Source: an optimization exercise on an open RTL-to-GDS flow (aim: small area and a short achievable clock period). Production flows keep margins and buffers that such runs may drop. At most, simulation tests tie the RTL to the original design; equivalence was not proved. The series may have gaps, and a smaller design here may also do less where the tests do not look. The RTL of runs 2 to 5, 7 and 11 was laid out without a check of its function. Power and IR drop assume default switching activity.

Figure 1. Floorplan with the power grid (run 1).
The bar under the picture is 200 um long. Pins as bars on the die edge. Tap cells in gray.
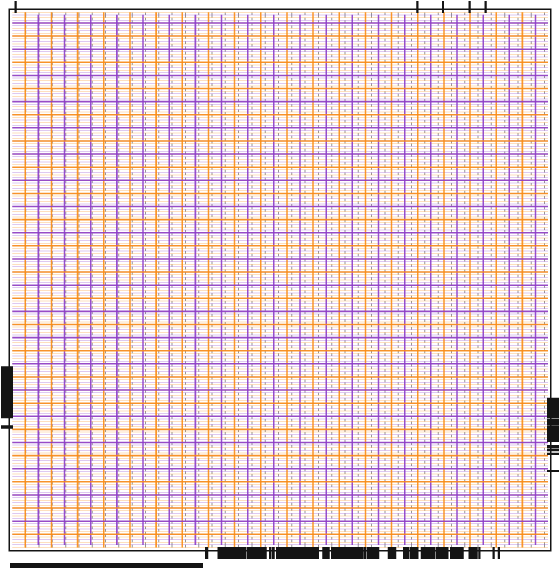
Figure 2. Placement by cell class (run 1).
Fill, decap, tap and diode cells in gray.
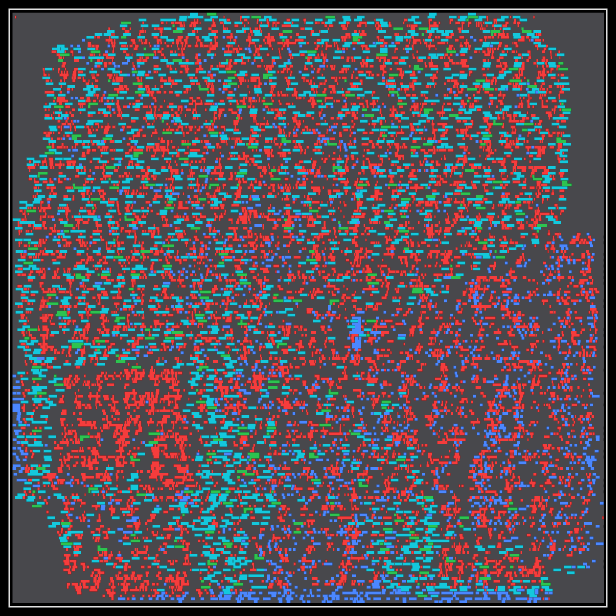
Figure 3. Clock network drawn from the DEF (run 1).
The bar under the picture is 200 um long.
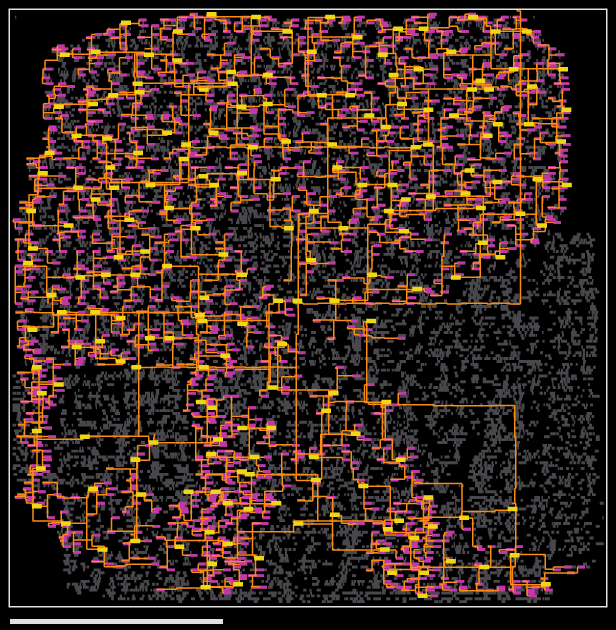
Figure 4. Metal layers overlaid (run 1).
Two of the layers only.
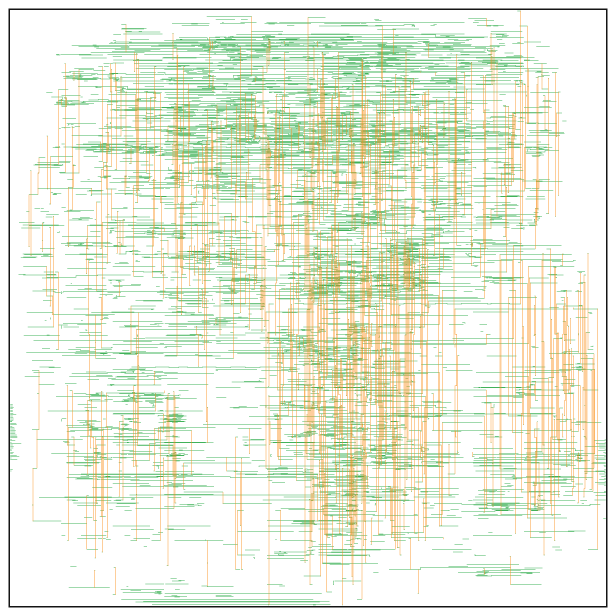
==> design/flow/design.v <==
module Programcounter(
  input         clock,
  input         reset,
  input  [31:0] io_in,
  output [31:0] io_pcout,
  output [31:0] io_pc4
);
  reg [31:0] reg_;  
  assign io_pcout = reg_;  
  assign io_pc4 = $signed(reg_) + 32'sh4;  
  always @(posedge clock) begin
    if (reset) begin  
      reg_ <= -32'sh4;  
    end else begin
      reg_ <= io_in;  
    end
  end
endmodule
module InstructionFetch(
  input  [31:0] io_address,
  output [31:0] io_instruction,
  input         io_stall,
  output        io_coreInstrReq_valid,
  output [31:0] io_coreInstrReq_bits_addrRequest,
  output [3:0]  io_coreInstrReq_bits_activeByteLane,
  output        io_coreInstrReq_bits_isWrite,
  output        io_coreInstrResp_ready,
  input  [31:0] io_coreInstrResp_bits_dataResponse
);
  assign io_instruction = io_stall ? 32'h0 : io_coreInstrResp_bits_dataResponse;  
  assign io_coreInstrReq_valid = io_stall ? 1'h0 : 1'h1;  
  assign io_coreInstrReq_bits_addrRequest = io_stall ? 32'h0 : io_address;  
  assign io_coreInstrReq_bits_activeByteLane = io_stall ? 4'h0 : 4'hf;  
  assign io_coreInstrReq_bits_isWrite = 1'h0;  
  assign io_coreInstrResp_ready = io_stall ? 1'h0 : 1'h1;  
endmodule
module Alu(
  input  [31:0] io_op1,
  input  [31:0] io_op2,
  input  [4:0]  io_aluctrl,
  output [31:0] io_aluout
);
  wire [31:0] _io_aluout_T_1 = io_op1 + io_op2;  
  wire [31:0] _io_aluout_T_3 = io_op1 - io_op2;  
  wire [31:0] _io_aluout_T_4 = io_op1 & io_op2;  
  wire [31:0] _io_aluout_T_5 = io_op1 | io_op2;  
  wire [31:0] _io_aluout_T_6 = io_op1 ^ io_op2;  
  wire  _T_16 = io_op1 < io_op2;  
  wire [62:0] _GEN_13 = {{31'd0}, io_op1};  
  wire [62:0] _io_aluout_T_8 = _GEN_13 << io_op2[4:0];  
  wire  _T_24 = io_aluctrl == 5'h5;  
  wire [31:0] shift = io_op1 >> io_op2[4:0];  
  wire [31:0] _GEN_2 = io_aluctrl == 5'h1f ? io_op1 : 32'h0;  
  wire [31:0] _GEN_3 = io_aluctrl == 5'hd | _T_24 ? shift : _GEN_2;  
  wire [31:0] _GEN_4 = io_aluctrl == 5'h5 | io_aluctrl == 5'h5 ? shift : _GEN_3;  
  wire [31:0] _GEN_5 = io_aluctrl == 5'h3 | io_aluctrl == 5'h3 ? {{31'd0}, _T_16} : _GEN_4;  
  wire [62:0] _GEN_6 = io_aluctrl == 5'h1 | io_aluctrl == 5'h1 ? _io_aluout_T_8 : {{31'd0}, _GEN_5};  
  wire [62:0] _GEN_7 = io_aluctrl == 5'h2 | io_aluctrl == 5'h2 ? {{62'd0}, _T_16} : _GEN_6;  
  wire [62:0] _GEN_8 = io_aluctrl == 5'h4 | io_aluctrl == 5'h4 ? {{31'd0}, _io_aluout_T_6} : _GEN_7;  
  wire [62:0] _GEN_9 = io_aluctrl == 5'h6 | io_aluctrl == 5'h6 ? {{31'd0}, _io_aluout_T_5} : _GEN_8;  
  wire [62:0] _GEN_10 = io_aluctrl == 5'h7 | io_aluctrl == 5'h7 ? {{31'd0}, _io_aluout_T_4} : _GEN_9;  
  wire [62:0] _GEN_11 = io_aluctrl == 5'h8 ? {{31'd0}, _io_aluout_T_3} : _GEN_10;  
  wire [62:0] _GEN_12 = io_aluctrl == 5'h0 | io_aluctrl == 5'h0 ? {{31'd0}, _io_aluout_T_1} : _GEN_11;  
  assign io_aluout = _GEN_12[31:0];
endmodule
module Alucontrol(
  input  [2:0] io_Aluop,
  input  [6:0] io_func7,
  input  [2:0] io_func3,
  output [4:0] io_aluctrl
);
  wire [10:0] _io_aluctrl_T = {1'h0,io_func7,io_func3};  
  wire [3:0] _io_aluctrl_T_1 = {1'h0,io_func3};  
  wire [4:0] _io_aluctrl_T_2 = {2'h2,io_func3};  
  wire [4:0] _GEN_1 = io_Aluop == 3'h2 ? _io_aluctrl_T_2 : 5'h0;  
  wire [4:0] _GEN_2 = io_Aluop == 3'h3 ? 5'h1f : _GEN_1;  
  wire [4:0] _GEN_3 = io_Aluop == 3'h5 | io_Aluop == 3'h4 ? 5'h0 : _GEN_2;  
  wire [4:0] _GEN_4 = io_Aluop == 3'h1 ? {{1'd0}, _io_aluctrl_T_1} : _GEN_3;  
  wire [10:0] _GEN_5 = io_Aluop == 3'h0 ? _io_aluctrl_T : {{6'd0}, _GEN_4};  
  assign io_aluctrl = _GEN_5[4:0];
endmodule
module Branchcontrol(
  input  [31:0] io_RS1,
  input  [31:0] io_RS2,
  input  [2:0]  io_func3,
  output        io_branchctrl
);
  wire  _T_1 = $signed(io_RS1) == $signed(io_RS2);  
  wire  _T_3 = $signed(io_RS1) != $signed(io_RS2);  
  wire  _T_5 = $signed(io_RS1) < $signed(io_RS2);  
  wire  _T_7 = $signed(io_RS1) >= $signed(io_RS2);  
  wire  _T_11 = io_RS1 < io_RS2;  
  wire  _T_15 = io_RS1 >= io_RS2;  
  wire  _GEN_6 = io_func3 == 3'h7 & _T_15;  
  wire  _GEN_7 = io_func3 == 3'h6 ? _T_11 : _GEN_6;  
  wire  _GEN_8 = io_func3 == 3'h5 ? _T_7 : _GEN_7;  
  wire  _GEN_9 = io_func3 == 3'h4 ? _T_5 : _GEN_8;  
  wire  _GEN_10 = io_func3 == 3'h1 ? _T_3 : _GEN_9;  
  assign io_branchctrl = io_func3 == 3'h0 ? _T_1 : _GEN_10;  
endmodule
module BranchForwardingUnit(
  input  [4:0] io_RS1,
  input  [4:0] io_RS2
);
endmodule
module ControlDecoder(
  input  [6:0] io_opcode,
  output       io_MemWrite,
  output       io_MemRead,
  output       io_Branch,
  output       io_RegWrite,
  output       io_Mem2Reg,
  output [1:0] io_Ex_sel,
  output [2:0] io_Aluop,
  output [1:0] io_opA,
  output       io_opB
);
  wire [1:0] _GEN_2 = 7'h17 == io_opcode ? 2'h2 : 2'h0;  
  wire [2:0] _GEN_3 = 7'h17 == io_opcode ? 3'h6 : 3'h7;  
  wire  _GEN_5 = 7'h37 == io_opcode | 7'h17 == io_opcode;  
  wire [1:0] _GEN_6 = 7'h37 == io_opcode ? 2'h2 : _GEN_2;  
  wire [2:0] _GEN_7 = 7'h37 == io_opcode ? 3'h6 : _GEN_3;  
  wire  _GEN_9 = 7'h67 == io_opcode | _GEN_5;  
  wire [1:0] _GEN_10 = 7'h67 == io_opcode ? 2'h0 : _GEN_6;  
  wire [2:0] _GEN_11 = 7'h67 == io_opcode ? 3'h3 : _GEN_7;  
  wire [1:0] _GEN_12 = 7'h67 == io_opcode ? 2'h1 : _GEN_6;  
  wire  _GEN_15 = 7'h6f == io_opcode | _GEN_9;  
  wire [1:0] _GEN_16 = 7'h6f == io_opcode ? 2'h0 : _GEN_10;  
  wire [2:0] _GEN_17 = 7'h6f == io_opcode ? 3'h3 : _GEN_11;  
  wire [1:0] _GEN_18 = 7'h6f == io_opcode ? 2'h1 : _GEN_12;  
  wire  _GEN_19 = 7'h6f == io_opcode ? 1'h0 : _GEN_9;  
  wire  _GEN_23 = 7'h63 == io_opcode ? 1'h0 : _GEN_15;  
  wire [1:0] _GEN_24 = 7'h63 == io_opcode ? 2'h0 : _GEN_16;  
  wire [2:0] _GEN_25 = 7'h63 == io_opcode ? 3'h2 : _GEN_17;  
  wire [1:0] _GEN_26 = 7'h63 == io_opcode ? 2'h0 : _GEN_18;  
  wire  _GEN_27 = 7'h63 == io_opcode ? 1'h0 : _GEN_19;  
  wire  _GEN_31 = 7'h3 == io_opcode ? 1'h0 : 7'h63 == io_opcode;  
  wire  _GEN_32 = 7'h3 == io_opcode | _GEN_23;  
  wire [1:0] _GEN_33 = 7'h3 == io_opcode ? 2'h0 : _GEN_24;  
  wire [2:0] _GEN_34 = 7'h3 == io_opcode ? 3'h4 : _GEN_25;  
  wire [1:0] _GEN_35 = 7'h3 == io_opcode ? 2'h0 : _GEN_26;  
  wire  _GEN_36 = 7'h3 == io_opcode | _GEN_27;  
  wire  _GEN_39 = 7'h23 == io_opcode ? 1'h0 : 7'h3 == io_opcode;  
  wire  _GEN_40 = 7'h23 == io_opcode ? 1'h0 : _GEN_31;  
  wire  _GEN_41 = 7'h23 == io_opcode ? 1'h0 : _GEN_32;  
  wire [1:0] _GEN_42 = 7'h23 == io_opcode ? 2'h1 : _GEN_33;  
  wire [2:0] _GEN_43 = 7'h23 == io_opcode ? 3'h5 : _GEN_34;  
  wire [1:0] _GEN_44 = 7'h23 == io_opcode ? 2'h0 : _GEN_35;  
  wire  _GEN_45 = 7'h23 == io_opcode | _GEN_36;  
  wire  _GEN_47 = 7'h13 == io_opcode ? 1'h0 : 7'h23 == io_opcode;  
  wire  _GEN_48 = 7'h13 == io_opcode ? 1'h0 : _GEN_39;  
  wire  _GEN_49 = 7'h13 == io_opcode ? 1'h0 : _GEN_40;  
  wire  _GEN_50 = 7'h13 == io_opcode | _GEN_41;  
  wire [1:0] _GEN_51 = 7'h13 == io_opcode ? 2'h0 : _GEN_42;  
  wire [2:0] _GEN_52 = 7'h13 == io_opcode ? 3'h1 : _GEN_43;  
  wire [1:0] _GEN_53 = 7'h13 == io_opcode ? 2'h0 : _GEN_44;  
  wire  _GEN_54 = 7'h13 == io_opcode | _GEN_45;  
  assign io_MemWrite = 7'h33 == io_opcode ? 1'h0 : _GEN_47;  
  assign io_MemRead = 7'h33 == io_opcode ? 1'h0 : _GEN_48;  
  assign io_Branch = 7'h33 == io_opcode ? 1'h0 : _GEN_49;  
  assign io_RegWrite = 7'h33 == io_opcode | _GEN_50;  
  assign io_Mem2Reg = 7'h33 == io_opcode ? 1'h0 : _GEN_48;  
  assign io_Ex_sel = 7'h33 == io_opcode ? 2'h0 : _GEN_51;  
  assign io_Aluop = 7'h33 == io_opcode ? 3'h0 : _GEN_52;  
  assign io_opA = 7'h33 == io_opcode ? 2'h0 : _GEN_53;  
  assign io_opB = 7'h33 == io_opcode ? 1'h0 : _GEN_54;  
endmodule
module EXMEM(
  input         clock,
  input         reset,
  input  [31:0] io_ALUres,
  input  [31:0] io_ReadData2,
  input  [4:0]  io_RD,
  input         io_MemRead,
  input         io_MemtoReg,
  input         io_MemWrite,
  input         io_RegWrite,
  input  [2:0]  io_func3,
  input  [31:0] io_Instr,
  input  [31:0] io_PC,
  output [31:0] io_ALUresMEM,
  output [31:0] io_ReadData2MEM,
  output [4:0]  io_RDD,
  output        io_MemReadS,
  output        io_MemtoRegS,
  output        io_MemWriteS,
  output        io_RegWriteS,
  output [2:0]  io_func3_EXMEM,
  output [31:0] io_Instr_EXMEM,
  output [31:0] io_PC_EXMEM
);
  reg [31:0] ALUres_reg;  
  reg [31:0] ReadData2_reg;  
  reg [4:0] RD_reg;  
  reg  MemRead_reg;  
  reg  MemtoReg_reg;  
  reg  MemWrite_reg;  
  reg  RegWrite_reg;  
  reg [2:0] func3_REG;  
  reg [31:0] Instr_reg;  
  reg [31:0] PC_REG;  
  assign io_ALUresMEM = ALUres_reg;  
  assign io_ReadData2MEM = ReadData2_reg;  
  assign io_RDD = RD_reg;  
  assign io_MemReadS = MemRead_reg;  
  assign io_MemtoRegS = MemtoReg_reg;  
  assign io_MemWriteS = MemWrite_reg;  
  assign io_RegWriteS = RegWrite_reg;  
  assign io_func3_EXMEM = func3_REG;  
  assign io_Instr_EXMEM = Instr_reg;  
  assign io_PC_EXMEM = PC_REG;  
  always @(posedge clock) begin
    if (reset) begin  
      ALUres_reg <= 32'h0;  
    end else begin
      ALUres_reg <= io_ALUres;  
    end
    if (reset) begin  
      ReadData2_reg <= 32'h0;  
    end else begin
      ReadData2_reg <= io_ReadData2;  
    end
    if (reset) begin  
      RD_reg <= 5'h0;  
    end else begin
      RD_reg <= io_RD;  
    end
    if (reset) begin  
      MemRead_reg <= 1'h0;  
    end else begin
      MemRead_reg <= io_MemRead;  
    end
    if (reset) begin  
      MemtoReg_reg <= 1'h0;  
    end else begin
      MemtoReg_reg <= io_MemtoReg;  
    end
    if (reset) begin  
      MemWrite_reg <= 1'h0;  
    end else begin
      MemWrite_reg <= io_MemWrite;  
    end
    if (reset) begin  
      RegWrite_reg <= 1'h0;  
    end else begin
      RegWrite_reg <= io_RegWrite;  
    end
    if (reset) begin  
      func3_REG <= 3'h0;  
    end else begin
      func3_REG <= io_func3;  
    end
    if (reset) begin  
      Instr_reg <= 32'h0;  
    end else begin
      Instr_reg <= io_Instr;  
    end
    if (reset) begin  
      PC_REG <= 32'h0;  
    end else begin
      PC_REG <= io_PC;  
    end
  end
endmodule
module Forward(
  input  [4:0] io_RS1,
  input  [4:0] io_RS2,
  input        io_MEMWB_RegWrite,
  input  [4:0] io_MEMWB_RD,
  output       io_RS1OUT,
  output       io_RS2OUT
);
  assign io_RS1OUT = io_MEMWB_RegWrite & io_MEMWB_RD == io_RS1;  
  assign io_RS2OUT = io_MEMWB_RegWrite & io_MEMWB_RD == io_RS2;  
endmodule
module ForwardingUnit(
  input  [4:0] io_IDEX_RS1,
  input  [4:0] io_IDEX_RS2,
  input  [4:0] io_EXMEM_RD,
  input  [4:0] io_MEMWB_RD,
  input        io_EXMEM_RegWrite,
  input        io_MEMWB_RegWrite,
  output [1:0] io_ForwardA,
  output [1:0] io_ForwardB
);
  wire  _T_1 = io_EXMEM_RegWrite & io_EXMEM_RD != 5'h0;  
  wire  _T_3 = io_EXMEM_RegWrite & io_EXMEM_RD != 5'h0 & io_EXMEM_RD == io_IDEX_RS1;  
  wire  _T_5 = io_MEMWB_RegWrite & io_MEMWB_RD != 5'h0;  
  wire  _T_6 = io_MEMWB_RD == io_IDEX_RS1;  
  wire  _T_7 = io_MEMWB_RegWrite & io_MEMWB_RD != 5'h0 & _T_6;  
  wire  _T_12 = ~_T_3;  
  wire  _T_13 = _T_7 & _T_12;  
  wire [1:0] _GEN_0 = _T_13 ? 2'h2 : 2'h0;  
  wire  _T_17 = _T_1 & io_EXMEM_RD == io_IDEX_RS2;  
  wire  _T_20 = io_MEMWB_RD == io_IDEX_RS2;  
  wire  _T_21 = _T_5 & _T_20;  
  wire  _T_26 = ~_T_17;  
  wire  _T_27 = _T_21 & _T_26;  
  wire [1:0] _GEN_2 = _T_27 ? 2'h2 : 2'h0;  
  assign io_ForwardA = io_EXMEM_RegWrite & io_EXMEM_RD != 5'h0 & io_EXMEM_RD == io_IDEX_RS1 ? 2'h1 : _GEN_0;  
  assign io_ForwardB = _T_1 & io_EXMEM_RD == io_IDEX_RS2 ? 2'h1 : _GEN_2;  
endmodule
module IDEX(
  input         clock,
  input         reset,
  input  [31:0] io_PC,
  input  [1:0]  io_OpA_s,
  input         io_OpB_s,
  input  [2:0]  io_func3,
  input         io_func7,
  input  [31:0] io_Read1,
  input  [31:0] io_Read2,
  input  [31:0] io_Immd,
  input  [4:0]  io_RD,
  input         io_MemRead,
  input         io_MemtoReg,
  input  [2:0]  io_ALUOp,
  input         io_MemWrite,
  input         io_RegWrite,
  input  [4:0]  io_RS1_S,
  input  [4:0]  io_RS2_S,
  input  [31:0] io_Instr,
  input  [31:0] io_operandA,
  input         io_operandAsel,
  output [31:0] io_PC_IDEX,
  output [1:0]  io_OpA_s_IDEX,
  output        io_OpB_s_IDEX,
  output [2:0]  io_func3_IDEX,
  output        io_func7_IDEX,
  output [31:0] io_Read1_IDEX,
  output [31:0] io_Read2_IDEX,
  output [31:0] io_Immd_IDEX,
  output [4:0]  io_RD_IDEX,
  output        io_MemRead_IDEX,
  output        io_MemtoReg_IDEX,
  output [2:0]  io_ALUOp_IDEX,
  output        io_MemWrite_IDEX,
  output        io_RegWrite_IDEX,
  output [4:0]  io_RS1_S_IDEX,
  output [4:0]  io_RS2_S_IDEX,
  output [31:0] io_Instr_IDEX,
  output [31:0] io_operandAout,
  output        io_operandAselout
);
  reg [31:0] PC_REG;  
  reg [1:0] OpA_s_REG;  
  reg  OpB_s_REG;  
  reg [2:0] func3_REG;  
  reg  func7_REG;  
  reg [31:0] Read1_REG;  
  reg [31:0] Read2_REG;  
  reg [31:0] Immd_REG;  
  reg [4:0] RD_REG;  
  reg  MemRead_REG;  
  reg  MemtoReg_REG;  
  reg [2:0] ALUOp_REG;  
  reg  MemWrite_REG;  
  reg  RegWrite_REG;  
  reg [4:0] RS1_S_REG;  
  reg [4:0] RS2_S_REG;  
  reg [31:0] Instr_reg;  
  reg [31:0] operandA_reg;  
  reg  operandAsel_reg;  
  assign io_PC_IDEX = PC_REG;  
  assign io_OpA_s_IDEX = OpA_s_REG;  
  assign io_OpB_s_IDEX = OpB_s_REG;  
  assign io_func3_IDEX = func3_REG;  
  assign io_func7_IDEX = func7_REG;  
  assign io_Read1_IDEX = Read1_REG;  
  assign io_Read2_IDEX = Read2_REG;  
  assign io_Immd_IDEX = Immd_REG;  
  assign io_RD_IDEX = RD_REG;  
  assign io_MemRead_IDEX = MemRead_REG;  
  assign io_MemtoReg_IDEX = MemtoReg_REG;  
  assign io_ALUOp_IDEX = ALUOp_REG;  
  assign io_MemWrite_IDEX = MemWrite_REG;  
  assign io_RegWrite_IDEX = RegWrite_REG;  
  assign io_RS1_S_IDEX = RS1_S_REG;  
  assign io_RS2_S_IDEX = RS2_S_REG;  
  assign io_Instr_IDEX = Instr_reg;  
  assign io_operandAout = operandA_reg;  
  assign io_operandAselout = operandAsel_reg;  
  always @(posedge clock) begin
    if (reset) begin  
      PC_REG <= 32'h0;  
    end else begin
      PC_REG <= io_PC;  
    end
    if (reset) begin  
      OpA_s_REG <= 2'h0;  
    end else begin
      OpA_s_REG <= io_OpA_s;  
    end
    if (reset) begin  
      OpB_s_REG <= 1'h0;  
    end else begin
      OpB_s_REG <= io_OpB_s;  
    end
    if (reset) begin  
      func3_REG <= 3'h0;  
    end else begin
      func3_REG <= io_func3;  
    end
    if (reset) begin  
      func7_REG <= 1'h0;  
    end else begin
      func7_REG <= io_func7;  
    end
    if (reset) begin  
      Read1_REG <= 32'h0;  
    end else begin
      Read1_REG <= io_Read1;  
    end
    if (reset) begin  
      Read2_REG <= 32'h0;  
    end else begin
      Read2_REG <= io_Read2;  
    end
    if (reset) begin  
      Immd_REG <= 32'h0;  
    end else begin
      Immd_REG <= io_Immd;  
    end
    if (reset) begin  
      RD_REG <= 5'h0;  
    end else begin
      RD_REG <= io_RD;  
    end
    if (reset) begin  
      MemRead_REG <= 1'h0;  
    end else begin
      MemRead_REG <= io_MemRead;  
    end
    if (reset) begin  
      MemtoReg_REG <= 1'h0;  
    end else begin
      MemtoReg_REG <= io_MemtoReg;  
    end
    if (reset) begin  
      ALUOp_REG <= 3'h0;  
    end else begin
      ALUOp_REG <= io_ALUOp;  
    end
    if (reset) begin  
      MemWrite_REG <= 1'h0;  
    end else begin
      MemWrite_REG <= io_MemWrite;  
    end
    if (reset) begin  
      RegWrite_REG <= 1'h0;  
    end else begin
      RegWrite_REG <= io_RegWrite;  
    end
    if (reset) begin  
      RS1_S_REG <= 5'h0;  
    end else begin
      RS1_S_REG <= io_RS1_S;  
    end
    if (reset) begin  
      RS2_S_REG <= 5'h0;  
    end else begin
      RS2_S_REG <= io_RS2_S;  
    end
    if (reset) begin  
      Instr_reg <= 32'h0;  
    end else begin
      Instr_reg <= io_Instr;  
    end
    if (reset) begin  
      operandA_reg <= 32'h0;  
    end else begin
      operandA_reg <= io_operandA;  
    end
    if (reset) begin  
      operandAsel_reg <= 1'h0;  
    end else begin
      operandAsel_reg <= io_operandAsel;  
    end
  end
endmodule
module IFID(
  input         clock,
  input         reset,
  input  [31:0] io_Instr,
  input  [31:0] io_PCout,
  input         io_flush,
  output [31:0] io_Instr_IFID,
  output [31:0] io_PCout_IFID
);
  reg [31:0] Instr_reg;  
  reg [31:0] PCout_reg;  
  assign io_Instr_IFID = Instr_reg;  
  assign io_PCout_IFID = PCout_reg;  
  always @(posedge clock) begin
    if (reset) begin  
      Instr_reg <= 32'h0;  
    end else if (io_flush) begin  
      Instr_reg <= 32'h0;  
    end else begin
      Instr_reg <= io_Instr;  
    end
    if (reset) begin  
      PCout_reg <= 32'h0;  
    end else if (io_flush) begin  
      PCout_reg <= 32'h0;  
    end else begin
      PCout_reg <= io_PCout;  
    end
  end
endmodule
module ImmediateGen(
  input  [31:0] io_instruction,
  input  [31:0] io_pc,
  output [31:0] io_imm_out
);
  wire [6:0] opcode = io_instruction[6:0];  
  wire [19:0] _i_imm_T_2 = io_instruction[31] ? 20'hfffff : 20'h0;  
  wire [31:0] i_imm = {_i_imm_T_2,io_instruction[31:20]};  
  wire [31:0] s_imm = {_i_imm_T_2,io_instruction[31:25],io_instruction[11:7]};  
  wire [18:0] _sb_imm_T_2 = io_instruction[31] ? 19'h7ffff : 19'h0;  
  wire [31:0] _sb_imm_T_8 = {_sb_imm_T_2,io_instruction[31],io_instruction[7],io_instruction[30:25],io_instruction[11:8]
    ,1'h0};  
  wire [31:0] _sb_imm_T_9 = io_pc;  
  wire [31:0] sb_imm = $signed(_sb_imm_T_8) + $signed(io_pc);  
  wire [19:0] u_imm_hi = io_instruction[31:12];  
  wire [31:0] u_imm = {u_imm_hi,12'h0};  
  wire [31:0] auipc_imm = $signed(u_imm) + $signed(io_pc);  
  wire [11:0] _uj_imm_T_2 = io_instruction[31] ? 12'hfff : 12'h0;  
  wire [32:0] _uj_imm_T_8 = {_uj_imm_T_2,io_instruction[31],io_instruction[19:12],io_instruction[20],io_instruction[30:
    21],1'h0};  
  wire [32:0] _GEN_8 = {{1{_sb_imm_T_9[31]}},_sb_imm_T_9};  
  wire [32:0] uj_imm = $signed(_uj_imm_T_8) + $signed(_GEN_8);  
  wire [32:0] _GEN_0 = 7'h6f == opcode ? $signed(uj_imm) : $signed(33'sh0);  
  wire [32:0] _GEN_1 = 7'h17 == opcode ? $signed({{1{auipc_imm[31]}},auipc_imm}) : $signed(_GEN_0);  
  wire [32:0] _GEN_2 = 7'h37 == opcode ? $signed({{1{u_imm[31]}},u_imm}) : $signed(_GEN_1);  
  wire [32:0] _GEN_3 = 7'h63 == opcode ? $signed({{1{sb_imm[31]}},sb_imm}) : $signed(_GEN_2);  
  wire [32:0] _GEN_4 = 7'h23 == opcode ? $signed({{1{s_imm[31]}},s_imm}) : $signed(_GEN_3);  
  wire [32:0] _GEN_5 = 7'h67 == opcode ? $signed({{1{i_imm[31]}},i_imm}) : $signed(_GEN_4);  
  wire [32:0] _GEN_6 = 7'h13 == opcode ? $signed({{1{i_imm[31]}},i_imm}) : $signed(_GEN_5);  
  wire [32:0] _GEN_7 = 7'h3 == opcode ? $signed({{1{i_imm[31]}},i_imm}) : $signed(_GEN_6);  
  assign io_imm_out = _GEN_7[31:0];
endmodule
module MEMWB(
  input         clock,
  input         reset,
  input  [31:0] io_ALUres,
  input  [4:0]  io_RD,
  input         io_MemtoReg,
  input         io_RegWrite,
  input  [31:0] io_Instr,
  input  [31:0] io_memaddress,
  input  [3:0]  io_mask,
  input  [31:0] io_MemWritedata,
  input  [31:0] io_PC,
  output [31:0] io_ALUres_MEMWB,
  output [4:0]  io_RDD_MEMWB,
  output        io_MemtoReg_MEMWB,
  output        io_RegWrite_MEMWB,
  output [31:0] io_Instr_MEMWB,
  output [31:0] io_memaddressD,
  output [3:0]  io_mask_out,
  output [31:0] io_MemWritedata_out,
  output [31:0] io_PC_MEMWB
);
  reg [31:0] ALUres_reg;  
  reg [4:0] RD_reg;  
  reg  MemtoReg_reg;  
  reg  RegWrite_reg;  
  reg [31:0] Instr_reg;  
  reg [31:0] memaddress_reg;  
  reg [3:0] mask_reg;  
  reg [31:0] MemWritedata_reg;  
  reg [31:0] PC_REG;  
  assign io_ALUres_MEMWB = ALUres_reg;  
  assign io_RDD_MEMWB = RD_reg;  
  assign io_MemtoReg_MEMWB = MemtoReg_reg;  
  assign io_RegWrite_MEMWB = RegWrite_reg;  
  assign io_Instr_MEMWB = Instr_reg;  
  assign io_memaddressD = memaddress_reg;  
  assign io_mask_out = mask_reg;  
  assign io_MemWritedata_out = MemWritedata_reg;  
  assign io_PC_MEMWB = PC_REG;  
  always @(posedge clock) begin
    if (reset) begin  
      ALUres_reg <= 32'h0;  
    end else begin
      ALUres_reg <= io_ALUres;  
    end
    if (reset) begin  
      RD_reg <= 5'h0;  
    end else begin
      RD_reg <= io_RD;  
    end
    if (reset) begin  
      MemtoReg_reg <= 1'h0;  
    end else begin
      MemtoReg_reg <= io_MemtoReg;  
    end
    if (reset) begin  
      RegWrite_reg <= 1'h0;  
    end else begin
      RegWrite_reg <= io_RegWrite;  
    end
    if (reset) begin  
      Instr_reg <= 32'h0;  
    end else begin
      Instr_reg <= io_Instr;  
    end
    if (reset) begin  
      memaddress_reg <= 32'h0;  
    end else begin
      memaddress_reg <= io_memaddress;  
    end
    if (reset) begin  
      mask_reg <= 4'h0;  
    end else begin
      mask_reg <= io_mask;  
    end
    if (reset) begin  
      MemWritedata_reg <= 32'h0;  
    end else begin
      MemWritedata_reg <= io_MemWritedata;  
    end
    if (reset) begin  
      PC_REG <= 32'h0;  
    end else begin
      PC_REG <= io_PC;  
    end
  end
endmodule
module RegisterFile(
  input         clock,
  input         reset,
  input         io_RegWrite,
  input  [4:0]  io_rd,
  input  [31:0] io_instruction,
  input  [31:0] io_writeData,
  output [31:0] io_readData1,
  output [31:0] io_readData2
);
  reg [31:0] reg_0;  
  reg [31:0] reg_1;  
  reg [31:0] reg_2;  
  reg [31:0] reg_3;  
  reg [31:0] reg_4;  
  reg [31:0] reg_5;  
  reg [31:0] reg_6;  
  reg [31:0] reg_7;  
  reg [31:0] reg_8;  
  reg [31:0] reg_9;  
  reg [31:0] reg_10;  
  reg [31:0] reg_11;  
  reg [31:0] reg_12;  
  reg [31:0] reg_13;  
  reg [31:0] reg_14;  
  reg [31:0] reg_15;  
  reg [31:0] reg_16;  
  reg [31:0] reg_17;  
  reg [31:0] reg_18;  
  reg [31:0] reg_19;  
  reg [31:0] reg_20;  
  reg [31:0] reg_21;  
  reg [31:0] reg_22;  
  reg [31:0] reg_23;  
  reg [31:0] reg_24;  
  reg [31:0] reg_25;  
  reg [31:0] reg_26;  
  reg [31:0] reg_27;  
  reg [31:0] reg_28;  
  reg [31:0] reg_29;  
  reg [31:0] reg_30;  
  reg [31:0] reg_31;  
  wire [4:0] Rs1 = io_instruction[19:15];  
  wire [4:0] Rs2 = io_instruction[24:20];  
  wire [31:0] _GEN_1 = 5'h1 == Rs1 ? reg_1 : reg_0;  
  wire [31:0] _GEN_2 = 5'h2 == Rs1 ? reg_2 : _GEN_1;  
  wire [31:0] _GEN_3 = 5'h3 == Rs1 ? reg_3 : _GEN_2;  
  wire [31:0] _GEN_4 = 5'h4 == Rs1 ? reg_4 : _GEN_3;  
  wire [31:0] _GEN_5 = 5'h5 == Rs1 ? reg_5 : _GEN_4;  
  wire [31:0] _GEN_6 = 5'h6 == Rs1 ? reg_6 : _GEN_5;  
  wire [31:0] _GEN_7 = 5'h7 == Rs1 ? reg_7 : _GEN_6;  
  wire [31:0] _GEN_8 = 5'h8 == Rs1 ? reg_8 : _GEN_7;  
  wire [31:0] _GEN_9 = 5'h9 == Rs1 ? reg_9 : _GEN_8;  
  wire [31:0] _GEN_10 = 5'ha == Rs1 ? reg_10 : _GEN_9;  
  wire [31:0] _GEN_11 = 5'hb == Rs1 ? reg_11 : _GEN_10;  
  wire [31:0] _GEN_12 = 5'hc == Rs1 ? reg_12 : _GEN_11;  
  wire [31:0] _GEN_13 = 5'hd == Rs1 ? reg_13 : _GEN_12;  
  wire [31:0] _GEN_14 = 5'he == Rs1 ? reg_14 : _GEN_13;  
  wire [31:0] _GEN_15 = 5'hf == Rs1 ? reg_15 : _GEN_14;  
  wire [31:0] _GEN_16 = 5'h10 == Rs1 ? reg_16 : _GEN_15;  
  wire [31:0] _GEN_17 = 5'h11 == Rs1 ? reg_17 : _GEN_16;  
  wire [31:0] _GEN_18 = 5'h12 == Rs1 ? reg_18 : _GEN_17;  
  wire [31:0] _GEN_19 = 5'h13 == Rs1 ? reg_19 : _GEN_18;  
  wire [31:0] _GEN_20 = 5'h14 == Rs1 ? reg_20 : _GEN_19;  
  wire [31:0] _GEN_21 = 5'h15 == Rs1 ? reg_21 : _GEN_20;  
  wire [31:0] _GEN_22 = 5'h16 == Rs1 ? reg_22 : _GEN_21;  
  wire [31:0] _GEN_23 = 5'h17 == Rs1 ? reg_23 : _GEN_22;  
  wire [31:0] _GEN_24 = 5'h18 == Rs1 ? reg_24 : _GEN_23;  
  wire [31:0] _GEN_25 = 5'h19 == Rs1 ? reg_25 : _GEN_24;  
  wire [31:0] _GEN_26 = 5'h1a == Rs1 ? reg_26 : _GEN_25;  
  wire [31:0] _GEN_27 = 5'h1b == Rs1 ? reg_27 : _GEN_26;  
  wire [31:0] _GEN_28 = 5'h1c == Rs1 ? reg_28 : _GEN_27;  
  wire [31:0] _GEN_29 = 5'h1d == Rs1 ? reg_29 : _GEN_28;  
  wire [31:0] _GEN_30 = 5'h1e == Rs1 ? reg_30 : _GEN_29;  
  wire [31:0] _GEN_31 = 5'h1f == Rs1 ? reg_31 : _GEN_30;  
  wire [31:0] _GEN_33 = 5'h1 == Rs2 ? reg_1 : reg_0;  
  wire [31:0] _GEN_34 = 5'h2 == Rs2 ? reg_2 : _GEN_33;  
  wire [31:0] _GEN_35 = 5'h3 == Rs2 ? reg_3 : _GEN_34;  
  wire [31:0] _GEN_36 = 5'h4 == Rs2 ? reg_4 : _GEN_35;  
  wire [31:0] _GEN_37 = 5'h5 == Rs2 ? reg_5 : _GEN_36;  
  wire [31:0] _GEN_38 = 5'h6 == Rs2 ? reg_6 : _GEN_37;  
  wire [31:0] _GEN_39 = 5'h7 == Rs2 ? reg_7 : _GEN_38;  
  wire [31:0] _GEN_40 = 5'h8 == Rs2 ? reg_8 : _GEN_39;  
  wire [31:0] _GEN_41 = 5'h9 == Rs2 ? reg_9 : _GEN_40;  
  wire [31:0] _GEN_42 = 5'ha == Rs2 ? reg_10 : _GEN_41;  
  wire [31:0] _GEN_43 = 5'hb == Rs2 ? reg_11 : _GEN_42;  
  wire [31:0] _GEN_44 = 5'hc == Rs2 ? reg_12 : _GEN_43;  
  wire [31:0] _GEN_45 = 5'hd == Rs2 ? reg_13 : _GEN_44;  
  wire [31:0] _GEN_46 = 5'he == Rs2 ? reg_14 : _GEN_45;  
  wire [31:0] _GEN_47 = 5'hf == Rs2 ? reg_15 : _GEN_46;  
  wire [31:0] _GEN_48 = 5'h10 == Rs2 ? reg_16 : _GEN_47;  
  wire [31:0] _GEN_49 = 5'h11 == Rs2 ? reg_17 : _GEN_48;  
  wire [31:0] _GEN_50 = 5'h12 == Rs2 ? reg_18 : _GEN_49;  
  wire [31:0] _GEN_51 = 5'h13 == Rs2 ? reg_19 : _GEN_50;  
  wire [31:0] _GEN_52 = 5'h14 == Rs2 ? reg_20 : _GEN_51;  
  wire [31:0] _GEN_53 = 5'h15 == Rs2 ? reg_21 : _GEN_52;  
  wire [31:0] _GEN_54 = 5'h16 == Rs2 ? reg_22 : _GEN_53;  
  wire [31:0] _GEN_55 = 5'h17 == Rs2 ? reg_23 : _GEN_54;  
  wire [31:0] _GEN_56 = 5'h18 == Rs2 ? reg_24 : _GEN_55;  
  wire [31:0] _GEN_57 = 5'h19 == Rs2 ? reg_25 : _GEN_56;  
  wire [31:0] _GEN_58 = 5'h1a == Rs2 ? reg_26 : _GEN_57;  
  wire [31:0] _GEN_59 = 5'h1b == Rs2 ? reg_27 : _GEN_58;  
  wire [31:0] _GEN_60 = 5'h1c == Rs2 ? reg_28 : _GEN_59;  
  wire [31:0] _GEN_61 = 5'h1d == Rs2 ? reg_29 : _GEN_60;  
  wire [31:0] _GEN_62 = 5'h1e == Rs2 ? reg_30 : _GEN_61;  
  wire [31:0] _GEN_63 = 5'h1f == Rs2 ? reg_31 : _GEN_62;  
  assign io_readData1 = Rs1 != 5'h0 ? _GEN_31 : 32'h0;  
  assign io_readData2 = Rs2 != 5'h0 ? _GEN_63 : 32'h0;  
  always @(posedge clock) begin
    if (reset) begin  
      reg_0 <= 32'h0;  
    end else if (io_RegWrite & io_rd != 5'h0) begin  
      if (5'h0 == io_rd) begin  
        reg_0 <= io_writeData;  
      end
    end
    if (reset) begin  
      reg_1 <= 32'h0;  
    end else if (io_RegWrite & io_rd != 5'h0) begin  
      if (5'h1 == io_rd) begin  
        reg_1 <= io_writeData;  
      end
    end
    if (reset) begin  
      reg_2 <= 32'h0;  
    end else if (io_RegWrite & io_rd != 5'h0) begin  
      if (5'h2 == io_rd) begin  
        reg_2 <= io_writeData;  
      end
    end
    if (reset) begin  
      reg_3 <= 32'h0;  
    end else if (io_RegWrite & io_rd != 5'h0) begin  
      if (5'h3 == io_rd) begin  
        reg_3 <= io_writeData;  
      end
    end
    if (reset) begin  
      reg_4 <= 32'h0;  
    end else if (io_RegWrite & io_rd != 5'h0) begin  
      if (5'h4 == io_rd) begin  
        reg_4 <= io_writeData;  
      end
    end
    if (reset) begin  
      reg_5 <= 32'h0;  
    end else if (io_RegWrite & io_rd != 5'h0) begin  
      if (5'h5 == io_rd) begin  
        reg_5 <= io_writeData;  
      end
    end
    if (reset) begin  
      reg_6 <= 32'h0;  
    end else if (io_RegWrite & io_rd != 5'h0) begin  
      if (5'h6 == io_rd) begin  
        reg_6 <= io_writeData;  
      end
    end
    if (reset) begin  
      reg_7 <= 32'h0;  
    end else if (io_RegWrite & io_rd != 5'h0) begin  
      if (5'h7 == io_rd) begin  
        reg_7 <= io_writeData;  
      end
    end
    if (reset) begin  
      reg_8 <= 32'h0;  
    end else if (io_RegWrite & io_rd != 5'h0) begin  
      if (5'h8 == io_rd) begin  
        reg_8 <= io_writeData;  
      end
    end
    if (reset) begin  
      reg_9 <= 32'h0;  
    end else if (io_RegWrite & io_rd != 5'h0) begin  
      if (5'h9 == io_rd) begin  
        reg_9 <= io_writeData;  
      end
    end
    if (reset) begin  
      reg_10 <= 32'h0;  
    end else if (io_RegWrite & io_rd != 5'h0) begin  
      if (5'ha == io_rd) begin  
        reg_10 <= io_writeData;  
      end
    end
    if (reset) begin  
      reg_11 <= 32'h0;  
    end else if (io_RegWrite & io_rd != 5'h0) begin  
      if (5'hb == io_rd) begin  
        reg_11 <= io_writeData;  
      end
    end
    if (reset) begin  
      reg_12 <= 32'h0;  
    end else if (io_RegWrite & io_rd != 5'h0) begin  
      if (5'hc == io_rd) begin  
        reg_12 <= io_writeData;  
      end
    end
    if (reset) begin  
      reg_13 <= 32'h0;  
    end else if (io_RegWrite & io_rd != 5'h0) begin  
      if (5'hd == io_rd) begin  
        reg_13 <= io_writeData;  
      end
    end
    if (reset) begin  
      reg_14 <= 32'h0;  
    end else if (io_RegWrite & io_rd != 5'h0) begin  
      if (5'he == io_rd) begin  
        reg_14 <= io_writeData;  
      end
    end
    if (reset) begin  
      reg_15 <= 32'h0;  
    end else if (io_RegWrite & io_rd != 5'h0) begin  
      if (5'hf == io_rd) begin  
        reg_15 <= io_writeData;  
      end
    end
    if (reset) begin  
      reg_16 <= 32'h0;  
    end else if (io_RegWrite & io_rd != 5'h0) begin  
      if (5'h10 == io_rd) begin  
        reg_16 <= io_writeData;  
      end
    end
    if (reset) begin  
      reg_17 <= 32'h0;  
    end else if (io_RegWrite & io_rd != 5'h0) begin  
      if (5'h11 == io_rd) begin  
        reg_17 <= io_writeData;  
      end
    end
    if (reset) begin  
      reg_18 <= 32'h0;  
    end else if (io_RegWrite & io_rd != 5'h0) begin  
      if (5'h12 == io_rd) begin  
        reg_18 <= io_writeData;  
      end
    end
    if (reset) begin  
      reg_19 <= 32'h0;  
    end else if (io_RegWrite & io_rd != 5'h0) begin  
      if (5'h13 == io_rd) begin  
        reg_19 <= io_writeData;  
      end
    end
    if (reset) begin  
      reg_20 <= 32'h0;  
    end else if (io_RegWrite & io_rd != 5'h0) begin  
      if (5'h14 == io_rd) begin  
        reg_20 <= io_writeData;  
      end
    end
    if (reset) begin  
      reg_21 <= 32'h0;  
    end else if (io_RegWrite & io_rd != 5'h0) begin  
      if (5'h15 == io_rd) begin  
        reg_21 <= io_writeData;  
      end
    end
    if (reset) begin  
      reg_22 <= 32'h0;  
    end else if (io_RegWrite & io_rd != 5'h0) begin  
      if (5'h16 == io_rd) begin  
        reg_22 <= io_writeData;  
      end
    end
    if (reset) begin  
      reg_23 <= 32'h0;  
    end else if (io_RegWrite & io_rd != 5'h0) begin  
      if (5'h17 == io_rd) begin  
        reg_23 <= io_writeData;  
      end
    end
    if (reset) begin  
      reg_24 <= 32'h0;  
    end else if (io_RegWrite & io_rd != 5'h0) begin  
      if (5'h18 == io_rd) begin  
        reg_24 <= io_writeData;  
      end
    end
    if (reset) begin  
      reg_25 <= 32'h0;  
    end else if (io_RegWrite & io_rd != 5'h0) begin  
      if (5'h19 == io_rd) begin  
        reg_25 <= io_writeData;  
      end
    end
    if (reset) begin  
      reg_26 <= 32'h0;  
    end else if (io_RegWrite & io_rd != 5'h0) begin  
      if (5'h1a == io_rd) begin  
        reg_26 <= io_writeData;  
      end
    end
    if (reset) begin  
      reg_27 <= 32'h0;  
    end else if (io_RegWrite & io_rd != 5'h0) begin  
      if (5'h1b == io_rd) begin  
        reg_27 <= io_writeData;  
      end
    end
    if (reset) begin  
      reg_28 <= 32'h0;  
    end else if (io_RegWrite & io_rd != 5'h0) begin  
      if (5'h1c == io_rd) begin  
        reg_28 <= io_writeData;  
      end
    end
    if (reset) begin  
      reg_29 <= 32'h0;  
    end else if (io_RegWrite & io_rd != 5'h0) begin  
      if (5'h1d == io_rd) begin  
        reg_29 <= io_writeData;  
      end
    end
    if (reset) begin  
      reg_30 <= 32'h0;  
    end else if (io_RegWrite & io_rd != 5'h0) begin  
      if (5'h1e == io_rd) begin  
        reg_30 <= io_writeData;  
      end
    end
    if (reset) begin  
      reg_31 <= 32'h0;  
    end else if (io_RegWrite & io_rd != 5'h0) begin  
      if (5'h1f == io_rd) begin  
        reg_31 <= io_writeData;  
      end
    end
  end
endmodule
module MemoryFetch(
  input         clock,
  input         reset,
  input  [31:0] io_aluResultIn,
  input  [31:0] io_writeData,
  input         io_writeEnable,
  input         io_readEnable,
  output [31:0] io_readData,
  input  [2:0]  io_f3,
  output [3:0]  io_maskout,
  output        io_dccmReq_valid,
  output [31:0] io_dccmReq_bits_addrRequest,
  output [31:0] io_dccmReq_bits_dataRequest,
  output [3:0]  io_dccmReq_bits_activeByteLane,
  output        io_dccmReq_bits_isWrite,
  input         io_dccmRsp_valid,
  input  [31:0] io_dccmRsp_bits_dataResponse
);
  reg [1:0] offset;  
  reg [2:0] funct3;  
  wire [1:0] offsetSW = io_aluResultIn[1:0];  
  wire  _T_3 = offsetSW == 2'h0;  
  wire  _T_4 = offsetSW == 2'h1;  
  wire [7:0] _GEN_2 = offsetSW == 2'h2 ? io_writeData[15:8] : io_writeData[15:8];  
  wire [7:0] _GEN_3 = offsetSW == 2'h2 ? io_writeData[23:16] : io_writeData[23:16];  
  wire [7:0] _GEN_4 = offsetSW == 2'h2 ? io_writeData[7:0] : io_writeData[31:24];  
  wire [7:0] _GEN_5 = offsetSW == 2'h2 ? io_writeData[31:24] : io_writeData[7:0];  
  wire [3:0] _GEN_6 = offsetSW == 2'h2 ? 4'h4 : 4'h8;  
  wire [7:0] _GEN_7 = offsetSW == 2'h1 ? io_writeData[15:8] : _GEN_2;  
  wire [7:0] _GEN_8 = offsetSW == 2'h1 ? io_writeData[7:0] : _GEN_3;  
  wire [7:0] _GEN_9 = offsetSW == 2'h1 ? io_writeData[23:16] : _GEN_4;  
  wire [7:0] _GEN_10 = offsetSW == 2'h1 ? io_writeData[31:24] : _GEN_5;  
  wire [3:0] _GEN_11 = offsetSW == 2'h1 ? 4'h2 : _GEN_6;  
  wire [3:0] _GEN_12 = offsetSW == 2'h0 ? 4'h1 : _GEN_11;  
  wire [7:0] _GEN_13 = offsetSW == 2'h0 ? io_writeData[7:0] : _GEN_7;  
  wire [7:0] _GEN_14 = offsetSW == 2'h0 ? io_writeData[15:8] : _GEN_8;  
  wire [7:0] _GEN_15 = offsetSW == 2'h0 ? io_writeData[23:16] : _GEN_9;  
  wire [7:0] _GEN_16 = offsetSW == 2'h0 ? io_writeData[31:24] : _GEN_10;  
  wire [3:0] _GEN_17 = _T_4 ? 4'h6 : 4'hc;  
  wire [7:0] _GEN_18 = _T_4 ? io_writeData[23:16] : io_writeData[23:16];  
  wire [7:0] _GEN_19 = _T_4 ? io_writeData[7:0] : io_writeData[31:24];  
  wire [7:0] _GEN_20 = _T_4 ? io_writeData[15:8] : io_writeData[7:0];  
  wire [7:0] _GEN_21 = _T_4 ? io_writeData[31:24] : io_writeData[15:8];  
  wire [3:0] _GEN_22 = _T_3 ? 4'h3 : _GEN_17;  
  wire [7:0] _GEN_23 = _T_3 ? io_writeData[7:0] : _GEN_18;  
  wire [7:0] _GEN_24 = _T_3 ? io_writeData[15:8] : _GEN_19;  
  wire [7:0] _GEN_25 = _T_3 ? io_writeData[23:16] : _GEN_20;  
  wire [7:0] _GEN_26 = _T_3 ? io_writeData[31:24] : _GEN_21;  
  wire [3:0] _io_maskout_T = io_writeEnable ? 4'hf : 4'h0;  
  wire [3:0] _GEN_27 = io_writeEnable & io_f3 == 3'h1 ? _GEN_22 : 4'hf;  
  wire [3:0] _GEN_29 = io_writeEnable & io_f3 == 3'h1 ? _GEN_22 : _io_maskout_T;  
  wire [7:0] _GEN_30 = io_writeEnable & io_f3 == 3'h1 ? _GEN_23 : io_writeData[7:0];  
  wire [7:0] _GEN_31 = io_writeEnable & io_f3 == 3'h1 ? _GEN_24 : io_writeData[15:8];  
  wire [7:0] _GEN_32 = io_writeEnable & io_f3 == 3'h1 ? _GEN_25 : io_writeData[23:16];  
  wire [7:0] _GEN_33 = io_writeEnable & io_f3 == 3'h1 ? _GEN_26 : io_writeData[31:24];  
  wire [7:0] wdata_0 = io_writeEnable & io_f3 == 3'h0 ? _GEN_13 : _GEN_30;  
  wire [7:0] wdata_1 = io_writeEnable & io_f3 == 3'h0 ? _GEN_14 : _GEN_31;  
  wire [7:0] wdata_2 = io_writeEnable & io_f3 == 3'h0 ? _GEN_15 : _GEN_32;  
  wire [7:0] wdata_3 = io_writeEnable & io_f3 == 3'h0 ? _GEN_16 : _GEN_33;  
  reg  readEnable_reg;  
  wire [15:0] io_dccmReq_bits_dataRequest_lo = {wdata_1,wdata_0};  
  wire [15:0] io_dccmReq_bits_dataRequest_hi = {wdata_3,wdata_2};  
  wire [31:0] rdata = io_dccmReq_valid ? io_dccmRsp_bits_dataResponse : 32'h0;  
  wire  _T_13 = offset == 2'h0;  
  wire [23:0] _io_readData_T_2 = rdata[7] ? 24'hffffff : 24'h0;  
  wire [31:0] _io_readData_T_4 = {_io_readData_T_2,rdata[7:0]};  
  wire  _T_14 = offset == 2'h1;  
  wire [23:0] _io_readData_T_7 = rdata[15] ? 24'hffffff : 24'h0;  
  wire [31:0] _io_readData_T_9 = {_io_readData_T_7,rdata[15:8]};  
  wire  _T_15 = offset == 2'h2;  
  wire [23:0] _io_readData_T_12 = rdata[23] ? 24'hffffff : 24'h0;  
  wire [31:0] _io_readData_T_14 = {_io_readData_T_12,rdata[23:16]};  
  wire [23:0] _io_readData_T_17 = rdata[31] ? 24'hffffff : 24'h0;  
  wire [31:0] _io_readData_T_19 = {_io_readData_T_17,rdata[31:24]};  
  wire [31:0] _GEN_42 = offset == 2'h2 ? _io_readData_T_14 : _io_readData_T_19;  
  wire [31:0] _GEN_43 = offset == 2'h1 ? _io_readData_T_9 : _GEN_42;  
  wire [31:0] _GEN_44 = offset == 2'h0 ? _io_readData_T_4 : _GEN_43;  
  wire [31:0] _io_readData_T_22 = {24'h0,rdata[7:0]};  
  wire [31:0] _io_readData_T_25 = {24'h0,rdata[15:8]};  
  wire [31:0] _io_readData_T_28 = {24'h0,rdata[23:16]};  
  wire [31:0] _io_readData_T_31 = {24'h0,rdata[31:24]};  
  wire [31:0] _GEN_46 = _T_15 ? _io_readData_T_28 : _io_readData_T_31;  
  wire [31:0] _GEN_47 = _T_14 ? _io_readData_T_25 : _GEN_46;  
  wire [31:0] _GEN_48 = _T_13 ? _io_readData_T_22 : _GEN_47;  
  wire [31:0] _io_readData_T_34 = {16'h0,rdata[15:0]};  
  wire [31:0] _io_readData_T_37 = {16'h0,rdata[23:8]};  
  wire [31:0] _io_readData_T_40 = {16'h0,rdata[31:16]};  
  wire [31:0] _GEN_50 = _T_14 ? _io_readData_T_37 : _io_readData_T_40;  
  wire [31:0] _GEN_51 = _T_13 ? _io_readData_T_34 : _GEN_50;  
  wire [15:0] _io_readData_T_43 = rdata[15] ? 16'hffff : 16'h0;  
  wire [31:0] _io_readData_T_45 = {_io_readData_T_43,rdata[15:0]};  
  wire [15:0] _io_readData_T_48 = rdata[23] ? 16'hffff : 16'h0;  
  wire [31:0] _io_readData_T_50 = {_io_readData_T_48,rdata[23:8]};  
  wire [15:0] _io_readData_T_53 = rdata[31] ? 16'hffff : 16'h0;  
  wire [31:0] _io_readData_T_55 = {_io_readData_T_53,rdata[31:16]};  
  wire [31:0] _GEN_53 = _T_14 ? _io_readData_T_50 : _io_readData_T_55;  
  wire [31:0] _GEN_54 = _T_13 ? _io_readData_T_45 : _GEN_53;  
  wire [31:0] _GEN_56 = funct3 == 3'h5 ? _GEN_51 : _GEN_54;  
  wire [31:0] _GEN_57 = funct3 == 3'h4 ? _GEN_48 : _GEN_56;  
  wire [31:0] _GEN_58 = funct3 == 3'h0 ? _GEN_44 : _GEN_57;  
  assign io_readData = funct3 == 3'h2 ? rdata : _GEN_58;  
  assign io_maskout = io_writeEnable & io_f3 == 3'h0 ? _GEN_12 : _GEN_29;  
  assign io_dccmReq_valid = io_writeEnable | io_readEnable | readEnable_reg;  
  assign io_dccmReq_bits_addrRequest = io_aluResultIn;  
  assign io_dccmReq_bits_dataRequest = {io_dccmReq_bits_dataRequest_hi,io_dccmReq_bits_dataRequest_lo};  
  assign io_dccmReq_bits_activeByteLane = io_writeEnable & io_f3 == 3'h0 ? _GEN_12 : _GEN_27;  
  assign io_dccmReq_bits_isWrite = io_writeEnable;  
  always @(posedge clock) begin
    if (reset) begin  
      offset <= 2'h0;  
    end else if (~io_dccmRsp_valid) begin  
      offset <= offsetSW;  
    end
    if (reset) begin  
      funct3 <= 3'h0;  
    end else if (~io_dccmRsp_valid) begin  
      funct3 <= io_f3;  
    end
    if (reset) begin  
      readEnable_reg <= 1'h0;  
    end else begin
      readEnable_reg <= io_readEnable;  
    end
  end
endmodule
module Core(
  input         clock,
  input         reset,
  output        io_dmemReq_valid,
  output [31:0] io_dmemReq_bits_addrRequest,
  output [31:0] io_dmemReq_bits_dataRequest,
  output [3:0]  io_dmemReq_bits_activeByteLane,
  output        io_dmemReq_bits_isWrite,
  input         io_dmemRsp_valid,
  input  [31:0] io_dmemRsp_bits_dataResponse,
  output        io_imemReq_valid,
  output [31:0] io_imemReq_bits_addrRequest,
  output [3:0]  io_imemReq_bits_activeByteLane,
  output        io_imemReq_bits_isWrite,
  output        io_imemRsp_ready,
  input  [31:0] io_imemRsp_bits_dataResponse,
  output        io_rvfi_bool,
  output [3:0]  io_rvfi_uint4,
  output [31:0] io_rvfi_uint32_0,
  output [31:0] io_rvfi_uint32_4,
  output [31:0] io_rvfi_uint32_6,
  output [31:0] io_rvfi_uint32_8
);
  wire  pc_module_clock;  
  wire  pc_module_reset;  
  wire [31:0] pc_module_io_in;  
  wire [31:0] pc_module_io_pcout;  
  wire [31:0] pc_module_io_pc4;  
  wire [31:0] InstructionFetch_io_address;  
  wire [31:0] InstructionFetch_io_instruction;  
  wire  InstructionFetch_io_stall;  
  wire  InstructionFetch_io_coreInstrReq_valid;  
  wire [31:0] InstructionFetch_io_coreInstrReq_bits_addrRequest;  
  wire [3:0] InstructionFetch_io_coreInstrReq_bits_activeByteLane;  
  wire  InstructionFetch_io_coreInstrReq_bits_isWrite;  
  wire  InstructionFetch_io_coreInstrResp_ready;  
  wire [31:0] InstructionFetch_io_coreInstrResp_bits_dataResponse;  
  wire [31:0] alu_module_io_op1;  
  wire [31:0] alu_module_io_op2;  
  wire [4:0] alu_module_io_aluctrl;  
  wire [31:0] alu_module_io_aluout;  
  wire [2:0] alucontrol_module_io_Aluop;  
  wire [6:0] alucontrol_module_io_func7;  
  wire [2:0] alucontrol_module_io_func3;  
  wire [4:0] alucontrol_module_io_aluctrl;  
  wire [31:0] Branchcontrol_module_io_RS1;  
  wire [31:0] Branchcontrol_module_io_RS2;  
  wire [2:0] Branchcontrol_module_io_func3;  
  wire  Branchcontrol_module_io_branchctrl;  
  wire [4:0] BranchForward_module_io_RS1;  
  wire [4:0] BranchForward_module_io_RS2;  
  wire [6:0] ControlDecoder_module_io_opcode;  
  wire  ControlDecoder_module_io_MemWrite;  
  wire  ControlDecoder_module_io_MemRead;  
  wire  ControlDecoder_module_io_Branch;  
  wire  ControlDecoder_module_io_RegWrite;  
  wire  ControlDecoder_module_io_Mem2Reg;  
  wire [1:0] ControlDecoder_module_io_Ex_sel;  
  wire [2:0] ControlDecoder_module_io_Aluop;  
  wire [1:0] ControlDecoder_module_io_opA;  
  wire  ControlDecoder_module_io_opB;  
  wire  exmem_module_clock;  
  wire  exmem_module_reset;  
  wire [31:0] exmem_module_io_ALUres;  
  wire [31:0] exmem_module_io_ReadData2;  
  wire [4:0] exmem_module_io_RD;  
  wire  exmem_module_io_MemRead;  
  wire  exmem_module_io_MemtoReg;  
  wire  exmem_module_io_MemWrite;  
  wire  exmem_module_io_RegWrite;  
  wire [2:0] exmem_module_io_func3;  
  wire [31:0] exmem_module_io_Instr;  
  wire [31:0] exmem_module_io_PC;  
  wire [31:0] exmem_module_io_ALUresMEM;  
  wire [31:0] exmem_module_io_ReadData2MEM;  
  wire [4:0] exmem_module_io_RDD;  
  wire  exmem_module_io_MemReadS;  
  wire  exmem_module_io_MemtoRegS;  
  wire  exmem_module_io_MemWriteS;  
  wire  exmem_module_io_RegWriteS;  
  wire [2:0] exmem_module_io_func3_EXMEM;  
  wire [31:0] exmem_module_io_Instr_EXMEM;  
  wire [31:0] exmem_module_io_PC_EXMEM;  
  wire [4:0] Forward_module_io_RS1;  
  wire [4:0] Forward_module_io_RS2;  
  wire  Forward_module_io_MEMWB_RegWrite;  
  wire [4:0] Forward_module_io_MEMWB_RD;  
  wire  Forward_module_io_RS1OUT;  
  wire  Forward_module_io_RS2OUT;  
  wire [4:0] ForwardingUnit_module_io_IDEX_RS1;  
  wire [4:0] ForwardingUnit_module_io_IDEX_RS2;  
  wire [4:0] ForwardingUnit_module_io_EXMEM_RD;  
  wire [4:0] ForwardingUnit_module_io_MEMWB_RD;  
  wire  ForwardingUnit_module_io_EXMEM_RegWrite;  
  wire  ForwardingUnit_module_io_MEMWB_RegWrite;  
  wire [1:0] ForwardingUnit_module_io_ForwardA;  
  wire [1:0] ForwardingUnit_module_io_ForwardB;  
  wire  idex_module_clock;  
  wire  idex_module_reset;  
  wire [31:0] idex_module_io_PC;  
  wire [1:0] idex_module_io_OpA_s;  
  wire  idex_module_io_OpB_s;  
  wire [2:0] idex_module_io_func3;  
  wire  idex_module_io_func7;  
  wire [31:0] idex_module_io_Read1;  
  wire [31:0] idex_module_io_Read2;  
  wire [31:0] idex_module_io_Immd;  
  wire [4:0] idex_module_io_RD;  
  wire  idex_module_io_MemRead;  
  wire  idex_module_io_MemtoReg;  
  wire [2:0] idex_module_io_ALUOp;  
  wire  idex_module_io_MemWrite;  
  wire  idex_module_io_RegWrite;  
  wire [4:0] idex_module_io_RS1_S;  
  wire [4:0] idex_module_io_RS2_S;  
  wire [31:0] idex_module_io_Instr;  
  wire [31:0] idex_module_io_operandA;  
  wire  idex_module_io_operandAsel;  
  wire [31:0] idex_module_io_PC_IDEX;  
  wire [1:0] idex_module_io_OpA_s_IDEX;  
  wire  idex_module_io_OpB_s_IDEX;  
  wire [2:0] idex_module_io_func3_IDEX;  
  wire  idex_module_io_func7_IDEX;  
  wire [31:0] idex_module_io_Read1_IDEX;  
  wire [31:0] idex_module_io_Read2_IDEX;  
  wire [31:0] idex_module_io_Immd_IDEX;  
  wire [4:0] idex_module_io_RD_IDEX;  
  wire  idex_module_io_MemRead_IDEX;  
  wire  idex_module_io_MemtoReg_IDEX;  
  wire [2:0] idex_module_io_ALUOp_IDEX;  
  wire  idex_module_io_MemWrite_IDEX;  
  wire  idex_module_io_RegWrite_IDEX;  
  wire [4:0] idex_module_io_RS1_S_IDEX;  
  wire [4:0] idex_module_io_RS2_S_IDEX;  
  wire [31:0] idex_module_io_Instr_IDEX;  
  wire [31:0] idex_module_io_operandAout;  
  wire  idex_module_io_operandAselout;  
  wire  ifid_module_clock;  
  wire  ifid_module_reset;  
  wire [31:0] ifid_module_io_Instr;  
  wire [31:0] ifid_module_io_PCout;  
  wire  ifid_module_io_flush;  
  wire [31:0] ifid_module_io_Instr_IFID;  
  wire [31:0] ifid_module_io_PCout_IFID;  
  wire [31:0] immgen_module_io_instruction;  
  wire [31:0] immgen_module_io_pc;  
  wire [31:0] immgen_module_io_imm_out;  
  wire  memwb_module_clock;  
  wire  memwb_module_reset;  
  wire [31:0] memwb_module_io_ALUres;  
  wire [4:0] memwb_module_io_RD;  
  wire  memwb_module_io_MemtoReg;  
  wire  memwb_module_io_RegWrite;  
  wire [31:0] memwb_module_io_Instr;  
  wire [31:0] memwb_module_io_memaddress;  
  wire [3:0] memwb_module_io_mask;  
  wire [31:0] memwb_module_io_MemWritedata;  
  wire [31:0] memwb_module_io_PC;  
  wire [31:0] memwb_module_io_ALUres_MEMWB;  
  wire [4:0] memwb_module_io_RDD_MEMWB;  
  wire  memwb_module_io_MemtoReg_MEMWB;  
  wire  memwb_module_io_RegWrite_MEMWB;  
  wire [31:0] memwb_module_io_Instr_MEMWB;  
  wire [31:0] memwb_module_io_memaddressD;  
  wire [3:0] memwb_module_io_mask_out;  
  wire [31:0] memwb_module_io_MemWritedata_out;  
  wire [31:0] memwb_module_io_PC_MEMWB;  
  wire  regfile_module_clock;  
  wire  regfile_module_reset;  
  wire  regfile_module_io_RegWrite;  
  wire [4:0] regfile_module_io_rd;  
  wire [31:0] regfile_module_io_instruction;  
  wire [31:0] regfile_module_io_writeData;  
  wire [31:0] regfile_module_io_readData1;  
  wire [31:0] regfile_module_io_readData2;  
  wire  MEM_clock;  
  wire  MEM_reset;  
  wire [31:0] MEM_io_aluResultIn;  
  wire [31:0] MEM_io_writeData;  
  wire  MEM_io_writeEnable;  
  wire  MEM_io_readEnable;  
  wire [31:0] MEM_io_readData;  
  wire [2:0] MEM_io_f3;  
  wire [3:0] MEM_io_maskout;  
  wire  MEM_io_dccmReq_valid;  
  wire [31:0] MEM_io_dccmReq_bits_addrRequest;  
  wire [31:0] MEM_io_dccmReq_bits_dataRequest;  
  wire [3:0] MEM_io_dccmReq_bits_activeByteLane;  
  wire  MEM_io_dccmReq_bits_isWrite;  
  wire  MEM_io_dccmRsp_valid;  
  wire [31:0] MEM_io_dccmRsp_bits_dataResponse;  
  wire  _T_4 = ifid_module_io_Instr_IFID[6:0] == 7'h6f | ifid_module_io_Instr_IFID[6:0] == 7'h67;  
  wire [31:0] _pc_module_io_in_T_2 = $signed(immgen_module_io_imm_out) - 32'sh4;  
  wire  _T_9 = ifid_module_io_Instr_IFID[6:0] == 7'h63;  
  wire  _T_11 = ifid_module_io_Instr_IFID[6:0] == 7'h3;  
  wire [31:0] _pc_module_io_in_T_5 = $signed(pc_module_io_pc4) - 32'sh8;  
  wire [31:0] _GEN_0 = ifid_module_io_Instr_IFID[6:0] == 7'h63 | ifid_module_io_Instr_IFID[6:0] == 7'h3 ? $signed(
    _pc_module_io_in_T_5) : $signed(pc_module_io_pc4);  
  wire [31:0] _GEN_1 = Branchcontrol_module_io_branchctrl & ControlDecoder_module_io_Branch ? $signed(
    _pc_module_io_in_T_2) : $signed(_GEN_0);  
  wire  _T_23 = _T_4 | _T_9 | idex_module_io_Instr_IDEX[6:0] == 7'h63;  
  wire  _T_37 = _T_23 | _T_11;  
  wire  _T_39 = idex_module_io_Instr_IDEX[6:0] == 7'h3;  
  wire  _T_40 = _T_23 | _T_11 | idex_module_io_Instr_IDEX[6:0] == 7'h3;  
  wire  _T_63 = memwb_module_io_RDD_MEMWB == ifid_module_io_Instr_IFID[19:15];  
  wire  _T_64 = memwb_module_io_RegWrite_MEMWB & _T_63;  
  wire  _T_66 = idex_module_io_RD_IDEX != ifid_module_io_Instr_IFID[19:15];  
  wire  _T_67 = _T_64 & _T_66;  
  wire  _T_69 = exmem_module_io_RDD != ifid_module_io_Instr_IFID[19:15];  
  wire  _T_70 = _T_67 & _T_69;  
  wire [31:0] _GEN_6 = _T_70 ? memwb_module_io_ALUres_MEMWB : 32'h0;  
  wire [31:0] _GEN_11 = BranchForward_module_io_RS1 == 5'ha ? $signed(regfile_module_io_readData1) : $signed(
    regfile_module_io_readData1);  
  wire [31:0] _GEN_13 = BranchForward_module_io_RS1 == 5'h9 ? $signed(regfile_module_io_readData1) : $signed(_GEN_11);  
  wire [31:0] _GEN_15 = BranchForward_module_io_RS1 == 5'h8 ? $signed(regfile_module_io_readData1) : $signed(_GEN_13);  
  wire [31:0] _GEN_17 = BranchForward_module_io_RS1 == 5'h7 ? $signed(regfile_module_io_readData1) : $signed(_GEN_15);  
  wire [31:0] _GEN_19 = BranchForward_module_io_RS1 == 5'h6 ? $signed(regfile_module_io_readData1) : $signed(_GEN_17);  
  wire [31:0] _GEN_20 = BranchForward_module_io_RS1 == 5'h5 ? $signed(regfile_module_io_writeData) : $signed(_GEN_19);  
  wire [31:0] _GEN_22 = BranchForward_module_io_RS1 == 5'h4 ? $signed(MEM_io_readData) : $signed(_GEN_20);  
  wire [31:0] _GEN_24 = BranchForward_module_io_RS1 == 5'h3 ? $signed(regfile_module_io_writeData) : $signed(_GEN_22);  
  wire [31:0] _GEN_26 = BranchForward_module_io_RS1 == 5'h2 ? $signed(exmem_module_io_ALUresMEM) : $signed(_GEN_24);  
  wire [31:0] _GEN_28 = BranchForward_module_io_RS1 == 5'h1 ? $signed(alu_module_io_aluout) : $signed(_GEN_26);  
  wire [31:0] _GEN_32 = BranchForward_module_io_RS2 == 5'h5 ? $signed(regfile_module_io_writeData) : $signed(
    regfile_module_io_readData2);  
  wire [31:0] _GEN_33 = BranchForward_module_io_RS2 == 5'h4 ? $signed(MEM_io_readData) : $signed(_GEN_32);  
  wire [31:0] _GEN_34 = BranchForward_module_io_RS2 == 5'h3 ? $signed(regfile_module_io_writeData) : $signed(_GEN_33);  
  wire [31:0] _GEN_35 = BranchForward_module_io_RS2 == 5'h2 ? $signed(exmem_module_io_ALUresMEM) : $signed(_GEN_34);  
  wire [31:0] _GEN_36 = BranchForward_module_io_RS2 == 5'h1 ? $signed(alu_module_io_aluout) : $signed(_GEN_35);  
  wire  _T_94 = idex_module_io_Instr_IDEX[6:0] == 7'h37;  
  wire [31:0] _GEN_49 = ForwardingUnit_module_io_ForwardA == 2'h2 ? regfile_module_io_writeData :
    idex_module_io_Read1_IDEX;  
  wire [31:0] _GEN_50 = ForwardingUnit_module_io_ForwardA == 2'h1 ? exmem_module_io_ALUresMEM : _GEN_49;  
  wire [31:0] _GEN_51 = ForwardingUnit_module_io_ForwardA == 2'h0 ? idex_module_io_Read1_IDEX : _GEN_50;  
  wire [31:0] _GEN_52 = idex_module_io_OpA_s_IDEX == 2'h2 ? idex_module_io_PC_IDEX : _GEN_51;  
  wire [31:0] _GEN_53 = _T_94 ? 32'h0 : _GEN_52;  
  wire [31:0] _GEN_54 = idex_module_io_Instr_IDEX[19:15] == 5'h0 ? 32'h0 : _GEN_53;  
  wire [31:0] _GEN_55 = idex_module_io_operandAselout ? idex_module_io_operandAout : _GEN_54;  
  wire [31:0] _GEN_57 = ControlDecoder_module_io_Ex_sel == 2'h2 ? immgen_module_io_imm_out : 32'h0;  
  wire [31:0] _GEN_58 = ControlDecoder_module_io_Ex_sel == 2'h1 ? immgen_module_io_imm_out : _GEN_57;  
  wire  _T_109 = ForwardingUnit_module_io_ForwardB == 2'h0;  
  wire  _T_110 = ForwardingUnit_module_io_ForwardB == 2'h1;  
  wire [31:0] _GEN_60 = ForwardingUnit_module_io_ForwardB == 2'h2 ? regfile_module_io_writeData :
    idex_module_io_Read2_IDEX;  
  wire [31:0] _GEN_61 = _T_110 ? exmem_module_io_ALUresMEM : _GEN_60;  
  wire [31:0] _GEN_62 = ForwardingUnit_module_io_ForwardB == 2'h1 & exmem_module_io_MemtoRegS ? MEM_io_readData :
    _GEN_61;  
  wire [31:0] _GEN_63 = ForwardingUnit_module_io_ForwardB == 2'h0 ? idex_module_io_Read2_IDEX : _GEN_62;  
  wire [31:0] _GEN_66 = _T_109 ? idex_module_io_Read2_IDEX : _GEN_61;  
  reg [31:0] ALUresMEM_reg;  
  wire  _T_119 = memwb_module_io_Instr_MEMWB[6:0] == 7'h3;  
  wire [31:0] _GEN_69 = memwb_module_io_Instr_MEMWB[6:0] == 7'h3 ? ALUresMEM_reg : 32'h0;  
  wire  _regfile_module_io_writeData_T = ~memwb_module_io_MemtoReg_MEMWB;  
  wire  _regfile_module_io_writeData_T_1 = memwb_module_io_MemtoReg_MEMWB;  
  wire [31:0] _regfile_module_io_writeData_T_2 = _regfile_module_io_writeData_T_1 ? MEM_io_readData : 32'h0;  
  wire [31:0] _regfile_module_io_writeData_T_3 = _regfile_module_io_writeData_T ? memwb_module_io_ALUres_MEMWB :
    _regfile_module_io_writeData_T_2;  
  Programcounter pc_module (  
    .clock(pc_module_clock),
    .reset(pc_module_reset),
    .io_in(pc_module_io_in),
    .io_pcout(pc_module_io_pcout),
    .io_pc4(pc_module_io_pc4)
  );
  InstructionFetch InstructionFetch (  
    .io_address(InstructionFetch_io_address),
    .io_instruction(InstructionFetch_io_instruction),
    .io_stall(InstructionFetch_io_stall),
    .io_coreInstrReq_valid(InstructionFetch_io_coreInstrReq_valid),
    .io_coreInstrReq_bits_addrRequest(InstructionFetch_io_coreInstrReq_bits_addrRequest),
    .io_coreInstrReq_bits_activeByteLane(InstructionFetch_io_coreInstrReq_bits_activeByteLane),
    .io_coreInstrReq_bits_isWrite(InstructionFetch_io_coreInstrReq_bits_isWrite),
    .io_coreInstrResp_ready(InstructionFetch_io_coreInstrResp_ready),
    .io_coreInstrResp_bits_dataResponse(InstructionFetch_io_coreInstrResp_bits_dataResponse)
  );
  Alu alu_module (  
    .io_op1(alu_module_io_op1),
    .io_op2(alu_module_io_op2),
    .io_aluctrl(alu_module_io_aluctrl),
    .io_aluout(alu_module_io_aluout)
  );
  Alucontrol alucontrol_module (  
    .io_Aluop(alucontrol_module_io_Aluop),
    .io_func7(alucontrol_module_io_func7),
    .io_func3(alucontrol_module_io_func3),
    .io_aluctrl(alucontrol_module_io_aluctrl)
  );
  Branchcontrol Branchcontrol_module (  
    .io_RS1(Branchcontrol_module_io_RS1),
    .io_RS2(Branchcontrol_module_io_RS2),
    .io_func3(Branchcontrol_module_io_func3),
    .io_branchctrl(Branchcontrol_module_io_branchctrl)
  );
  BranchForwardingUnit BranchForward_module (  
    .io_RS1(BranchForward_module_io_RS1),
    .io_RS2(BranchForward_module_io_RS2)
  );
  ControlDecoder ControlDecoder_module (  
    .io_opcode(ControlDecoder_module_io_opcode),
    .io_MemWrite(ControlDecoder_module_io_MemWrite),
    .io_MemRead(ControlDecoder_module_io_MemRead),
    .io_Branch(ControlDecoder_module_io_Branch),
    .io_RegWrite(ControlDecoder_module_io_RegWrite),
    .io_Mem2Reg(ControlDecoder_module_io_Mem2Reg),
    .io_Ex_sel(ControlDecoder_module_io_Ex_sel),
    .io_Aluop(ControlDecoder_module_io_Aluop),
    .io_opA(ControlDecoder_module_io_opA),
    .io_opB(ControlDecoder_module_io_opB)
  );
  EXMEM exmem_module (  
    .clock(exmem_module_clock),
    .reset(exmem_module_reset),
    .io_ALUres(exmem_module_io_ALUres),
    .io_ReadData2(exmem_module_io_ReadData2),
    .io_RD(exmem_module_io_RD),
    .io_MemRead(exmem_module_io_MemRead),
    .io_MemtoReg(exmem_module_io_MemtoReg),
    .io_MemWrite(exmem_module_io_MemWrite),
    .io_RegWrite(exmem_module_io_RegWrite),
    .io_func3(exmem_module_io_func3),
    .io_Instr(exmem_module_io_Instr),
    .io_PC(exmem_module_io_PC),
    .io_ALUresMEM(exmem_module_io_ALUresMEM),
    .io_ReadData2MEM(exmem_module_io_ReadData2MEM),
    .io_RDD(exmem_module_io_RDD),
    .io_MemReadS(exmem_module_io_MemReadS),
    .io_MemtoRegS(exmem_module_io_MemtoRegS),
    .io_MemWriteS(exmem_module_io_MemWriteS),
    .io_RegWriteS(exmem_module_io_RegWriteS),
    .io_func3_EXMEM(exmem_module_io_func3_EXMEM),
    .io_Instr_EXMEM(exmem_module_io_Instr_EXMEM),
    .io_PC_EXMEM(exmem_module_io_PC_EXMEM)
  );
  Forward Forward_module (  
    .io_RS1(Forward_module_io_RS1),
    .io_RS2(Forward_module_io_RS2),
    .io_MEMWB_RegWrite(Forward_module_io_MEMWB_RegWrite),
    .io_MEMWB_RD(Forward_module_io_MEMWB_RD),
    .io_RS1OUT(Forward_module_io_RS1OUT),
    .io_RS2OUT(Forward_module_io_RS2OUT)
  );
  ForwardingUnit ForwardingUnit_module (  
    .io_IDEX_RS1(ForwardingUnit_module_io_IDEX_RS1),
    .io_IDEX_RS2(ForwardingUnit_module_io_IDEX_RS2),
    .io_EXMEM_RD(ForwardingUnit_module_io_EXMEM_RD),
    .io_MEMWB_RD(ForwardingUnit_module_io_MEMWB_RD),
    .io_EXMEM_RegWrite(ForwardingUnit_module_io_EXMEM_RegWrite),
    .io_MEMWB_RegWrite(ForwardingUnit_module_io_MEMWB_RegWrite),
    .io_ForwardA(ForwardingUnit_module_io_ForwardA),
    .io_ForwardB(ForwardingUnit_module_io_ForwardB)
  );
  IDEX idex_module (  
    .clock(idex_module_clock),
    .reset(idex_module_reset),
    .io_PC(idex_module_io_PC),
    .io_OpA_s(idex_module_io_OpA_s),
    .io_OpB_s(idex_module_io_OpB_s),
    .io_func3(idex_module_io_func3),
    .io_func7(idex_module_io_func7),
    .io_Read1(idex_module_io_Read1),
    .io_Read2(idex_module_io_Read2),
    .io_Immd(idex_module_io_Immd),
    .io_RD(idex_module_io_RD),
    .io_MemRead(idex_module_io_MemRead),
    .io_MemtoReg(idex_module_io_MemtoReg),
    .io_ALUOp(idex_module_io_ALUOp),
    .io_MemWrite(idex_module_io_MemWrite),
    .io_RegWrite(idex_module_io_RegWrite),
    .io_RS1_S(idex_module_io_RS1_S),
    .io_RS2_S(idex_module_io_RS2_S),
    .io_Instr(idex_module_io_Instr),
    .io_operandA(idex_module_io_operandA),
    .io_operandAsel(idex_module_io_operandAsel),
    .io_PC_IDEX(idex_module_io_PC_IDEX),
    .io_OpA_s_IDEX(idex_module_io_OpA_s_IDEX),
    .io_OpB_s_IDEX(idex_module_io_OpB_s_IDEX),
    .io_func3_IDEX(idex_module_io_func3_IDEX),
    .io_func7_IDEX(idex_module_io_func7_IDEX),
    .io_Read1_IDEX(idex_module_io_Read1_IDEX),
    .io_Read2_IDEX(idex_module_io_Read2_IDEX),
    .io_Immd_IDEX(idex_module_io_Immd_IDEX),
    .io_RD_IDEX(idex_module_io_RD_IDEX),
    .io_MemRead_IDEX(idex_module_io_MemRead_IDEX),
    .io_MemtoReg_IDEX(idex_module_io_MemtoReg_IDEX),
    .io_ALUOp_IDEX(idex_module_io_ALUOp_IDEX),
    .io_MemWrite_IDEX(idex_module_io_MemWrite_IDEX),
    .io_RegWrite_IDEX(idex_module_io_RegWrite_IDEX),
    .io_RS1_S_IDEX(idex_module_io_RS1_S_IDEX),
    .io_RS2_S_IDEX(idex_module_io_RS2_S_IDEX),
    .io_Instr_IDEX(idex_module_io_Instr_IDEX),
    .io_operandAout(idex_module_io_operandAout),
    .io_operandAselout(idex_module_io_operandAselout)
  );
  IFID ifid_module (  
    .clock(ifid_module_clock),
    .reset(ifid_module_reset),
    .io_Instr(ifid_module_io_Instr),
    .io_PCout(ifid_module_io_PCout),
    .io_flush(ifid_module_io_flush),
    .io_Instr_IFID(ifid_module_io_Instr_IFID),
    .io_PCout_IFID(ifid_module_io_PCout_IFID)
  );
  ImmediateGen immgen_module (  
    .io_instruction(immgen_module_io_instruction),
    .io_pc(immgen_module_io_pc),
    .io_imm_out(immgen_module_io_imm_out)
  );
  MEMWB memwb_module (  
    .clock(memwb_module_clock),
    .reset(memwb_module_reset),
    .io_ALUres(memwb_module_io_ALUres),
    .io_RD(memwb_module_io_RD),
    .io_MemtoReg(memwb_module_io_MemtoReg),
    .io_RegWrite(memwb_module_io_RegWrite),
    .io_Instr(memwb_module_io_Instr),
    .io_memaddress(memwb_module_io_memaddress),
    .io_mask(memwb_module_io_mask),
    .io_MemWritedata(memwb_module_io_MemWritedata),
    .io_PC(memwb_module_io_PC),
    .io_ALUres_MEMWB(memwb_module_io_ALUres_MEMWB),
    .io_RDD_MEMWB(memwb_module_io_RDD_MEMWB),
    .io_MemtoReg_MEMWB(memwb_module_io_MemtoReg_MEMWB),
    .io_RegWrite_MEMWB(memwb_module_io_RegWrite_MEMWB),
    .io_Instr_MEMWB(memwb_module_io_Instr_MEMWB),
    .io_memaddressD(memwb_module_io_memaddressD),
    .io_mask_out(memwb_module_io_mask_out),
    .io_MemWritedata_out(memwb_module_io_MemWritedata_out),
    .io_PC_MEMWB(memwb_module_io_PC_MEMWB)
  );
  RegisterFile regfile_module (  
    .clock(regfile_module_clock),
    .reset(regfile_module_reset),
    .io_RegWrite(regfile_module_io_RegWrite),
    .io_rd(regfile_module_io_rd),
    .io_instruction(regfile_module_io_instruction),
    .io_writeData(regfile_module_io_writeData),
    .io_readData1(regfile_module_io_readData1),
    .io_readData2(regfile_module_io_readData2)
  );
  MemoryFetch MEM (  
    .clock(MEM_clock),
    .reset(MEM_reset),
    .io_aluResultIn(MEM_io_aluResultIn),
    .io_writeData(MEM_io_writeData),
    .io_writeEnable(MEM_io_writeEnable),
    .io_readEnable(MEM_io_readEnable),
    .io_readData(MEM_io_readData),
    .io_f3(MEM_io_f3),
    .io_maskout(MEM_io_maskout),
    .io_dccmReq_valid(MEM_io_dccmReq_valid),
    .io_dccmReq_bits_addrRequest(MEM_io_dccmReq_bits_addrRequest),
    .io_dccmReq_bits_dataRequest(MEM_io_dccmReq_bits_dataRequest),
    .io_dccmReq_bits_activeByteLane(MEM_io_dccmReq_bits_activeByteLane),
    .io_dccmReq_bits_isWrite(MEM_io_dccmReq_bits_isWrite),
    .io_dccmRsp_valid(MEM_io_dccmRsp_valid),
    .io_dccmRsp_bits_dataResponse(MEM_io_dccmRsp_bits_dataResponse)
  );
  assign io_dmemReq_valid = MEM_io_dccmReq_valid;  
  assign io_dmemReq_bits_addrRequest = MEM_io_dccmReq_bits_addrRequest;  
  assign io_dmemReq_bits_dataRequest = MEM_io_dccmReq_bits_dataRequest;  
  assign io_dmemReq_bits_activeByteLane = MEM_io_dccmReq_bits_activeByteLane;  
  assign io_dmemReq_bits_isWrite = MEM_io_dccmReq_bits_isWrite;  
  assign io_imemReq_valid = InstructionFetch_io_coreInstrReq_valid;  
  assign io_imemReq_bits_addrRequest = InstructionFetch_io_coreInstrReq_bits_addrRequest;  
  assign io_imemReq_bits_activeByteLane = InstructionFetch_io_coreInstrReq_bits_activeByteLane;  
  assign io_imemReq_bits_isWrite = InstructionFetch_io_coreInstrReq_bits_isWrite;  
  assign io_imemRsp_ready = InstructionFetch_io_coreInstrResp_ready;  
  assign io_rvfi_bool = memwb_module_io_Instr_MEMWB != 32'h0;  
  assign io_rvfi_uint4 = memwb_module_io_mask_out;  
  assign io_rvfi_uint32_0 = memwb_module_io_Instr_MEMWB;  
  assign io_rvfi_uint32_4 = memwb_module_io_PC_MEMWB;  
  assign io_rvfi_uint32_6 = memwb_module_io_memaddressD;  
  assign io_rvfi_uint32_8 = memwb_module_io_MemWritedata_out;  
  assign pc_module_clock = clock;
  assign pc_module_reset = reset;
  assign pc_module_io_in = ifid_module_io_Instr_IFID[6:0] == 7'h6f | ifid_module_io_Instr_IFID[6:0] == 7'h67 ? $signed(
    immgen_module_io_imm_out) : $signed(_GEN_1);  
  assign InstructionFetch_io_address = {{8'd0}, pc_module_io_pcout[25:2]};  
  assign InstructionFetch_io_stall = _T_4 | _T_9 | idex_module_io_Instr_IDEX[6:0] == 7'h63 | _T_40;  
  assign InstructionFetch_io_coreInstrResp_bits_dataResponse = io_imemRsp_bits_dataResponse;  
  assign alu_module_io_op1 = idex_module_io_Instr_IDEX[6:0] == 7'h17 | idex_module_io_Instr_IDEX[6:0] == 7'h37 ? 32'h0
     : _GEN_55;  
  assign alu_module_io_op2 = idex_module_io_OpB_s_IDEX ? idex_module_io_Immd_IDEX : _GEN_66;  
  assign alu_module_io_aluctrl = alucontrol_module_io_aluctrl;  
  assign alucontrol_module_io_Aluop = idex_module_io_ALUOp_IDEX;  
  assign alucontrol_module_io_func7 = {{6'd0}, idex_module_io_func7_IDEX};  
  assign alucontrol_module_io_func3 = idex_module_io_func3_IDEX;  
  assign Branchcontrol_module_io_RS1 = BranchForward_module_io_RS1 == 5'h0 ? $signed(regfile_module_io_readData1) :
    $signed(_GEN_28);  
  assign Branchcontrol_module_io_RS2 = BranchForward_module_io_RS2 == 5'h0 ? $signed(regfile_module_io_readData2) :
    $signed(_GEN_36);  
  assign Branchcontrol_module_io_func3 = ifid_module_io_Instr_IFID[14:12];  
  assign BranchForward_module_io_RS1 = ifid_module_io_Instr_IFID[19:15];  
  assign BranchForward_module_io_RS2 = ifid_module_io_Instr_IFID[24:20];  
  assign ControlDecoder_module_io_opcode = ifid_module_io_Instr_IFID[6:0];  
  assign exmem_module_clock = clock;
  assign exmem_module_reset = reset;
  assign exmem_module_io_ALUres = alu_module_io_aluout;  
  assign exmem_module_io_ReadData2 = idex_module_io_OpB_s_IDEX ? _GEN_63 : _GEN_66;  
  assign exmem_module_io_RD = idex_module_io_RD_IDEX;  
  assign exmem_module_io_MemRead = idex_module_io_MemRead_IDEX;  
  assign exmem_module_io_MemtoReg = idex_module_io_MemtoReg_IDEX;  
  assign exmem_module_io_MemWrite = idex_module_io_MemWrite_IDEX;  
  assign exmem_module_io_RegWrite = idex_module_io_RegWrite_IDEX;  
  assign exmem_module_io_func3 = idex_module_io_func3_IDEX;  
  assign exmem_module_io_Instr = idex_module_io_Instr_IDEX;  
  assign exmem_module_io_PC = idex_module_io_PC_IDEX;  
  assign Forward_module_io_RS1 = ifid_module_io_Instr_IFID[19:15];  
  assign Forward_module_io_RS2 = ifid_module_io_Instr_IFID[24:20];  
  assign Forward_module_io_MEMWB_RegWrite = memwb_module_io_RegWrite_MEMWB;  
  assign Forward_module_io_MEMWB_RD = memwb_module_io_RDD_MEMWB;  
  assign ForwardingUnit_module_io_IDEX_RS1 = idex_module_io_RS1_S_IDEX;  
  assign ForwardingUnit_module_io_IDEX_RS2 = idex_module_io_RS2_S_IDEX;  
  assign ForwardingUnit_module_io_EXMEM_RD = exmem_module_io_RDD;  
  assign ForwardingUnit_module_io_MEMWB_RD = memwb_module_io_RDD_MEMWB;  
  assign ForwardingUnit_module_io_EXMEM_RegWrite = exmem_module_io_RegWriteS;  
  assign ForwardingUnit_module_io_MEMWB_RegWrite = memwb_module_io_RegWrite_MEMWB;  
  assign idex_module_clock = clock;
  assign idex_module_reset = reset;
  assign idex_module_io_PC = ifid_module_io_PCout_IFID;  
  assign idex_module_io_OpA_s = ControlDecoder_module_io_opA;  
  assign idex_module_io_OpB_s = ControlDecoder_module_io_opB;  
  assign idex_module_io_func3 = ifid_module_io_Instr_IFID[14:12];  
  assign idex_module_io_func7 = ifid_module_io_Instr_IFID[30];  
  assign idex_module_io_Read1 = Forward_module_io_RS1OUT ? regfile_module_io_writeData : regfile_module_io_readData1;  
  assign idex_module_io_Read2 = Forward_module_io_RS2OUT ? regfile_module_io_writeData : regfile_module_io_readData2;  
  assign idex_module_io_Immd = ControlDecoder_module_io_Ex_sel == 2'h0 ? immgen_module_io_imm_out : _GEN_58;  
  assign idex_module_io_RD = ifid_module_io_Instr_IFID[11:7];  
  assign idex_module_io_MemRead = ControlDecoder_module_io_MemRead;  
  assign idex_module_io_MemtoReg = ControlDecoder_module_io_Mem2Reg;  
  assign idex_module_io_ALUOp = ControlDecoder_module_io_Aluop;  
  assign idex_module_io_MemWrite = ControlDecoder_module_io_MemWrite;  
  assign idex_module_io_RegWrite = ControlDecoder_module_io_RegWrite;  
  assign idex_module_io_RS1_S = ifid_module_io_Instr_IFID[19:15];  
  assign idex_module_io_RS2_S = ifid_module_io_Instr_IFID[24:20];  
  assign idex_module_io_Instr = ifid_module_io_Instr_IFID;  
  assign idex_module_io_operandA = ifid_module_io_Instr_IFID[19:15] != 5'h0 ? _GEN_6 : 32'h0;  
  assign idex_module_io_operandAsel = ifid_module_io_Instr_IFID[19:15] != 5'h0 & _T_70;  
  assign ifid_module_clock = clock;
  assign ifid_module_reset = reset;
  assign ifid_module_io_Instr = InstructionFetch_io_instruction;  
  assign ifid_module_io_PCout = pc_module_io_pcout;  
  assign ifid_module_io_flush = _T_37 | _T_39;  
  assign immgen_module_io_instruction = ifid_module_io_Instr_IFID;  
  assign immgen_module_io_pc = ifid_module_io_PCout_IFID;  
  assign memwb_module_clock = clock;
  assign memwb_module_reset = reset;
  assign memwb_module_io_ALUres = exmem_module_io_ALUresMEM;  
  assign memwb_module_io_RD = exmem_module_io_RDD;  
  assign memwb_module_io_MemtoReg = exmem_module_io_MemtoRegS;  
  assign memwb_module_io_RegWrite = exmem_module_io_RegWriteS;  
  assign memwb_module_io_Instr = exmem_module_io_Instr_EXMEM;  
  assign memwb_module_io_memaddress = exmem_module_io_ALUresMEM;  
  assign memwb_module_io_mask = MEM_io_maskout;  
  assign memwb_module_io_MemWritedata = exmem_module_io_ReadData2MEM;  
  assign memwb_module_io_PC = exmem_module_io_PC_EXMEM;  
  assign regfile_module_clock = clock;
  assign regfile_module_reset = reset;
  assign regfile_module_io_RegWrite = _T_119 | memwb_module_io_RegWrite_MEMWB;  
  assign regfile_module_io_rd = memwb_module_io_RDD_MEMWB;  
  assign regfile_module_io_instruction = ifid_module_io_Instr_IFID;  
  assign regfile_module_io_writeData = _T_119 ? MEM_io_readData : _regfile_module_io_writeData_T_3;  
  assign MEM_clock = clock;
  assign MEM_reset = reset;
  assign MEM_io_aluResultIn = exmem_module_io_MemReadS | exmem_module_io_MemWriteS ? exmem_module_io_ALUresMEM : _GEN_69
    ;  
  assign MEM_io_writeData = exmem_module_io_ReadData2MEM;  
  assign MEM_io_writeEnable = exmem_module_io_MemWriteS;  
  assign MEM_io_readEnable = exmem_module_io_MemReadS;  
  assign MEM_io_f3 = exmem_module_io_func3_EXMEM;  
  assign MEM_io_dccmRsp_valid = io_dmemRsp_valid;  
  assign MEM_io_dccmRsp_bits_dataResponse = io_dmemRsp_bits_dataResponse;  
  always @(posedge clock) begin
    if (reset) begin  
      ALUresMEM_reg <= 32'h0;  
    end else begin
      ALUresMEM_reg <= exmem_module_io_ALUresMEM;  
    end
  end
endmodule
module DmemHandshake(
  input   clock,
  input   reset,
  input   io_req_valid,
  output  io_rsp_valid
);
  reg [1:0] state_reg;
  wire  _state_reg_T_3 = state_reg == 2'h0 | state_reg == 2'h2;
  wire  _state_reg_T_5 = state_reg == 2'h1 & io_req_valid;
  assign io_rsp_valid = state_reg == 2'h2;
  always @(posedge clock) begin
    if (reset) begin
      state_reg <= 2'h0;
    end else if (_state_reg_T_3) begin
      state_reg <= 2'h1;
    end else if (_state_reg_T_5) begin
      state_reg <= 2'h2;
    end
  end
endmodule
module RvTop(
  input         clock,
  input         reset,
  output        imem_valid,
  output [31:0] imem_addr,
  input  [31:0] imem_rdata,
  output        dmem_valid,
  output [31:0] dmem_addr,
  output [31:0] dmem_wdata,
  output [3:0]  dmem_wmask,
  output        dmem_we,
  input  [31:0] dmem_rdata,
  output        rvfi_valid,
  output [31:0] rvfi_insn,
  output [31:0] rvfi_pc,
  output [31:0] rvfi_mem_addr,
  output [3:0]  rvfi_mem_wmask,
  output [31:0] rvfi_mem_wdata
);
  wire dmem_rsp_valid;
  wire [3:0] imem_lanes;
  wire imem_iswrite;
  wire imem_rsp_ready;
  Core core (
    .clock(clock),
    .reset(reset),
    .io_dmemReq_valid(dmem_valid),
    .io_dmemReq_bits_addrRequest(dmem_addr),
    .io_dmemReq_bits_dataRequest(dmem_wdata),
    .io_dmemReq_bits_activeByteLane(dmem_wmask),
    .io_dmemReq_bits_isWrite(dmem_we),
    .io_dmemRsp_valid(dmem_rsp_valid),
    .io_dmemRsp_bits_dataResponse(dmem_rdata),
    .io_imemReq_valid(imem_valid),
    .io_imemReq_bits_addrRequest(imem_addr),
    .io_imemReq_bits_activeByteLane(imem_lanes),
    .io_imemReq_bits_isWrite(imem_iswrite),
    .io_imemRsp_ready(imem_rsp_ready),
    .io_imemRsp_bits_dataResponse(imem_rdata),
    .io_rvfi_bool(rvfi_valid),
    .io_rvfi_uint4(rvfi_mem_wmask),
    .io_rvfi_uint32_0(rvfi_insn),
    .io_rvfi_uint32_4(rvfi_pc),
    .io_rvfi_uint32_6(rvfi_mem_addr),
    .io_rvfi_uint32_8(rvfi_mem_wdata)
  );
  DmemHandshake dmem_hs (
    .clock(clock),
    .reset(reset),
    .io_req_valid(dmem_valid),
    .io_rsp_valid(dmem_rsp_valid)
  );
endmodule
==> design/flow/run.sh <==
#!/bin/bash
# synth_recipe.tcl (not shown) runs the flow's synth.tcl, then flattens the netlist and writes it again
# the make line also repeats each setting of config.mk as NAME=value (left out here)
make -C /OpenROAD-flow-scripts/flow DESIGN_CONFIG=/design/flow/config.mk WORK_HOME=/design/flow/orfs CLKGATE_MAP_FILE= SYNTH_SCRIPT=/design/flow/synth_recipe.tcl finish
==> design/flow/config.mk <==
export PLATFORM = sky130hd
export DESIGN_NAME = RvTop
export DESIGN_NICKNAME = RvTop
export VERILOG_FILES = /design/flow/design.v
export SDC_FILE = /design/flow/constraint.sdc
export NUM_CORES = 4
export LEC_CHECK = 0
export CAP_MARGIN = 20
export CORE_MARGIN = 2
export CORE_UTILIZATION = 30
export PLACE_DENSITY = 0.45
export SETUP_SLACK_MARGIN = 0.3
export SLEW_MARGIN = 20
==> design/flow/constraint.sdc <==
create_clock -name core_clock -period 10.0 [get_ports {clock}]
set_input_delay 2.0000 -clock core_clock [delete_from_list [all_inputs] [get_ports {clock}]]
set_output_delay 2.0000 -clock core_clock [all_outputs]
set_load 0.01 [all_outputs]
==> impl_metrics.yaml, run 1 <==
outcome:
  status: "timing/DRC/antenna clean"
drt:
  wl_met3_um: 78200
  drt_iter0_markers: 17410
  dr_wl_met2_um: 275000
  ant_nets: 0
  drt_first_pass_iters: 10
  via_per_inst: 6.30
  drt-met1-wl_um: 264000
  wl_um: 665000
  route.detailed.drc: 0
floorplan:
  start_util: 0.301
  dieArea_sq_um: 314000
  num_rows: 204
  io_pins: 302
  core-area_sq_um: 308000
timing:
  rsz0062_at_grt: "yes"
  slew_viol_final: 0
  whs_ns: 0.421
  min_period_ns: 9.64
  timing.final.crit_share: 0.964
  finalHoldViolations: 0
  worst_slew_pin_slew_ns: 1.31
  fin_ws_ns: 0.358
  fmax_mhz: 104
  setup_violations: 0
  slew_headroom: 0.128
worst_setup_path:
  timing.rr.end: "core.pc_module.reg_[31]"
  slowest_delay_ns: 0.52
  crit_buf_inv: 12
  crit_arrival_ns: 10.39
  cp-startpoint: "dmem_rdata[2]"
  cpMostUsedCell: "buf_6"
  crit_end: "core.pc_module.reg_[31]"
  endpoint_kind: "flop"
  crit_fanout: 4
  path_class: "in -> reg"
  worstRegToRegCells: 31
  r2r-start: "core.ifid_module.Instr_reg[15]"
  crit_family: "compound AO/OA/AOI/OAI gates"
  regToRegSetupSlack_ns: 0.42
  path_depth: 44
  critPathLaunchType: "primary input"
  cp_data_required_time_ns: 10.75
cells_and_area:
  syn2layout_area_growth_pct: 27.8
  seq-cell-share: 0.269
  multi_input_cells: 9605
  seqCellArea_sq_um: 31900
  buffer_area_frac: 0.135
  multi_input_area_sq_um: 58000
  final_common_cell: "nand2_1"
  buffers_excl_clock: 1923
  mostFrequentLayoutCells: "nand2_1, dfxtp_1, buf_4"
  postLayoutCoreUtil: 0.385
  final_layout_size_suffix_gt1_frac: 0.182
  nNetsFinal: 13765
  diodes: 33
  nFlopsAndLatches: 1594
  largest_cell_class: "multi-input combinational cells"
  layout.cells.non_filler: 17818
synth:
  netlist_area_sq_um: 92800
  synthCells: 12504
  synth_compound_area_frac: 0.316
  ys_seq_area_frac: 0.344
  synth_top_cells_by_count: "nand2_1, dfxtp_1, nor2_1, a21oi_1, clkbuf_1"
  ys_ff_latch: 1594
  async_reset_ff_frac: 0
  synthMuxAreaShare: 0.0231
  synth_adder_area_share: 0.0262
  netlist_top_cells_area: "dfxtp_1, nand2_1, a21oi_1"
  yosysMostFrequentCell: "nand2_1"
  synth_warnings: 9
  synth_xor_area_frac: 0.0127
  ys_types: 128
  avgSynthCellArea_sq_um: 7.42
  synth_top_family_by_area: "compound AO/OA/AOI/OAI gates"
  synth-simple-area-share: 0.224
global_routing:
  grtUsageTotal: 0.403
  use_met3: 0.121
  top_usage_layer: "met2"
  grt_max_degree: 216
  use_met2: 0.589
  antenna_found_initial: 77
clock_network:
  clk_pin_slew_ns: 0.06
  clock-sinks: 1594
  cts_max_level: 4
  cts_made_buffers: 195
  cts_tree: "yes"
  cts_resized: 198
  cts_hold_buffers: 0
  cts_setup_buffers: 69
placed_design:
  gp_congestion: 1.05
  dpl.hpwl_um: 494000
  dpl_cell_area_sq_um: 110000
power:
  power_density_nw_per_um2: 168
  power.switching_uw: 7100
  netSwitchingFraction: 0.357
  power_frac_comb: 0.269
  power-top-group: "clock"
  seq_power_share: 0.349
  comb_power_uw: 5350
  intPower_uw: 12800
min_path:
  hold_path_end: "core.memwb_module.PC_REG[27]"
  hold-path-cell-count: 1
  hold_path_class: "reg -> reg"
Back to the opening pictures, Figure 1:
legend:
  VSS:
    color: orange
  VDD:
    color: purple
met1 rails: 205
tap cells: 4120
signal pins: 302
met5 straps: 40
rows: 204

Back to the opening pictures, Figure 2:
legend:
  clock drivers and dummy loads:
    color: green
    cells: 354
    share_of_their_area: 5.9%
  flops:
    color: cyan
    cells: 1594
    share_of_their_area: 28%
  other buffers and delay cells:
    color: blue
    cells: 1923
    share_of_their_area: 14%
  combinational and other logic:
    color: red
    cells: 9794
    share_of_their_area: 52%

Back to the opening pictures, Figure 3:
legend:
  clock drivers:
    color: yellow
    count: 195
  flip-flops:
    color: magenta
    count: 1594
  clock wires:
    color: orange
    length: 26.1 mm
flops lie: widely spread
routed clock nets: 196
Clock group: 7610 uW
Clk pwr share: 0.382
Setup Skew: 0.111 ns
clk latency of the worst-skew pair: 0.96 ns

Back to the opening pictures, Figure 4:
legend:
  metal 3:
    color: green
    wire_length: 78.2 mm
  metal 4:
    color: orange
    wire_length: 47.5 mm

Figure 5. CTS result over the die (run 1).
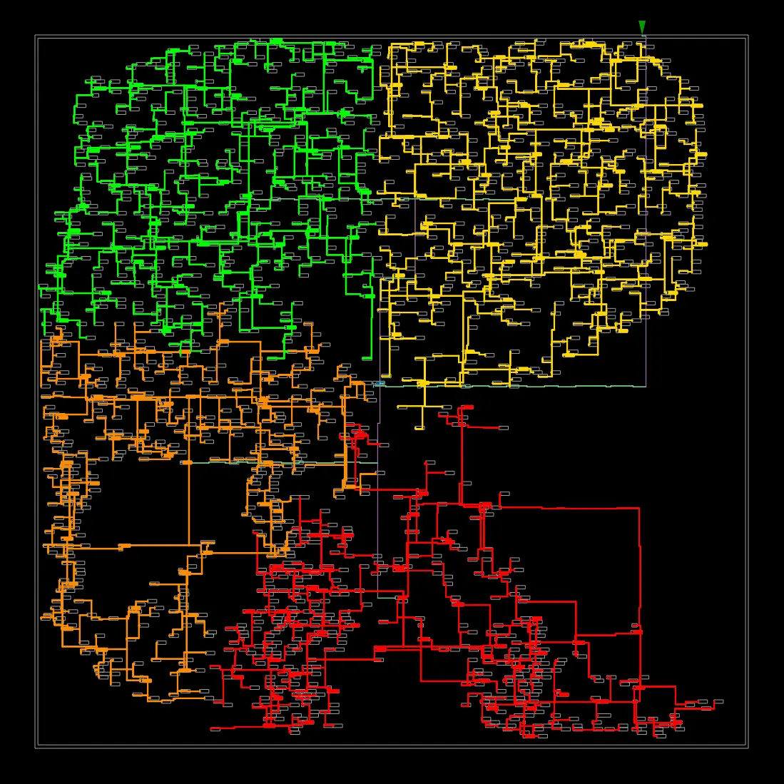

## Run 2: files that changed since run 1, shown whole
==> design/flow/design.v <==
module RegFile(
  input         clock,
  input         reset,
  input  [31:1] wen,
  input  [31:0] wdata,
  input  [4:0]  rs1,
  input  [4:0]  rs2,
  output reg [31:0] rd1,
  output reg [31:0] rd2
);
  reg [1023:32] r;
  reg [31:1] vld;
  wire [31:0] dec1 = 32'b1 << rs1;
  wire [31:0] dec2 = 32'b1 << rs2;
  wire [31:1] sel1 = dec1[31:1] & vld;
  wire [31:1] sel2 = dec2[31:1] & vld;
  integer k;
  always @* begin
    rd1 = 32'h0;
    rd2 = 32'h0;
    for (k = 1; k < 32; k = k + 1) begin
      rd1 = rd1 | ({32{sel1[k]}} & r[k*32 +: 32]);
      rd2 = rd2 | ({32{sel2[k]}} & r[k*32 +: 32]);
    end
  end
  always @(posedge clock) begin
    for (k = 1; k < 32; k = k + 1)
      if (wen[k]) r[k*32 +: 32] <= wdata;
  end
  always @(posedge clock) begin
    if (reset) vld <= 31'h0;
    else vld <= vld | wen;
  end
endmodule
module RvTop(
  input         clock,
  input         reset,
  output        imem_valid,
  output [31:0] imem_addr,
  input  [31:0] imem_rdata,
  output        dmem_valid,
  output [31:0] dmem_addr,
  output [31:0] dmem_wdata,
  output [3:0]  dmem_wmask,
  output        dmem_we,
  input  [31:0] dmem_rdata,
  output        rvfi_valid,
  output [31:0] rvfi_insn,
  output [31:0] rvfi_pc,
  output [31:0] rvfi_mem_addr,
  output [3:0]  rvfi_mem_wmask,
  output [31:0] rvfi_mem_wdata
);
  localparam [6:0] OP_R = 7'h33, OP_I = 7'h13, OP_L = 7'h03, OP_S = 7'h23,
                   OP_B = 7'h63, OP_JAL = 7'h6f, OP_JALR = 7'h67,
                   OP_LUI = 7'h37, OP_AUIPC = 7'h17;
  reg [31:0] pc;
  reg [31:0] d_ins, d_pc;
  reg [31:0] e_ins, e_pc, e_r1, e_r2, e_bb;
  reg [31:0] m_ins, m_pc, m_alu, m_rd2;
  reg [31:0] w_ins, w_pc, w_alu, w_wd;
  reg [3:0]  w_mask;
  reg [1:0]  ld_off;
  reg [2:0]  ld_f3;
  reg [1:0]  hs;
  wire [6:0] d_op = d_ins[6:0];
  wire [6:0] e_op = e_ins[6:0];
  wire [6:0] m_op = m_ins[6:0];
  wire [6:0] w_op = w_ins[6:0];
  function automatic rw_of(input [6:0] op);
    rw_of = op == OP_R || op == OP_I || op == OP_L || op == OP_JAL ||
            op == OP_JALR || op == OP_LUI || op == OP_AUIPC;
  endfunction
  wire d_jal  = d_op == OP_JAL;
  wire d_jalr = d_op == OP_JALR;
  wire d_br   = d_op == OP_B;
  wire d_ld   = d_op == OP_L;
  wire e_br   = e_op == OP_B;
  wire e_ld   = e_op == OP_L;
  wire m_ld   = m_op == OP_L;
  wire m_st   = m_op == OP_S;
  wire w_ld   = w_op == OP_L;
  wire m_rw   = rw_of(m_op);
  wire w_rw   = rw_of(w_op);
  wire [4:0] m_rd = m_ins[11:7];
  wire [4:0] w_rd = w_ins[11:7];
  wire       m_acc = m_ld | m_st;
  assign dmem_valid = m_acc | w_ld;
  assign dmem_addr  = m_acc ? m_alu : w_alu;
  assign dmem_we    = m_st;
  wire [1:0] off_sw = m_acc ? m_alu[1:0] : (w_ld ? w_alu[1:0] : 2'b00);
  wire [2:0] m_f3   = m_ins[14:12];
  wire [1:0] so     = m_alu[1:0];
  wire [7:0] b0 = m_rd2[7:0], b1 = m_rd2[15:8], b2 = m_rd2[23:16], b3 = m_rd2[31:24];
  reg  [31:0] wdata_sh;
  reg  [3:0]  lanes;
  always @* begin
    if (m_f3 == 3'd0) begin
      case (so)
        2'd0: begin wdata_sh = {b3, b2, b1, b0}; lanes = 4'h1; end
        2'd1: begin wdata_sh = {b3, b2, b0, b1}; lanes = 4'h2; end
        2'd2: begin wdata_sh = {b3, b0, b2, b1}; lanes = 4'h4; end
        default: begin wdata_sh = {b0, b3, b2, b1}; lanes = 4'h8; end
      endcase
    end else if (m_f3 == 3'd1) begin
      case (so)
        2'd0: begin wdata_sh = {b3, b2, b1, b0}; lanes = 4'h3; end
        2'd1: begin wdata_sh = {b3, b1, b0, b2}; lanes = 4'h6; end
        default: begin wdata_sh = {b1, b0, b3, b2}; lanes = 4'hc; end
      endcase
    end else begin
      wdata_sh = m_rd2;
      lanes = 4'hf;
    end
  end
  assign dmem_wdata = wdata_sh;
  assign dmem_wmask = lanes;
  wire [3:0] m_mask = m_st ? lanes : 4'h0;
  wire [31:0] rdata = dmem_valid ? dmem_rdata : 32'h0;
  wire [7:0]  lb = ld_off == 2'd0 ? rdata[7:0] : ld_off == 2'd1 ? rdata[15:8] :
                   ld_off == 2'd2 ? rdata[23:16] : rdata[31:24];
  wire [15:0] lh = ld_off == 2'd0 ? rdata[15:0] : ld_off == 2'd1 ? rdata[23:8] :
                   rdata[31:16];
  wire ld_w = ld_f3 == 3'd2;
  wire ld_b = ld_f3 == 3'd0 || ld_f3 == 3'd4;
  wire ld_sx = ld_b ? ld_f3 == 3'd0 : ld_f3 != 3'd5;
  wire [31:0] rd_fmt = ld_w ? rdata :
                       ld_b ? {{24{ld_sx & lb[7]}}, lb} : {{16{ld_sx & lh[15]}}, lh};
  wire rsp_valid = hs == 2'd2;
  wire [31:0] wb_data = w_ld ? rd_fmt : w_alu;
  reg        wb2_we;
  reg [4:0]  wb2_rd;
  reg [31:0] wb2_d;
  wire [31:0] wen_dec = 32'b1 << wb2_rd;
  wire [31:1] rf_wen  = wb2_we ? wen_dec[31:1] : 31'h0;
  wire [4:0] d_rs1 = d_ins[19:15];
  wire [4:0] d_rs2 = d_ins[24:20];
  wire [31:0] rfa, rfb;
  RegFile regs (
    .clock(clock), .reset(reset), .wen(rf_wen), .wdata(wb2_d),
    .rs1(d_rs1), .rs2(d_rs2), .rd1(rfa), .rd2(rfb));
  wire [31:0] rf1 = (wb2_we && wb2_rd == d_rs1) ? wb2_d : rfa;
  wire [31:0] rf2 = (wb2_we && wb2_rd == d_rs2) ? wb2_d : rfb;
  wire hit1 = w_rw & (w_rd == d_rs1);
  wire hit2 = w_rw & (w_rd == d_rs2);
  wire [31:0] bra = (d_rs1 == 5'd3 || d_rs1 == 5'd5) ? wb_data :
                    d_rs1 == 5'd4 ? rd_fmt : rf1;
  wire [31:0] brb = (d_rs2 == 5'd3 || d_rs2 == 5'd5) ? wb_data :
                    d_rs2 == 5'd4 ? rd_fmt : rf2;
  wire [31:0] rd1_n = d_br ? bra : (hit1 ? w_alu : rf1);
  wire [31:0] rd2_n = hit2 ? wb_data : rf2;
  wire [31:0] d_jimm = {{12{d_ins[31]}}, d_ins[19:12], d_ins[20], d_ins[30:21], 1'b0};
  wire [31:0] d_iimm = {{20{d_ins[31]}}, d_ins[31:20]};
  wire stall = d_jal | d_jalr | d_br | d_ld | e_br | e_ld;
  assign imem_valid = ~stall;
  assign imem_addr  = {8'h0, pc[25:2]};
  wire [4:0] e_rs1 = e_ins[19:15];
  wire [4:0] e_rs2 = e_ins[24:20];
  wire [2:0] e_f3  = e_ins[14:12];
  wire       e_f7  = e_ins[30];
  reg s1_pc, s1_m, s1_w, s1_r;
  reg s2_imm, s2_m, s2_w, s2_r;
  reg fb_m, fb_w;
  reg c_sum, c_usub, c_sll, c_srl, c_lt, c_xor, c_or, c_and, c_pass;
  reg ba_m, ba_w, bb_m, bb_w;
  wire [4:0] e_rd  = e_ins[11:7];
  wire e_rw  = rw_of(e_op);
  wire n_fa1 = e_rw & (e_rd != 5'd0) & (e_rd == d_rs1);
  wire n_fa2 = ~n_fa1 & m_rw & (m_rd != 5'd0) & (m_rd == d_rs1);
  wire n_fb1 = e_rw & (e_rd != 5'd0) & (e_rd == d_rs2);
  wire n_fb2 = ~n_fb1 & m_rw & (m_rd != 5'd0) & (m_rd == d_rs2);
  wire d_auipc = d_op == OP_AUIPC;
  wire d_lui   = d_op == OP_LUI;
  wire d_opb   = d_op == OP_I || d_op == OP_S || d_op == OP_L || d_op == OP_JALR || d_lui || d_auipc;
  wire d_a0    = d_lui | d_auipc;
  wire [2:0] d_f3 = d_ins[14:12];
  wire d_f7  = d_ins[30];
  wire d_R   = d_op == OP_R;
  wire d_I   = d_op == OP_I;
  wire d_J   = d_jal | d_jalr;
  wire d_other = ~d_R & ~d_I & ~d_J & ~d_br;
  wire d_base  = d_I | (d_R & ~d_f7);
  wire n_add = (d_base & d_f3 == 3'd0) | d_other;
  wire n_sub = d_R & d_f7 & d_f3 == 3'd0;
  wire n_sll = d_base & d_f3 == 3'd1;
  wire n_lt  = d_base & (d_f3 == 3'd2 || d_f3 == 3'd3);
  wire n_xor = d_base & d_f3 == 3'd4;
  wire n_srl = (d_I | d_R) & d_f3 == 3'd5;
  wire n_or  = d_base & d_f3 == 3'd6;
  wire n_and = d_base & d_f3 == 3'd7;
  always @(posedge clock) begin
    if (reset) begin
      {s1_pc, s1_m, s1_w, s1_r} <= 4'b0000;
      {s2_imm, s2_m, s2_w, s2_r} <= 4'b0001;
      {fb_m, fb_w} <= 2'b00;
      {c_sum, c_usub, c_sll, c_srl, c_lt, c_xor, c_or, c_and, c_pass} <= 9'b100000000;
      {ba_m, ba_w, bb_m, bb_w} <= 4'b0000;
    end else begin
      s1_pc <= d_auipc | d_br;
      s1_m  <= n_fa1 & ~d_a0 & ~d_br;
      s1_w  <= n_fa2 & ~d_a0 & ~d_br;
      s1_r  <= ~n_fa1 & ~n_fa2 & ~d_a0 & ~d_br & (d_rs1 != 5'd0);
      s2_imm <= d_opb | d_br;
      s2_m  <= n_fb1 & ~d_opb & ~d_br;
      s2_w  <= n_fb2 & ~d_opb & ~d_br;
      s2_r  <= ~n_fb1 & ~n_fb2 & ~d_opb & ~d_br;
      fb_m  <= n_fb1;
      fb_w  <= n_fb2;
      c_sum <= n_add | n_sub;
      c_usub <= n_sub | n_lt;
      c_sll <= n_sll;
      c_srl <= n_srl;
      c_lt  <= n_lt;
      c_xor <= n_xor;
      c_or  <= n_or;
      c_and <= n_and;
      c_pass <= d_J;
      ba_m <= d_rs1 == 5'd1;
      ba_w <= d_rs1 == 5'd2;
      bb_m <= d_rs2 == 5'd1;
      bb_w <= d_rs2 == 5'd2;
    end
  end
  wire [31:0] fwd_b = fb_m ? m_alu : fb_w ? w_alu : e_r2;
  wire e_lui   = e_op == OP_LUI;
  wire e_auipc = e_op == OP_AUIPC;
  wire e_s     = e_op == OP_S;
  wire [31:0] e_imm = (e_lui | e_auipc) ? {e_ins[31:12], 12'h0} :
                      e_s ? {{20{e_ins[31]}}, e_ins[31:25], e_ins[11:7]} :
                      e_br ? {{20{e_ins[31]}}, e_ins[7], e_ins[30:25], e_ins[11:8], 1'b0} :
                      {{20{e_ins[31]}}, e_ins[31:20]};
  wire [31:0] op1 = ({32{s1_pc}} & e_pc) | ({32{s1_m}} & m_alu) |
                    ({32{s1_w}} & w_alu) | ({32{s1_r}} & e_r1);
  wire [31:0] op2 = ({32{s2_imm}} & e_imm) | ({32{s2_m}} & m_alu) |
                    ({32{s2_w}} & w_alu) | ({32{s2_r}} & e_r2);
  wire [32:0] addsub = {1'b0, op1} + {1'b0, op2 ^ {32{c_usub}}} + {32'h0, c_usub};
  wire lt = ~addsub[32];
  reg [31:0] op1_rev, shr_rev;
  integer i;
  always @* for (i = 0; i < 32; i = i + 1) op1_rev[i] = op1[31 - i];
  wire [31:0] sh_in  = c_sll ? op1_rev : op1;
  wire [31:0] shr    = sh_in >> op2[4:0];
  always @* for (i = 0; i < 32; i = i + 1) shr_rev[i] = shr[31 - i];
  wire [31:0] aluout =
      ({32{c_sum}} & addsub[31:0]) |
      ({32{c_sll}} & shr_rev) |
      ({32{c_srl}} & shr) |
      ({32{c_lt}}  & {31'h0, lt}) |
      ({32{c_xor}} & (op1 ^ op2)) |
      ({32{c_or}}  & (op1 | op2)) |
      ({32{c_and}} & (op1 & op2)) |
      ({32{c_pass}} & op1);
  wire [31:0] ba = ba_m ? m_alu : ba_w ? w_alu : e_r1;
  wire [31:0] bb = bb_m ? m_alu : bb_w ? w_alu : e_bb;
  wire b_eq  = ba == bb;
  wire [32:0] b_diff = {1'b0, ba} + {1'b0, ~bb} + 33'd1;
  wire b_ltu = ~b_diff[32];
  wire b_lt  = b_ltu ^ ba[31] ^ bb[31];
  reg  b_take;
  always @* begin
    case (e_f3)
      3'd0: b_take = b_eq;
      3'd1: b_take = ~b_eq;
      3'd4: b_take = b_lt;
      3'd5: b_take = ~b_lt;
      3'd6: b_take = b_ltu;
      3'd7: b_take = ~b_ltu;
      default: b_take = 1'b0;
    endcase
  end
  wire taken = e_br & b_take;
  wire [31:0] pc_n = taken ? addsub[31:0] :
                     d_jal ? d_pc + d_jimm :
                     d_jalr ? d_iimm :
                     (d_br | d_ld | e_br | e_ld) ? pc : pc + 32'd4;
  assign rvfi_valid     = w_ins != 32'h0;
  assign rvfi_insn      = w_ins;
  assign rvfi_pc        = w_pc;
  assign rvfi_mem_addr  = w_alu;
  assign rvfi_mem_wmask = w_mask;
  assign rvfi_mem_wdata = w_wd;
  always @(posedge clock) begin
    if (reset) begin
      pc    <= 32'hfffffffc;
      d_ins <= 32'h0;
      e_ins <= 32'h0;
      e_r2  <= 32'h0;
      m_ins <= 32'h0;
      m_alu <= 32'h0;
      w_ins <= 32'h0;
    end else begin
      pc    <= pc_n;
      d_ins <= stall ? 32'h0 : imem_rdata;
      e_ins <= d_ins;
      e_r2  <= rd2_n;
      m_ins <= e_ins;
      m_alu <= aluout;
      w_ins <= m_ins;
    end
    d_pc   <= pc;
    e_pc   <= d_pc;
    e_r1   <= rd1_n;
    e_bb   <= brb;
    m_pc   <= e_pc;
    m_rd2  <= fwd_b;
    w_pc   <= m_pc;
    w_alu  <= m_alu;
    w_wd   <= m_rd2;
    w_mask <= m_mask;
    wb2_rd <= w_rd;
    wb2_d  <= wb_data;
  end
  always @(posedge clock) begin
    if (reset) begin
      wb2_we <= 1'b0;
      ld_off <= 2'h0;
      ld_f3  <= 3'h0;
      hs     <= 2'h0;
    end else begin
      wb2_we <= w_rw & (w_rd != 5'd0);
      if (~rsp_valid) begin
        ld_off <= off_sw;
        ld_f3  <= m_f3;
      end
      if (hs == 2'd0 || hs == 2'd2) hs <= 2'd1;
      else if (hs == 2'd1 && dmem_valid) hs <= 2'd2;
    end
  end
endmodule
==> design/flow/config.mk <==
export PLATFORM = sky130hd
export DESIGN_NAME = RvTop
export DESIGN_NICKNAME = RvTop
export VERILOG_FILES = /design/flow/design.v
export SDC_FILE = /design/flow/constraint.sdc
export NUM_CORES = 4
export LEC_CHECK = 0
export CAP_MARGIN = 20
export CORE_MARGIN = 2
export CORE_UTILIZATION = 30
export PLACE_DENSITY = 0.45
export SETUP_SLACK_MARGIN = 5
export SLEW_MARGIN = 20
Figure 6. CTS result over the die (run 2).
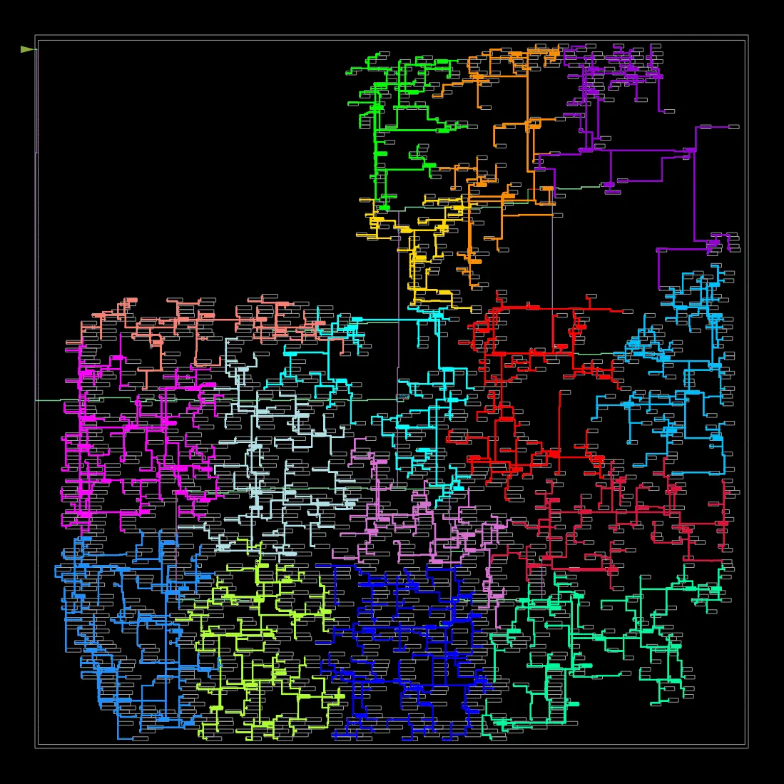
FF+latch count: 1607
number of H-tree levels: 4
Root Buffer: clkbuf_16

Figure 7. Floorplan with the power grid (run 2).
The bar under the picture is 200 um long. Pins as bars on the die edge. Tap cells in gray.
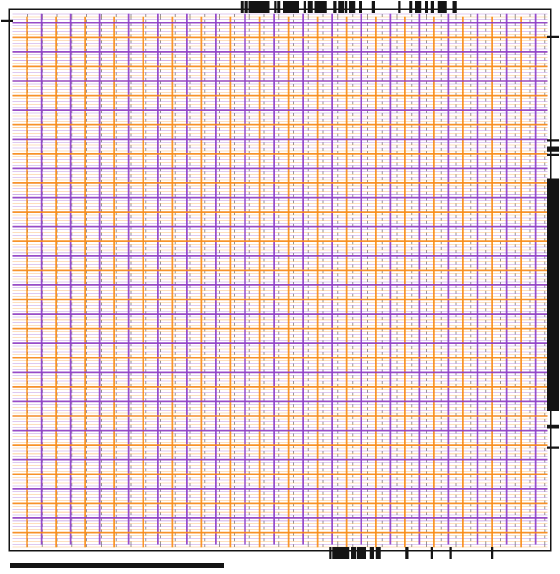
legend:
  VSS:
    color: orange
  VDD:
    color: purple
tap cells: 3330
met1 rails: 184
Max IR drop VDD: 0.185 mV
core region area: 249000 sq um

Figure 8. Routing congestion map (run 2).
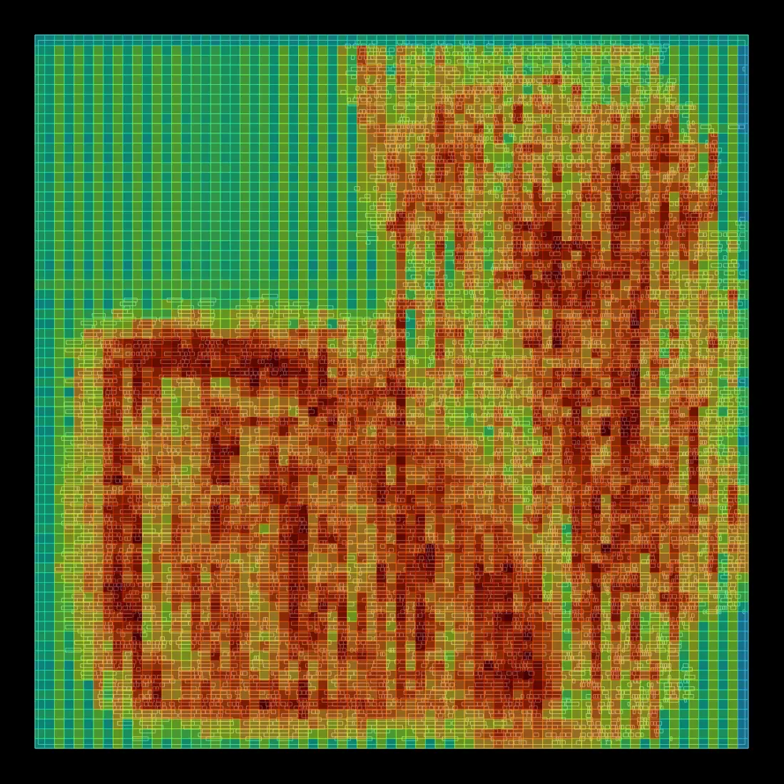
routing usage on met2: 0.462
GR met3 Demand/Resource: 0.108
GRT Total Usage: 0.316

Figure 9. Clock network drawn from the DEF (run 2).
The bar under the picture is 200 um long.
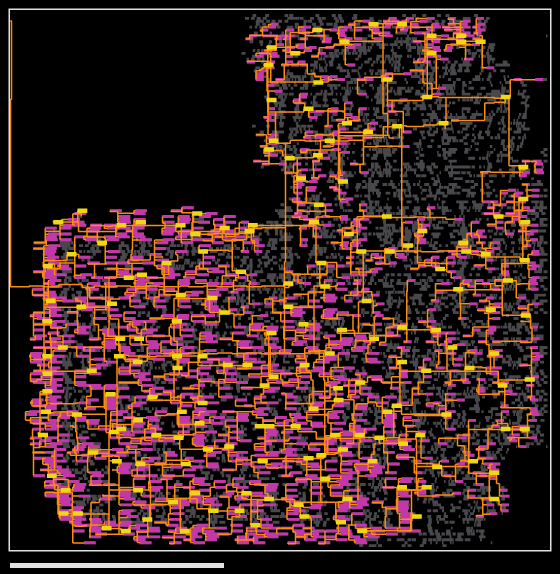
legend:
  clock drivers:
    color: yellow
    count: 182
  flip-flops:
    color: magenta
    count: 1607
  clock wires:
    color: orange
    length: 22.0 mm
flops lie: widely spread
clk latency of the worst-skew pair: 0.89 ns
Clk pwr share: 0.444
Clock group: 7050 uW
Setup Skew: 0.108 ns

==> run 2 against run 1 <==
Total power shrank 20%; core utilization shrank 2.6 points; sequential share of layout area grew 20 points; register-to-register slack gained 4.5 ns; clock-buffer cell count shrank 36; final cell count shrank 41%; maximum frequency grew 90%; synthesized cell count shrank 46%; non-clock buffer count shrank 1355; sequential power grew 8.5%; via count shrank 40%; hold slack lost 0.11 ns; largest power group is now registers; highest routed layer unchanged.
==> impl_metrics.yaml, run 2 <==
drt:
  dr_wl_met2_um: 177000
  via_per_inst: 6.46
  drt_iter0_markers: 12401
  drt-met1-wl_um: 160000
  wl_um: 421000
  wl_met3_um: 54300
  ant_nets: 0
  drt_first_pass_iters: 13
synth:
  synth_compound_area_frac: 0.206
  synth_top_family_by_area: "compound AO/OA/AOI/OAI gates"
  netlist_area_sq_um: 75100
  yosysMostFrequentCell: "edfxtp_1"
  synth_xor_area_frac: 0.0176
  netlist_top_cells_area: "edfxtp_1, dfxtp_1, a22oi_1"
  ys_ff_latch: 1607
  synth-simple-area-share: 0.113
  ys_seq_area_frac: 0.561
  async_reset_ff_frac: 0
  synth_warnings: 2
  avgSynthCellArea_sq_um: 11.0
  ys_types: 86
cells_and_area:
  final_common_cell: "edfxtp_1"
  multi_input_area_sq_um: 30900
  multi_input_cells: 4492
  syn2layout_area_growth_pct: 18.7
  buffer_area_frac: 0.0581
  largest_cell_class: "sequential cells"
  diodes: 14
  nNetsFinal: 7187
  layout.cells.non_filler: 10459
  postLayoutCoreUtil: 0.358
  seq-cell-share: 0.473
  mostFrequentLayoutCells: "edfxtp_1, dfxtp_1, nor2_1"
  final_layout_size_suffix_gt1_frac: 0.114
worst_setup_path:
  crit_buf_inv: 2
  cp_data_required_time_ns: 10.77
  critPathLaunchType: "flop"
  path_depth: 11
  crit_fanout: 20
  path_class: "reg -> reg"
  crit_end: "e_r2[31]"
  worstRegToRegCells: 11
  regToRegSetupSlack_ns: 4.93
  slowest_delay_ns: 0.83
  endpoint_kind: "flop"
  timing.rr.end: "e_r2[31]"
power:
  netSwitchingFraction: 0.255
  power_frac_comb: 0.081
  intPower_uw: 11800
  power-top-group: "registers"
floorplan:
  num_rows: 183
  io_pins: 302
  start_util: 0.302
  dieArea_sq_um: 254000
timing:
  fmax_mhz: 197
  fin_ws_ns: 4.93
  timing.final.crit_share: 0.507
  worst_slew_pin_slew_ns: 1.37
  rsz0062_at_grt: "yes"
  setup_violations: 0
  min_period_ns: 5.07
  finalHoldViolations: 0
  slew_headroom: 0.0836
  whs_ns: 0.313
global_routing:
  top_usage_layer: "met2"
  antenna_found_initial: 20
  grt_max_degree: 77
placed_design:
  gp_congestion: 1.01
clock_network:
  cts_hold_buffers: 0
  cts_tree: "yes"
  clk_pin_slew_ns: 0.06
  clock-sinks: 1607
  cts_made_buffers: 182
  cts_setup_buffers: 14
min_path:
  hold_path_end: "w_pc[19]"
  hold-path-cell-count: 0
  hold_path_class: "reg -> reg"
outcome:
  status: "timing/DRC/antenna clean"
--- run 3 (diff from run 2) ---
--- a/design/flow/config.mk
+++ b/design/flow/config.mk
@@ -9,5 +9,5 @@
 export CORE_MARGIN = 2
 export CORE_UTILIZATION = 30
 export PLACE_DENSITY = 0.45
-export SETUP_SLACK_MARGIN = 5
+export SETUP_SLACK_MARGIN = 3
 export SLEW_MARGIN = 20
Figure 10. Clock network drawn from the DEF (run 3).
The bar under the picture is 200 um long.
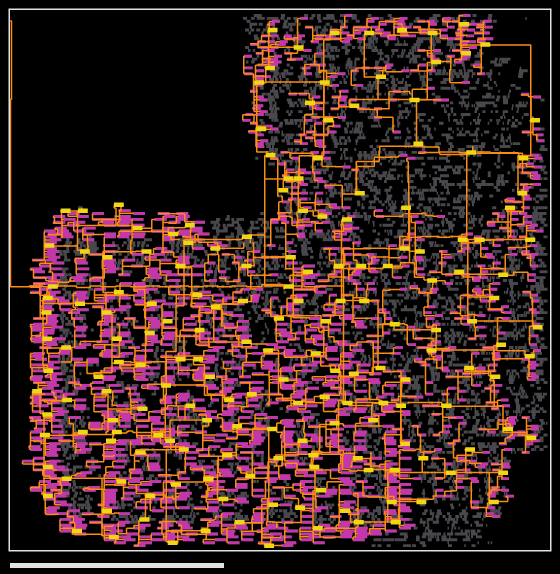
legend:
  clock drivers:
    color: yellow
    count: 181
  clock wires:
    color: orange
    length: 22.4 mm
  flip-flops:
    color: magenta
    count: 1607
flops lie: widely spread
clk latency of the worst-skew pair: 0.90 ns
Clk pwr share: 0.447
Clock group: 7140 uW
Setup Skew: 0.0955 ns

Figure 11. CTS result over the die (run 3).
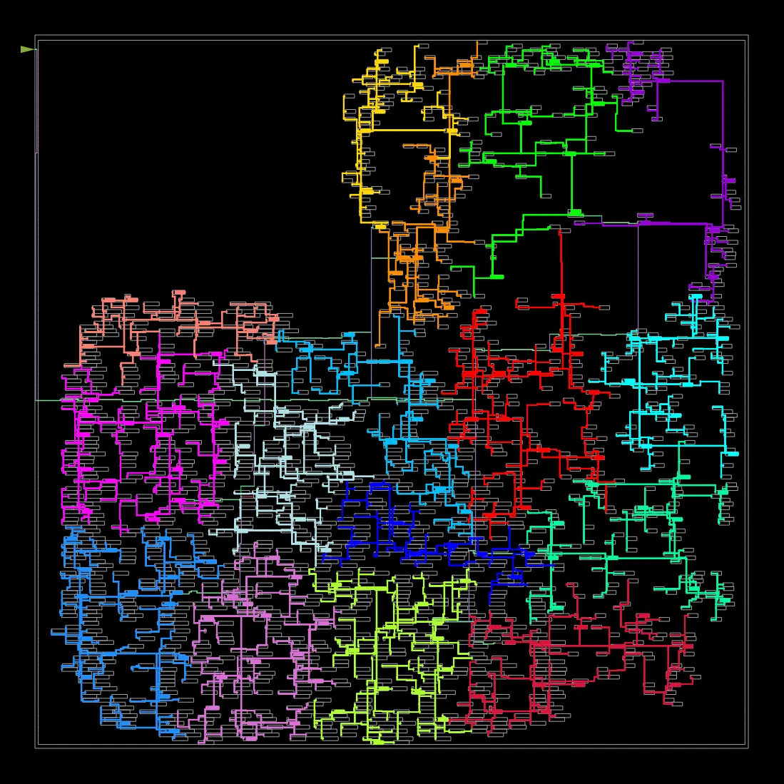
clock sinks: 1607
total CTS buffers: 181

Figure 12. Metal layers overlaid (run 3).
Two of the layers only.
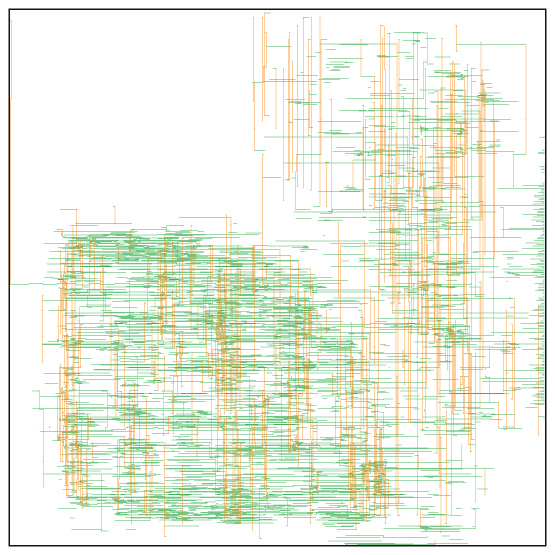
legend:
  metal 3:
    color: green
    wire_length: 55.3 mm
  metal 4:
    color: orange
    wire_length: 30.3 mm

Figure 13. Placement by cell class (run 3).
Fill, decap, tap and diode cells in gray.
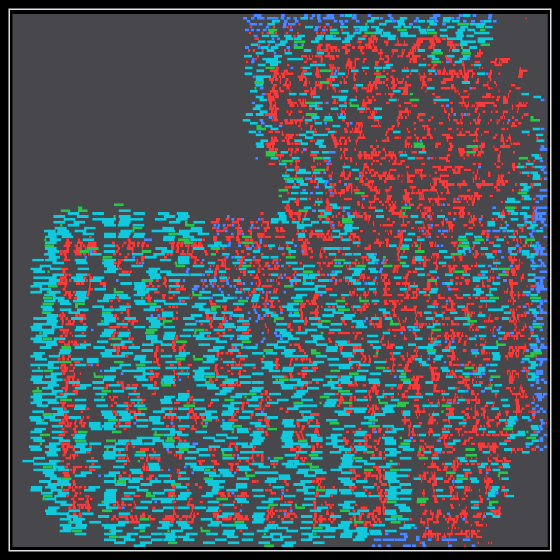
legend:
  flops:
    color: cyan
    cells: 1607
    share_of_their_area: 50%
  other buffers and delay cells:
    color: blue
    cells: 556
    share_of_their_area: 5.8%
  clock drivers and dummy loads:
    color: green
    cells: 337
    share_of_their_area: 7.5%
  combinational and other logic:
    color: red
    cells: 4602
    share_of_their_area: 37%

==> run 3 against run 2 <==
Sequential power about the same; total power rose by 0.52%; critical path type is now reg -> out; still clean; largest power group unchanged; highest routed layer unchanged; synthesized cell count stayed put.
==> impl_metrics.yaml, run 3 <==
cells_and_area:
  final_common_cell: "edfxtp_1"
  multi_input_cells: 4492
  layout.cells.non_filler: 10440
  multi_input_area_sq_um: 30700
  buffer_area_frac: 0.0557
  nFlopsAndLatches: 1607
  largest_cell_class: "sequential cells"
  final_layout_size_suffix_gt1_frac: 0.106
drt:
  via_per_inst: 6.44
  drt-met1-wl_um: 163000
  wl_um: 427000
synth:
  yosysMostFrequentCell: "edfxtp_1"
  async_reset_ff_frac: 0
  avgSynthCellArea_sq_um: 11.0
  ys_seq_area_frac: 0.561
  synth_top_cells_by_count: "edfxtp_1, dfxtp_1, nor2_1, clkbuf_1, nand2_1"
  synth_warnings: 2
outcome:
  status: "timing/DRC/antenna clean"
min_path:
  hold_path_class: "reg -> reg"
power:
  power_density_nw_per_um2: 180
  vdd_ir_drop_max_mv: 0.185
  power.switching_uw: 4080
  seq_power_share: 0.472
  power-top-group: "registers"
worst_setup_path:
  crit_buf_inv: 1
  crit_arrival_ns: 4.19
  path_class: "reg -> out"
  critPathLaunchType: "flop"
  cp_data_required_time_ns: 8.00
  slowest_delay_ns: 0.88
  cpMostUsedCell: "nor2_1"
  crit_fanout: 24
clock_network:
  clk_pin_slew_ns: 0.06
  cts_tree: "yes"
  root_buffer: "clkbuf_16"
  cts_resized: 0
timing:
  setup_violations: 0
  timing.final.crit_share: 0.619
  finalHoldViolations: 0
  fin_ws_ns: 3.81
global_routing:
  grtUsageTotal: 0.321
floorplan:
  start_util: 0.302
--- run 4 (diff from run 3) ---
--- a/design/flow/design.v
+++ b/design/flow/design.v
@@ -71,17 +71,10 @@
     rw_of = op == OP_R || op == OP_I || op == OP_L || op == OP_JAL ||
             op == OP_JALR || op == OP_LUI || op == OP_AUIPC;
   endfunction
-  wire d_jal  = d_op == OP_JAL;
-  wire d_jalr = d_op == OP_JALR;
-  wire d_br   = d_op == OP_B;
-  wire d_ld   = d_op == OP_L;
-  wire e_br   = e_op == OP_B;
-  wire e_ld   = e_op == OP_L;
-  wire m_ld   = m_op == OP_L;
-  wire m_st   = m_op == OP_S;
-  wire w_ld   = w_op == OP_L;
-  wire m_rw   = rw_of(m_op);
-  wire w_rw   = rw_of(w_op);
+  reg d_jal, d_jalr, d_br, d_ld;
+  reg e_br, e_ld, e_st, e_rw, ei_u, ei_s, ei_i;
+  reg m_ld, m_st, m_rw;
+  reg w_ld, w_rw;
   wire [4:0] m_rd = m_ins[11:7];
   wire [4:0] w_rd = w_ins[11:7];
   wire       m_acc = m_ld | m_st;
@@ -164,7 +157,6 @@
   reg c_sum, c_usub, c_sll, c_srl, c_lt, c_xor, c_or, c_and, c_pass;
   reg ba_m, ba_w, bb_m, bb_w;
   wire [4:0] e_rd  = e_ins[11:7];
-  wire e_rw  = rw_of(e_op);
   wire n_fa1 = e_rw & (e_rd != 5'd0) & (e_rd == d_rs1);
   wire n_fa2 = ~n_fa1 & m_rw & (m_rd != 5'd0) & (m_rd == d_rs1);
   wire n_fb1 = e_rw & (e_rd != 5'd0) & (e_rd == d_rs2);
@@ -195,7 +187,26 @@
       {fb_m, fb_w} <= 2'b00;
       {c_sum, c_usub, c_sll, c_srl, c_lt, c_xor, c_or, c_and, c_pass} <= 9'b100000000;
       {ba_m, ba_w, bb_m, bb_w} <= 4'b0000;
+      {d_jal, d_jalr, d_br, d_ld} <= 4'b0000;
+      {e_br, e_ld, e_st, e_rw, ei_u, ei_s, ei_i} <= 7'b0000001;
+      {m_ld, m_st, m_rw, w_ld, w_rw} <= 5'b00000;
     end else begin
+      d_jal  <= ~stall & (imem_rdata[6:0] == OP_JAL);
+      d_jalr <= ~stall & (imem_rdata[6:0] == OP_JALR);
+      d_br   <= ~stall & (imem_rdata[6:0] == OP_B);
+      d_ld   <= ~stall & (imem_rdata[6:0] == OP_L);
+      e_br <= d_br;
+      e_ld <= d_ld;
+      e_st <= d_op == OP_S;
+      e_rw <= rw_of(d_op);
+      ei_u <= d_a0;
+      ei_s <= d_op == OP_S;
+      ei_i <= ~d_a0 & ~d_br & (d_op != OP_S);
+      m_ld <= e_ld;
+      m_st <= e_st;
+      m_rw <= e_rw;
+      w_ld <= m_ld;
+      w_rw <= m_rw;
       s1_pc <= d_auipc | d_br;
       s1_m  <= n_fa1 & ~d_a0 & ~d_br;
       s1_w  <= n_fa2 & ~d_a0 & ~d_br;
@@ -222,13 +233,11 @@
     end
   end
   wire [31:0] fwd_b = fb_m ? m_alu : fb_w ? w_alu : e_r2;
-  wire e_lui   = e_op == OP_LUI;
-  wire e_auipc = e_op == OP_AUIPC;
-  wire e_s     = e_op == OP_S;
-  wire [31:0] e_imm = (e_lui | e_auipc) ? {e_ins[31:12], 12'h0} :
-                      e_s ? {{20{e_ins[31]}}, e_ins[31:25], e_ins[11:7]} :
-                      e_br ? {{20{e_ins[31]}}, e_ins[7], e_ins[30:25], e_ins[11:8], 1'b0} :
-                      {{20{e_ins[31]}}, e_ins[31:20]};
+  wire [31:0] e_imm =
+      ({32{ei_u}} & {e_ins[31:12], 12'h0}) |
+      ({32{ei_s}} & {{20{e_ins[31]}}, e_ins[31:25], e_ins[11:7]}) |
+      ({32{e_br}} & {{20{e_ins[31]}}, e_ins[7], e_ins[30:25], e_ins[11:8], 1'b0}) |
+      ({32{ei_i}} & {{20{e_ins[31]}}, e_ins[31:20]});
   wire [31:0] op1 = ({32{s1_pc}} & e_pc) | ({32{s1_m}} & m_alu) |
                     ({32{s1_w}} & w_alu) | ({32{s1_r}} & e_r1);
   wire [31:0] op2 = ({32{s2_imm}} & e_imm) | ({32{s2_m}} & m_alu) |
--- a/design/flow/config.mk
+++ b/design/flow/config.mk
@@ -9,5 +9,5 @@
 export CORE_MARGIN = 2
 export CORE_UTILIZATION = 30
 export PLACE_DENSITY = 0.45
-export SETUP_SLACK_MARGIN = 3
+export SETUP_SLACK_MARGIN = 5
 export SLEW_MARGIN = 20
Figure 14. Placement by cell class (run 4).
Fill, decap, tap and diode cells in gray.
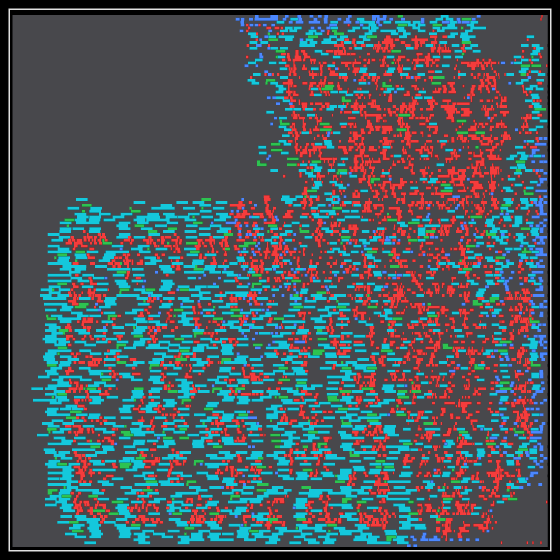
legend:
  flops:
    color: cyan
    cells: 1622
    share_of_their_area: 50%
  combinational and other logic:
    color: red
    cells: 4489
    share_of_their_area: 37%
  clock drivers and dummy loads:
    color: green
    cells: 346
    share_of_their_area: 7.5%
  other buffers and delay cells:
    color: blue
    cells: 518
    share_of_their_area: 5.6%
sequential cell area share: 0.478
num rows: 183
final instance area: 88800 sq um
core region area: 249000 sq um
Final Util: 0.356

Figure 15. Metal layers overlaid (run 4).
Two of the layers only.
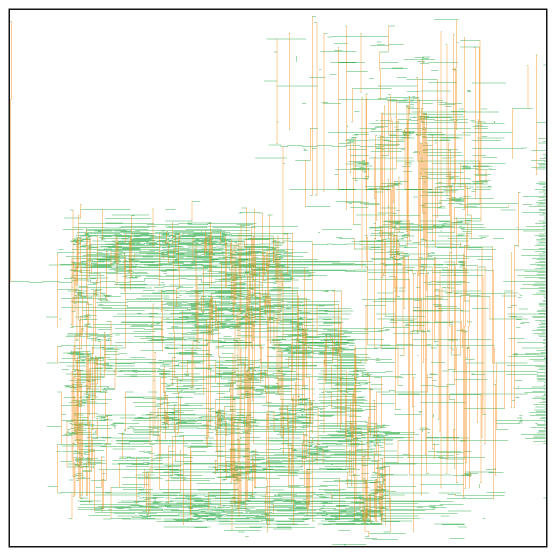
legend:
  metal 4:
    color: orange
    wire_length: 31.5 mm
  metal 3:
    color: green
    wire_length: 54.4 mm
Avg WL per Cell: 41.5 um
routed via count: 66747
final wirelength: 429000 um
GRT Total Usage: 0.322

==> run 4 against run 3 <==
Hold slack lost 0.026 ns; global-route usage barely moved; area after synthesis rose by 0.33%; total power shrank 0.13%; critical path depth down 4; clock-buffer cell count is 1 lower; sequential power barely moved; via count decreased by 0.77%; setup slack gained 1.2 ns; sequential cell count up 15.
==> impl_metrics.yaml, run 4 <==
synth:
  synth_warnings: 2
  async_reset_ff_frac: 0
  yosysMostFrequentCell: "edfxtp_1"
  synth_top_family_by_area: "compound AO/OA/AOI/OAI gates"
  ys_seq_area_frac: 0.563
  netlist_area_sq_um: 75300
  synth-simple-area-share: 0.107
  synthMuxAreaShare: 0.0476
  synth_adder_area_share: 0.0268
  netlist_top_cells_area: "edfxtp_1, dfxtp_1, a22oi_1"
  avgSynthCellArea_sq_um: 11.3
  synth_compound_area_frac: 0.199
cells_and_area:
  buffer_area_frac: 0.0533
  multi_input_area_sq_um: 30600
  final_layout_size_suffix_gt1_frac: 0.121
  multi_input_cells: 4372
  mostFrequentLayoutCells: "edfxtp_1, dfxtp_1, nor2_1"
  seqCellArea_sq_um: 42400
  syn2layout_area_growth_pct: 17.9
  final_common_cell: "edfxtp_1"
  nNetsFinal: 7041
  diodes: 12
  buffers_excl_clock: 518
worst_setup_path:
  crit_arrival_ns: 2.94
  timing.rr.end: "e_r2[23]"
  endpoint_kind: "output pin"
  slowest_delay_ns: 0.68
  regToRegSetupSlack_ns: 5.14
  critPathLaunchType: "flop"
  cp_data_required_time_ns: 8.00
  path_depth: 3
  worstRegToRegCells: 12
  path_class: "reg -> out"
  crit_family: "simple AND/OR/NAND/NOR gates"
global_routing:
  antenna_found_initial: 23
drt:
  dr_wl_met2_um: 182000
  wl_met3_um: 54400
  drt_iter0_markers: 12807
  ant_nets: 0
  via_per_inst: 6.47
timing:
  fmax_mhz: 202
  worst_slew_pin_slew_ns: 1.28
  fin_worst_skew_ns: 0.122
  rsz0062_at_grt: "yes"
  slew_headroom: 0.144
  finalHoldViolations: 0
  min_period_ns: 4.94
  timing.final.crit_share: 0.494
  slew_viol_final: 0
  setup_violations: 0
  whs_ns: 0.298
  fin_ws_ns: 5.06
placed_design:
  dpl_cell_area_sq_um: 82100
  gp_congestion: 0.978
power:
  power.switching_uw: 4070
  netSwitchingFraction: 0.255
  intPower_uw: 11900
  power_density_nw_per_um2: 180
  seq_power_share: 0.473
  pwr-share-clk: 0.451
  comb_power_uw: 1200
  vdd_ir_drop_max_mv: 0.154
floorplan:
  start_util: 0.302
  io_pins: 302
  dieArea_sq_um: 255000
clock_network:
  insertion_delay_ns: 0.91
  root_buffer: "clkbuf_16"
  clk_pin_slew_ns: 0.06
  cts_max_level: 4
outcome:
  status: "timing/DRC/antenna clean"
min_path:
  hold_path_class: "reg -> reg"
Figure 16. CTS result over the die (run 4).
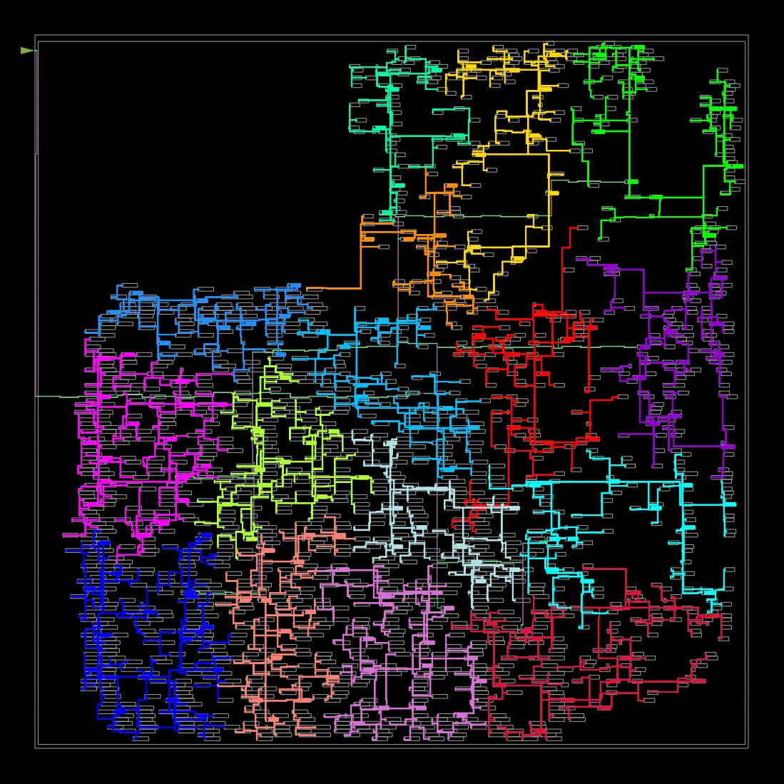
clock sinks: 1622
FF+latch count: 1622
total CTS buffers: 184

Figure 17. Routing congestion map (run 4).
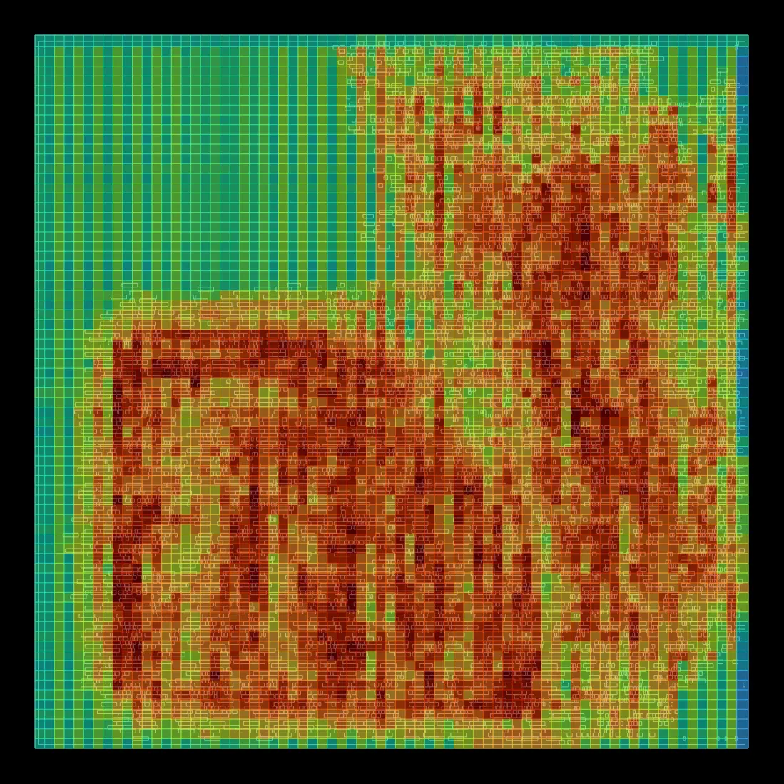
GR met3 Demand/Resource: 0.109
routing usage on met2: 0.477
met1 Use GR: 0.401
grt peak-use layer: met2

## Run 5: files that changed since run 4, shown whole
removed: design/flow/run.sh
==> design/flow/design.v <==
module AOI222(input a1, input b1, input a2, input b2, input a3, input b3, output y);
  assign y = ~((a1 & b1) | (a2 & b2) | (a3 & b3));
endmodule
module RdBit(input [31:1] sel, input [31:1] d, output y);
  wire [10:0] t;
  genvar g;
  generate for (g = 0; g < 10; g = g + 1) begin : grp
    AOI222 u (.a1(sel[3*g+1]), .b1(d[3*g+1]), .a2(sel[3*g+2]), .b2(d[3*g+2]),
              .a3(sel[3*g+3]), .b3(d[3*g+3]), .y(t[g]));
  end endgenerate
  assign t[10] = ~(sel[31] & d[31]);
  assign y = ~(&t);
endmodule
module RvTop(
  input         clock,
  input         reset,
  output        imem_valid,
  output [31:0] imem_addr,
  input  [31:0] imem_rdata,
  output        dmem_valid,
  output [31:0] dmem_addr,
  output [31:0] dmem_wdata,
  output [3:0]  dmem_wmask,
  output        dmem_we,
  input  [31:0] dmem_rdata,
  output        rvfi_valid,
  output [31:0] rvfi_insn,
  output [31:0] rvfi_pc,
  output [31:0] rvfi_mem_addr,
  output [3:0]  rvfi_mem_wmask,
  output [31:0] rvfi_mem_wdata
);
  localparam [6:0] OP_R = 7'h33, OP_I = 7'h13, OP_L = 7'h03, OP_S = 7'h23,
                   OP_B = 7'h63, OP_JAL = 7'h6f, OP_JALR = 7'h67,
                   OP_LUI = 7'h37, OP_AUIPC = 7'h17;
  reg [31:0] pc;
  reg [31:0] d_ins, d_pc;
  reg [31:0] e_ins, e_pc, e_r1, e_r2, e_bb;
  reg [31:0] m_ins, m_pc, m_alu, m_rd2;
  reg [31:0] w_ins, w_pc, w_alu, w_wd;
  reg [3:0]  w_mask;
  reg [1:0]  ld_off;
  reg [2:0]  ld_f3;
  reg [1:0]  hs;
  wire [6:0] d_op = d_ins[6:0];
  wire [6:0] e_op = e_ins[6:0];
  wire [6:0] m_op = m_ins[6:0];
  wire [6:0] w_op = w_ins[6:0];
  function automatic rw_of(input [6:0] op);
    rw_of = op == OP_R || op == OP_I || op == OP_L || op == OP_JAL ||
            op == OP_JALR || op == OP_LUI || op == OP_AUIPC;
  endfunction
  reg d_jal, d_jalr, d_br, d_ld;
  reg e_br, e_ld, e_st, e_rw, ei_u, ei_s, ei_i;
  reg m_ld, m_st, m_rw;
  reg w_ld, w_rw;
  wire [4:0] m_rd = m_ins[11:7];
  wire [4:0] w_rd = w_ins[11:7];
  reg        dv, m_acc;
  reg [3:0]  m_lanes;
  reg        m_l0_b1, m_l0_b2, m_l1_b0, m_l1_b2, m_l1_b3, m_l2_b0, m_l2_b1,
             m_l2_b3, m_l3_b0, m_l3_b1;
  assign dmem_valid = dv;
  assign dmem_addr  = m_acc ? m_alu : w_alu;
  assign dmem_we    = m_st;
  wire [1:0] off_sw = m_acc ? m_alu[1:0] : (w_ld ? w_alu[1:0] : 2'b00);
  wire [2:0] m_f3   = m_ins[14:12];
  wire [7:0] b0 = m_rd2[7:0], b1 = m_rd2[15:8], b2 = m_rd2[23:16], b3 = m_rd2[31:24];
  wire l0_b0 = ~m_l0_b1 & ~m_l0_b2;
  wire l1_b1 = ~m_l1_b0 & ~m_l1_b2 & ~m_l1_b3;
  wire l2_b2 = ~m_l2_b0 & ~m_l2_b1 & ~m_l2_b3;
  wire l3_b3 = ~m_l3_b0 & ~m_l3_b1;
  assign dmem_wdata[7:0]   = ({8{l0_b0}} & b0) | ({8{m_l0_b1}} & b1) | ({8{m_l0_b2}} & b2);
  assign dmem_wdata[15:8]  = ({8{m_l1_b0}} & b0) | ({8{l1_b1}} & b1) | ({8{m_l1_b2}} & b2) |
                             ({8{m_l1_b3}} & b3);
  assign dmem_wdata[23:16] = ({8{m_l2_b0}} & b0) | ({8{m_l2_b1}} & b1) | ({8{l2_b2}} & b2) |
                             ({8{m_l2_b3}} & b3);
  assign dmem_wdata[31:24] = ({8{m_l3_b0}} & b0) | ({8{m_l3_b1}} & b1) | ({8{l3_b3}} & b3);
  assign dmem_wmask = m_lanes;
  wire [3:0] m_mask = m_st ? m_lanes : 4'h0;
  wire [31:0] rdata = dmem_valid ? dmem_rdata : 32'h0;
  wire [7:0]  lb = ld_off == 2'd0 ? rdata[7:0] : ld_off == 2'd1 ? rdata[15:8] :
                   ld_off == 2'd2 ? rdata[23:16] : rdata[31:24];
  wire [15:0] lh = ld_off == 2'd0 ? rdata[15:0] : ld_off == 2'd1 ? rdata[23:8] :
                   rdata[31:16];
  wire ld_w = ld_f3 == 3'd2;
  wire ld_b = ld_f3 == 3'd0 || ld_f3 == 3'd4;
  wire ld_sx = ld_b ? ld_f3 == 3'd0 : ld_f3 != 3'd5;
  wire [31:0] rd_fmt = ld_w ? rdata :
                       ld_b ? {{24{ld_sx & lb[7]}}, lb} : {{16{ld_sx & lh[15]}}, lh};
  wire rsp_valid = hs == 2'd2;
  wire [31:0] wb_data = w_ld ? rd_fmt : w_alu;
  reg        wb2_we;
  reg [4:0]  wb2_rd;
  reg [31:0] wb2_d;
  wire [31:0] wen_dec = 32'b1 << wb2_rd;
  wire [31:1] rf_wen  = wb2_we ? wen_dec[31:1] : 31'h0;
  wire [4:0] d_rs1 = d_ins[19:15];
  wire [4:0] d_rs2 = d_ins[24:20];
  reg [1023:32] rf;
  reg [31:1]    rf_vld;
  wire [31:0] dec1 = 32'b1 << d_rs1;
  wire [31:0] dec2 = 32'b1 << d_rs2;
  wire [31:1] sel1 = dec1[31:1] & rf_vld;
  wire [31:1] sel2 = dec2[31:1] & rf_vld;
  wire [31:0] rfa, rfb;
  genvar gb, gk;
  generate for (gb = 0; gb < 32; gb = gb + 1) begin : rdb
    wire [31:1] col;
    for (gk = 1; gk < 32; gk = gk + 1) begin : c
      assign col[gk] = rf[gk*32 + gb];
    end
    RdBit p1 (.sel(sel1), .d(col), .y(rfa[gb]));
    RdBit p2 (.sel(sel2), .d(col), .y(rfb[gb]));
  end endgenerate
  integer k;
  always @(posedge clock) begin
    for (k = 1; k < 32; k = k + 1)
      if (rf_wen[k]) rf[k*32 +: 32] <= wb2_d;
    if (reset) rf_vld <= 31'h0;
    else rf_vld <= rf_vld | rf_wen;
  end
  wire [31:0] rf1 = (wb2_we && wb2_rd == d_rs1) ? wb2_d : rfa;
  wire [31:0] rf2 = (wb2_we && wb2_rd == d_rs2) ? wb2_d : rfb;
  wire hit1 = w_rw & (w_rd == d_rs1);
  wire hit2 = w_rw & (w_rd == d_rs2);
  wire [31:0] bra = (d_rs1 == 5'd3 || d_rs1 == 5'd5) ? wb_data :
                    d_rs1 == 5'd4 ? rd_fmt : rf1;
  wire [31:0] brb = (d_rs2 == 5'd3 || d_rs2 == 5'd5) ? wb_data :
                    d_rs2 == 5'd4 ? rd_fmt : rf2;
  wire [31:0] rd1_n = d_br ? bra : (hit1 ? w_alu : rf1);
  wire [31:0] rd2_n = hit2 ? wb_data : rf2;
  wire [31:0] d_jimm = {{12{d_ins[31]}}, d_ins[19:12], d_ins[20], d_ins[30:21], 1'b0};
  wire [31:0] d_iimm = {{20{d_ins[31]}}, d_ins[31:20]};
  wire stall = d_jal | d_jalr | d_br | d_ld | e_br | e_ld;
  reg iv;
  assign imem_valid = iv;
  assign imem_addr  = {8'h0, pc[25:2]};
  wire [4:0] e_rs1 = e_ins[19:15];
  wire [4:0] e_rs2 = e_ins[24:20];
  wire [2:0] e_f3  = e_ins[14:12];
  wire       e_f7  = e_ins[30];
  reg s1_pc, s1_m, s1_w, s1_r;
  reg s2_imm, s2_m, s2_w, s2_r;
  reg fb_m, fb_w;
  reg c_sum, c_usub, c_sll, c_srl, c_lt, c_xor, c_or, c_and, c_pass;
  reg ba_m, ba_w, bb_m, bb_w;
  wire [4:0] e_rd  = e_ins[11:7];
  wire n_fa1 = e_rw & (e_rd != 5'd0) & (e_rd == d_rs1);
  wire n_fa2 = ~n_fa1 & m_rw & (m_rd != 5'd0) & (m_rd == d_rs1);
  wire n_fb1 = e_rw & (e_rd != 5'd0) & (e_rd == d_rs2);
  wire n_fb2 = ~n_fb1 & m_rw & (m_rd != 5'd0) & (m_rd == d_rs2);
  wire d_auipc = d_op == OP_AUIPC;
  wire d_lui   = d_op == OP_LUI;
  wire d_opb   = d_op == OP_I || d_op == OP_S || d_op == OP_L || d_op == OP_JALR || d_lui || d_auipc;
  wire d_a0    = d_lui | d_auipc;
  wire [2:0] d_f3 = d_ins[14:12];
  wire d_f7  = d_ins[30];
  wire d_R   = d_op == OP_R;
  wire d_I   = d_op == OP_I;
  wire d_J   = d_jal | d_jalr;
  wire d_other = ~d_R & ~d_I & ~d_J & ~d_br;
  wire d_base  = d_I | (d_R & ~d_f7);
  wire n_add = (d_base & d_f3 == 3'd0) | d_other;
  wire n_sub = d_R & d_f7 & d_f3 == 3'd0;
  wire n_sll = d_base & d_f3 == 3'd1;
  wire n_lt  = d_base & (d_f3 == 3'd2 || d_f3 == 3'd3);
  wire n_xor = d_base & d_f3 == 3'd4;
  wire n_srl = (d_I | d_R) & d_f3 == 3'd5;
  wire n_or  = d_base & d_f3 == 3'd6;
  wire n_and = d_base & d_f3 == 3'd7;
  always @(posedge clock) begin
    if (reset) begin
      {s1_pc, s1_m, s1_w, s1_r} <= 4'b0000;
      {s2_imm, s2_m, s2_w, s2_r} <= 4'b0001;
      {fb_m, fb_w} <= 2'b00;
      {c_sum, c_usub, c_sll, c_srl, c_lt, c_xor, c_or, c_and, c_pass} <= 9'b100000000;
      {ba_m, ba_w, bb_m, bb_w} <= 4'b0000;
      {d_jal, d_jalr, d_br, d_ld} <= 4'b0000;
      {iv, dv, m_acc, w_nz} <= 4'b1000;
      m_lanes <= 4'hf;
      {m_l0_b1, m_l0_b2, m_l1_b0, m_l1_b2, m_l1_b3, m_l2_b0, m_l2_b1, m_l2_b3,
       m_l3_b0, m_l3_b1} <= 10'h0;
      {e_br, e_ld, e_st, e_rw, ei_u, ei_s, ei_i} <= 7'b0000001;
      {m_ld, m_st, m_rw, w_ld, w_rw} <= 5'b00000;
    end else begin
      d_jal  <= n_dj;
      d_jalr <= n_djr;
      d_br   <= n_db;
      d_ld   <= n_dl;
      iv     <= ~n_stall;
      dv     <= e_ld | e_st | m_ld;
      m_acc  <= e_ld | e_st;
      w_nz   <= m_ins != 32'h0;
      m_lanes <= st_lanes;
      m_l0_b1 <= st_b & st_off != 2'd0;
      m_l0_b2 <= st_h & st_off != 2'd0;
      m_l1_b0 <= (st_b | st_h) & st_off == 2'd1;
      m_l1_b2 <= st_b & st_off[1];
      m_l1_b3 <= st_h & st_off[1];
      m_l2_b0 <= (st_b & st_off == 2'd2) | (st_h & st_off[1]);
      m_l2_b1 <= st_h & st_off == 2'd1;
      m_l2_b3 <= st_b & st_off == 2'd3;
      m_l3_b0 <= st_b & st_off == 2'd3;
      m_l3_b1 <= st_h & st_off[1];
      e_br <= d_br;
      e_ld <= d_ld;
      e_st <= d_op == OP_S;
      e_rw <= rw_of(d_op);
      ei_u <= d_a0;
      ei_s <= d_op == OP_S;
      ei_i <= ~d_a0 & ~d_br & (d_op != OP_S);
      m_ld <= e_ld;
      m_st <= e_st;
      m_rw <= e_rw;
      w_ld <= m_ld;
      w_rw <= m_rw;
      s1_pc <= d_auipc | d_br;
      s1_m  <= n_fa1 & ~d_a0 & ~d_br;
      s1_w  <= n_fa2 & ~d_a0 & ~d_br;
      s1_r  <= ~n_fa1 & ~n_fa2 & ~d_a0 & ~d_br & (d_rs1 != 5'd0);
      s2_imm <= d_opb | d_br;
      s2_m  <= n_fb1 & ~d_opb & ~d_br;
      s2_w  <= n_fb2 & ~d_opb & ~d_br;
      s2_r  <= ~n_fb1 & ~n_fb2 & ~d_opb & ~d_br;
      fb_m  <= n_fb1;
      fb_w  <= n_fb2;
      c_sum <= n_add | n_sub;
      c_usub <= n_sub | n_lt;
      c_sll <= n_sll;
      c_srl <= n_srl;
      c_lt  <= n_lt;
      c_xor <= n_xor;
      c_or  <= n_or;
      c_and <= n_and;
      c_pass <= d_J;
      ba_m <= d_rs1 == 5'd1;
      ba_w <= d_rs1 == 5'd2;
      bb_m <= d_rs2 == 5'd1;
      bb_w <= d_rs2 == 5'd2;
    end
  end
  wire [31:0] fwd_b = fb_m ? m_alu : fb_w ? w_alu : e_r2;
  wire [31:0] e_imm =
      ({32{ei_u}} & {e_ins[31:12], 12'h0}) |
      ({32{ei_s}} & {{20{e_ins[31]}}, e_ins[31:25], e_ins[11:7]}) |
      ({32{e_br}} & {{20{e_ins[31]}}, e_ins[7], e_ins[30:25], e_ins[11:8], 1'b0}) |
      ({32{ei_i}} & {{20{e_ins[31]}}, e_ins[31:20]});
  wire [31:0] op1 = ({32{s1_pc}} & e_pc) | ({32{s1_m}} & m_alu) |
                    ({32{s1_w}} & w_alu) | ({32{s1_r}} & e_r1);
  wire [31:0] op2 = ({32{s2_imm}} & e_imm) | ({32{s2_m}} & m_alu) |
                    ({32{s2_w}} & w_alu) | ({32{s2_r}} & e_r2);
  wire [32:0] addsub = {1'b0, op1} + {1'b0, op2 ^ {32{c_usub}}} + {32'h0, c_usub};
  wire lt = ~addsub[32];
  reg [31:0] op1_rev, shr_rev;
  integer i;
  always @* for (i = 0; i < 32; i = i + 1) op1_rev[i] = op1[31 - i];
  wire [31:0] sh_in  = c_sll ? op1_rev : op1;
  wire [31:0] shr    = sh_in >> op2[4:0];
  always @* for (i = 0; i < 32; i = i + 1) shr_rev[i] = shr[31 - i];
  wire [31:0] aluout =
      ({32{c_sum}} & addsub[31:0]) |
      ({32{c_sll}} & shr_rev) |
      ({32{c_srl}} & shr) |
      ({32{c_lt}}  & {31'h0, lt}) |
      ({32{c_xor}} & (op1 ^ op2)) |
      ({32{c_or}}  & (op1 | op2)) |
      ({32{c_and}} & (op1 & op2)) |
      ({32{c_pass}} & op1);
  wire [1:0] st_off = op1[1:0] + e_imm[1:0];
  wire [2:0] e_f3s  = e_ins[14:12];
  wire st_b = e_f3s == 3'd0;
  wire st_h = e_f3s == 3'd1;
  reg  [3:0] st_lanes;
  always @* begin
    if (st_b) st_lanes = 4'b0001 << st_off;
    else if (st_h) st_lanes = st_off == 2'd0 ? 4'h3 : st_off == 2'd1 ? 4'h6 : 4'hc;
    else st_lanes = 4'hf;
  end
  wire [6:0] if_op = imem_rdata[6:0];
  wire n_dj   = ~stall & (if_op == OP_JAL);
  wire n_djr  = ~stall & (if_op == OP_JALR);
  wire n_db   = ~stall & (if_op == OP_B);
  wire n_dl   = ~stall & (if_op == OP_L);
  wire n_stall = n_dj | n_djr | n_db | n_dl | d_br | d_ld;
  wire [31:0] ba = ba_m ? m_alu : ba_w ? w_alu : e_r1;
  wire [31:0] bb = bb_m ? m_alu : bb_w ? w_alu : e_bb;
  wire b_eq  = ba == bb;
  wire [32:0] b_diff = {1'b0, ba} + {1'b0, ~bb} + 33'd1;
  wire b_ltu = ~b_diff[32];
  wire b_lt  = b_ltu ^ ba[31] ^ bb[31];
  reg  b_take;
  always @* begin
    case (e_f3)
      3'd0: b_take = b_eq;
      3'd1: b_take = ~b_eq;
      3'd4: b_take = b_lt;
      3'd5: b_take = ~b_lt;
      3'd6: b_take = b_ltu;
      3'd7: b_take = ~b_ltu;
      default: b_take = 1'b0;
    endcase
  end
  wire taken = e_br & b_take;
  wire [31:0] pc_n = taken ? addsub[31:0] :
                     d_jal ? d_pc + d_jimm :
                     d_jalr ? d_iimm :
                     (d_br | d_ld | e_br | e_ld) ? pc : pc + 32'd4;
  reg w_nz;
  assign rvfi_valid     = w_nz;
  assign rvfi_insn      = w_ins;
  assign rvfi_pc        = w_pc;
  assign rvfi_mem_addr  = w_alu;
  assign rvfi_mem_wmask = w_mask;
  assign rvfi_mem_wdata = w_wd;
  always @(posedge clock) begin
    if (reset) begin
      pc    <= 32'hfffffffc;
      d_ins <= 32'h0;
      e_ins <= 32'h0;
      e_r2  <= 32'h0;
      m_ins <= 32'h0;
      m_alu <= 32'h0;
      w_ins <= 32'h0;
    end else begin
      pc    <= pc_n;
      d_ins <= stall ? 32'h0 : imem_rdata;
      e_ins <= d_ins;
      e_r2  <= rd2_n;
      m_ins <= e_ins;
      m_alu <= aluout;
      w_ins <= m_ins;
    end
    d_pc   <= pc;
    e_pc   <= d_pc;
    e_r1   <= rd1_n;
    e_bb   <= brb;
    m_pc   <= e_pc;
    m_rd2  <= fwd_b;
    w_pc   <= m_pc;
    w_alu  <= m_alu;
    w_wd   <= m_rd2;
    w_mask <= m_mask;
    wb2_rd <= w_rd;
    wb2_d  <= wb_data;
  end
  always @(posedge clock) begin
    if (reset) begin
      wb2_we <= 1'b0;
      ld_off <= 2'h0;
      ld_f3  <= 3'h0;
      hs     <= 2'h0;
    end else begin
      wb2_we <= w_rw & (w_rd != 5'd0);
      if (~rsp_valid) begin
        ld_off <= off_sw;
        ld_f3  <= m_f3;
      end
      if (hs == 2'd0 || hs == 2'd2) hs <= 2'd1;
      else if (hs == 2'd1 && dmem_valid) hs <= 2'd2;
    end
  end
endmodule
==> design/flow/flow/run.sh <==
#!/bin/bash
set -euo pipefail
bash standard.sh SETUP_SLACK_MARGIN=6.5 \
  "BUFFER_PORTS_ARGS=-buffer_cell sky130_fd_sc_hd__buf_2" finish > make_finish.log 2>&1
==> design/flow/standard.sh <==
#!/bin/bash
# synth_recipe.tcl (not shown) runs the flow's synth.tcl, then flattens the netlist and writes it again
# the make line also repeats each setting of config.mk as NAME=value (left out here)
make -C /OpenROAD-flow-scripts/flow DESIGN_CONFIG=/design/flow/config.mk WORK_HOME=/design/flow/orfs CLKGATE_MAP_FILE= SYNTH_SCRIPT=/design/flow/synth_recipe.tcl "${@:-finish}"
==> design/flow/config.mk <==
export PLATFORM = sky130hd
export DESIGN_NAME = RvTop
export DESIGN_NICKNAME = RvTop
export VERILOG_FILES = /design/flow/design.v
export SDC_FILE = /design/flow/constraint.sdc
export NUM_CORES = 4
export LEC_CHECK = 0
export CAP_MARGIN = 20
export CORE_MARGIN = 2
export CORE_UTILIZATION = 50
export CTS_BUF_LIST = sky130_fd_sc_hd__clkbuf_8
export PLACE_DENSITY = 0.6
export SLEW_MARGIN = 20
export SYNTH_HIERARCHICAL = 1
export SYNTH_MINIMUM_KEEP_SIZE = 0
==> run 5 against run 4 <==
Setup slack improved by 0.77 ns; combinational power rose by 4%; via count is 5.8% lower; sequential share of layout area is 0.59 points higher; critical endpoint is now m_alu[28]; largest cell class unchanged.
==> impl_metrics.yaml, run 5 <==
cells_and_area:
  final_common_cell: "edfxtp_1"
  syn2layout_area_growth_pct: 22.4
  final_area_sq_um: 89100
  buffers_excl_clock: 762
  nFlopsAndLatches: 1638
  mostFrequentLayoutCells: "edfxtp_1, a222oi_1, nand2_1"
  buffer_area_frac: 0.0774
drt:
  dr_wl_met2_um: 149000
  drt_first_pass_iters: 12
  ant_nets: 0
  via_count: 62861
timing:
  min_period_ns: 4.17
  finalHoldViolations: 0
  fmax_mhz: 240
  slew_viol_final: 0
  timing.final.crit_share: 0.417
  rsz0062_at_grt: "yes"
synth:
  ys_ff_latch: 1638
  synth_warnings: 7
  synth_adder_area_share: 0.0279
  netlist_area_sq_um: 72800
  synth_top_family_by_area: "compound AO/OA/AOI/OAI gates"
  synthCells: 6025
  avgSynthCellArea_sq_um: 12.1
floorplan:
  start_util: 0.502
  dieArea_sq_um: 149000
  num_rows: 140
worst_setup_path:
  crit_arrival_ns: 5.03
  timing.rr.end: "m_alu[28]"
  crit_end: "m_alu[28]"
  worstRegToRegCells: 16
  regToRegSetupSlack_ns: 5.83
  cp-startpoint: "s2_m"
  critPathLaunchType: "flop"
clock_network:
  root_buffer: "clkbuf_8"
  cts_hold_buffers: 0
  clk_pin_slew_ns: 0.07
  cts_max_level: 5
  clock-sinks: 1638
placed_design:
  gp_congestion: 1.07
  dpl_cell_area_sq_um: 77200
min_path:
  hold_path_end: "w_pc[28]"
  hold-path-cell-count: 0
global_routing:
  grt_max_degree: 71
  use_met3: 0.0926
power:
  netSwitchingFraction: 0.253
  power_density_nw_per_um2: 167
outcome:
  status: "timing/DRC/antenna clean"
Figure 18. Placement by cell class (run 5).
Fill, decap, tap and diode cells in gray.
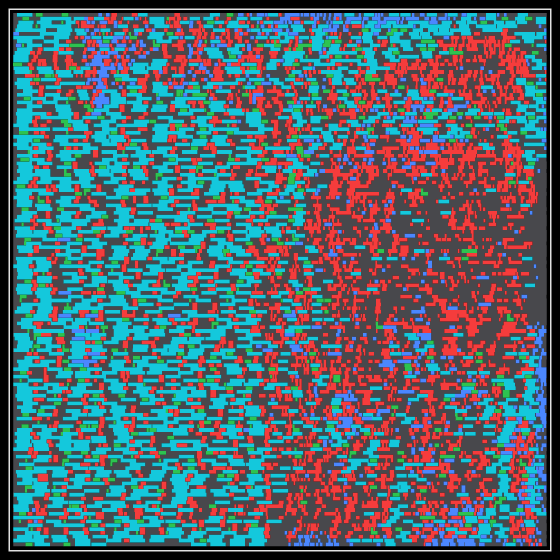
legend:
  combinational and other logic:
    color: red
    cells: 4075
    share_of_their_area: 36%
  flops:
    color: cyan
    cells: 1638
    share_of_their_area: 50%
  clock drivers and dummy loads:
    color: green
    cells: 482
    share_of_their_area: 6.3%
  other buffers and delay cells:
    color: blue
    cells: 762
    share_of_their_area: 8.0%

Figure 19. Routing congestion map (run 5).
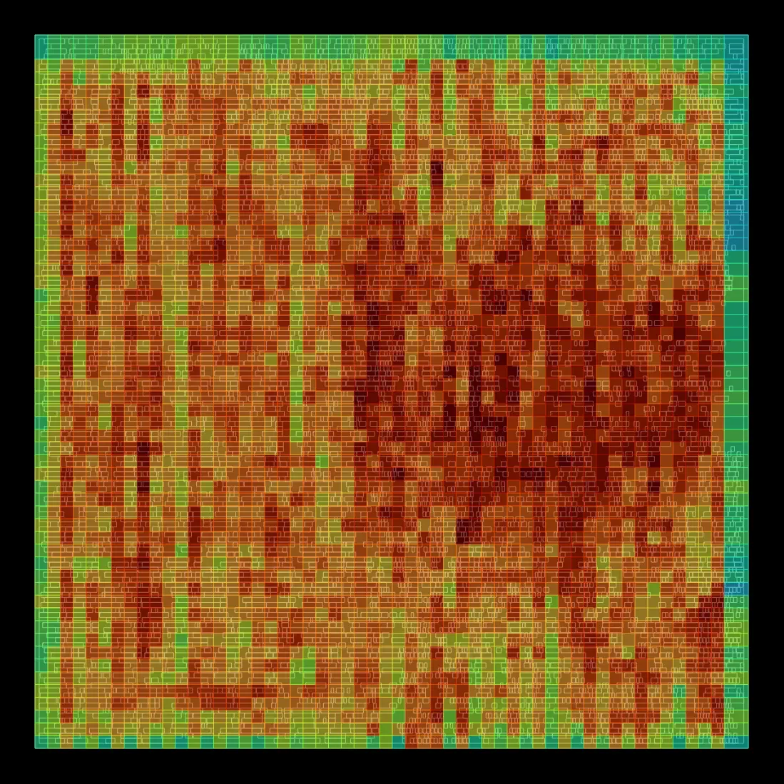
Final Util: 0.615
met1 Use GR: 0.524

Figure 20. Clock network drawn from the DEF (run 5).
The bar under the picture is 100 um long.
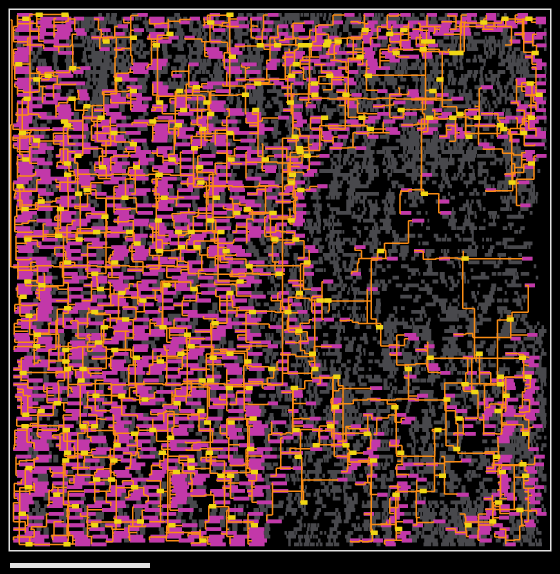
legend:
  flip-flops:
    color: magenta
    count: 1638
  clock drivers:
    color: yellow
    count: 291
  clock wires:
    color: orange
    length: 21.4 mm
routed clock nets: 292
flops lie: widely spread
Setup Skew: 0.106 ns
Clock group: 6020 uW
Clk pwr share: 0.405
clk latency of the worst-skew pair: 1.03 ns

Figure 21. Metal layers overlaid (run 5).
Two of the layers only.
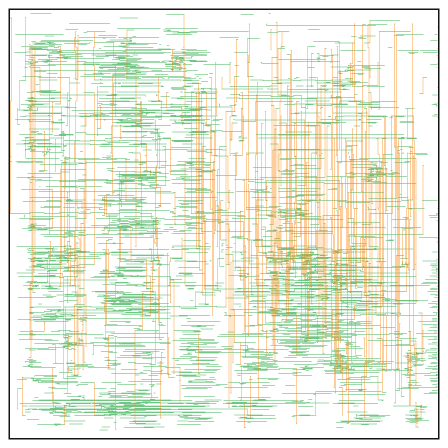
legend:
  metal 4:
    color: orange
    wire_length: 26.5 mm
  metal 3:
    color: green
    wire_length: 37.6 mm

--- run 6 (diff from run 5) ---
--- a/design/flow/design.v
+++ b/design/flow/design.v
@@ -90,11 +90,8 @@
                        ld_b ? {{24{ld_sx & lb[7]}}, lb} : {{16{ld_sx & lh[15]}}, lh};
   wire rsp_valid = hs == 2'd2;
   wire [31:0] wb_data = w_ld ? rd_fmt : w_alu;
-  reg        wb2_we;
-  reg [4:0]  wb2_rd;
-  reg [31:0] wb2_d;
-  wire [31:0] wen_dec = 32'b1 << wb2_rd;
-  wire [31:1] rf_wen  = wb2_we ? wen_dec[31:1] : 31'h0;
+  wire [31:0] wen_dec = 32'b1 << w_rd;
+  wire [31:1] rf_wen  = w_rw ? wen_dec[31:1] : 31'h0;
   wire [4:0] d_rs1 = d_ins[19:15];
   wire [4:0] d_rs2 = d_ins[24:20];
   reg [1023:32] rf;
@@ -116,12 +113,12 @@
   integer k;
   always @(posedge clock) begin
     for (k = 1; k < 32; k = k + 1)
-      if (rf_wen[k]) rf[k*32 +: 32] <= wb2_d;
+      if (rf_wen[k]) rf[k*32 +: 32] <= wb_data;
     if (reset) rf_vld <= 31'h0;
     else rf_vld <= rf_vld | rf_wen;
   end
-  wire [31:0] rf1 = (wb2_we && wb2_rd == d_rs1) ? wb2_d : rfa;
-  wire [31:0] rf2 = (wb2_we && wb2_rd == d_rs2) ? wb2_d : rfb;
+  wire [31:0] rf1 = rfa;
+  wire [31:0] rf2 = rfb;
   wire hit1 = w_rw & (w_rd == d_rs1);
   wire hit2 = w_rw & (w_rd == d_rs2);
   wire [31:0] bra = (d_rs1 == 5'd3 || d_rs1 == 5'd5) ? wb_data :
@@ -341,17 +338,13 @@
     w_alu  <= m_alu;
     w_wd   <= m_rd2;
     w_mask <= m_mask;
-    wb2_rd <= w_rd;
-    wb2_d  <= wb_data;
   end
   always @(posedge clock) begin
     if (reset) begin
-      wb2_we <= 1'b0;
       ld_off <= 2'h0;
       ld_f3  <= 3'h0;
       hs     <= 2'h0;
     end else begin
-      wb2_we <= w_rw & (w_rd != 5'd0);
       if (~rsp_valid) begin
         ld_off <= off_sw;
         ld_f3  <= m_f3;
Figure 22. Placement by cell class (run 6).
Fill, decap, tap and diode cells in gray.
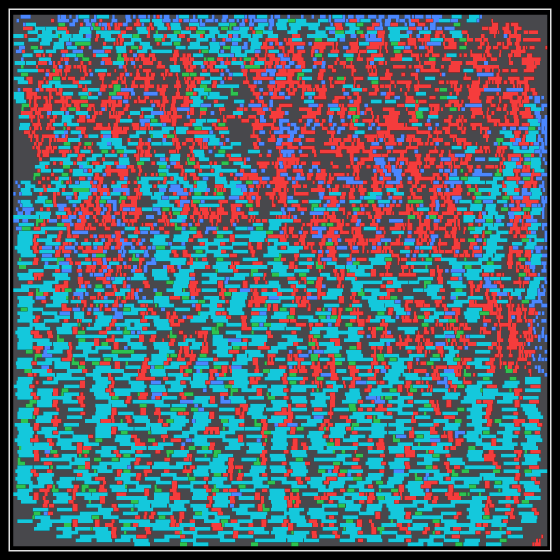
legend:
  clock drivers and dummy loads:
    color: green
    cells: 472
    share_of_their_area: 5.9%
  other buffers and delay cells:
    color: blue
    cells: 879
    share_of_their_area: 9.7%
  combinational and other logic:
    color: red
    cells: 3973
    share_of_their_area: 36%
  flops:
    color: cyan
    cells: 1600
    share_of_their_area: 48%
num rows: 138
final instance area: 89900 sq um
Final Util: 0.635

Figure 23. Floorplan with the power grid (run 6).
The bar under the picture is 100 um long. Pins as bars on the die edge. Tap cells in gray.
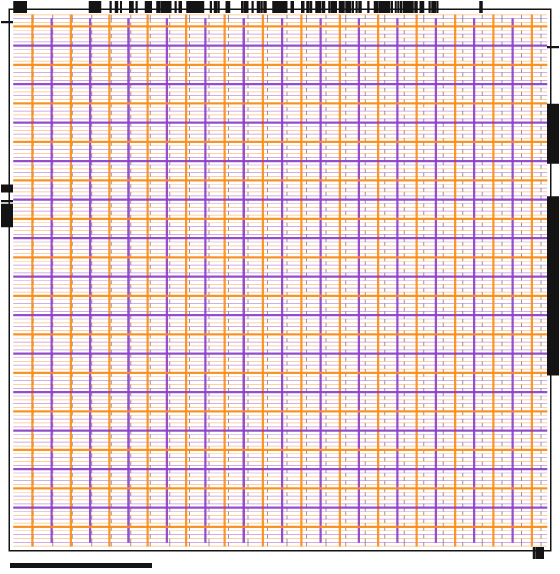
legend:
  VDD:
    color: purple
  VSS:
    color: orange
rows: 138
met1 rails: 139
Die Wd: 382 um
Max IR drop VDD: 0.146 mV

Figure 24. Metal layers overlaid (run 6).
Two of the layers only.
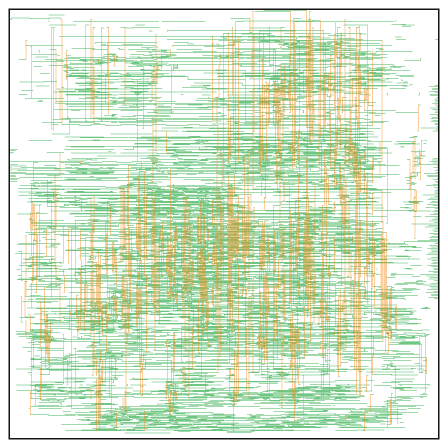
legend:
  metal 4:
    color: orange
    wire_length: 27.7 mm
  metal 3:
    color: green
    wire_length: 74.4 mm
routed via count: 66996
GRT Total Usage: 0.481
Avg WL per Cell: 42.1 um
final wirelength: 372000 um

Figure 25. Routing congestion map (run 6).
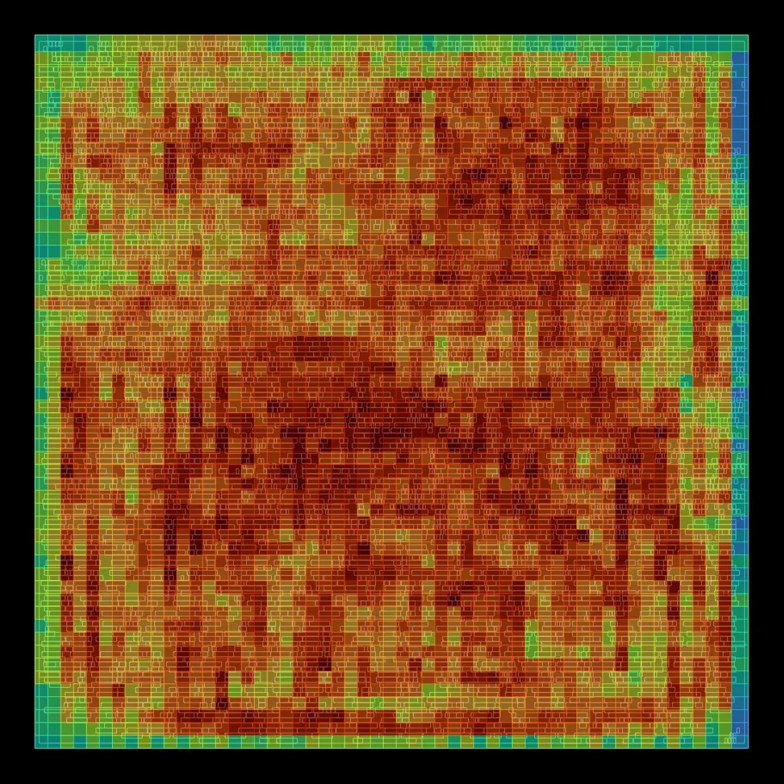
GR met3 Demand/Resource: 0.268
routing usage on met2: 0.625
met1 Use GR: 0.623

==> run 6 against run 5 <==
Non-clock buffer count grew 117; combinational power grew 6%; synthesized cell count shrank 2.9%; global-route usage grew 6.3 points; clock skew grew 0.016 ns; clock-buffer cell count shrank 12; die area shrank 2.1%; setup slack lost 0.040 ns; hold slack lost 0.0027 ns.
==> impl_metrics.yaml, run 6 <==
power:
  power_frac_comb: 0.091
  seq_power_share: 0.513
  netSwitchingFraction: 0.261
  power.switching_uw: 3790
  power-top-group: "registers"
  intPower_uw: 10700
  powerClk_uw: 5750
  pwr-share-clk: 0.396
cells_and_area:
  layout.cells.non_filler: 8833
  seqCellArea_sq_um: 42300
  nFlopsAndLatches: 1600
  nNetsFinal: 6965
  largest_cell_class: "sequential cells"
  seq-cell-share: 0.471
  mostFrequentLayoutCells: "edfxtp_1, a222oi_1, nand2_1"
  multi_input_cells: 3859
  final_layout_size_suffix_gt1_frac: 0.283
  buffer_area_frac: 0.0941
  syn2layout_area_growth_pct: 26.2
  buffers_excl_clock: 879
worst_setup_path:
  cpMostUsedCell: "buf_12"
  worstRegToRegCells: 12
  critPathLaunchType: "flop"
  path_depth: 4
  path_class: "reg -> out"
  cp-startpoint: "m_acc"
  crit_end: "dmem_addr[5]"
  regToRegSetupSlack_ns: 5.89
  crit_fanout: 4
  crit_buf_inv: 3
  r2r-start: "s2_m"
min_path:
  hold_path_end: "w_pc[14]"
  hold_path_class: "reg -> reg"
  hold-path-cell-count: 0
clock_network:
  cts_hold_buffers: 0
  insertion_delay_ns: 1.05
  clk_pin_slew_ns: 0.07
  cts_setup_buffers: 245
  cts_max_level: 5
outcome:
  status: "timing/DRC/antenna clean"
placed_design:
  dpl_cell_area_sq_um: 75700
  gp_congestion: 1.07
drt:
  drt-met1-wl_um: 130000
  ant_nets: 0
  via_per_inst: 7.58
timing:
  whs_ns: 0.321
  worst_slew_pin_slew_ns: 1.34
  min_period_ns: 4.21
  fmax_mhz: 238
  rsz0062_at_grt: "yes"
  fin_ws_ns: 5.79
  slew_headroom: 0.0971
synth:
  synth_adder_area_share: 0.0285
  synth_warnings: 7
  avgSynthCellArea_sq_um: 12.2
  synthMuxAreaShare: 0.0415
  async_reset_ff_frac: 0
  netlist_top_cells_area: "edfxtp_1, dfxtp_1, a222oi_1"
  ys_types: 104
  synth-simple-area-share: 0.0994
global_routing:
  top_usage_layer: "met2"
  grt_max_degree: 68
  antenna_found_initial: 26
floorplan:
  start_util: 0.503
--- run 7 (diff from run 6) ---
--- a/design/flow/design.v
+++ b/design/flow/design.v
@@ -11,6 +11,9 @@
   assign t[10] = ~(sel[31] & d[31]);
   assign y = ~(&t);
 endmodule
+module WMux(input we, input nwe, input d, input q, output y);
+  assign y = (we & d) | (nwe & q);
+endmodule
 module RvTop(
   input         clock,
   input         reset,
@@ -110,10 +113,16 @@
     RdBit p1 (.sel(sel1), .d(col), .y(rfa[gb]));
     RdBit p2 (.sel(sel2), .d(col), .y(rfb[gb]));
   end endgenerate
-  integer k;
+  wire [1023:32] rf_d;
+  generate for (gk = 1; gk < 32; gk = gk + 1) begin : wr
+    wire nwe = ~rf_wen[gk];
+    for (gb = 0; gb < 32; gb = gb + 1) begin : b
+      WMux m (.we(rf_wen[gk]), .nwe(nwe), .d(wb_data[gb]), .q(rf[gk*32 + gb]),
+              .y(rf_d[gk*32 + gb]));
+    end
+  end endgenerate
   always @(posedge clock) begin
-    for (k = 1; k < 32; k = k + 1)
-      if (rf_wen[k]) rf[k*32 +: 32] <= wb_data;
+    rf <= rf_d;
     if (reset) rf_vld <= 31'h0;
     else rf_vld <= rf_vld | rf_wen;
   end
==> design/flow/flow/run.sh (replaced) <==
#!/bin/bash
set -euo pipefail
bash standard.sh SETUP_SLACK_MARGIN=6.0 \
  "BUFFER_PORTS_ARGS=-buffer_cell sky130_fd_sc_hd__buf_2" finish > make_finish.log 2>&1
Figure 26. Clock network drawn from the DEF (run 7).
The bar under the picture is 100 um long.
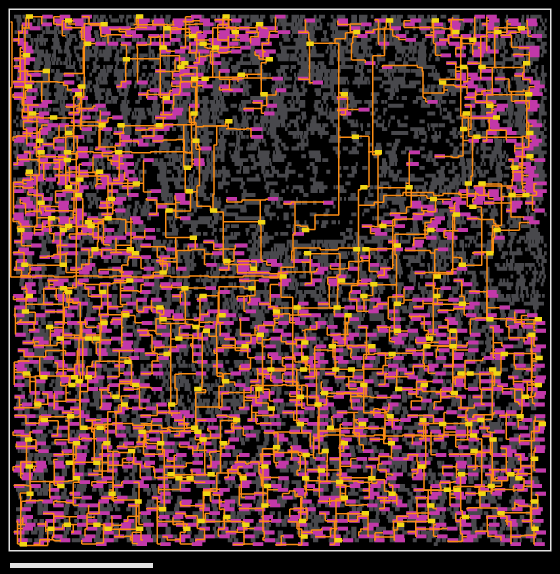
legend:
  clock wires:
    color: orange
    length: 21.7 mm
  clock drivers:
    color: yellow
    count: 284
  flip-flops:
    color: magenta
    count: 1600
flops lie: widely spread

Figure 27. CTS result over the die (run 7).
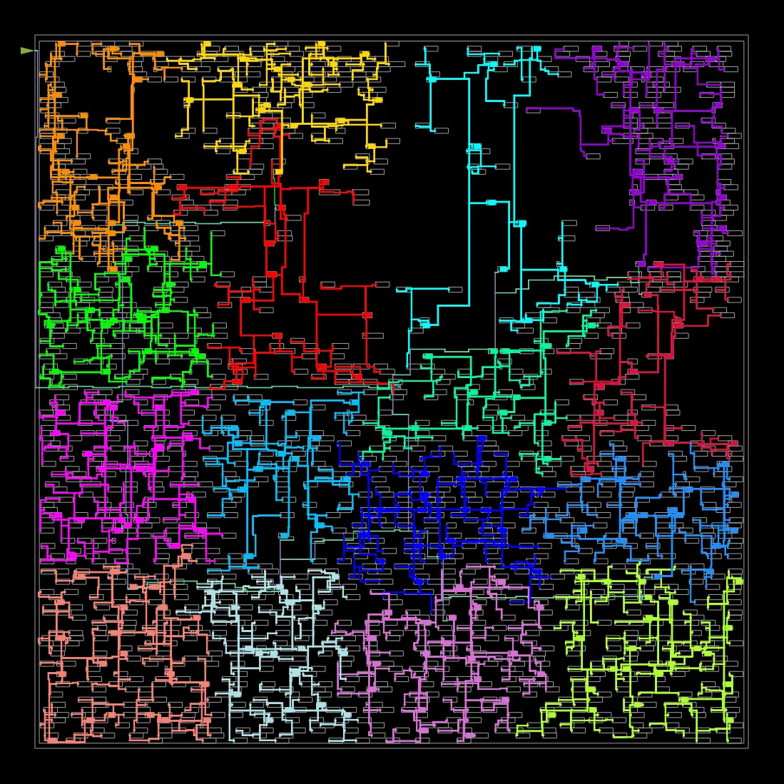
FF+latch count: 1600
clock sinks: 1600

==> run 7 against run 6 <==
First-iteration DRC count rose by 1.2%; sequential cell count did not move; largest cell class is now multi-input combinational cells; largest power group unchanged; register-to-register slack lost 0.40 ns; via count increased by 7.7%; sequential share of layout area shrank 8.9 points; final cell count grew 8.8%; core utilization is 3.0 points lower; clock-buffer cell count rose by 38; maximum frequency shrank 6.7%; synthesized cell count increased by 17%; total power down 2.2%.
==> impl_metrics.yaml, run 7 <==
outcome:
  status: "timing/DRC/antenna clean"
drt:
  wl_um: 360000
  via_per_inst: 7.51
  drt-met1-wl_um: 137000
  drt_first_pass_iters: 13
  via_count: 72159
  wl_met3_um: 62600
  dr_wl_met2_um: 138000
  drt_iter0_markers: 17642
  ant_nets: 0
  routedWlPerCell_um: 37.4
  route.detailed.drc: 0
synth:
  synth-simple-area-share: 0.101
  synth_xor_area_frac: 0.0181
  synth_top_family_by_area: "compound AO/OA/AOI/OAI gates"
  avgSynthCellArea_sq_um: 10.2
  ys_ff_latch: 1600
  synth_warnings: 7
  synth_adder_area_share: 0.0289
  ys_types: 101
  netlist_area_sq_um: 70200
  yosysMostFrequentCell: "dfxtp_1"
  synthCells: 6856
  ys_seq_area_frac: 0.456
  netlist_top_cells_area: "dfxtp_1, a22o_1, a222oi_1"
worst_setup_path:
  r2r-start: "m_alu[7]"
  regToRegSetupSlack_ns: 5.49
  slowest_delay_ns: 1.02
  timing.rr.end: "m_alu[24]"
  path_depth: 17
  crit_arrival_ns: 5.37
  critPathLaunchType: "flop"
  cp-startpoint: "m_alu[7]"
  crit_end: "m_alu[24]"
  cp_data_required_time_ns: 10.85
  crit_fanout: 5
  cpMostUsedCell: "buf_12"
  path_class: "reg -> reg"
cells_and_area:
  final_area_sq_um: 84200
  mostFrequentLayoutCells: "dfxtp_1, a22o_1, a222oi_1"
  diodes: 12
  buffer_area_frac: 0.0650
  postLayoutCoreUtil: 0.605
  seq-cell-share: 0.382
  largest_cell_class: "multi-input combinational cells"
  multi_input_area_sq_um: 38000
  buffers_excl_clock: 691
  final_layout_size_suffix_gt1_frac: 0.194
  seqCellArea_sq_um: 32200
  multi_input_cells: 4806
timing:
  fin_worst_skew_ns: 0.0792
  worst_slew_pin_slew_ns: 1.29
  slew_viol_final: 0
  rsz0062_at_grt: "yes"
  timing.final.crit_share: 0.451
  min_period_ns: 4.51
  finalHoldViolations: 0
  fmax_mhz: 222
  setup_violations: 0
  fin_ws_ns: 5.49
floorplan:
  dieArea_sq_um: 143000
  chipWidth_um: 379
  io_pins: 302
  core-area_sq_um: 139000
  start_util: 0.503
power:
  power_density_nw_per_um2: 169
  powerClk_uw: 6240
  intPower_uw: 10500
  power.switching_uw: 3760
  power-top-group: "registers"
  vdd_ir_drop_max_mv: 0.173
  seq_power_share: 0.484
clock_network:
  insertion_delay_ns: 1.04
  cts_setup_buffers: 90
  clk_pin_slew_ns: 0.07
  cts_max_level: 5
  cts_hold_buffers: 0
min_path:
  hold_path_class: "reg -> reg"
  hold-path-cell-count: 0
  hold_path_end: "w_pc[4]"
global_routing:
  use_met2: 0.629
  grt_use_met1: 0.635
  grt_max_degree: 87
  grtUsageTotal: 0.474
placed_design:
  dpl_cell_area_sq_um: 74800
  dpl.hpwl_um: 229000
  gp_congestion: 1.10
Figure 28. Routing congestion map (run 7).
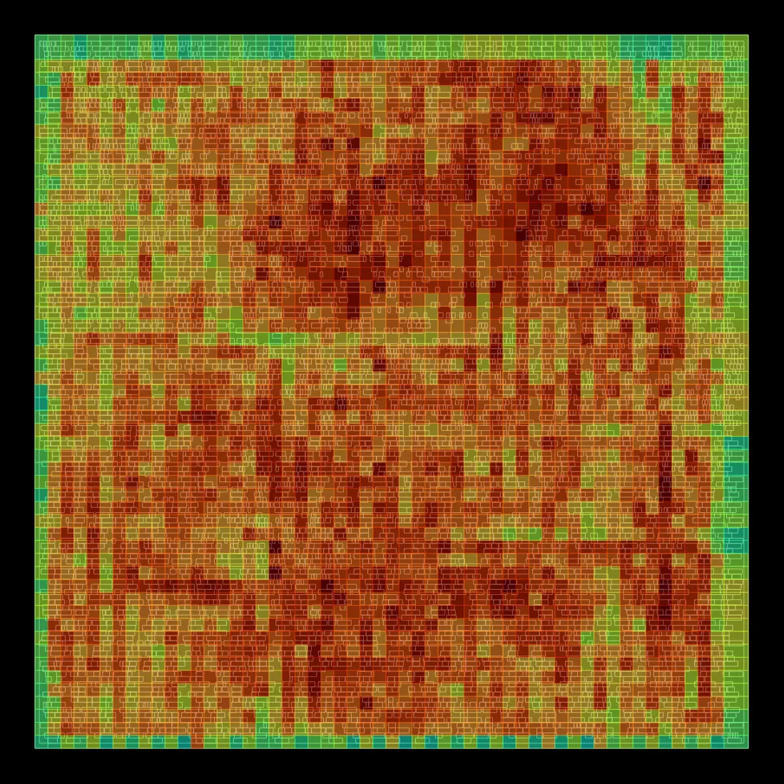
grt peak-use layer: met1
GR met3 Demand/Resource: 0.219

Figure 29. Floorplan with the power grid (run 7).
The bar under the picture is 100 um long. Pins as bars on the die edge. Tap cells in gray.
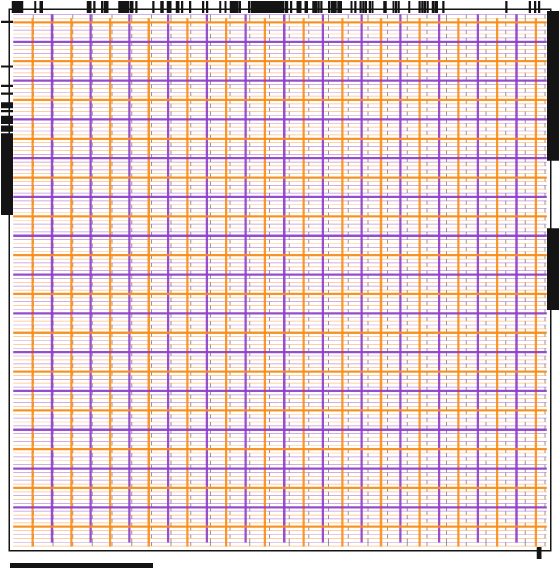
legend:
  VSS:
    color: orange
  VDD:
    color: purple
signal pins: 302
met5 straps: 27

Figure 30. Metal layers overlaid (run 7).
Two of the layers only.
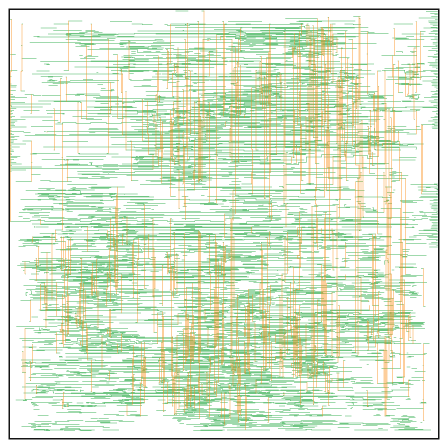

## Run 8: files that changed since run 7, shown whole
==> design/flow/design.v <==
module AOI222(input a1, input b1, input a2, input b2, input a3, input b3, output y);
  assign y = ~((a1 & b1) | (a2 & b2) | (a3 & b3));
endmodule
module RdBit(input [31:1] sel, input [31:1] d, output y);
  wire [10:0] t;
  genvar g;
  generate for (g = 0; g < 10; g = g + 1) begin : grp
    AOI222 u (.a1(sel[3*g+1]), .b1(d[3*g+1]), .a2(sel[3*g+2]), .b2(d[3*g+2]),
              .a3(sel[3*g+3]), .b3(d[3*g+3]), .y(t[g]));
  end endgenerate
  assign t[10] = ~(sel[31] & d[31]);
  assign y = ~(&t);
endmodule
module WMux(input we, input nwe, input d, input q, output y);
  assign y = (we & d) | (nwe & q);
endmodule
module RvTop(
  input         clock,
  input         reset,
  output        imem_valid,
  output [31:0] imem_addr,
  input  [31:0] imem_rdata,
  output        dmem_valid,
  output [31:0] dmem_addr,
  output [31:0] dmem_wdata,
  output [3:0]  dmem_wmask,
  output        dmem_we,
  input  [31:0] dmem_rdata,
  output        rvfi_valid,
  output [31:0] rvfi_insn,
  output [31:0] rvfi_pc,
  output [31:0] rvfi_mem_addr,
  output [3:0]  rvfi_mem_wmask,
  output [31:0] rvfi_mem_wdata
);
  localparam [6:0] OP_R = 7'h33, OP_I = 7'h13, OP_L = 7'h03, OP_S = 7'h23,
                   OP_B = 7'h63, OP_JAL = 7'h6f, OP_JALR = 7'h67,
                   OP_LUI = 7'h37, OP_AUIPC = 7'h17;
  reg [31:0] pc;
  reg [31:0] d_ins, d_pc;
  reg [31:0] e_ins, e_pc, e_a, e_b, e_r2;
  reg [31:0] m_ins, m_pc, m_alu, m_rd2;
  reg [31:0] w_ins, w_pc, w_alu, w_wd;
  reg [3:0]  w_mask;
  reg [1:0]  ld_off;
  reg [2:0]  ld_f3;
  reg [1:0]  hs;
  wire [6:0] d_op = d_ins[6:0];
  wire [6:0] e_op = e_ins[6:0];
  wire [6:0] m_op = m_ins[6:0];
  wire [6:0] w_op = w_ins[6:0];
  function automatic rw_of(input [6:0] op);
    rw_of = op == OP_R || op == OP_I || op == OP_L || op == OP_JAL ||
            op == OP_JALR || op == OP_LUI || op == OP_AUIPC;
  endfunction
  reg d_jal, d_jalr, d_br, d_ld;
  reg e_br, e_ld, e_st, e_rw;
  reg m_ld, m_st, m_rw;
  reg w_ld, w_rw;
  wire [4:0] m_rd = m_ins[11:7];
  wire [4:0] w_rd = w_ins[11:7];
  reg        dv, m_acc;
  reg [3:0]  m_lanes;
  reg        m_l0_b1, m_l0_b2, m_l1_b0, m_l1_b2, m_l1_b3, m_l2_b0, m_l2_b1,
             m_l2_b3, m_l3_b0, m_l3_b1;
  assign dmem_valid = dv;
  assign dmem_addr  = m_acc ? m_alu : w_alu;
  assign dmem_we    = m_st;
  wire [1:0] off_sw = m_acc ? m_alu[1:0] : (w_ld ? w_alu[1:0] : 2'b00);
  wire [2:0] m_f3   = m_ins[14:12];
  wire [7:0] b0 = m_rd2[7:0], b1 = m_rd2[15:8], b2 = m_rd2[23:16], b3 = m_rd2[31:24];
  wire l0_b0 = ~m_l0_b1 & ~m_l0_b2;
  wire l1_b1 = ~m_l1_b0 & ~m_l1_b2 & ~m_l1_b3;
  wire l2_b2 = ~m_l2_b0 & ~m_l2_b1 & ~m_l2_b3;
  wire l3_b3 = ~m_l3_b0 & ~m_l3_b1;
  assign dmem_wdata[7:0]   = ({8{l0_b0}} & b0) | ({8{m_l0_b1}} & b1) | ({8{m_l0_b2}} & b2);
  assign dmem_wdata[15:8]  = ({8{m_l1_b0}} & b0) | ({8{l1_b1}} & b1) | ({8{m_l1_b2}} & b2) |
                             ({8{m_l1_b3}} & b3);
  assign dmem_wdata[23:16] = ({8{m_l2_b0}} & b0) | ({8{m_l2_b1}} & b1) | ({8{l2_b2}} & b2) |
                             ({8{m_l2_b3}} & b3);
  assign dmem_wdata[31:24] = ({8{m_l3_b0}} & b0) | ({8{m_l3_b1}} & b1) | ({8{l3_b3}} & b3);
  assign dmem_wmask = m_lanes;
  wire [3:0] m_mask = m_st ? m_lanes : 4'h0;
  wire [31:0] rdata = dmem_valid ? dmem_rdata : 32'h0;
  wire [7:0]  lb = ld_off == 2'd0 ? rdata[7:0] : ld_off == 2'd1 ? rdata[15:8] :
                   ld_off == 2'd2 ? rdata[23:16] : rdata[31:24];
  wire [15:0] lh = ld_off == 2'd0 ? rdata[15:0] : ld_off == 2'd1 ? rdata[23:8] :
                   rdata[31:16];
  wire ld_w = ld_f3 == 3'd2;
  wire ld_b = ld_f3 == 3'd0 || ld_f3 == 3'd4;
  wire ld_sx = ld_b ? ld_f3 == 3'd0 : ld_f3 != 3'd5;
  wire [31:0] rd_fmt = ld_w ? rdata :
                       ld_b ? {{24{ld_sx & lb[7]}}, lb} : {{16{ld_sx & lh[15]}}, lh};
  wire rsp_valid = hs == 2'd2;
  wire [31:0] wb_data = w_ld ? rd_fmt : w_alu;
  wire [31:0] wen_dec = 32'b1 << w_rd;
  wire [31:1] rf_wen  = w_rw ? wen_dec[31:1] : 31'h0;
  wire [4:0] d_rs1 = d_ins[19:15];
  wire [4:0] d_rs2 = d_ins[24:20];
  reg [1023:32] rf;
  reg [31:1]    rf_vld;
  wire [31:0] dec1 = 32'b1 << d_rs1;
  wire [31:0] dec2 = 32'b1 << d_rs2;
  wire [31:1] sel1 = dec1[31:1] & rf_vld;
  wire [31:1] sel2 = dec2[31:1] & rf_vld;
  wire [31:0] rf1, rf2;
  genvar gb, gk;
  generate for (gb = 0; gb < 32; gb = gb + 1) begin : rdb
    wire [31:1] col;
    for (gk = 1; gk < 32; gk = gk + 1) begin : c
      assign col[gk] = rf[gk*32 + gb];
    end
    RdBit p1 (.sel(sel1), .d(col), .y(rf1[gb]));
    RdBit p2 (.sel(sel2), .d(col), .y(rf2[gb]));
  end endgenerate
  wire [1023:32] rf_d;
  generate for (gk = 1; gk < 32; gk = gk + 1) begin : wr
    wire nwe = ~rf_wen[gk];
    for (gb = 0; gb < 32; gb = gb + 1) begin : b
      WMux m (.we(rf_wen[gk]), .nwe(nwe), .d(wb_data[gb]), .q(rf[gk*32 + gb]),
              .y(rf_d[gk*32 + gb]));
    end
  end endgenerate
  always @(posedge clock) begin
    rf <= rf_d;
    if (reset) rf_vld <= 31'h0;
    else rf_vld <= rf_vld | rf_wen;
  end
  wire [4:0] e_rd  = e_ins[11:7];
  wire n_fa1 = e_rw & (e_rd != 5'd0) & (e_rd == d_rs1);
  wire n_fa2 = ~n_fa1 & m_rw & (m_rd != 5'd0) & (m_rd == d_rs1);
  wire n_fb1 = e_rw & (e_rd != 5'd0) & (e_rd == d_rs2);
  wire n_fb2 = ~n_fb1 & m_rw & (m_rd != 5'd0) & (m_rd == d_rs2);
  wire hit1 = w_rw & (w_rd == d_rs1);
  wire hit2 = w_rw & (w_rd == d_rs2);
  wire d_auipc = d_op == OP_AUIPC;
  wire d_lui   = d_op == OP_LUI;
  wire d_s     = d_op == OP_S;
  wire d_opb   = d_op == OP_I || d_s || d_op == OP_L || d_jalr || d_lui || d_auipc;
  wire [31:0] d_imm = (d_lui | d_auipc) ? {d_ins[31:12], 12'h0} :
                      d_s ? {{20{d_ins[31]}}, d_ins[31:25], d_ins[11:7]} :
                      {{20{d_ins[31]}}, d_ins[31:20]};
  wire [31:0] bra = d_rs1 == 5'd2 ? m_alu : (d_rs1 == 5'd3 || d_rs1 == 5'd5) ? wb_data :
                    d_rs1 == 5'd4 ? rd_fmt : rf1;
  wire [31:0] brb = d_rs2 == 5'd2 ? m_alu : (d_rs2 == 5'd3 || d_rs2 == 5'd5) ? wb_data :
                    d_rs2 == 5'd4 ? rd_fmt : rf2;
  wire [31:0] rd2_n = n_fb2 ? m_alu : hit2 ? wb_data : rf2;
  wire [31:0] ea_n = d_br ? bra :
                     d_auipc ? d_pc :
                     (d_lui || d_rs1 == 5'd0) ? 32'h0 :
                     n_fa2 ? m_alu :
                     hit1 ? w_alu : rf1;
  wire [31:0] eb_n = d_br ? brb : d_opb ? d_imm : rd2_n;
  wire [31:0] d_jimm = {{12{d_ins[31]}}, d_ins[19:12], d_ins[20], d_ins[30:21], 1'b0};
  wire [31:0] d_iimm = {{20{d_ins[31]}}, d_ins[31:20]};
  wire stall = d_jal | d_jalr | d_br | d_ld | e_br | e_ld;
  reg iv;
  assign imem_valid = iv;
  assign imem_addr  = {8'h0, pc[25:2]};
  wire [2:0] d_f3 = d_ins[14:12];
  wire d_f7  = d_ins[30];
  wire d_R   = d_op == OP_R;
  wire d_I   = d_op == OP_I;
  wire d_J   = d_jal | d_jalr;
  wire d_other = ~d_R & ~d_I & ~d_J & ~d_br;
  wire d_base  = d_I | (d_R & ~d_f7);
  wire n_add = (d_base & d_f3 == 3'd0) | d_other;
  wire n_sub = d_R & d_f7 & d_f3 == 3'd0;
  wire n_sll = d_base & d_f3 == 3'd1;
  wire n_lt  = d_base & (d_f3 == 3'd2 || d_f3 == 3'd3);
  wire n_xor = d_base & d_f3 == 3'd4;
  wire n_srl = (d_I | d_R) & d_f3 == 3'd5;
  wire n_or  = d_base & d_f3 == 3'd6;
  wire n_and = d_base & d_f3 == 3'd7;
  reg s1_m, s2_m, fb_m;
  reg c_sum, c_usub, c_sll, c_srl, c_lt, c_xor, c_or, c_and, c_pass;
  wire [31:0] op1 = s1_m ? m_alu : e_a;
  wire [31:0] op2 = s2_m ? m_alu : e_b;
  wire [31:0] fwd_b = fb_m ? m_alu : e_r2;
  wire [32:0] addsub = {1'b0, op1} + {1'b0, op2 ^ {32{c_usub}}} + {32'h0, c_usub};
  wire [31:0] xr = op1 ^ op2;
  wire lt = ~addsub[32];
  reg [31:0] op1_rev, shr_rev;
  integer i;
  always @* for (i = 0; i < 32; i = i + 1) op1_rev[i] = op1[31 - i];
  wire [31:0] sh_in  = c_sll ? op1_rev : op1;
  wire [31:0] shr    = sh_in >> op2[4:0];
  always @* for (i = 0; i < 32; i = i + 1) shr_rev[i] = shr[31 - i];
  wire [31:0] aluout =
      ({32{c_sum}} & addsub[31:0]) |
      ({32{c_sll}} & shr_rev) |
      ({32{c_srl}} & shr) |
      ({32{c_lt}}  & {31'h0, lt}) |
      ({32{c_xor}} & xr) |
      ({32{c_or}}  & (op1 | op2)) |
      ({32{c_and}} & (op1 & op2)) |
      ({32{c_pass}} & op1);
  wire [2:0] e_f3 = e_ins[14:12];
  wire b_eq  = ~|xr;
  wire b_ltu = lt;
  wire b_lt  = lt ^ op1[31] ^ op2[31];
  reg  b_take;
  always @* begin
    case (e_f3)
      3'd0: b_take = b_eq;
      3'd1: b_take = ~b_eq;
      3'd4: b_take = b_lt;
      3'd5: b_take = ~b_lt;
      3'd6: b_take = b_ltu;
      3'd7: b_take = ~b_ltu;
      default: b_take = 1'b0;
    endcase
  end
  wire taken = e_br & b_take;
  wire [1:0] st_off = op1[1:0] + e_b[1:0];
  wire st_b = e_f3 == 3'd0;
  wire st_h = e_f3 == 3'd1;
  reg  [3:0] st_lanes;
  always @* begin
    if (st_b) st_lanes = 4'b0001 << st_off;
    else if (st_h) st_lanes = st_off == 2'd0 ? 4'h3 : st_off == 2'd1 ? 4'h6 : 4'hc;
    else st_lanes = 4'hf;
  end
  wire [6:0] if_op = imem_rdata[6:0];
  wire n_dj   = ~stall & (if_op == OP_JAL);
  wire n_djr  = ~stall & (if_op == OP_JALR);
  wire n_db   = ~stall & (if_op == OP_B);
  wire n_dl   = ~stall & (if_op == OP_L);
  wire n_stall = n_dj | n_djr | n_db | n_dl | d_br | d_ld;
  wire [31:0] d_bimm = {{20{d_ins[31]}}, d_ins[7], d_ins[30:25], d_ins[11:8], 1'b0};
  wire [31:0] tgt = d_pc + (d_br ? d_bimm : d_jimm);
  wire [31:0] pc_n = e_br ? (taken ? pc : d_pc) :
                     (d_jal | d_br) ? tgt :
                     d_jalr ? d_iimm :
                     (d_ld | e_ld) ? pc : pc + 32'd4;
  reg e_nz, m_nz, w_nz;    
  assign rvfi_valid     = w_nz;
  assign rvfi_insn      = w_ins;
  assign rvfi_pc        = w_pc;
  assign rvfi_mem_addr  = w_alu;
  assign rvfi_mem_wmask = w_mask;
  assign rvfi_mem_wdata = w_wd;
  always @(posedge clock) begin
    if (reset) begin
      pc    <= 32'hfffffffc;
      d_ins <= 32'h0;
      m_alu <= 32'h0;
      {e_nz, m_nz} <= 2'b00;
      {d_jal, d_jalr, d_br, d_ld} <= 4'b0000;
      {e_br, e_ld, e_st, e_rw} <= 4'b0000;
      {m_ld, m_st, m_rw, w_ld, w_rw} <= 5'b00000;
      {iv, dv, m_acc, w_nz} <= 4'b1000;
      {s1_m, s2_m, fb_m} <= 3'b000;
      {c_sum, c_usub, c_sll, c_srl, c_lt, c_xor, c_or, c_and, c_pass} <= 9'b000000000;
      m_lanes <= 4'hf;
      {m_l0_b1, m_l0_b2, m_l1_b0, m_l1_b2, m_l1_b3, m_l2_b0, m_l2_b1, m_l2_b3,
       m_l3_b0, m_l3_b1} <= 10'h0;
    end else begin
      pc    <= pc_n;
      d_ins <= stall ? 32'h0 : imem_rdata;
      m_alu <= aluout;
      e_nz  <= d_ins != 32'h0;
      m_nz  <= e_nz;
      d_jal  <= n_dj;
      d_jalr <= n_djr;
      d_br   <= n_db;
      d_ld   <= n_dl;
      e_br <= d_br;
      e_ld <= d_ld;
      e_st <= d_s;
      e_rw <= rw_of(d_op);
      m_ld <= e_ld;
      m_st <= e_st;
      m_rw <= e_rw;
      w_ld <= m_ld;
      w_rw <= m_rw;
      iv     <= ~n_stall;
      dv     <= e_ld | e_st | m_ld;
      m_acc  <= e_ld | e_st;
      w_nz   <= m_nz;
      s1_m  <= d_br ? d_rs1 == 5'd1 : n_fa1 & ~d_lui & ~d_auipc;
      s2_m  <= d_br ? d_rs2 == 5'd1 : n_fb1 & ~d_opb;
      fb_m  <= n_fb1;
      c_sum <= n_add | n_sub;
      c_usub <= n_sub | n_lt | d_br;
      c_sll <= n_sll;
      c_srl <= n_srl;
      c_lt  <= n_lt;
      c_xor <= n_xor;
      c_or  <= n_or;
      c_and <= n_and;
      c_pass <= d_J;
      m_lanes <= st_lanes;
      m_l0_b1 <= st_b & st_off != 2'd0;
      m_l0_b2 <= st_h & st_off != 2'd0;
      m_l1_b0 <= (st_b | st_h) & st_off == 2'd1;
      m_l1_b2 <= st_b & st_off[1];
      m_l1_b3 <= st_h & st_off[1];
      m_l2_b0 <= (st_b & st_off == 2'd2) | (st_h & st_off[1]);
      m_l2_b1 <= st_h & st_off == 2'd1;
      m_l2_b3 <= st_b & st_off == 2'd3;
      m_l3_b0 <= st_b & st_off == 2'd3;
      m_l3_b1 <= st_h & st_off[1];
    end
    e_ins  <= d_ins;
    e_a    <= ea_n;
    e_b    <= eb_n;
    e_r2   <= rd2_n;
    m_ins  <= e_ins;
    w_ins  <= m_ins;
    d_pc   <= pc;
    e_pc   <= d_pc;
    m_pc   <= e_pc;
    m_rd2  <= fwd_b;
    w_pc   <= m_pc;
    w_alu  <= m_alu;
    w_wd   <= m_rd2;
    w_mask <= m_mask;
  end
  always @(posedge clock) begin
    if (reset) begin
      ld_off <= 2'h0;
      ld_f3  <= 3'h0;
      hs     <= 2'h0;
    end else begin
      if (~rsp_valid) begin
        ld_off <= off_sw;
        ld_f3  <= m_f3;
      end
      if (hs == 2'd0 || hs == 2'd2) hs <= 2'd1;
      else if (hs == 2'd1 && dmem_valid) hs <= 2'd2;
    end
  end
endmodule
==> design/flow/flow/run.sh <==
#!/bin/bash
set -euo pipefail
bash standard.sh SETUP_SLACK_MARGIN=6.5 \
  "BUFFER_PORTS_ARGS=-buffer_cell sky130_fd_sc_hd__buf_2" finish > make_finish.log 2>&1
==> design/flow/config.mk <==
export PLATFORM = sky130hd
export DESIGN_NAME = RvTop
export DESIGN_NICKNAME = RvTop
export VERILOG_FILES = /design/flow/design.v
export SDC_FILE = /design/flow/constraint.sdc
export NUM_CORES = 4
export LEC_CHECK = 0
export CAP_MARGIN = 20
export CORE_MARGIN = 2
export CORE_UTILIZATION = 45
export CTS_BUF_LIST = sky130_fd_sc_hd__clkbuf_16
export CTS_CLUSTER_DIAMETER = 80
export CTS_CLUSTER_SIZE = 20
export PLACE_DENSITY = 0.55
export SLEW_MARGIN = 20
export SYNTH_HIERARCHICAL = 1
export SYNTH_MINIMUM_KEEP_SIZE = 0
export TNS_END_PERCENT = 0
Figure 31. Metal layers overlaid (run 8).
Two of the layers only.
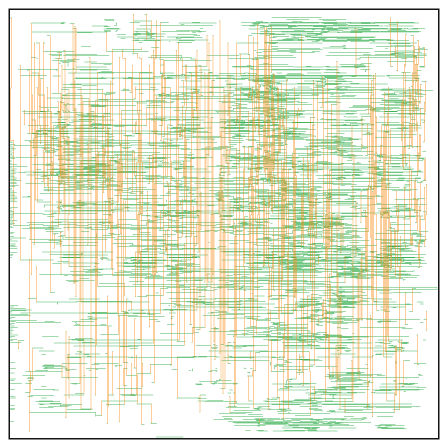
legend:
  metal 4:
    color: orange
    wire_length: 34.1 mm
  metal 3:
    color: green
    wire_length: 48.4 mm
Avg WL per Cell: 40.0 um
final wirelength: 369000 um
routed via count: 69065
GRT Total Usage: 0.445

Figure 32. Floorplan with the power grid (run 8).
The bar under the picture is 100 um long. Pins as bars on the die edge. Tap cells in gray.
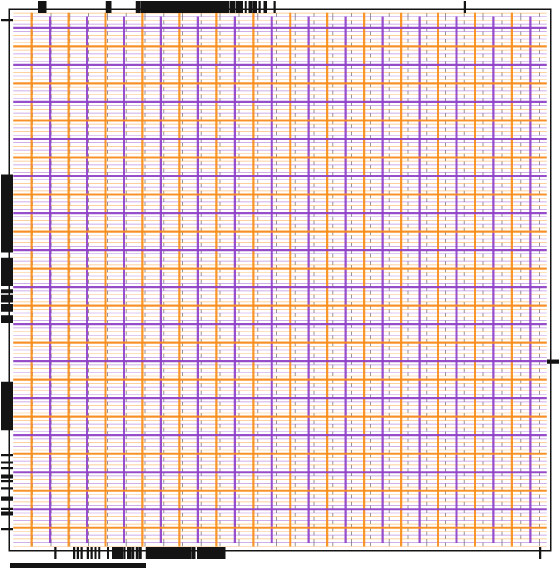
legend:
  VSS:
    color: orange
  VDD:
    color: purple
tap cells: 2044
met4 straps: 28
met1 rails: 145

==> run 8 against run 7 <==
Synthesized cell count fell by 2.2%; clock power decreased by 25%; wire length is 2.6% higher; sequential cell count fell by 11; maximum frequency grew 4.6%; via count is 4.3% lower; final area fell by 5.8%; non-clock buffer count decreased by 103; global-route usage is 2.9 points lower; area after synthesis shrank 1.1%; setup slack improved by 0.20 ns; clock-buffer cell count decreased by 250; critical endpoint is now e_b[15].
==> impl_metrics.yaml, run 8 <==
synth:
  synthCells: 6704
  synth_adder_area_share: 0.0235
  netlist_area_sq_um: 69400
  avgSynthCellArea_sq_um: 10.3
  ys_seq_area_frac: 0.458
  synth_xor_area_frac: 0.0177
  synth_compound_area_frac: 0.328
  ys_types: 100
  synthMuxAreaShare: 0.0527
  yosysMostFrequentCell: "dfxtp_1"
  synth_warnings: 7
  synth_top_family_by_area: "compound AO/OA/AOI/OAI gates"
  synth-simple-area-share: 0.0898
  synth_top_cells_by_count: "dfxtp_1, a22o_1, a222oi_1, nand2_1, nor2_1"
  ys_ff_latch: 1589
  async_reset_ff_frac: 0
power:
  seq_power_share: 0.540
  netSwitchingFraction: 0.279
  intPower_uw: 9230
  powerClk_uw: 4670
  comb_power_uw: 1210
  vdd_ir_drop_max_mv: 0.265
  power_density_nw_per_um2: 161
  power.switching_uw: 3570
  power_frac_comb: 0.095
worst_setup_path:
  crit_fanout: 34
  cp-startpoint: "dmem_rdata[23]"
  endpoint_kind: "flop"
  path_class: "in -> reg"
  worstRegToRegCells: 13
  crit_family: "compound AO/OA/AOI/OAI gates"
  cp_data_required_time_ns: 10.66
  crit_buf_inv: 2
  timing.rr.end: "pc[26]"
  slowest_delay_ns: 0.71
  critPathLaunchType: "primary input"
  cpMostUsedCell: "mux2i_1"
  crit_arrival_ns: 4.98
  regToRegSetupSlack_ns: 5.68
  path_depth: 10
  r2r-start: "m_alu[7]"
  crit_end: "e_b[15]"
timing:
  timing.final.crit_share: 0.432
  fin_ws_ns: 5.68
  finalHoldViolations: 0
  setup_violations: 0
  slew_headroom: 0.190
  fin_worst_skew_ns: 0.0629
  fmax_mhz: 232
  worst_slew_pin_slew_ns: 1.21
  slew_viol_final: 0
  rsz0062_at_grt: "yes"
  min_period_ns: 4.32
cells_and_area:
  final_common_cell: "dfxtp_1"
  diodes: 10
  buffers_excl_clock: 588
  seqCellArea_sq_um: 31900
  buffer_area_frac: 0.0525
  multi_input_cells: 4671
  nNetsFinal: 7296
  multi_input_area_sq_um: 36800
  largest_cell_class: "multi-input combinational cells"
  final_layout_size_suffix_gt1_frac: 0.156
  layout.cells.non_filler: 9208
  mostFrequentLayoutCells: "dfxtp_1, a22o_1, a222oi_1"
  syn2layout_area_growth_pct: 14.4
clock_network:
  cts_setup_buffers: 41
  cts_hold_buffers: 0
  insertion_delay_ns: 0.80
  cts_resized: 125
  cts_tree: "yes"
  clk_pin_slew_ns: 0.09
  root_buffer: "clkbuf_16"
global_routing:
  top_usage_layer: "met2"
  grt_max_degree: 94
  grt_use_met1: 0.557
  antenna_found_initial: 22
  use_met3: 0.129
  use_met2: 0.640
min_path:
  hold_path_end: "m_ins[0]"
  hold-path-cell-count: 0
  hold_path_class: "reg -> reg"
placed_design:
  gp_congestion: 1.03
  dpl_cell_area_sq_um: 74000
  dpl.hpwl_um: 227000
floorplan:
  core-area_sq_um: 154000
  start_util: 0.452
  dieArea_sq_um: 157000
  chipWidth_um: 397
  io_pins: 302
outcome:
  status: "timing/DRC/antenna clean"
drt:
  via_per_inst: 7.50
  dr_wl_met2_um: 152000
  route.detailed.drc: 0
  drt_first_pass_iters: 13
  ant_nets: 0
  drt_iter0_markers: 14778
  wl_met3_um: 48400
Figure 33. Placement by cell class (run 8).
Fill, decap, tap and diode cells in gray.
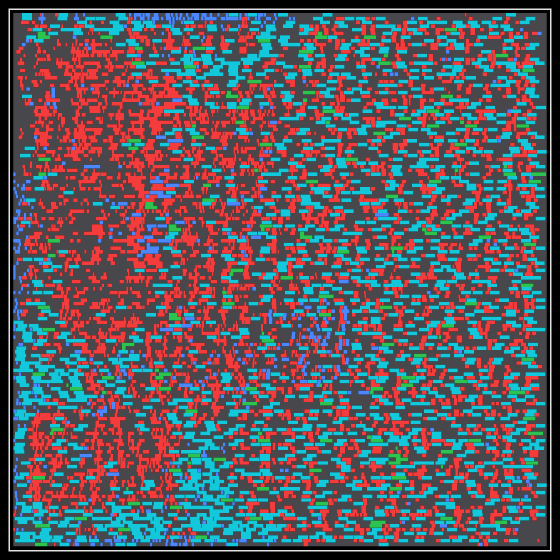
legend:
  other buffers and delay cells:
    color: blue
    cells: 588
    share_of_their_area: 5.4%
  clock drivers and dummy loads:
    color: green
    cells: 159
    share_of_their_area: 4.4%
  flops:
    color: cyan
    cells: 1589
    share_of_their_area: 42%
  combinational and other logic:
    color: red
    cells: 4818
    share_of_their_area: 49%
final instance area: 79300 sq um
num rows: 144
sequential cell area share: 0.402
Final Util: 0.517

Figure 34. CTS result over the die (run 8).
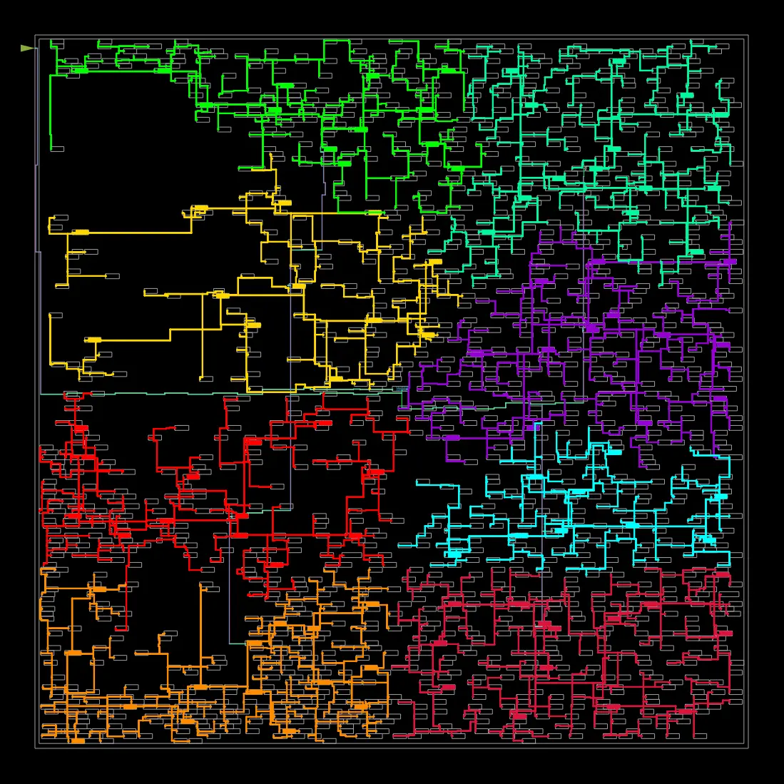
clock sinks: 1589
number of H-tree levels: 3
total CTS buffers: 104
FF+latch count: 1589

Figure 35. Clock network drawn from the DEF (run 8).
The bar under the picture is 100 um long.
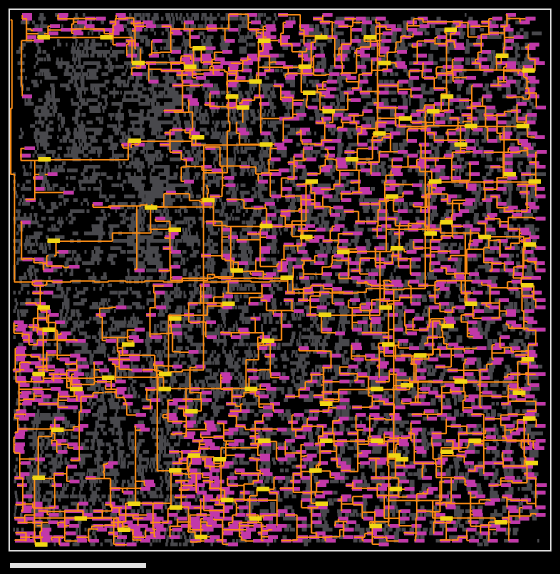

--- run 9 (diff from run 8) ---
--- a/design/flow/config.mk
+++ b/design/flow/config.mk
@@ -10,7 +10,7 @@
 export CORE_UTILIZATION = 45
 export CTS_BUF_LIST = sky130_fd_sc_hd__clkbuf_16
 export CTS_CLUSTER_DIAMETER = 80
-export CTS_CLUSTER_SIZE = 20
+export CTS_CLUSTER_SIZE = 24
 export PLACE_DENSITY = 0.55
 export SLEW_MARGIN = 20
 export SYNTH_HIERARCHICAL = 1
Figure 36. Clock network drawn from the DEF (run 9).
The bar under the picture is 100 um long.
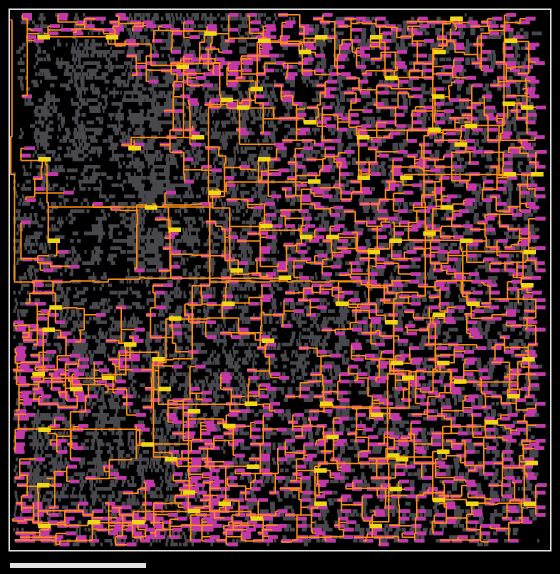
legend:
  flip-flops:
    color: magenta
    count: 1589
  clock wires:
    color: orange
    length: 19000 um
  clock drivers:
    color: yellow
    count: 99
routed clock nets: 100
flops lie: widely spread

Figure 37. Routing congestion map (run 9).
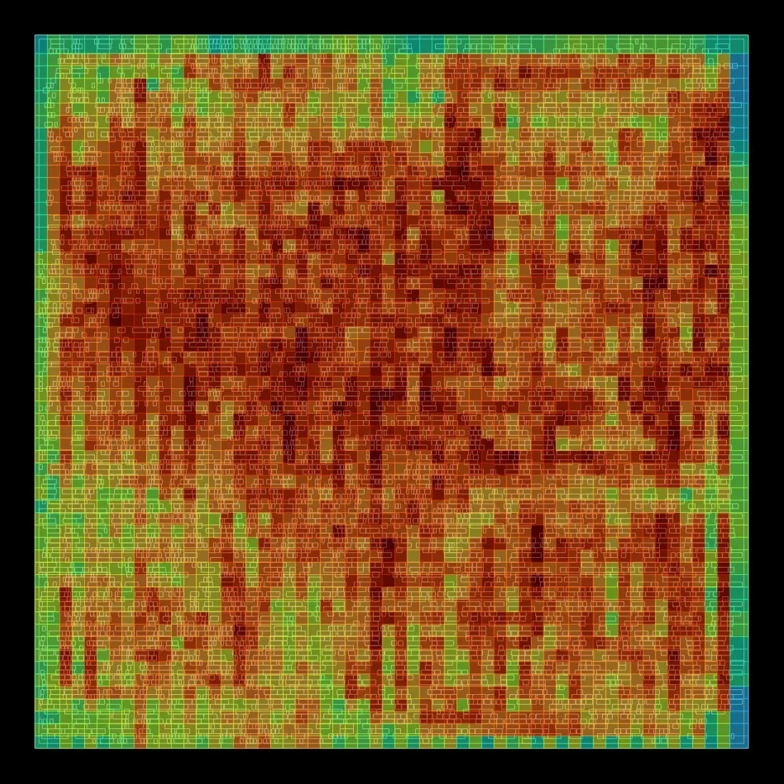
grt peak-use layer: met2
Final Util: 0.518
routing usage on met2: 0.646
GRT Total Usage: 0.444
GR met3 Demand/Resource: 0.128

==> run 9 against run 8 <==
Via count fell by 0.11%; combinational power barely moved; final cell count rose by 0.21%; register-to-register slack barely moved.
==> impl_metrics.yaml, run 9 <==
worst_setup_path:
  crit_family: "simple AND/OR/NAND/NOR gates"
  cp-startpoint: "d_ins[15]"
  worstRegToRegCells: 13
  slowest_delay_ns: 0.60
  crit_end: "e_a[15]"
  path_depth: 13
  cp_data_required_time_ns: 10.67
  timing.rr.end: "e_a[15]"
  path_class: "reg -> reg"
  crit_buf_inv: 2
cells_and_area:
  multi_input_area_sq_um: 36900
  diodes: 12
  nFlopsAndLatches: 1589
  final_common_cell: "dfxtp_1"
  seqCellArea_sq_um: 31900
  final_area_sq_um: 79500
  multi_input_cells: 4671
  largest_cell_class: "multi-input combinational cells"
  buffers_excl_clock: 596
placed_design:
  dpl.hpwl_um: 227000
  gp_congestion: 1.03
min_path:
  hold_path_class: "reg -> reg"
  hold-path-cell-count: 0
  hold_path_end: "m_ins[26]"
clock_network:
  root_buffer: "clkbuf_16"
  cts_setup_buffers: 45
  cts_tree: "yes"
  cts_max_level: 3
synth:
  synth_top_cells_by_count: "dfxtp_1, a22o_1, a222oi_1, nand2_1, nor2_1"
  ys_ff_latch: 1589
  netlist_area_sq_um: 69400
  ys_types: 100
  synthCells: 6704
  synth_xor_area_frac: 0.0177
  async_reset_ff_frac: 0
  netlist_top_cells_area: "dfxtp_1, a22o_1, a222oi_1"
timing:
  fin_worst_skew_ns: 0.0502
  fin_ws_ns: 5.67
  fmax_mhz: 231
  min_period_ns: 4.33
  whs_ns: 0.327
  slew_headroom: 0.194
power:
  vdd_ir_drop_max_mv: 0.191
  power-top-group: "registers"
  pwr-share-clk: 0.364
  netSwitchingFraction: 0.290
  power_density_nw_per_um2: 161
  seq_power_share: 0.540
  comb_power_uw: 1230
drt:
  wl_um: 369000
  dr_wl_met2_um: 153000
  wl_met3_um: 49000
  routedWlPerCell_um: 40.0
  via_per_inst: 7.48
  drt_iter0_markers: 14670
global_routing:
  antenna_found_initial: 19
  grt_use_met1: 0.557
floorplan:
  core-area_sq_um: 154000
  chipWidth_um: 397
  start_util: 0.452
  num_rows: 144
  dieArea_sq_um: 157000
  io_pins: 302
outcome:
  status: "timing/DRC/antenna clean"
Figure 38. CTS result over the die (run 9).
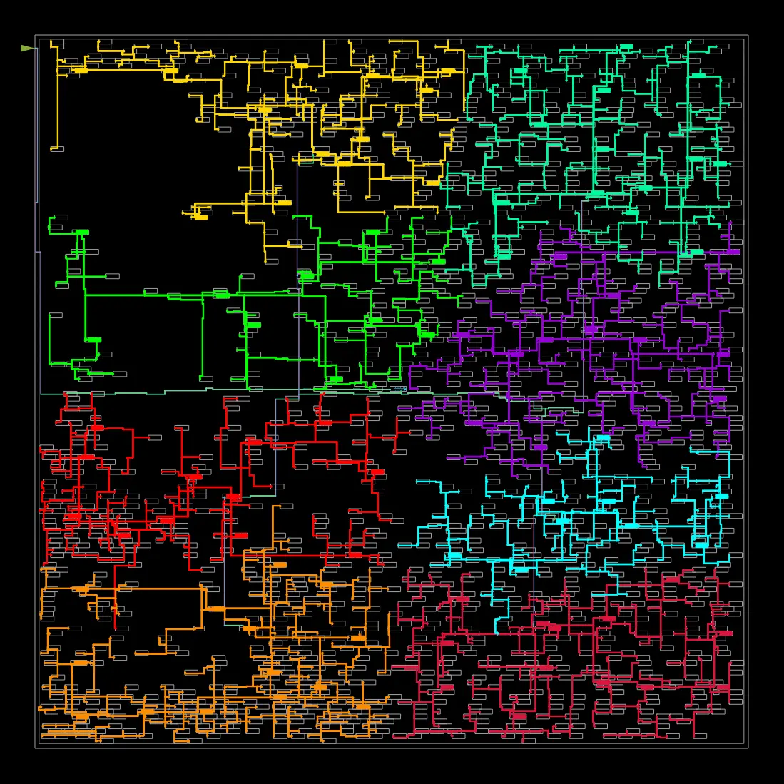
total CTS buffers: 99

Figure 39. Placement by cell class (run 9).
Fill, decap, tap and diode cells in gray.
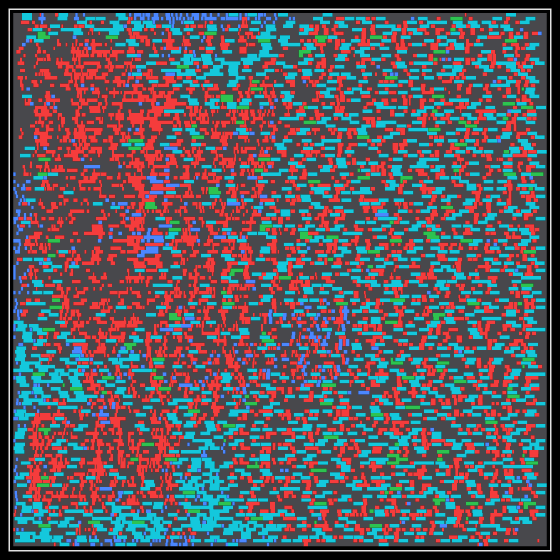
legend:
  flops:
    color: cyan
    cells: 1589
    share_of_their_area: 41%
  combinational and other logic:
    color: red
    cells: 4818
    share_of_their_area: 49%
  other buffers and delay cells:
    color: blue
    cells: 596
    share_of_their_area: 5.5%
  clock drivers and dummy loads:
    color: green
    cells: 168
    share_of_their_area: 4.4%

--- run 10 (diff from run 9) ---
--- a/design/flow/config.mk
+++ b/design/flow/config.mk
@@ -7,11 +7,11 @@
 export LEC_CHECK = 0
 export CAP_MARGIN = 20
 export CORE_MARGIN = 2
-export CORE_UTILIZATION = 45
+export CORE_UTILIZATION = 60
 export CTS_BUF_LIST = sky130_fd_sc_hd__clkbuf_16
 export CTS_CLUSTER_DIAMETER = 80
-export CTS_CLUSTER_SIZE = 24
-export PLACE_DENSITY = 0.55
+export CTS_CLUSTER_SIZE = 20
+export PLACE_DENSITY = 0.7
 export SLEW_MARGIN = 20
 export SYNTH_HIERARCHICAL = 1
 export SYNTH_MINIMUM_KEEP_SIZE = 0
Figure 40. Floorplan with the power grid (run 10).
The bar under the picture is 100 um long. Pins as bars on the die edge. Tap cells in gray.
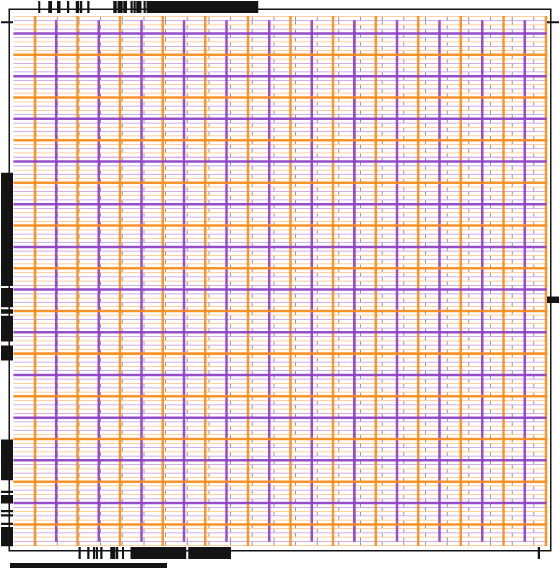
legend:
  VSS:
    color: orange
  VDD:
    color: purple
rows: 124
met4 straps: 25
Max IR drop VDD: 0.270 mV
core region area: 115000 sq um
Die Wd: 344 um

Figure 41. Clock network drawn from the DEF (run 10).
The bar under the picture is 100 um long.
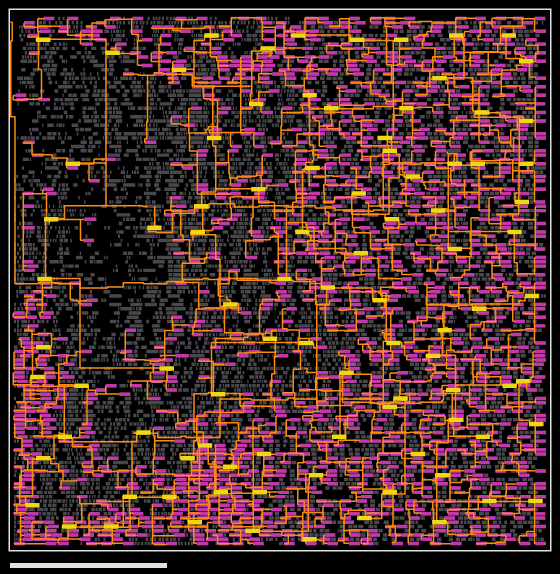
legend:
  clock drivers:
    color: yellow
    count: 92
  clock wires:
    color: orange
    length: 16800 um
  flip-flops:
    color: magenta
    count: 1589
routed clock nets: 93
flops lie: widely spread
Clock group: 3990 uW
clk latency of the worst-skew pair: 0.78 ns

Figure 42. Metal layers overlaid (run 10).
Two of the layers only.
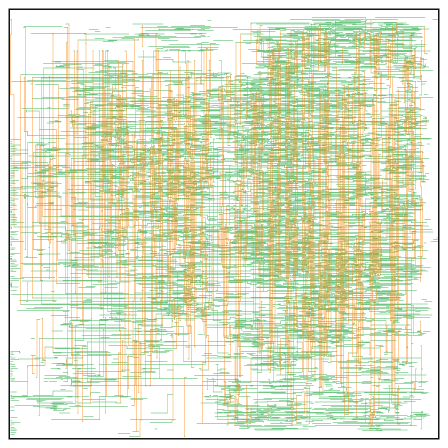
legend:
  metal 3:
    color: green
    wire_length: 61.1 mm
  metal 4:
    color: orange
    wire_length: 39.8 mm
final wirelength: 348000 um
GRT Total Usage: 0.558
routed via count: 71962

Figure 43. Routing congestion map (run 10).
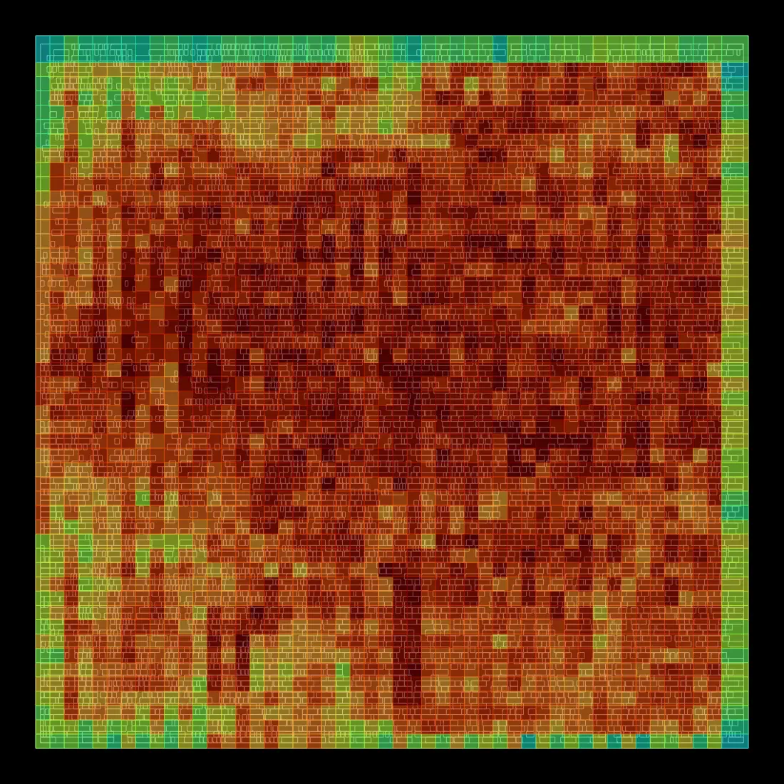
routing usage on met2: 0.762
met1 Use GR: 0.649
Final Util: 0.681

==> run 10 against run 9 <==
Still clean on timing, DRC and antenna; total power down 5.3%; sequential share of layout area is 0.76 points higher; area after synthesis unchanged; clock-buffer cell count decreased by 9; register-to-register slack got worse by 0.08 ns; critical endpoint is now e_b[11]; largest power group unchanged.
==> impl_metrics.yaml, run 10 <==
outcome:
  status: "timing/DRC/antenna clean"
cells_and_area:
  final_common_cell: "dfxtp_1"
  buffers_excl_clock: 594
  seq-cell-share: 0.408
  nFlopsAndLatches: 1589
  mostFrequentLayoutCells: "dfxtp_1, a22o_1, a222oi_1"
  buffer_area_frac: 0.0553
  final_layout_size_suffix_gt1_frac: 0.149
  seqCellArea_sq_um: 31900
clock_network:
  cts_made_buffers: 92
  clk_pin_slew_ns: 0.09
  cts_resized: 146
  cts_hold_buffers: 0
drt:
  route.detailed.drc: 0
  wl_met3_um: 61100
  drt-met1-wl_um: 113000
  ant_nets: 0
  drt_iter0_markers: 19427
  dr_wl_met2_um: 134000
power:
  pwr-share-clk: 0.329
  power_density_nw_per_um2: 156
timing:
  min_period_ns: 4.41
  slew_viol_final: 0
  fmax_mhz: 227
  setup_violations: 0
  worst_slew_pin_slew_ns: 1.36
  timing.final.crit_share: 0.441
  whs_ns: 0.319
  fin_ws_ns: 5.59
floorplan:
  start_util: 0.606
  num_rows: 124
synth:
  synth_warnings: 7
  synth_top_cells_by_count: "dfxtp_1, a22o_1, a222oi_1, nand2_1, nor2_1"
  ys_types: 100
  synth_top_family_by_area: "compound AO/OA/AOI/OAI gates"
  async_reset_ff_frac: 0
  synth_xor_area_frac: 0.0177
  ys_seq_area_frac: 0.458
worst_setup_path:
  path_class: "reg -> reg"
  crit_family: "simple AND/OR/NAND/NOR gates"
  cpMostUsedCell: "buf_4"
  crit_fanout: 32
  worstRegToRegCells: 11
  crit_arrival_ns: 5.08
  crit_end: "e_b[11]"
  path_depth: 11
min_path:
  hold_path_end: "m_pc[6]"
  hold_path_class: "reg -> reg"
placed_design:
  dpl_cell_area_sq_um: 73000
global_routing:
  top_usage_layer: "met2"
  use_met3: 0.275
--- run 11 (diff from run 10) ---
--- a/design/flow/design.v
+++ b/design/flow/design.v
@@ -227,12 +227,12 @@
   wire n_db   = ~stall & (if_op == OP_B);
   wire n_dl   = ~stall & (if_op == OP_L);
   wire n_stall = n_dj | n_djr | n_db | n_dl | d_br | d_ld;
-  wire [31:0] d_bimm = {{20{d_ins[31]}}, d_ins[7], d_ins[30:25], d_ins[11:8], 1'b0};
-  wire [31:0] tgt = d_pc + (d_br ? d_bimm : d_jimm);
-  wire [31:0] pc_n = e_br ? (taken ? pc : d_pc) :
-                     (d_jal | d_br) ? tgt :
-                     d_jalr ? d_iimm :
-                     (d_ld | e_ld) ? pc : pc + 32'd4;
+  wire [31:0] tgt = (e_br ? e_pc : d_pc) +
+                    (e_br ? {{20{e_ins[31]}}, e_ins[7], e_ins[30:25], e_ins[11:8], 1'b0} : d_jimm);
+  wire [31:0] pc_seq = d_jal ? tgt :
+                       d_jalr ? d_iimm :
+                       (d_br | d_ld | e_br | e_ld) ? pc : pc + 32'd4;
+  wire [31:0] pc_n = taken ? tgt : pc_seq;
   reg e_nz, m_nz, w_nz;    
   assign rvfi_valid     = w_nz;
   assign rvfi_insn      = w_ins;
==> design/flow/config.mk (replaced) <==
export PLATFORM = sky130hd
export DESIGN_NAME = RvTop
export DESIGN_NICKNAME = RvTop
export VERILOG_FILES = /design/flow/design.v
export SDC_FILE = /design/flow/constraint.sdc
export NUM_CORES = 4
export LEC_CHECK = 0
export CAP_MARGIN = 20
export CORE_MARGIN = 2
export CORE_UTILIZATION = 50
export CTS_BUF_LIST = sky130_fd_sc_hd__clkbuf_8
export PLACE_DENSITY = 0.6
export SLEW_MARGIN = 20
export SYNTH_HIERARCHICAL = 1
export SYNTH_MINIMUM_KEEP_SIZE = 0
Figure 44. Floorplan with the power grid (run 11).
The bar under the picture is 100 um long. Pins as bars on the die edge. Tap cells in gray.
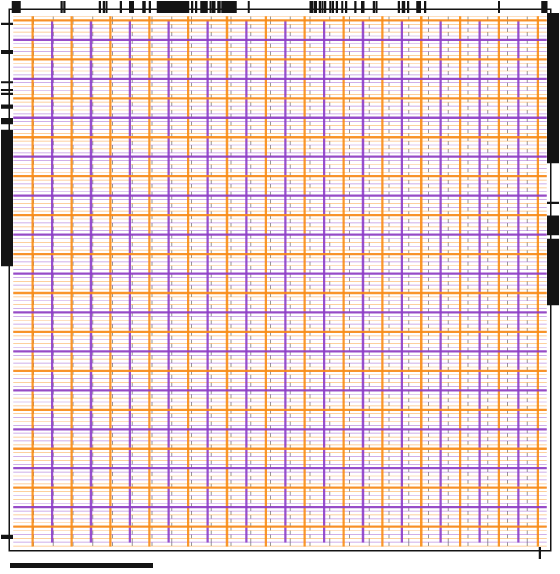
legend:
  VSS:
    color: orange
  VDD:
    color: purple
signal pins: 302
rows: 136
Die Wd: 377 um
Max IR drop VDD: 0.253 mV

Figure 45. Routing congestion map (run 11).
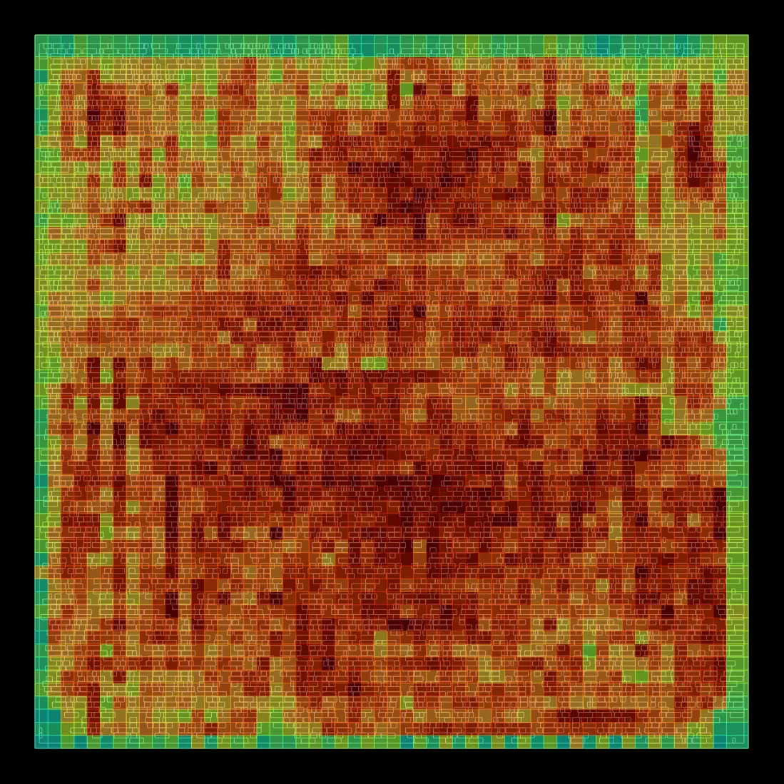
met1 Use GR: 0.633
GRT Total Usage: 0.509
Final Util: 0.651

Figure 46. Metal layers overlaid (run 11).
Two of the layers only.
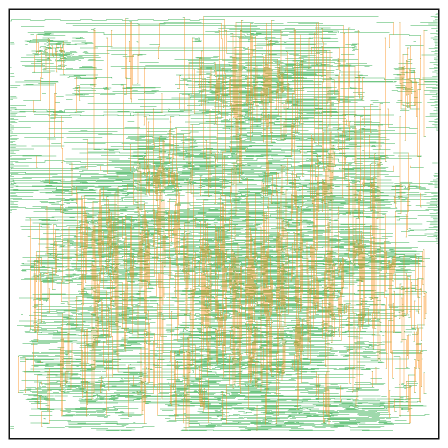
legend:
  metal 3:
    color: green
    wire_length: 75.4 mm
  metal 4:
    color: orange
    wire_length: 32.3 mm

Figure 47. Placement by cell class (run 11).
Fill, decap, tap and diode cells in gray.
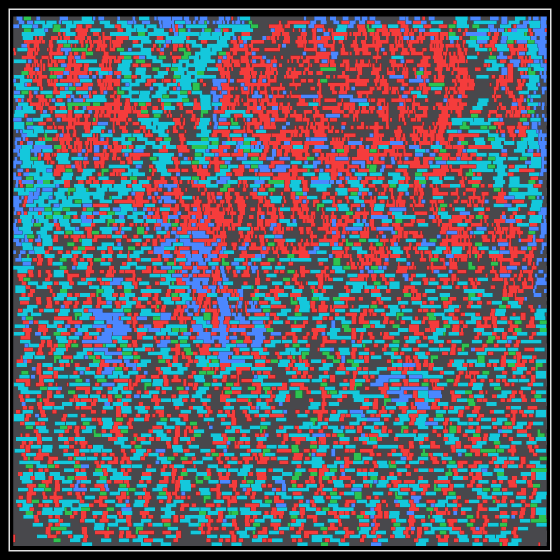
legend:
  other buffers and delay cells:
    color: blue
    cells: 935
    share_of_their_area: 11%
  flops:
    color: cyan
    cells: 1589
    share_of_their_area: 37%
  clock drivers and dummy loads:
    color: green
    cells: 477
    share_of_their_area: 6.6%
  combinational and other logic:
    color: red
    cells: 4806
    share_of_their_area: 45%

==> run 11 against run 10 <==
Still clean; hold slack got worse by 0.0054 ns; total power rose by 23%; final area rose by 15%; die area rose by 20%; sequential power barely moved; critical path type is now reg -> out; critical endpoint is now dmem_addr[5]; highest routed layer unchanged.
==> impl_metrics.yaml, run 11 <==
cells_and_area:
  diodes: 16
  largest_cell_class: "multi-input combinational cells"
  final_area_sq_um: 89700
  nNetsFinal: 7813
  final_layout_size_suffix_gt1_frac: 0.271
  nFlopsAndLatches: 1589
  multi_input_area_sq_um: 38800
  mostFrequentLayoutCells: "dfxtp_1, a22o_1, a222oi_1"
  syn2layout_area_growth_pct: 28.9
  seqCellArea_sq_um: 32200
  buffers_excl_clock: 935
  seq-cell-share: 0.359
  final_common_cell: "dfxtp_1"
synth:
  netlist_top_cells_area: "dfxtp_1, a22o_1, a222oi_1"
  synthCells: 6652
  synth_top_family_by_area: "compound AO/OA/AOI/OAI gates"
  avgSynthCellArea_sq_um: 10.5
  synth_adder_area_share: 0.0235
  ys_ff_latch: 1589
  async_reset_ff_frac: 0
  synth_warnings: 7
  synthMuxAreaShare: 0.0603
  synth_xor_area_frac: 0.0171
  netlist_area_sq_um: 69600
  synth_top_cells_by_count: "dfxtp_1, a22o_1, a222oi_1, nand2_1, nor2_1"
timing:
  finalHoldViolations: 0
  min_period_ns: 4.30
  slew_headroom: 0.100
  fmax_mhz: 233
  slew_viol_final: 0
  timing.final.crit_share: 0.430
  worst_slew_pin_slew_ns: 1.34
  rsz0062_at_grt: "yes"
  whs_ns: 0.314
  fin_worst_skew_ns: 0.0636
  setup_violations: 0
drt:
  ant_nets: 0
  dr_wl_met2_um: 145000
  drt_iter0_markers: 18294
  via_per_inst: 7.84
  drt_first_pass_iters: 22
  wl_met3_um: 75400
  wl_um: 391000
  routedWlPerCell_um: 40.7
  route.detailed.drc: 0
  drt-met1-wl_um: 137000
global_routing:
  use_met2: 0.659
  antenna_found_initial: 29
  use_met3: 0.284
  grt_max_degree: 90
  top_usage_layer: "met2"
clock_network:
  cts_resized: 847
  insertion_delay_ns: 1.06
  cts_tree: "yes"
  cts_max_level: 5
  cts_made_buffers: 286
  cts_hold_buffers: 0
  clock-sinks: 1589
  cts_setup_buffers: 233
worst_setup_path:
  path_class: "reg -> out"
  crit_arrival_ns: 2.30
  worstRegToRegCells: 15
  slowest_delay_ns: 0.39
  regToRegSetupSlack_ns: 5.94
  path_depth: 4
  critPathLaunchType: "flop"
  cp-startpoint: "m_acc"
  crit_end: "dmem_addr[5]"
  crit_buf_inv: 3
  timing.rr.end: "pc[22]"
  cp_data_required_time_ns: 8.00
  crit_family: "buffers and inverters"
  crit_fanout: 5
  r2r-start: "s2_m"
floorplan:
  dieArea_sq_um: 142000
  core-area_sq_um: 138000
power:
  comb_power_uw: 1570
  power_density_nw_per_um2: 166
  power_frac_comb: 0.106
  power-top-group: "registers"
  seq_power_share: 0.468
  powerClk_uw: 6340
  pwr-share-clk: 0.426
  intPower_uw: 10800
min_path:
  hold-path-cell-count: 0
  hold_path_class: "reg -> reg"
  hold_path_end: "w_pc[24]"
placed_design:
  dpl.hpwl_um: 216000
  dpl_cell_area_sq_um: 74000
outcome:
  status: "timing/DRC/antenna clean"
--- run 12: outline of the changes from run 11 ---
design/flow/design.v: 334 -> 275 lines; modules unchanged: 0
  RegFile: new, 34 lines
  RvTop: edited, 318 -> 241 lines
  removed: AOI222, RdBit, WMux
==> module RegFile as of run 12 <==
module RegFile(
  input         clock,
  input         reset,
  input  [31:1] wen,
  input  [31:0] wdata,
  input  [4:0]  rs1,
  input  [4:0]  rs2,
  output reg [31:0] rd1,
  output reg [31:0] rd2
);
  reg [1023:32] r;
  reg [31:1] vld;
  wire [31:0] dec1 = 32'b1 << rs1;
  wire [31:0] dec2 = 32'b1 << rs2;
  wire [31:1] sel1 = dec1[31:1] & vld;
  wire [31:1] sel2 = dec2[31:1] & vld;
  integer k;
  always @* begin
    rd1 = 32'h0;
    rd2 = 32'h0;
    for (k = 1; k < 32; k = k + 1) begin
      rd1 = rd1 | ({32{sel1[k]}} & r[k*32 +: 32]);
      rd2 = rd2 | ({32{sel2[k]}} & r[k*32 +: 32]);
    end
  end
  always @(posedge clock) begin
    for (k = 1; k < 32; k = k + 1)
      if (wen[k]) r[k*32 +: 32] <= wdata;
  end
  always @(posedge clock) begin
    if (reset) vld <= 31'h0;
    else vld <= vld | wen;
  end
endmodule
==> design/flow/run.sh (new file) <==
#!/bin/bash
# synth_recipe.tcl (not shown) runs the flow's synth.tcl, then flattens the netlist and writes it again
# the make line also repeats each setting of config.mk as NAME=value (left out here)
make -C /OpenROAD-flow-scripts/flow DESIGN_CONFIG=/design/flow/config.mk WORK_HOME=/design/flow/orfs CLKGATE_MAP_FILE= SYNTH_SCRIPT=/design/flow/synth_recipe.tcl finish
==> design/flow/config.mk (replaced) <==
export PLATFORM = sky130hd
export DESIGN_NAME = RvTop
export DESIGN_NICKNAME = RvTop
export VERILOG_FILES = /design/flow/design.v
export SDC_FILE = /design/flow/constraint.sdc
export NUM_CORES = 4
export LEC_CHECK = 0
export CAP_MARGIN = 20
export CORE_MARGIN = 2
export CORE_UTILIZATION = 30
export PLACE_DENSITY = 0.45
export SETUP_SLACK_MARGIN = 0.3
export SLEW_MARGIN = 20
removed: design/flow/flow/run.sh
removed: design/flow/standard.sh
==> run 12 against run 11 <==
Final cell count increased by 10%; critical path type is now reg -> reg; final area decreased by 0.80%; clock-buffer cell count decreased by 131.
==> impl_metrics.yaml, run 12 <==
outcome:
  status: "timing/DRC/antenna clean"
timing:
  finalHoldViolations: 0
  timing.final.crit_share: 0.672
  worst_slew_pin_slew_ns: 1.18
worst_setup_path:
  crit_fanout: 32
  crit_arrival_ns: 7.47
  crit_end: "m_alu[26]"
  cp_data_required_time_ns: 10.75
  path_class: "reg -> reg"
  timing.rr.end: "m_alu[26]"
  path_depth: 20
  cp-startpoint: "w_ins[11]"
  slowest_delay_ns: 0.85
  worstRegToRegCells: 20
cells_and_area:
  layout.cells.non_filler: 10584
  seqCellArea_sq_um: 40900
  largest_cell_class: "sequential cells"
  diodes: 17
  buffers_excl_clock: 500
  nNetsFinal: 7355
  mostFrequentLayoutCells: "edfxtp_1, dfxtp_1, a22oi_1"
drt:
  routedWlPerCell_um: 39.9
  drt_iter0_markers: 11983
  via_count: 67299
  wl_um: 422000
  wl_met3_um: 48800
  via_per_inst: 6.36
  dr_wl_met2_um: 182000
synth:
  ys_types: 94
  async_reset_ff_frac: 0
  yosysMostFrequentCell: "edfxtp_1"
  synth_xor_area_frac: 0.0181
  ys_ff_latch: 1546
  netlist_top_cells_area: "edfxtp_1, dfxtp_1, a22oi_1"
  synth-simple-area-share: 0.110
  synth_warnings: 2
  netlist_area_sq_um: 75900
  ys_seq_area_frac: 0.538
  synthMuxAreaShare: 0.0439
  synth_compound_area_frac: 0.215
placed_design:
  dpl_cell_area_sq_um: 82900
  dpl.hpwl_um: 268000
power:
  intPower_uw: 11600
  power.switching_uw: 4290
global_routing:
  use_met3: 0.0990
  use_met2: 0.477
  grt_use_met1: 0.386
  top_usage_layer: "met2"
floorplan:
  core-area_sq_um: 252000
min_path:
  hold-path-cell-count: 0
clock_network:
  cts_resized: 0
  cts_setup_buffers: 0
  cts_hold_buffers: 0
  root_buffer: "clkbuf_16"
Figure 48. Placement by cell class (run 12).
Fill, decap, tap and diode cells in gray.
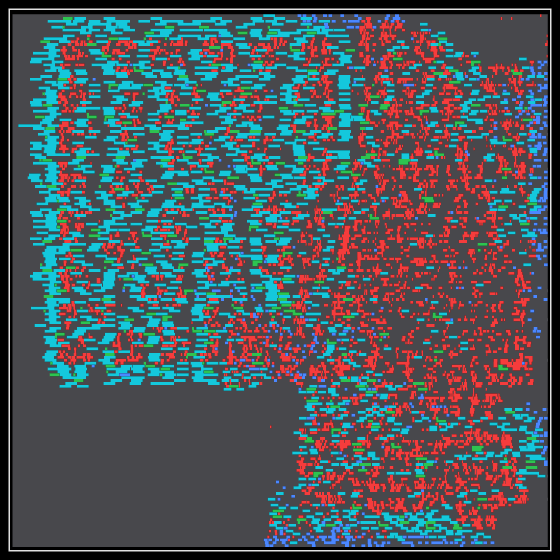
legend:
  other buffers and delay cells:
    color: blue
    cells: 500
    share_of_their_area: 5.4%
  combinational and other logic:
    color: red
    cells: 4844
    share_of_their_area: 39%
  flops:
    color: cyan
    cells: 1546
    share_of_their_area: 48%
  clock drivers and dummy loads:
    color: green
    cells: 329
    share_of_their_area: 7.1%
num rows: 184
Final Util: 0.354
final instance area: 89000 sq um

Figure 49. Metal layers overlaid (run 12).
Two of the layers only.
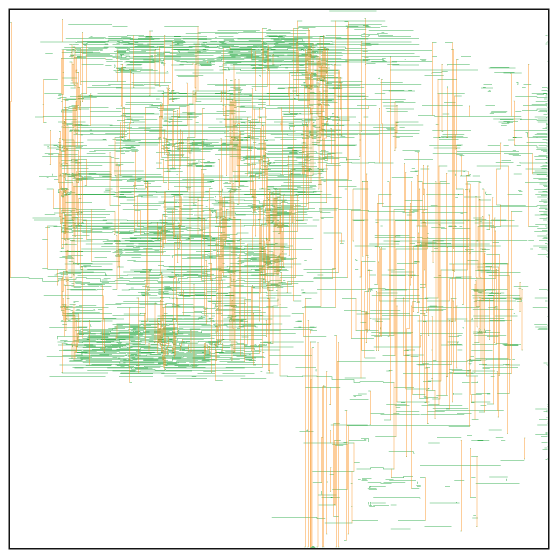
legend:
  metal 4:
    color: orange
    wire_length: 32.9 mm
  metal 3:
    color: green
    wire_length: 48.8 mm

Figure 50. Clock network drawn from the DEF (run 12).
The bar under the picture is 200 um long.
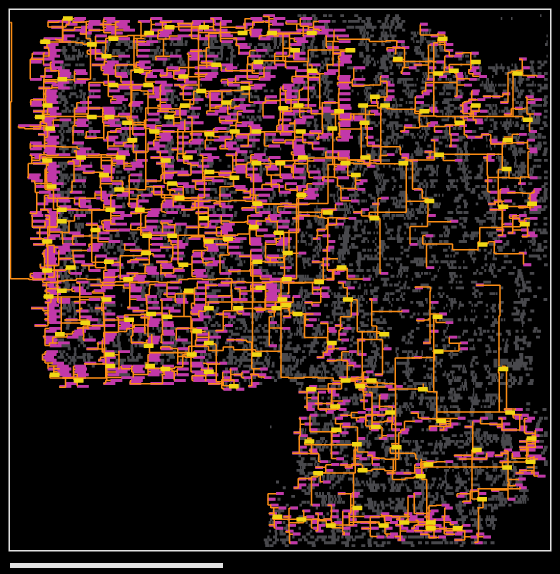
legend:
  flip-flops:
    color: magenta
    count: 1546
  clock drivers:
    color: yellow
    count: 178
  clock wires:
    color: orange
    length: 22.0 mm
flops lie: widely spread
routed clock nets: 179
Clock group: 6820 uW
Clk pwr share: 0.429
Setup Skew: 0.105 ns
clk latency of the worst-skew pair: 0.90 ns

Figure 51. CTS result over the die (run 12).
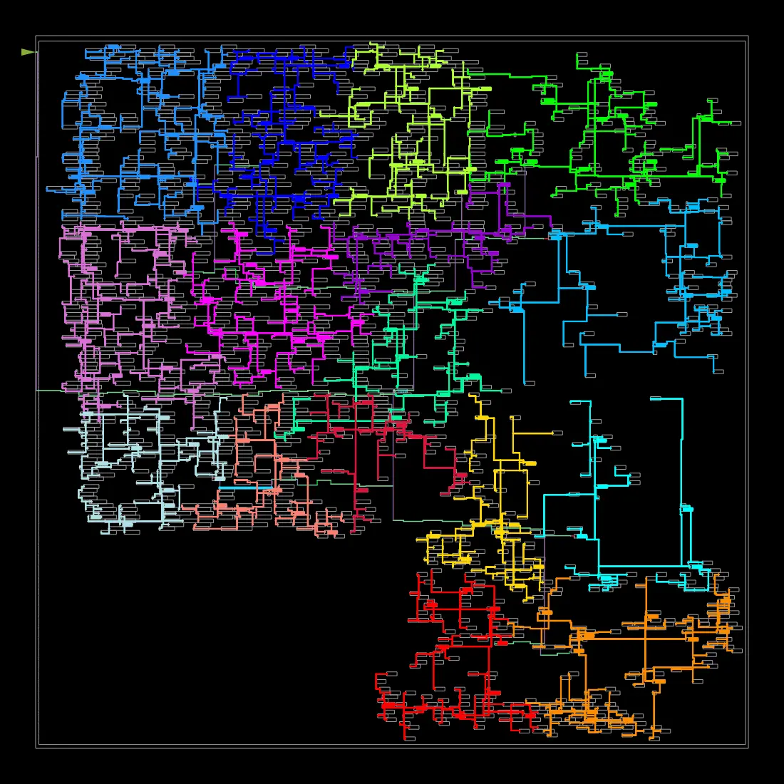
clock sinks: 1546
number of H-tree levels: 4
total CTS buffers: 178
FF+latch count: 1546


==> gallery <==
CTS result over the die.
Plate I
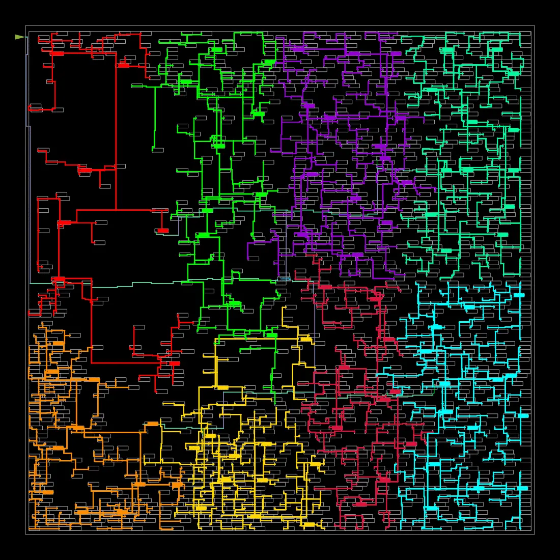
Plate II
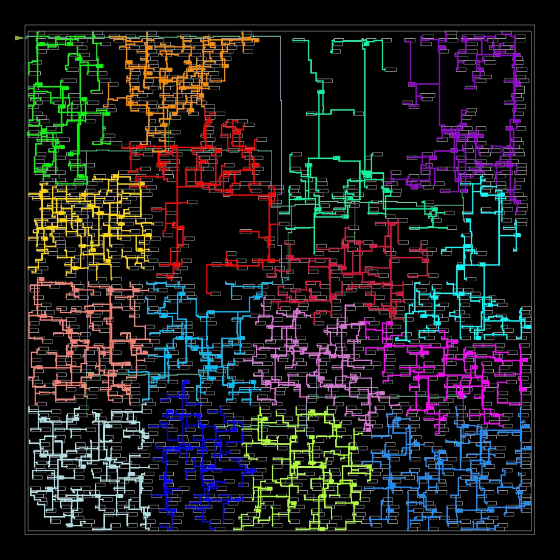
Plate III
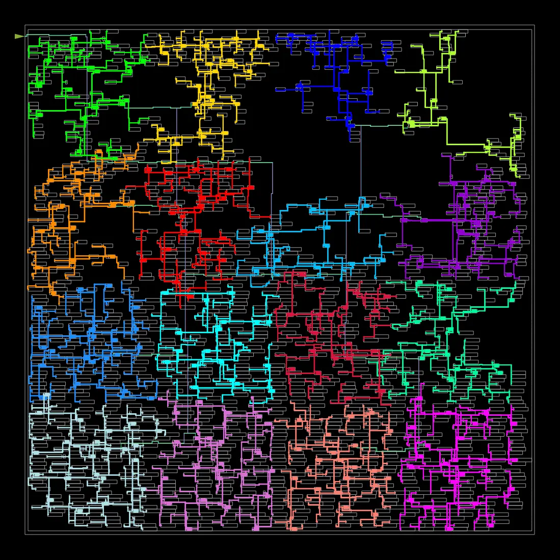
Plate IV
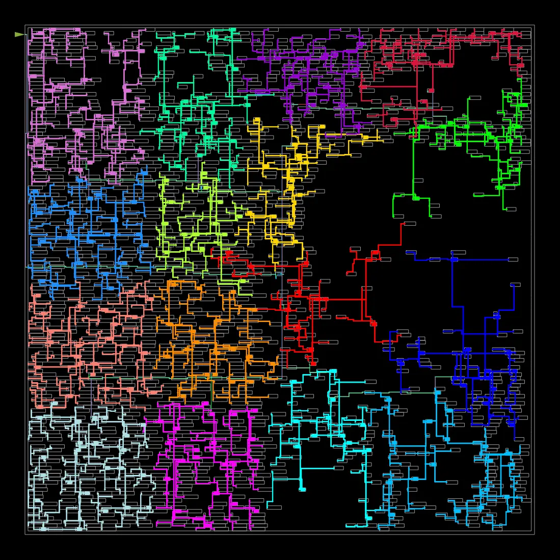
Plate I -> run 10
Plate III -> run 6
Plate IV -> run 5
Plate II -> run 11


==> notes/layouts.md <==
Pictures saved along the way, in no particular order.

Routing congestion map.
panel A
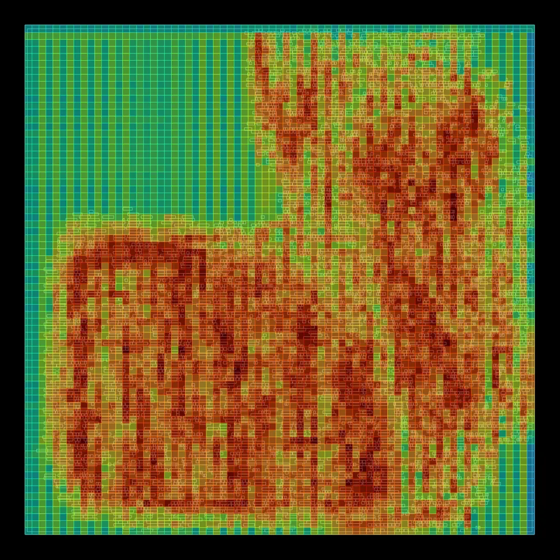
panel B
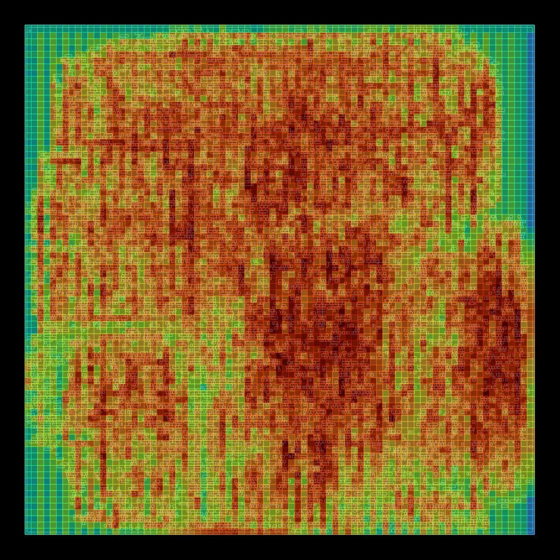
panel C
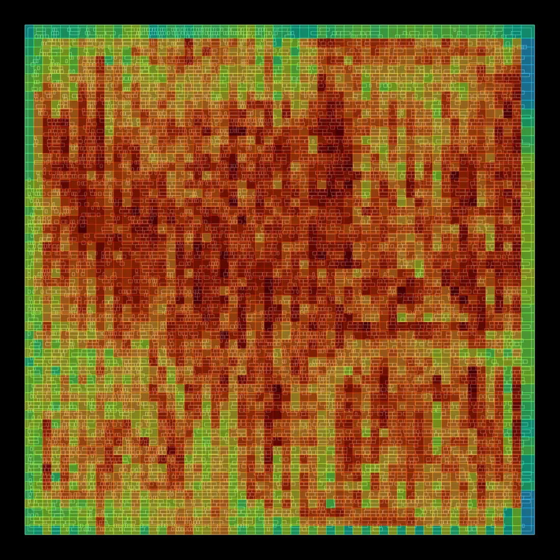
panel D
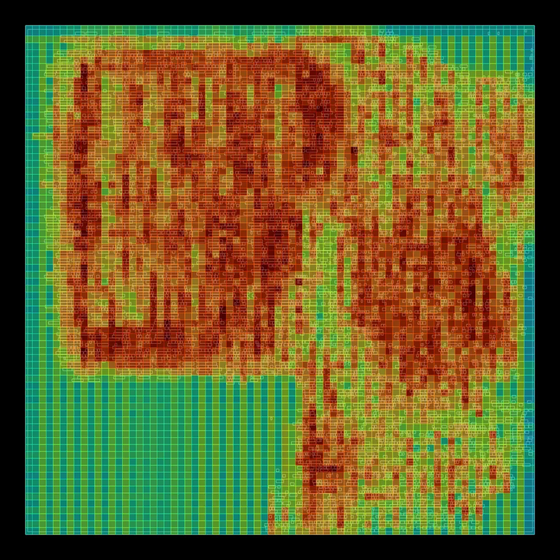
The one with the highest utilization is panel C.
panel D -> run 12
panel B -> run 1
panel A -> run 3
panel C -> run 8

static timing again, ports no longer ideal:
The results above use ideal ports. As a check the final layouts listed here were re-extracted and re-timed, cells and wires unchanged.
Step 1, drivers: a clkbuf_16 drives clock and a buf_2 each remaining input, both assumed.
Step 2 times the ports against the registers' clock, not the clock port: input delays grow and output delays shrink by t, the midpoint of the rising clock arrivals with the driver on.
Slacks: ideal / step 1 / step 2; pairs: ideal / step 1.
| run | t, ns | setup WS [ns] | worst setup path after step 2 | slew at the worst register clock pin (ns) | worst data-port slew with drivers (ns) |
|---|---|---|---|---|---|
| run 1 | 1.018 | 0.358 / 0.416 / -0.572 | input to register | 0.10 / 0.10 | 0.09 |
| run 2 | 0.931 | 4.925 / 4.925 / 4.345 | input to register | 0.07 / 0.07 | 0.12 |
| run 3 | 0.950 | 3.815 / 3.717 / 3.866 | register to register | 0.07 / 0.07 | 0.15 |
| run 4 | 0.950 | 5.056 / 4.957 / 4.837 | input to register | 0.07 / 0.07 | 0.14 |
| run 5 | 1.052 | 5.830 / 5.792 / 5.524 | input to register | 0.08 / 0.08 | 0.07 |
| run 6 | 1.079 | 5.790 / 5.703 / 5.183 | input to register | 0.07 / 0.07 | 0.10 |
| run 7 | 1.080 | 5.486 / 5.486 / 4.995 | input to register | 0.08 / 0.08 | 0.04 |
| run 8 | 0.857 | 5.685 / 5.693 / 4.891 | input to register | 0.09 / 0.09 | 0.10 |
| run 9 | 0.859 | 5.670 / 5.670 / 4.892 | input to register | 0.11 / 0.11 | 0.10 |
| run 10 | 0.839 | 5.593 / 5.593 / 4.927 | input to register | 0.10 / 0.10 | 0.04 |
| run 11 | 1.104 | 5.701 / 5.616 / 5.324 | input to register | 0.08 / 0.08 | 0.04 |
| run 12 | 0.943 | 3.283 / 3.283 / 3.283 | register to register | 0.07 / 0.07 | 0.26 |
With both steps, setup timing fails in run 1, where it was met with ideal ports. The setup slack of run 1, which loses most, moves by +0.058 ns with the drivers and by -0.930 ns with both steps.
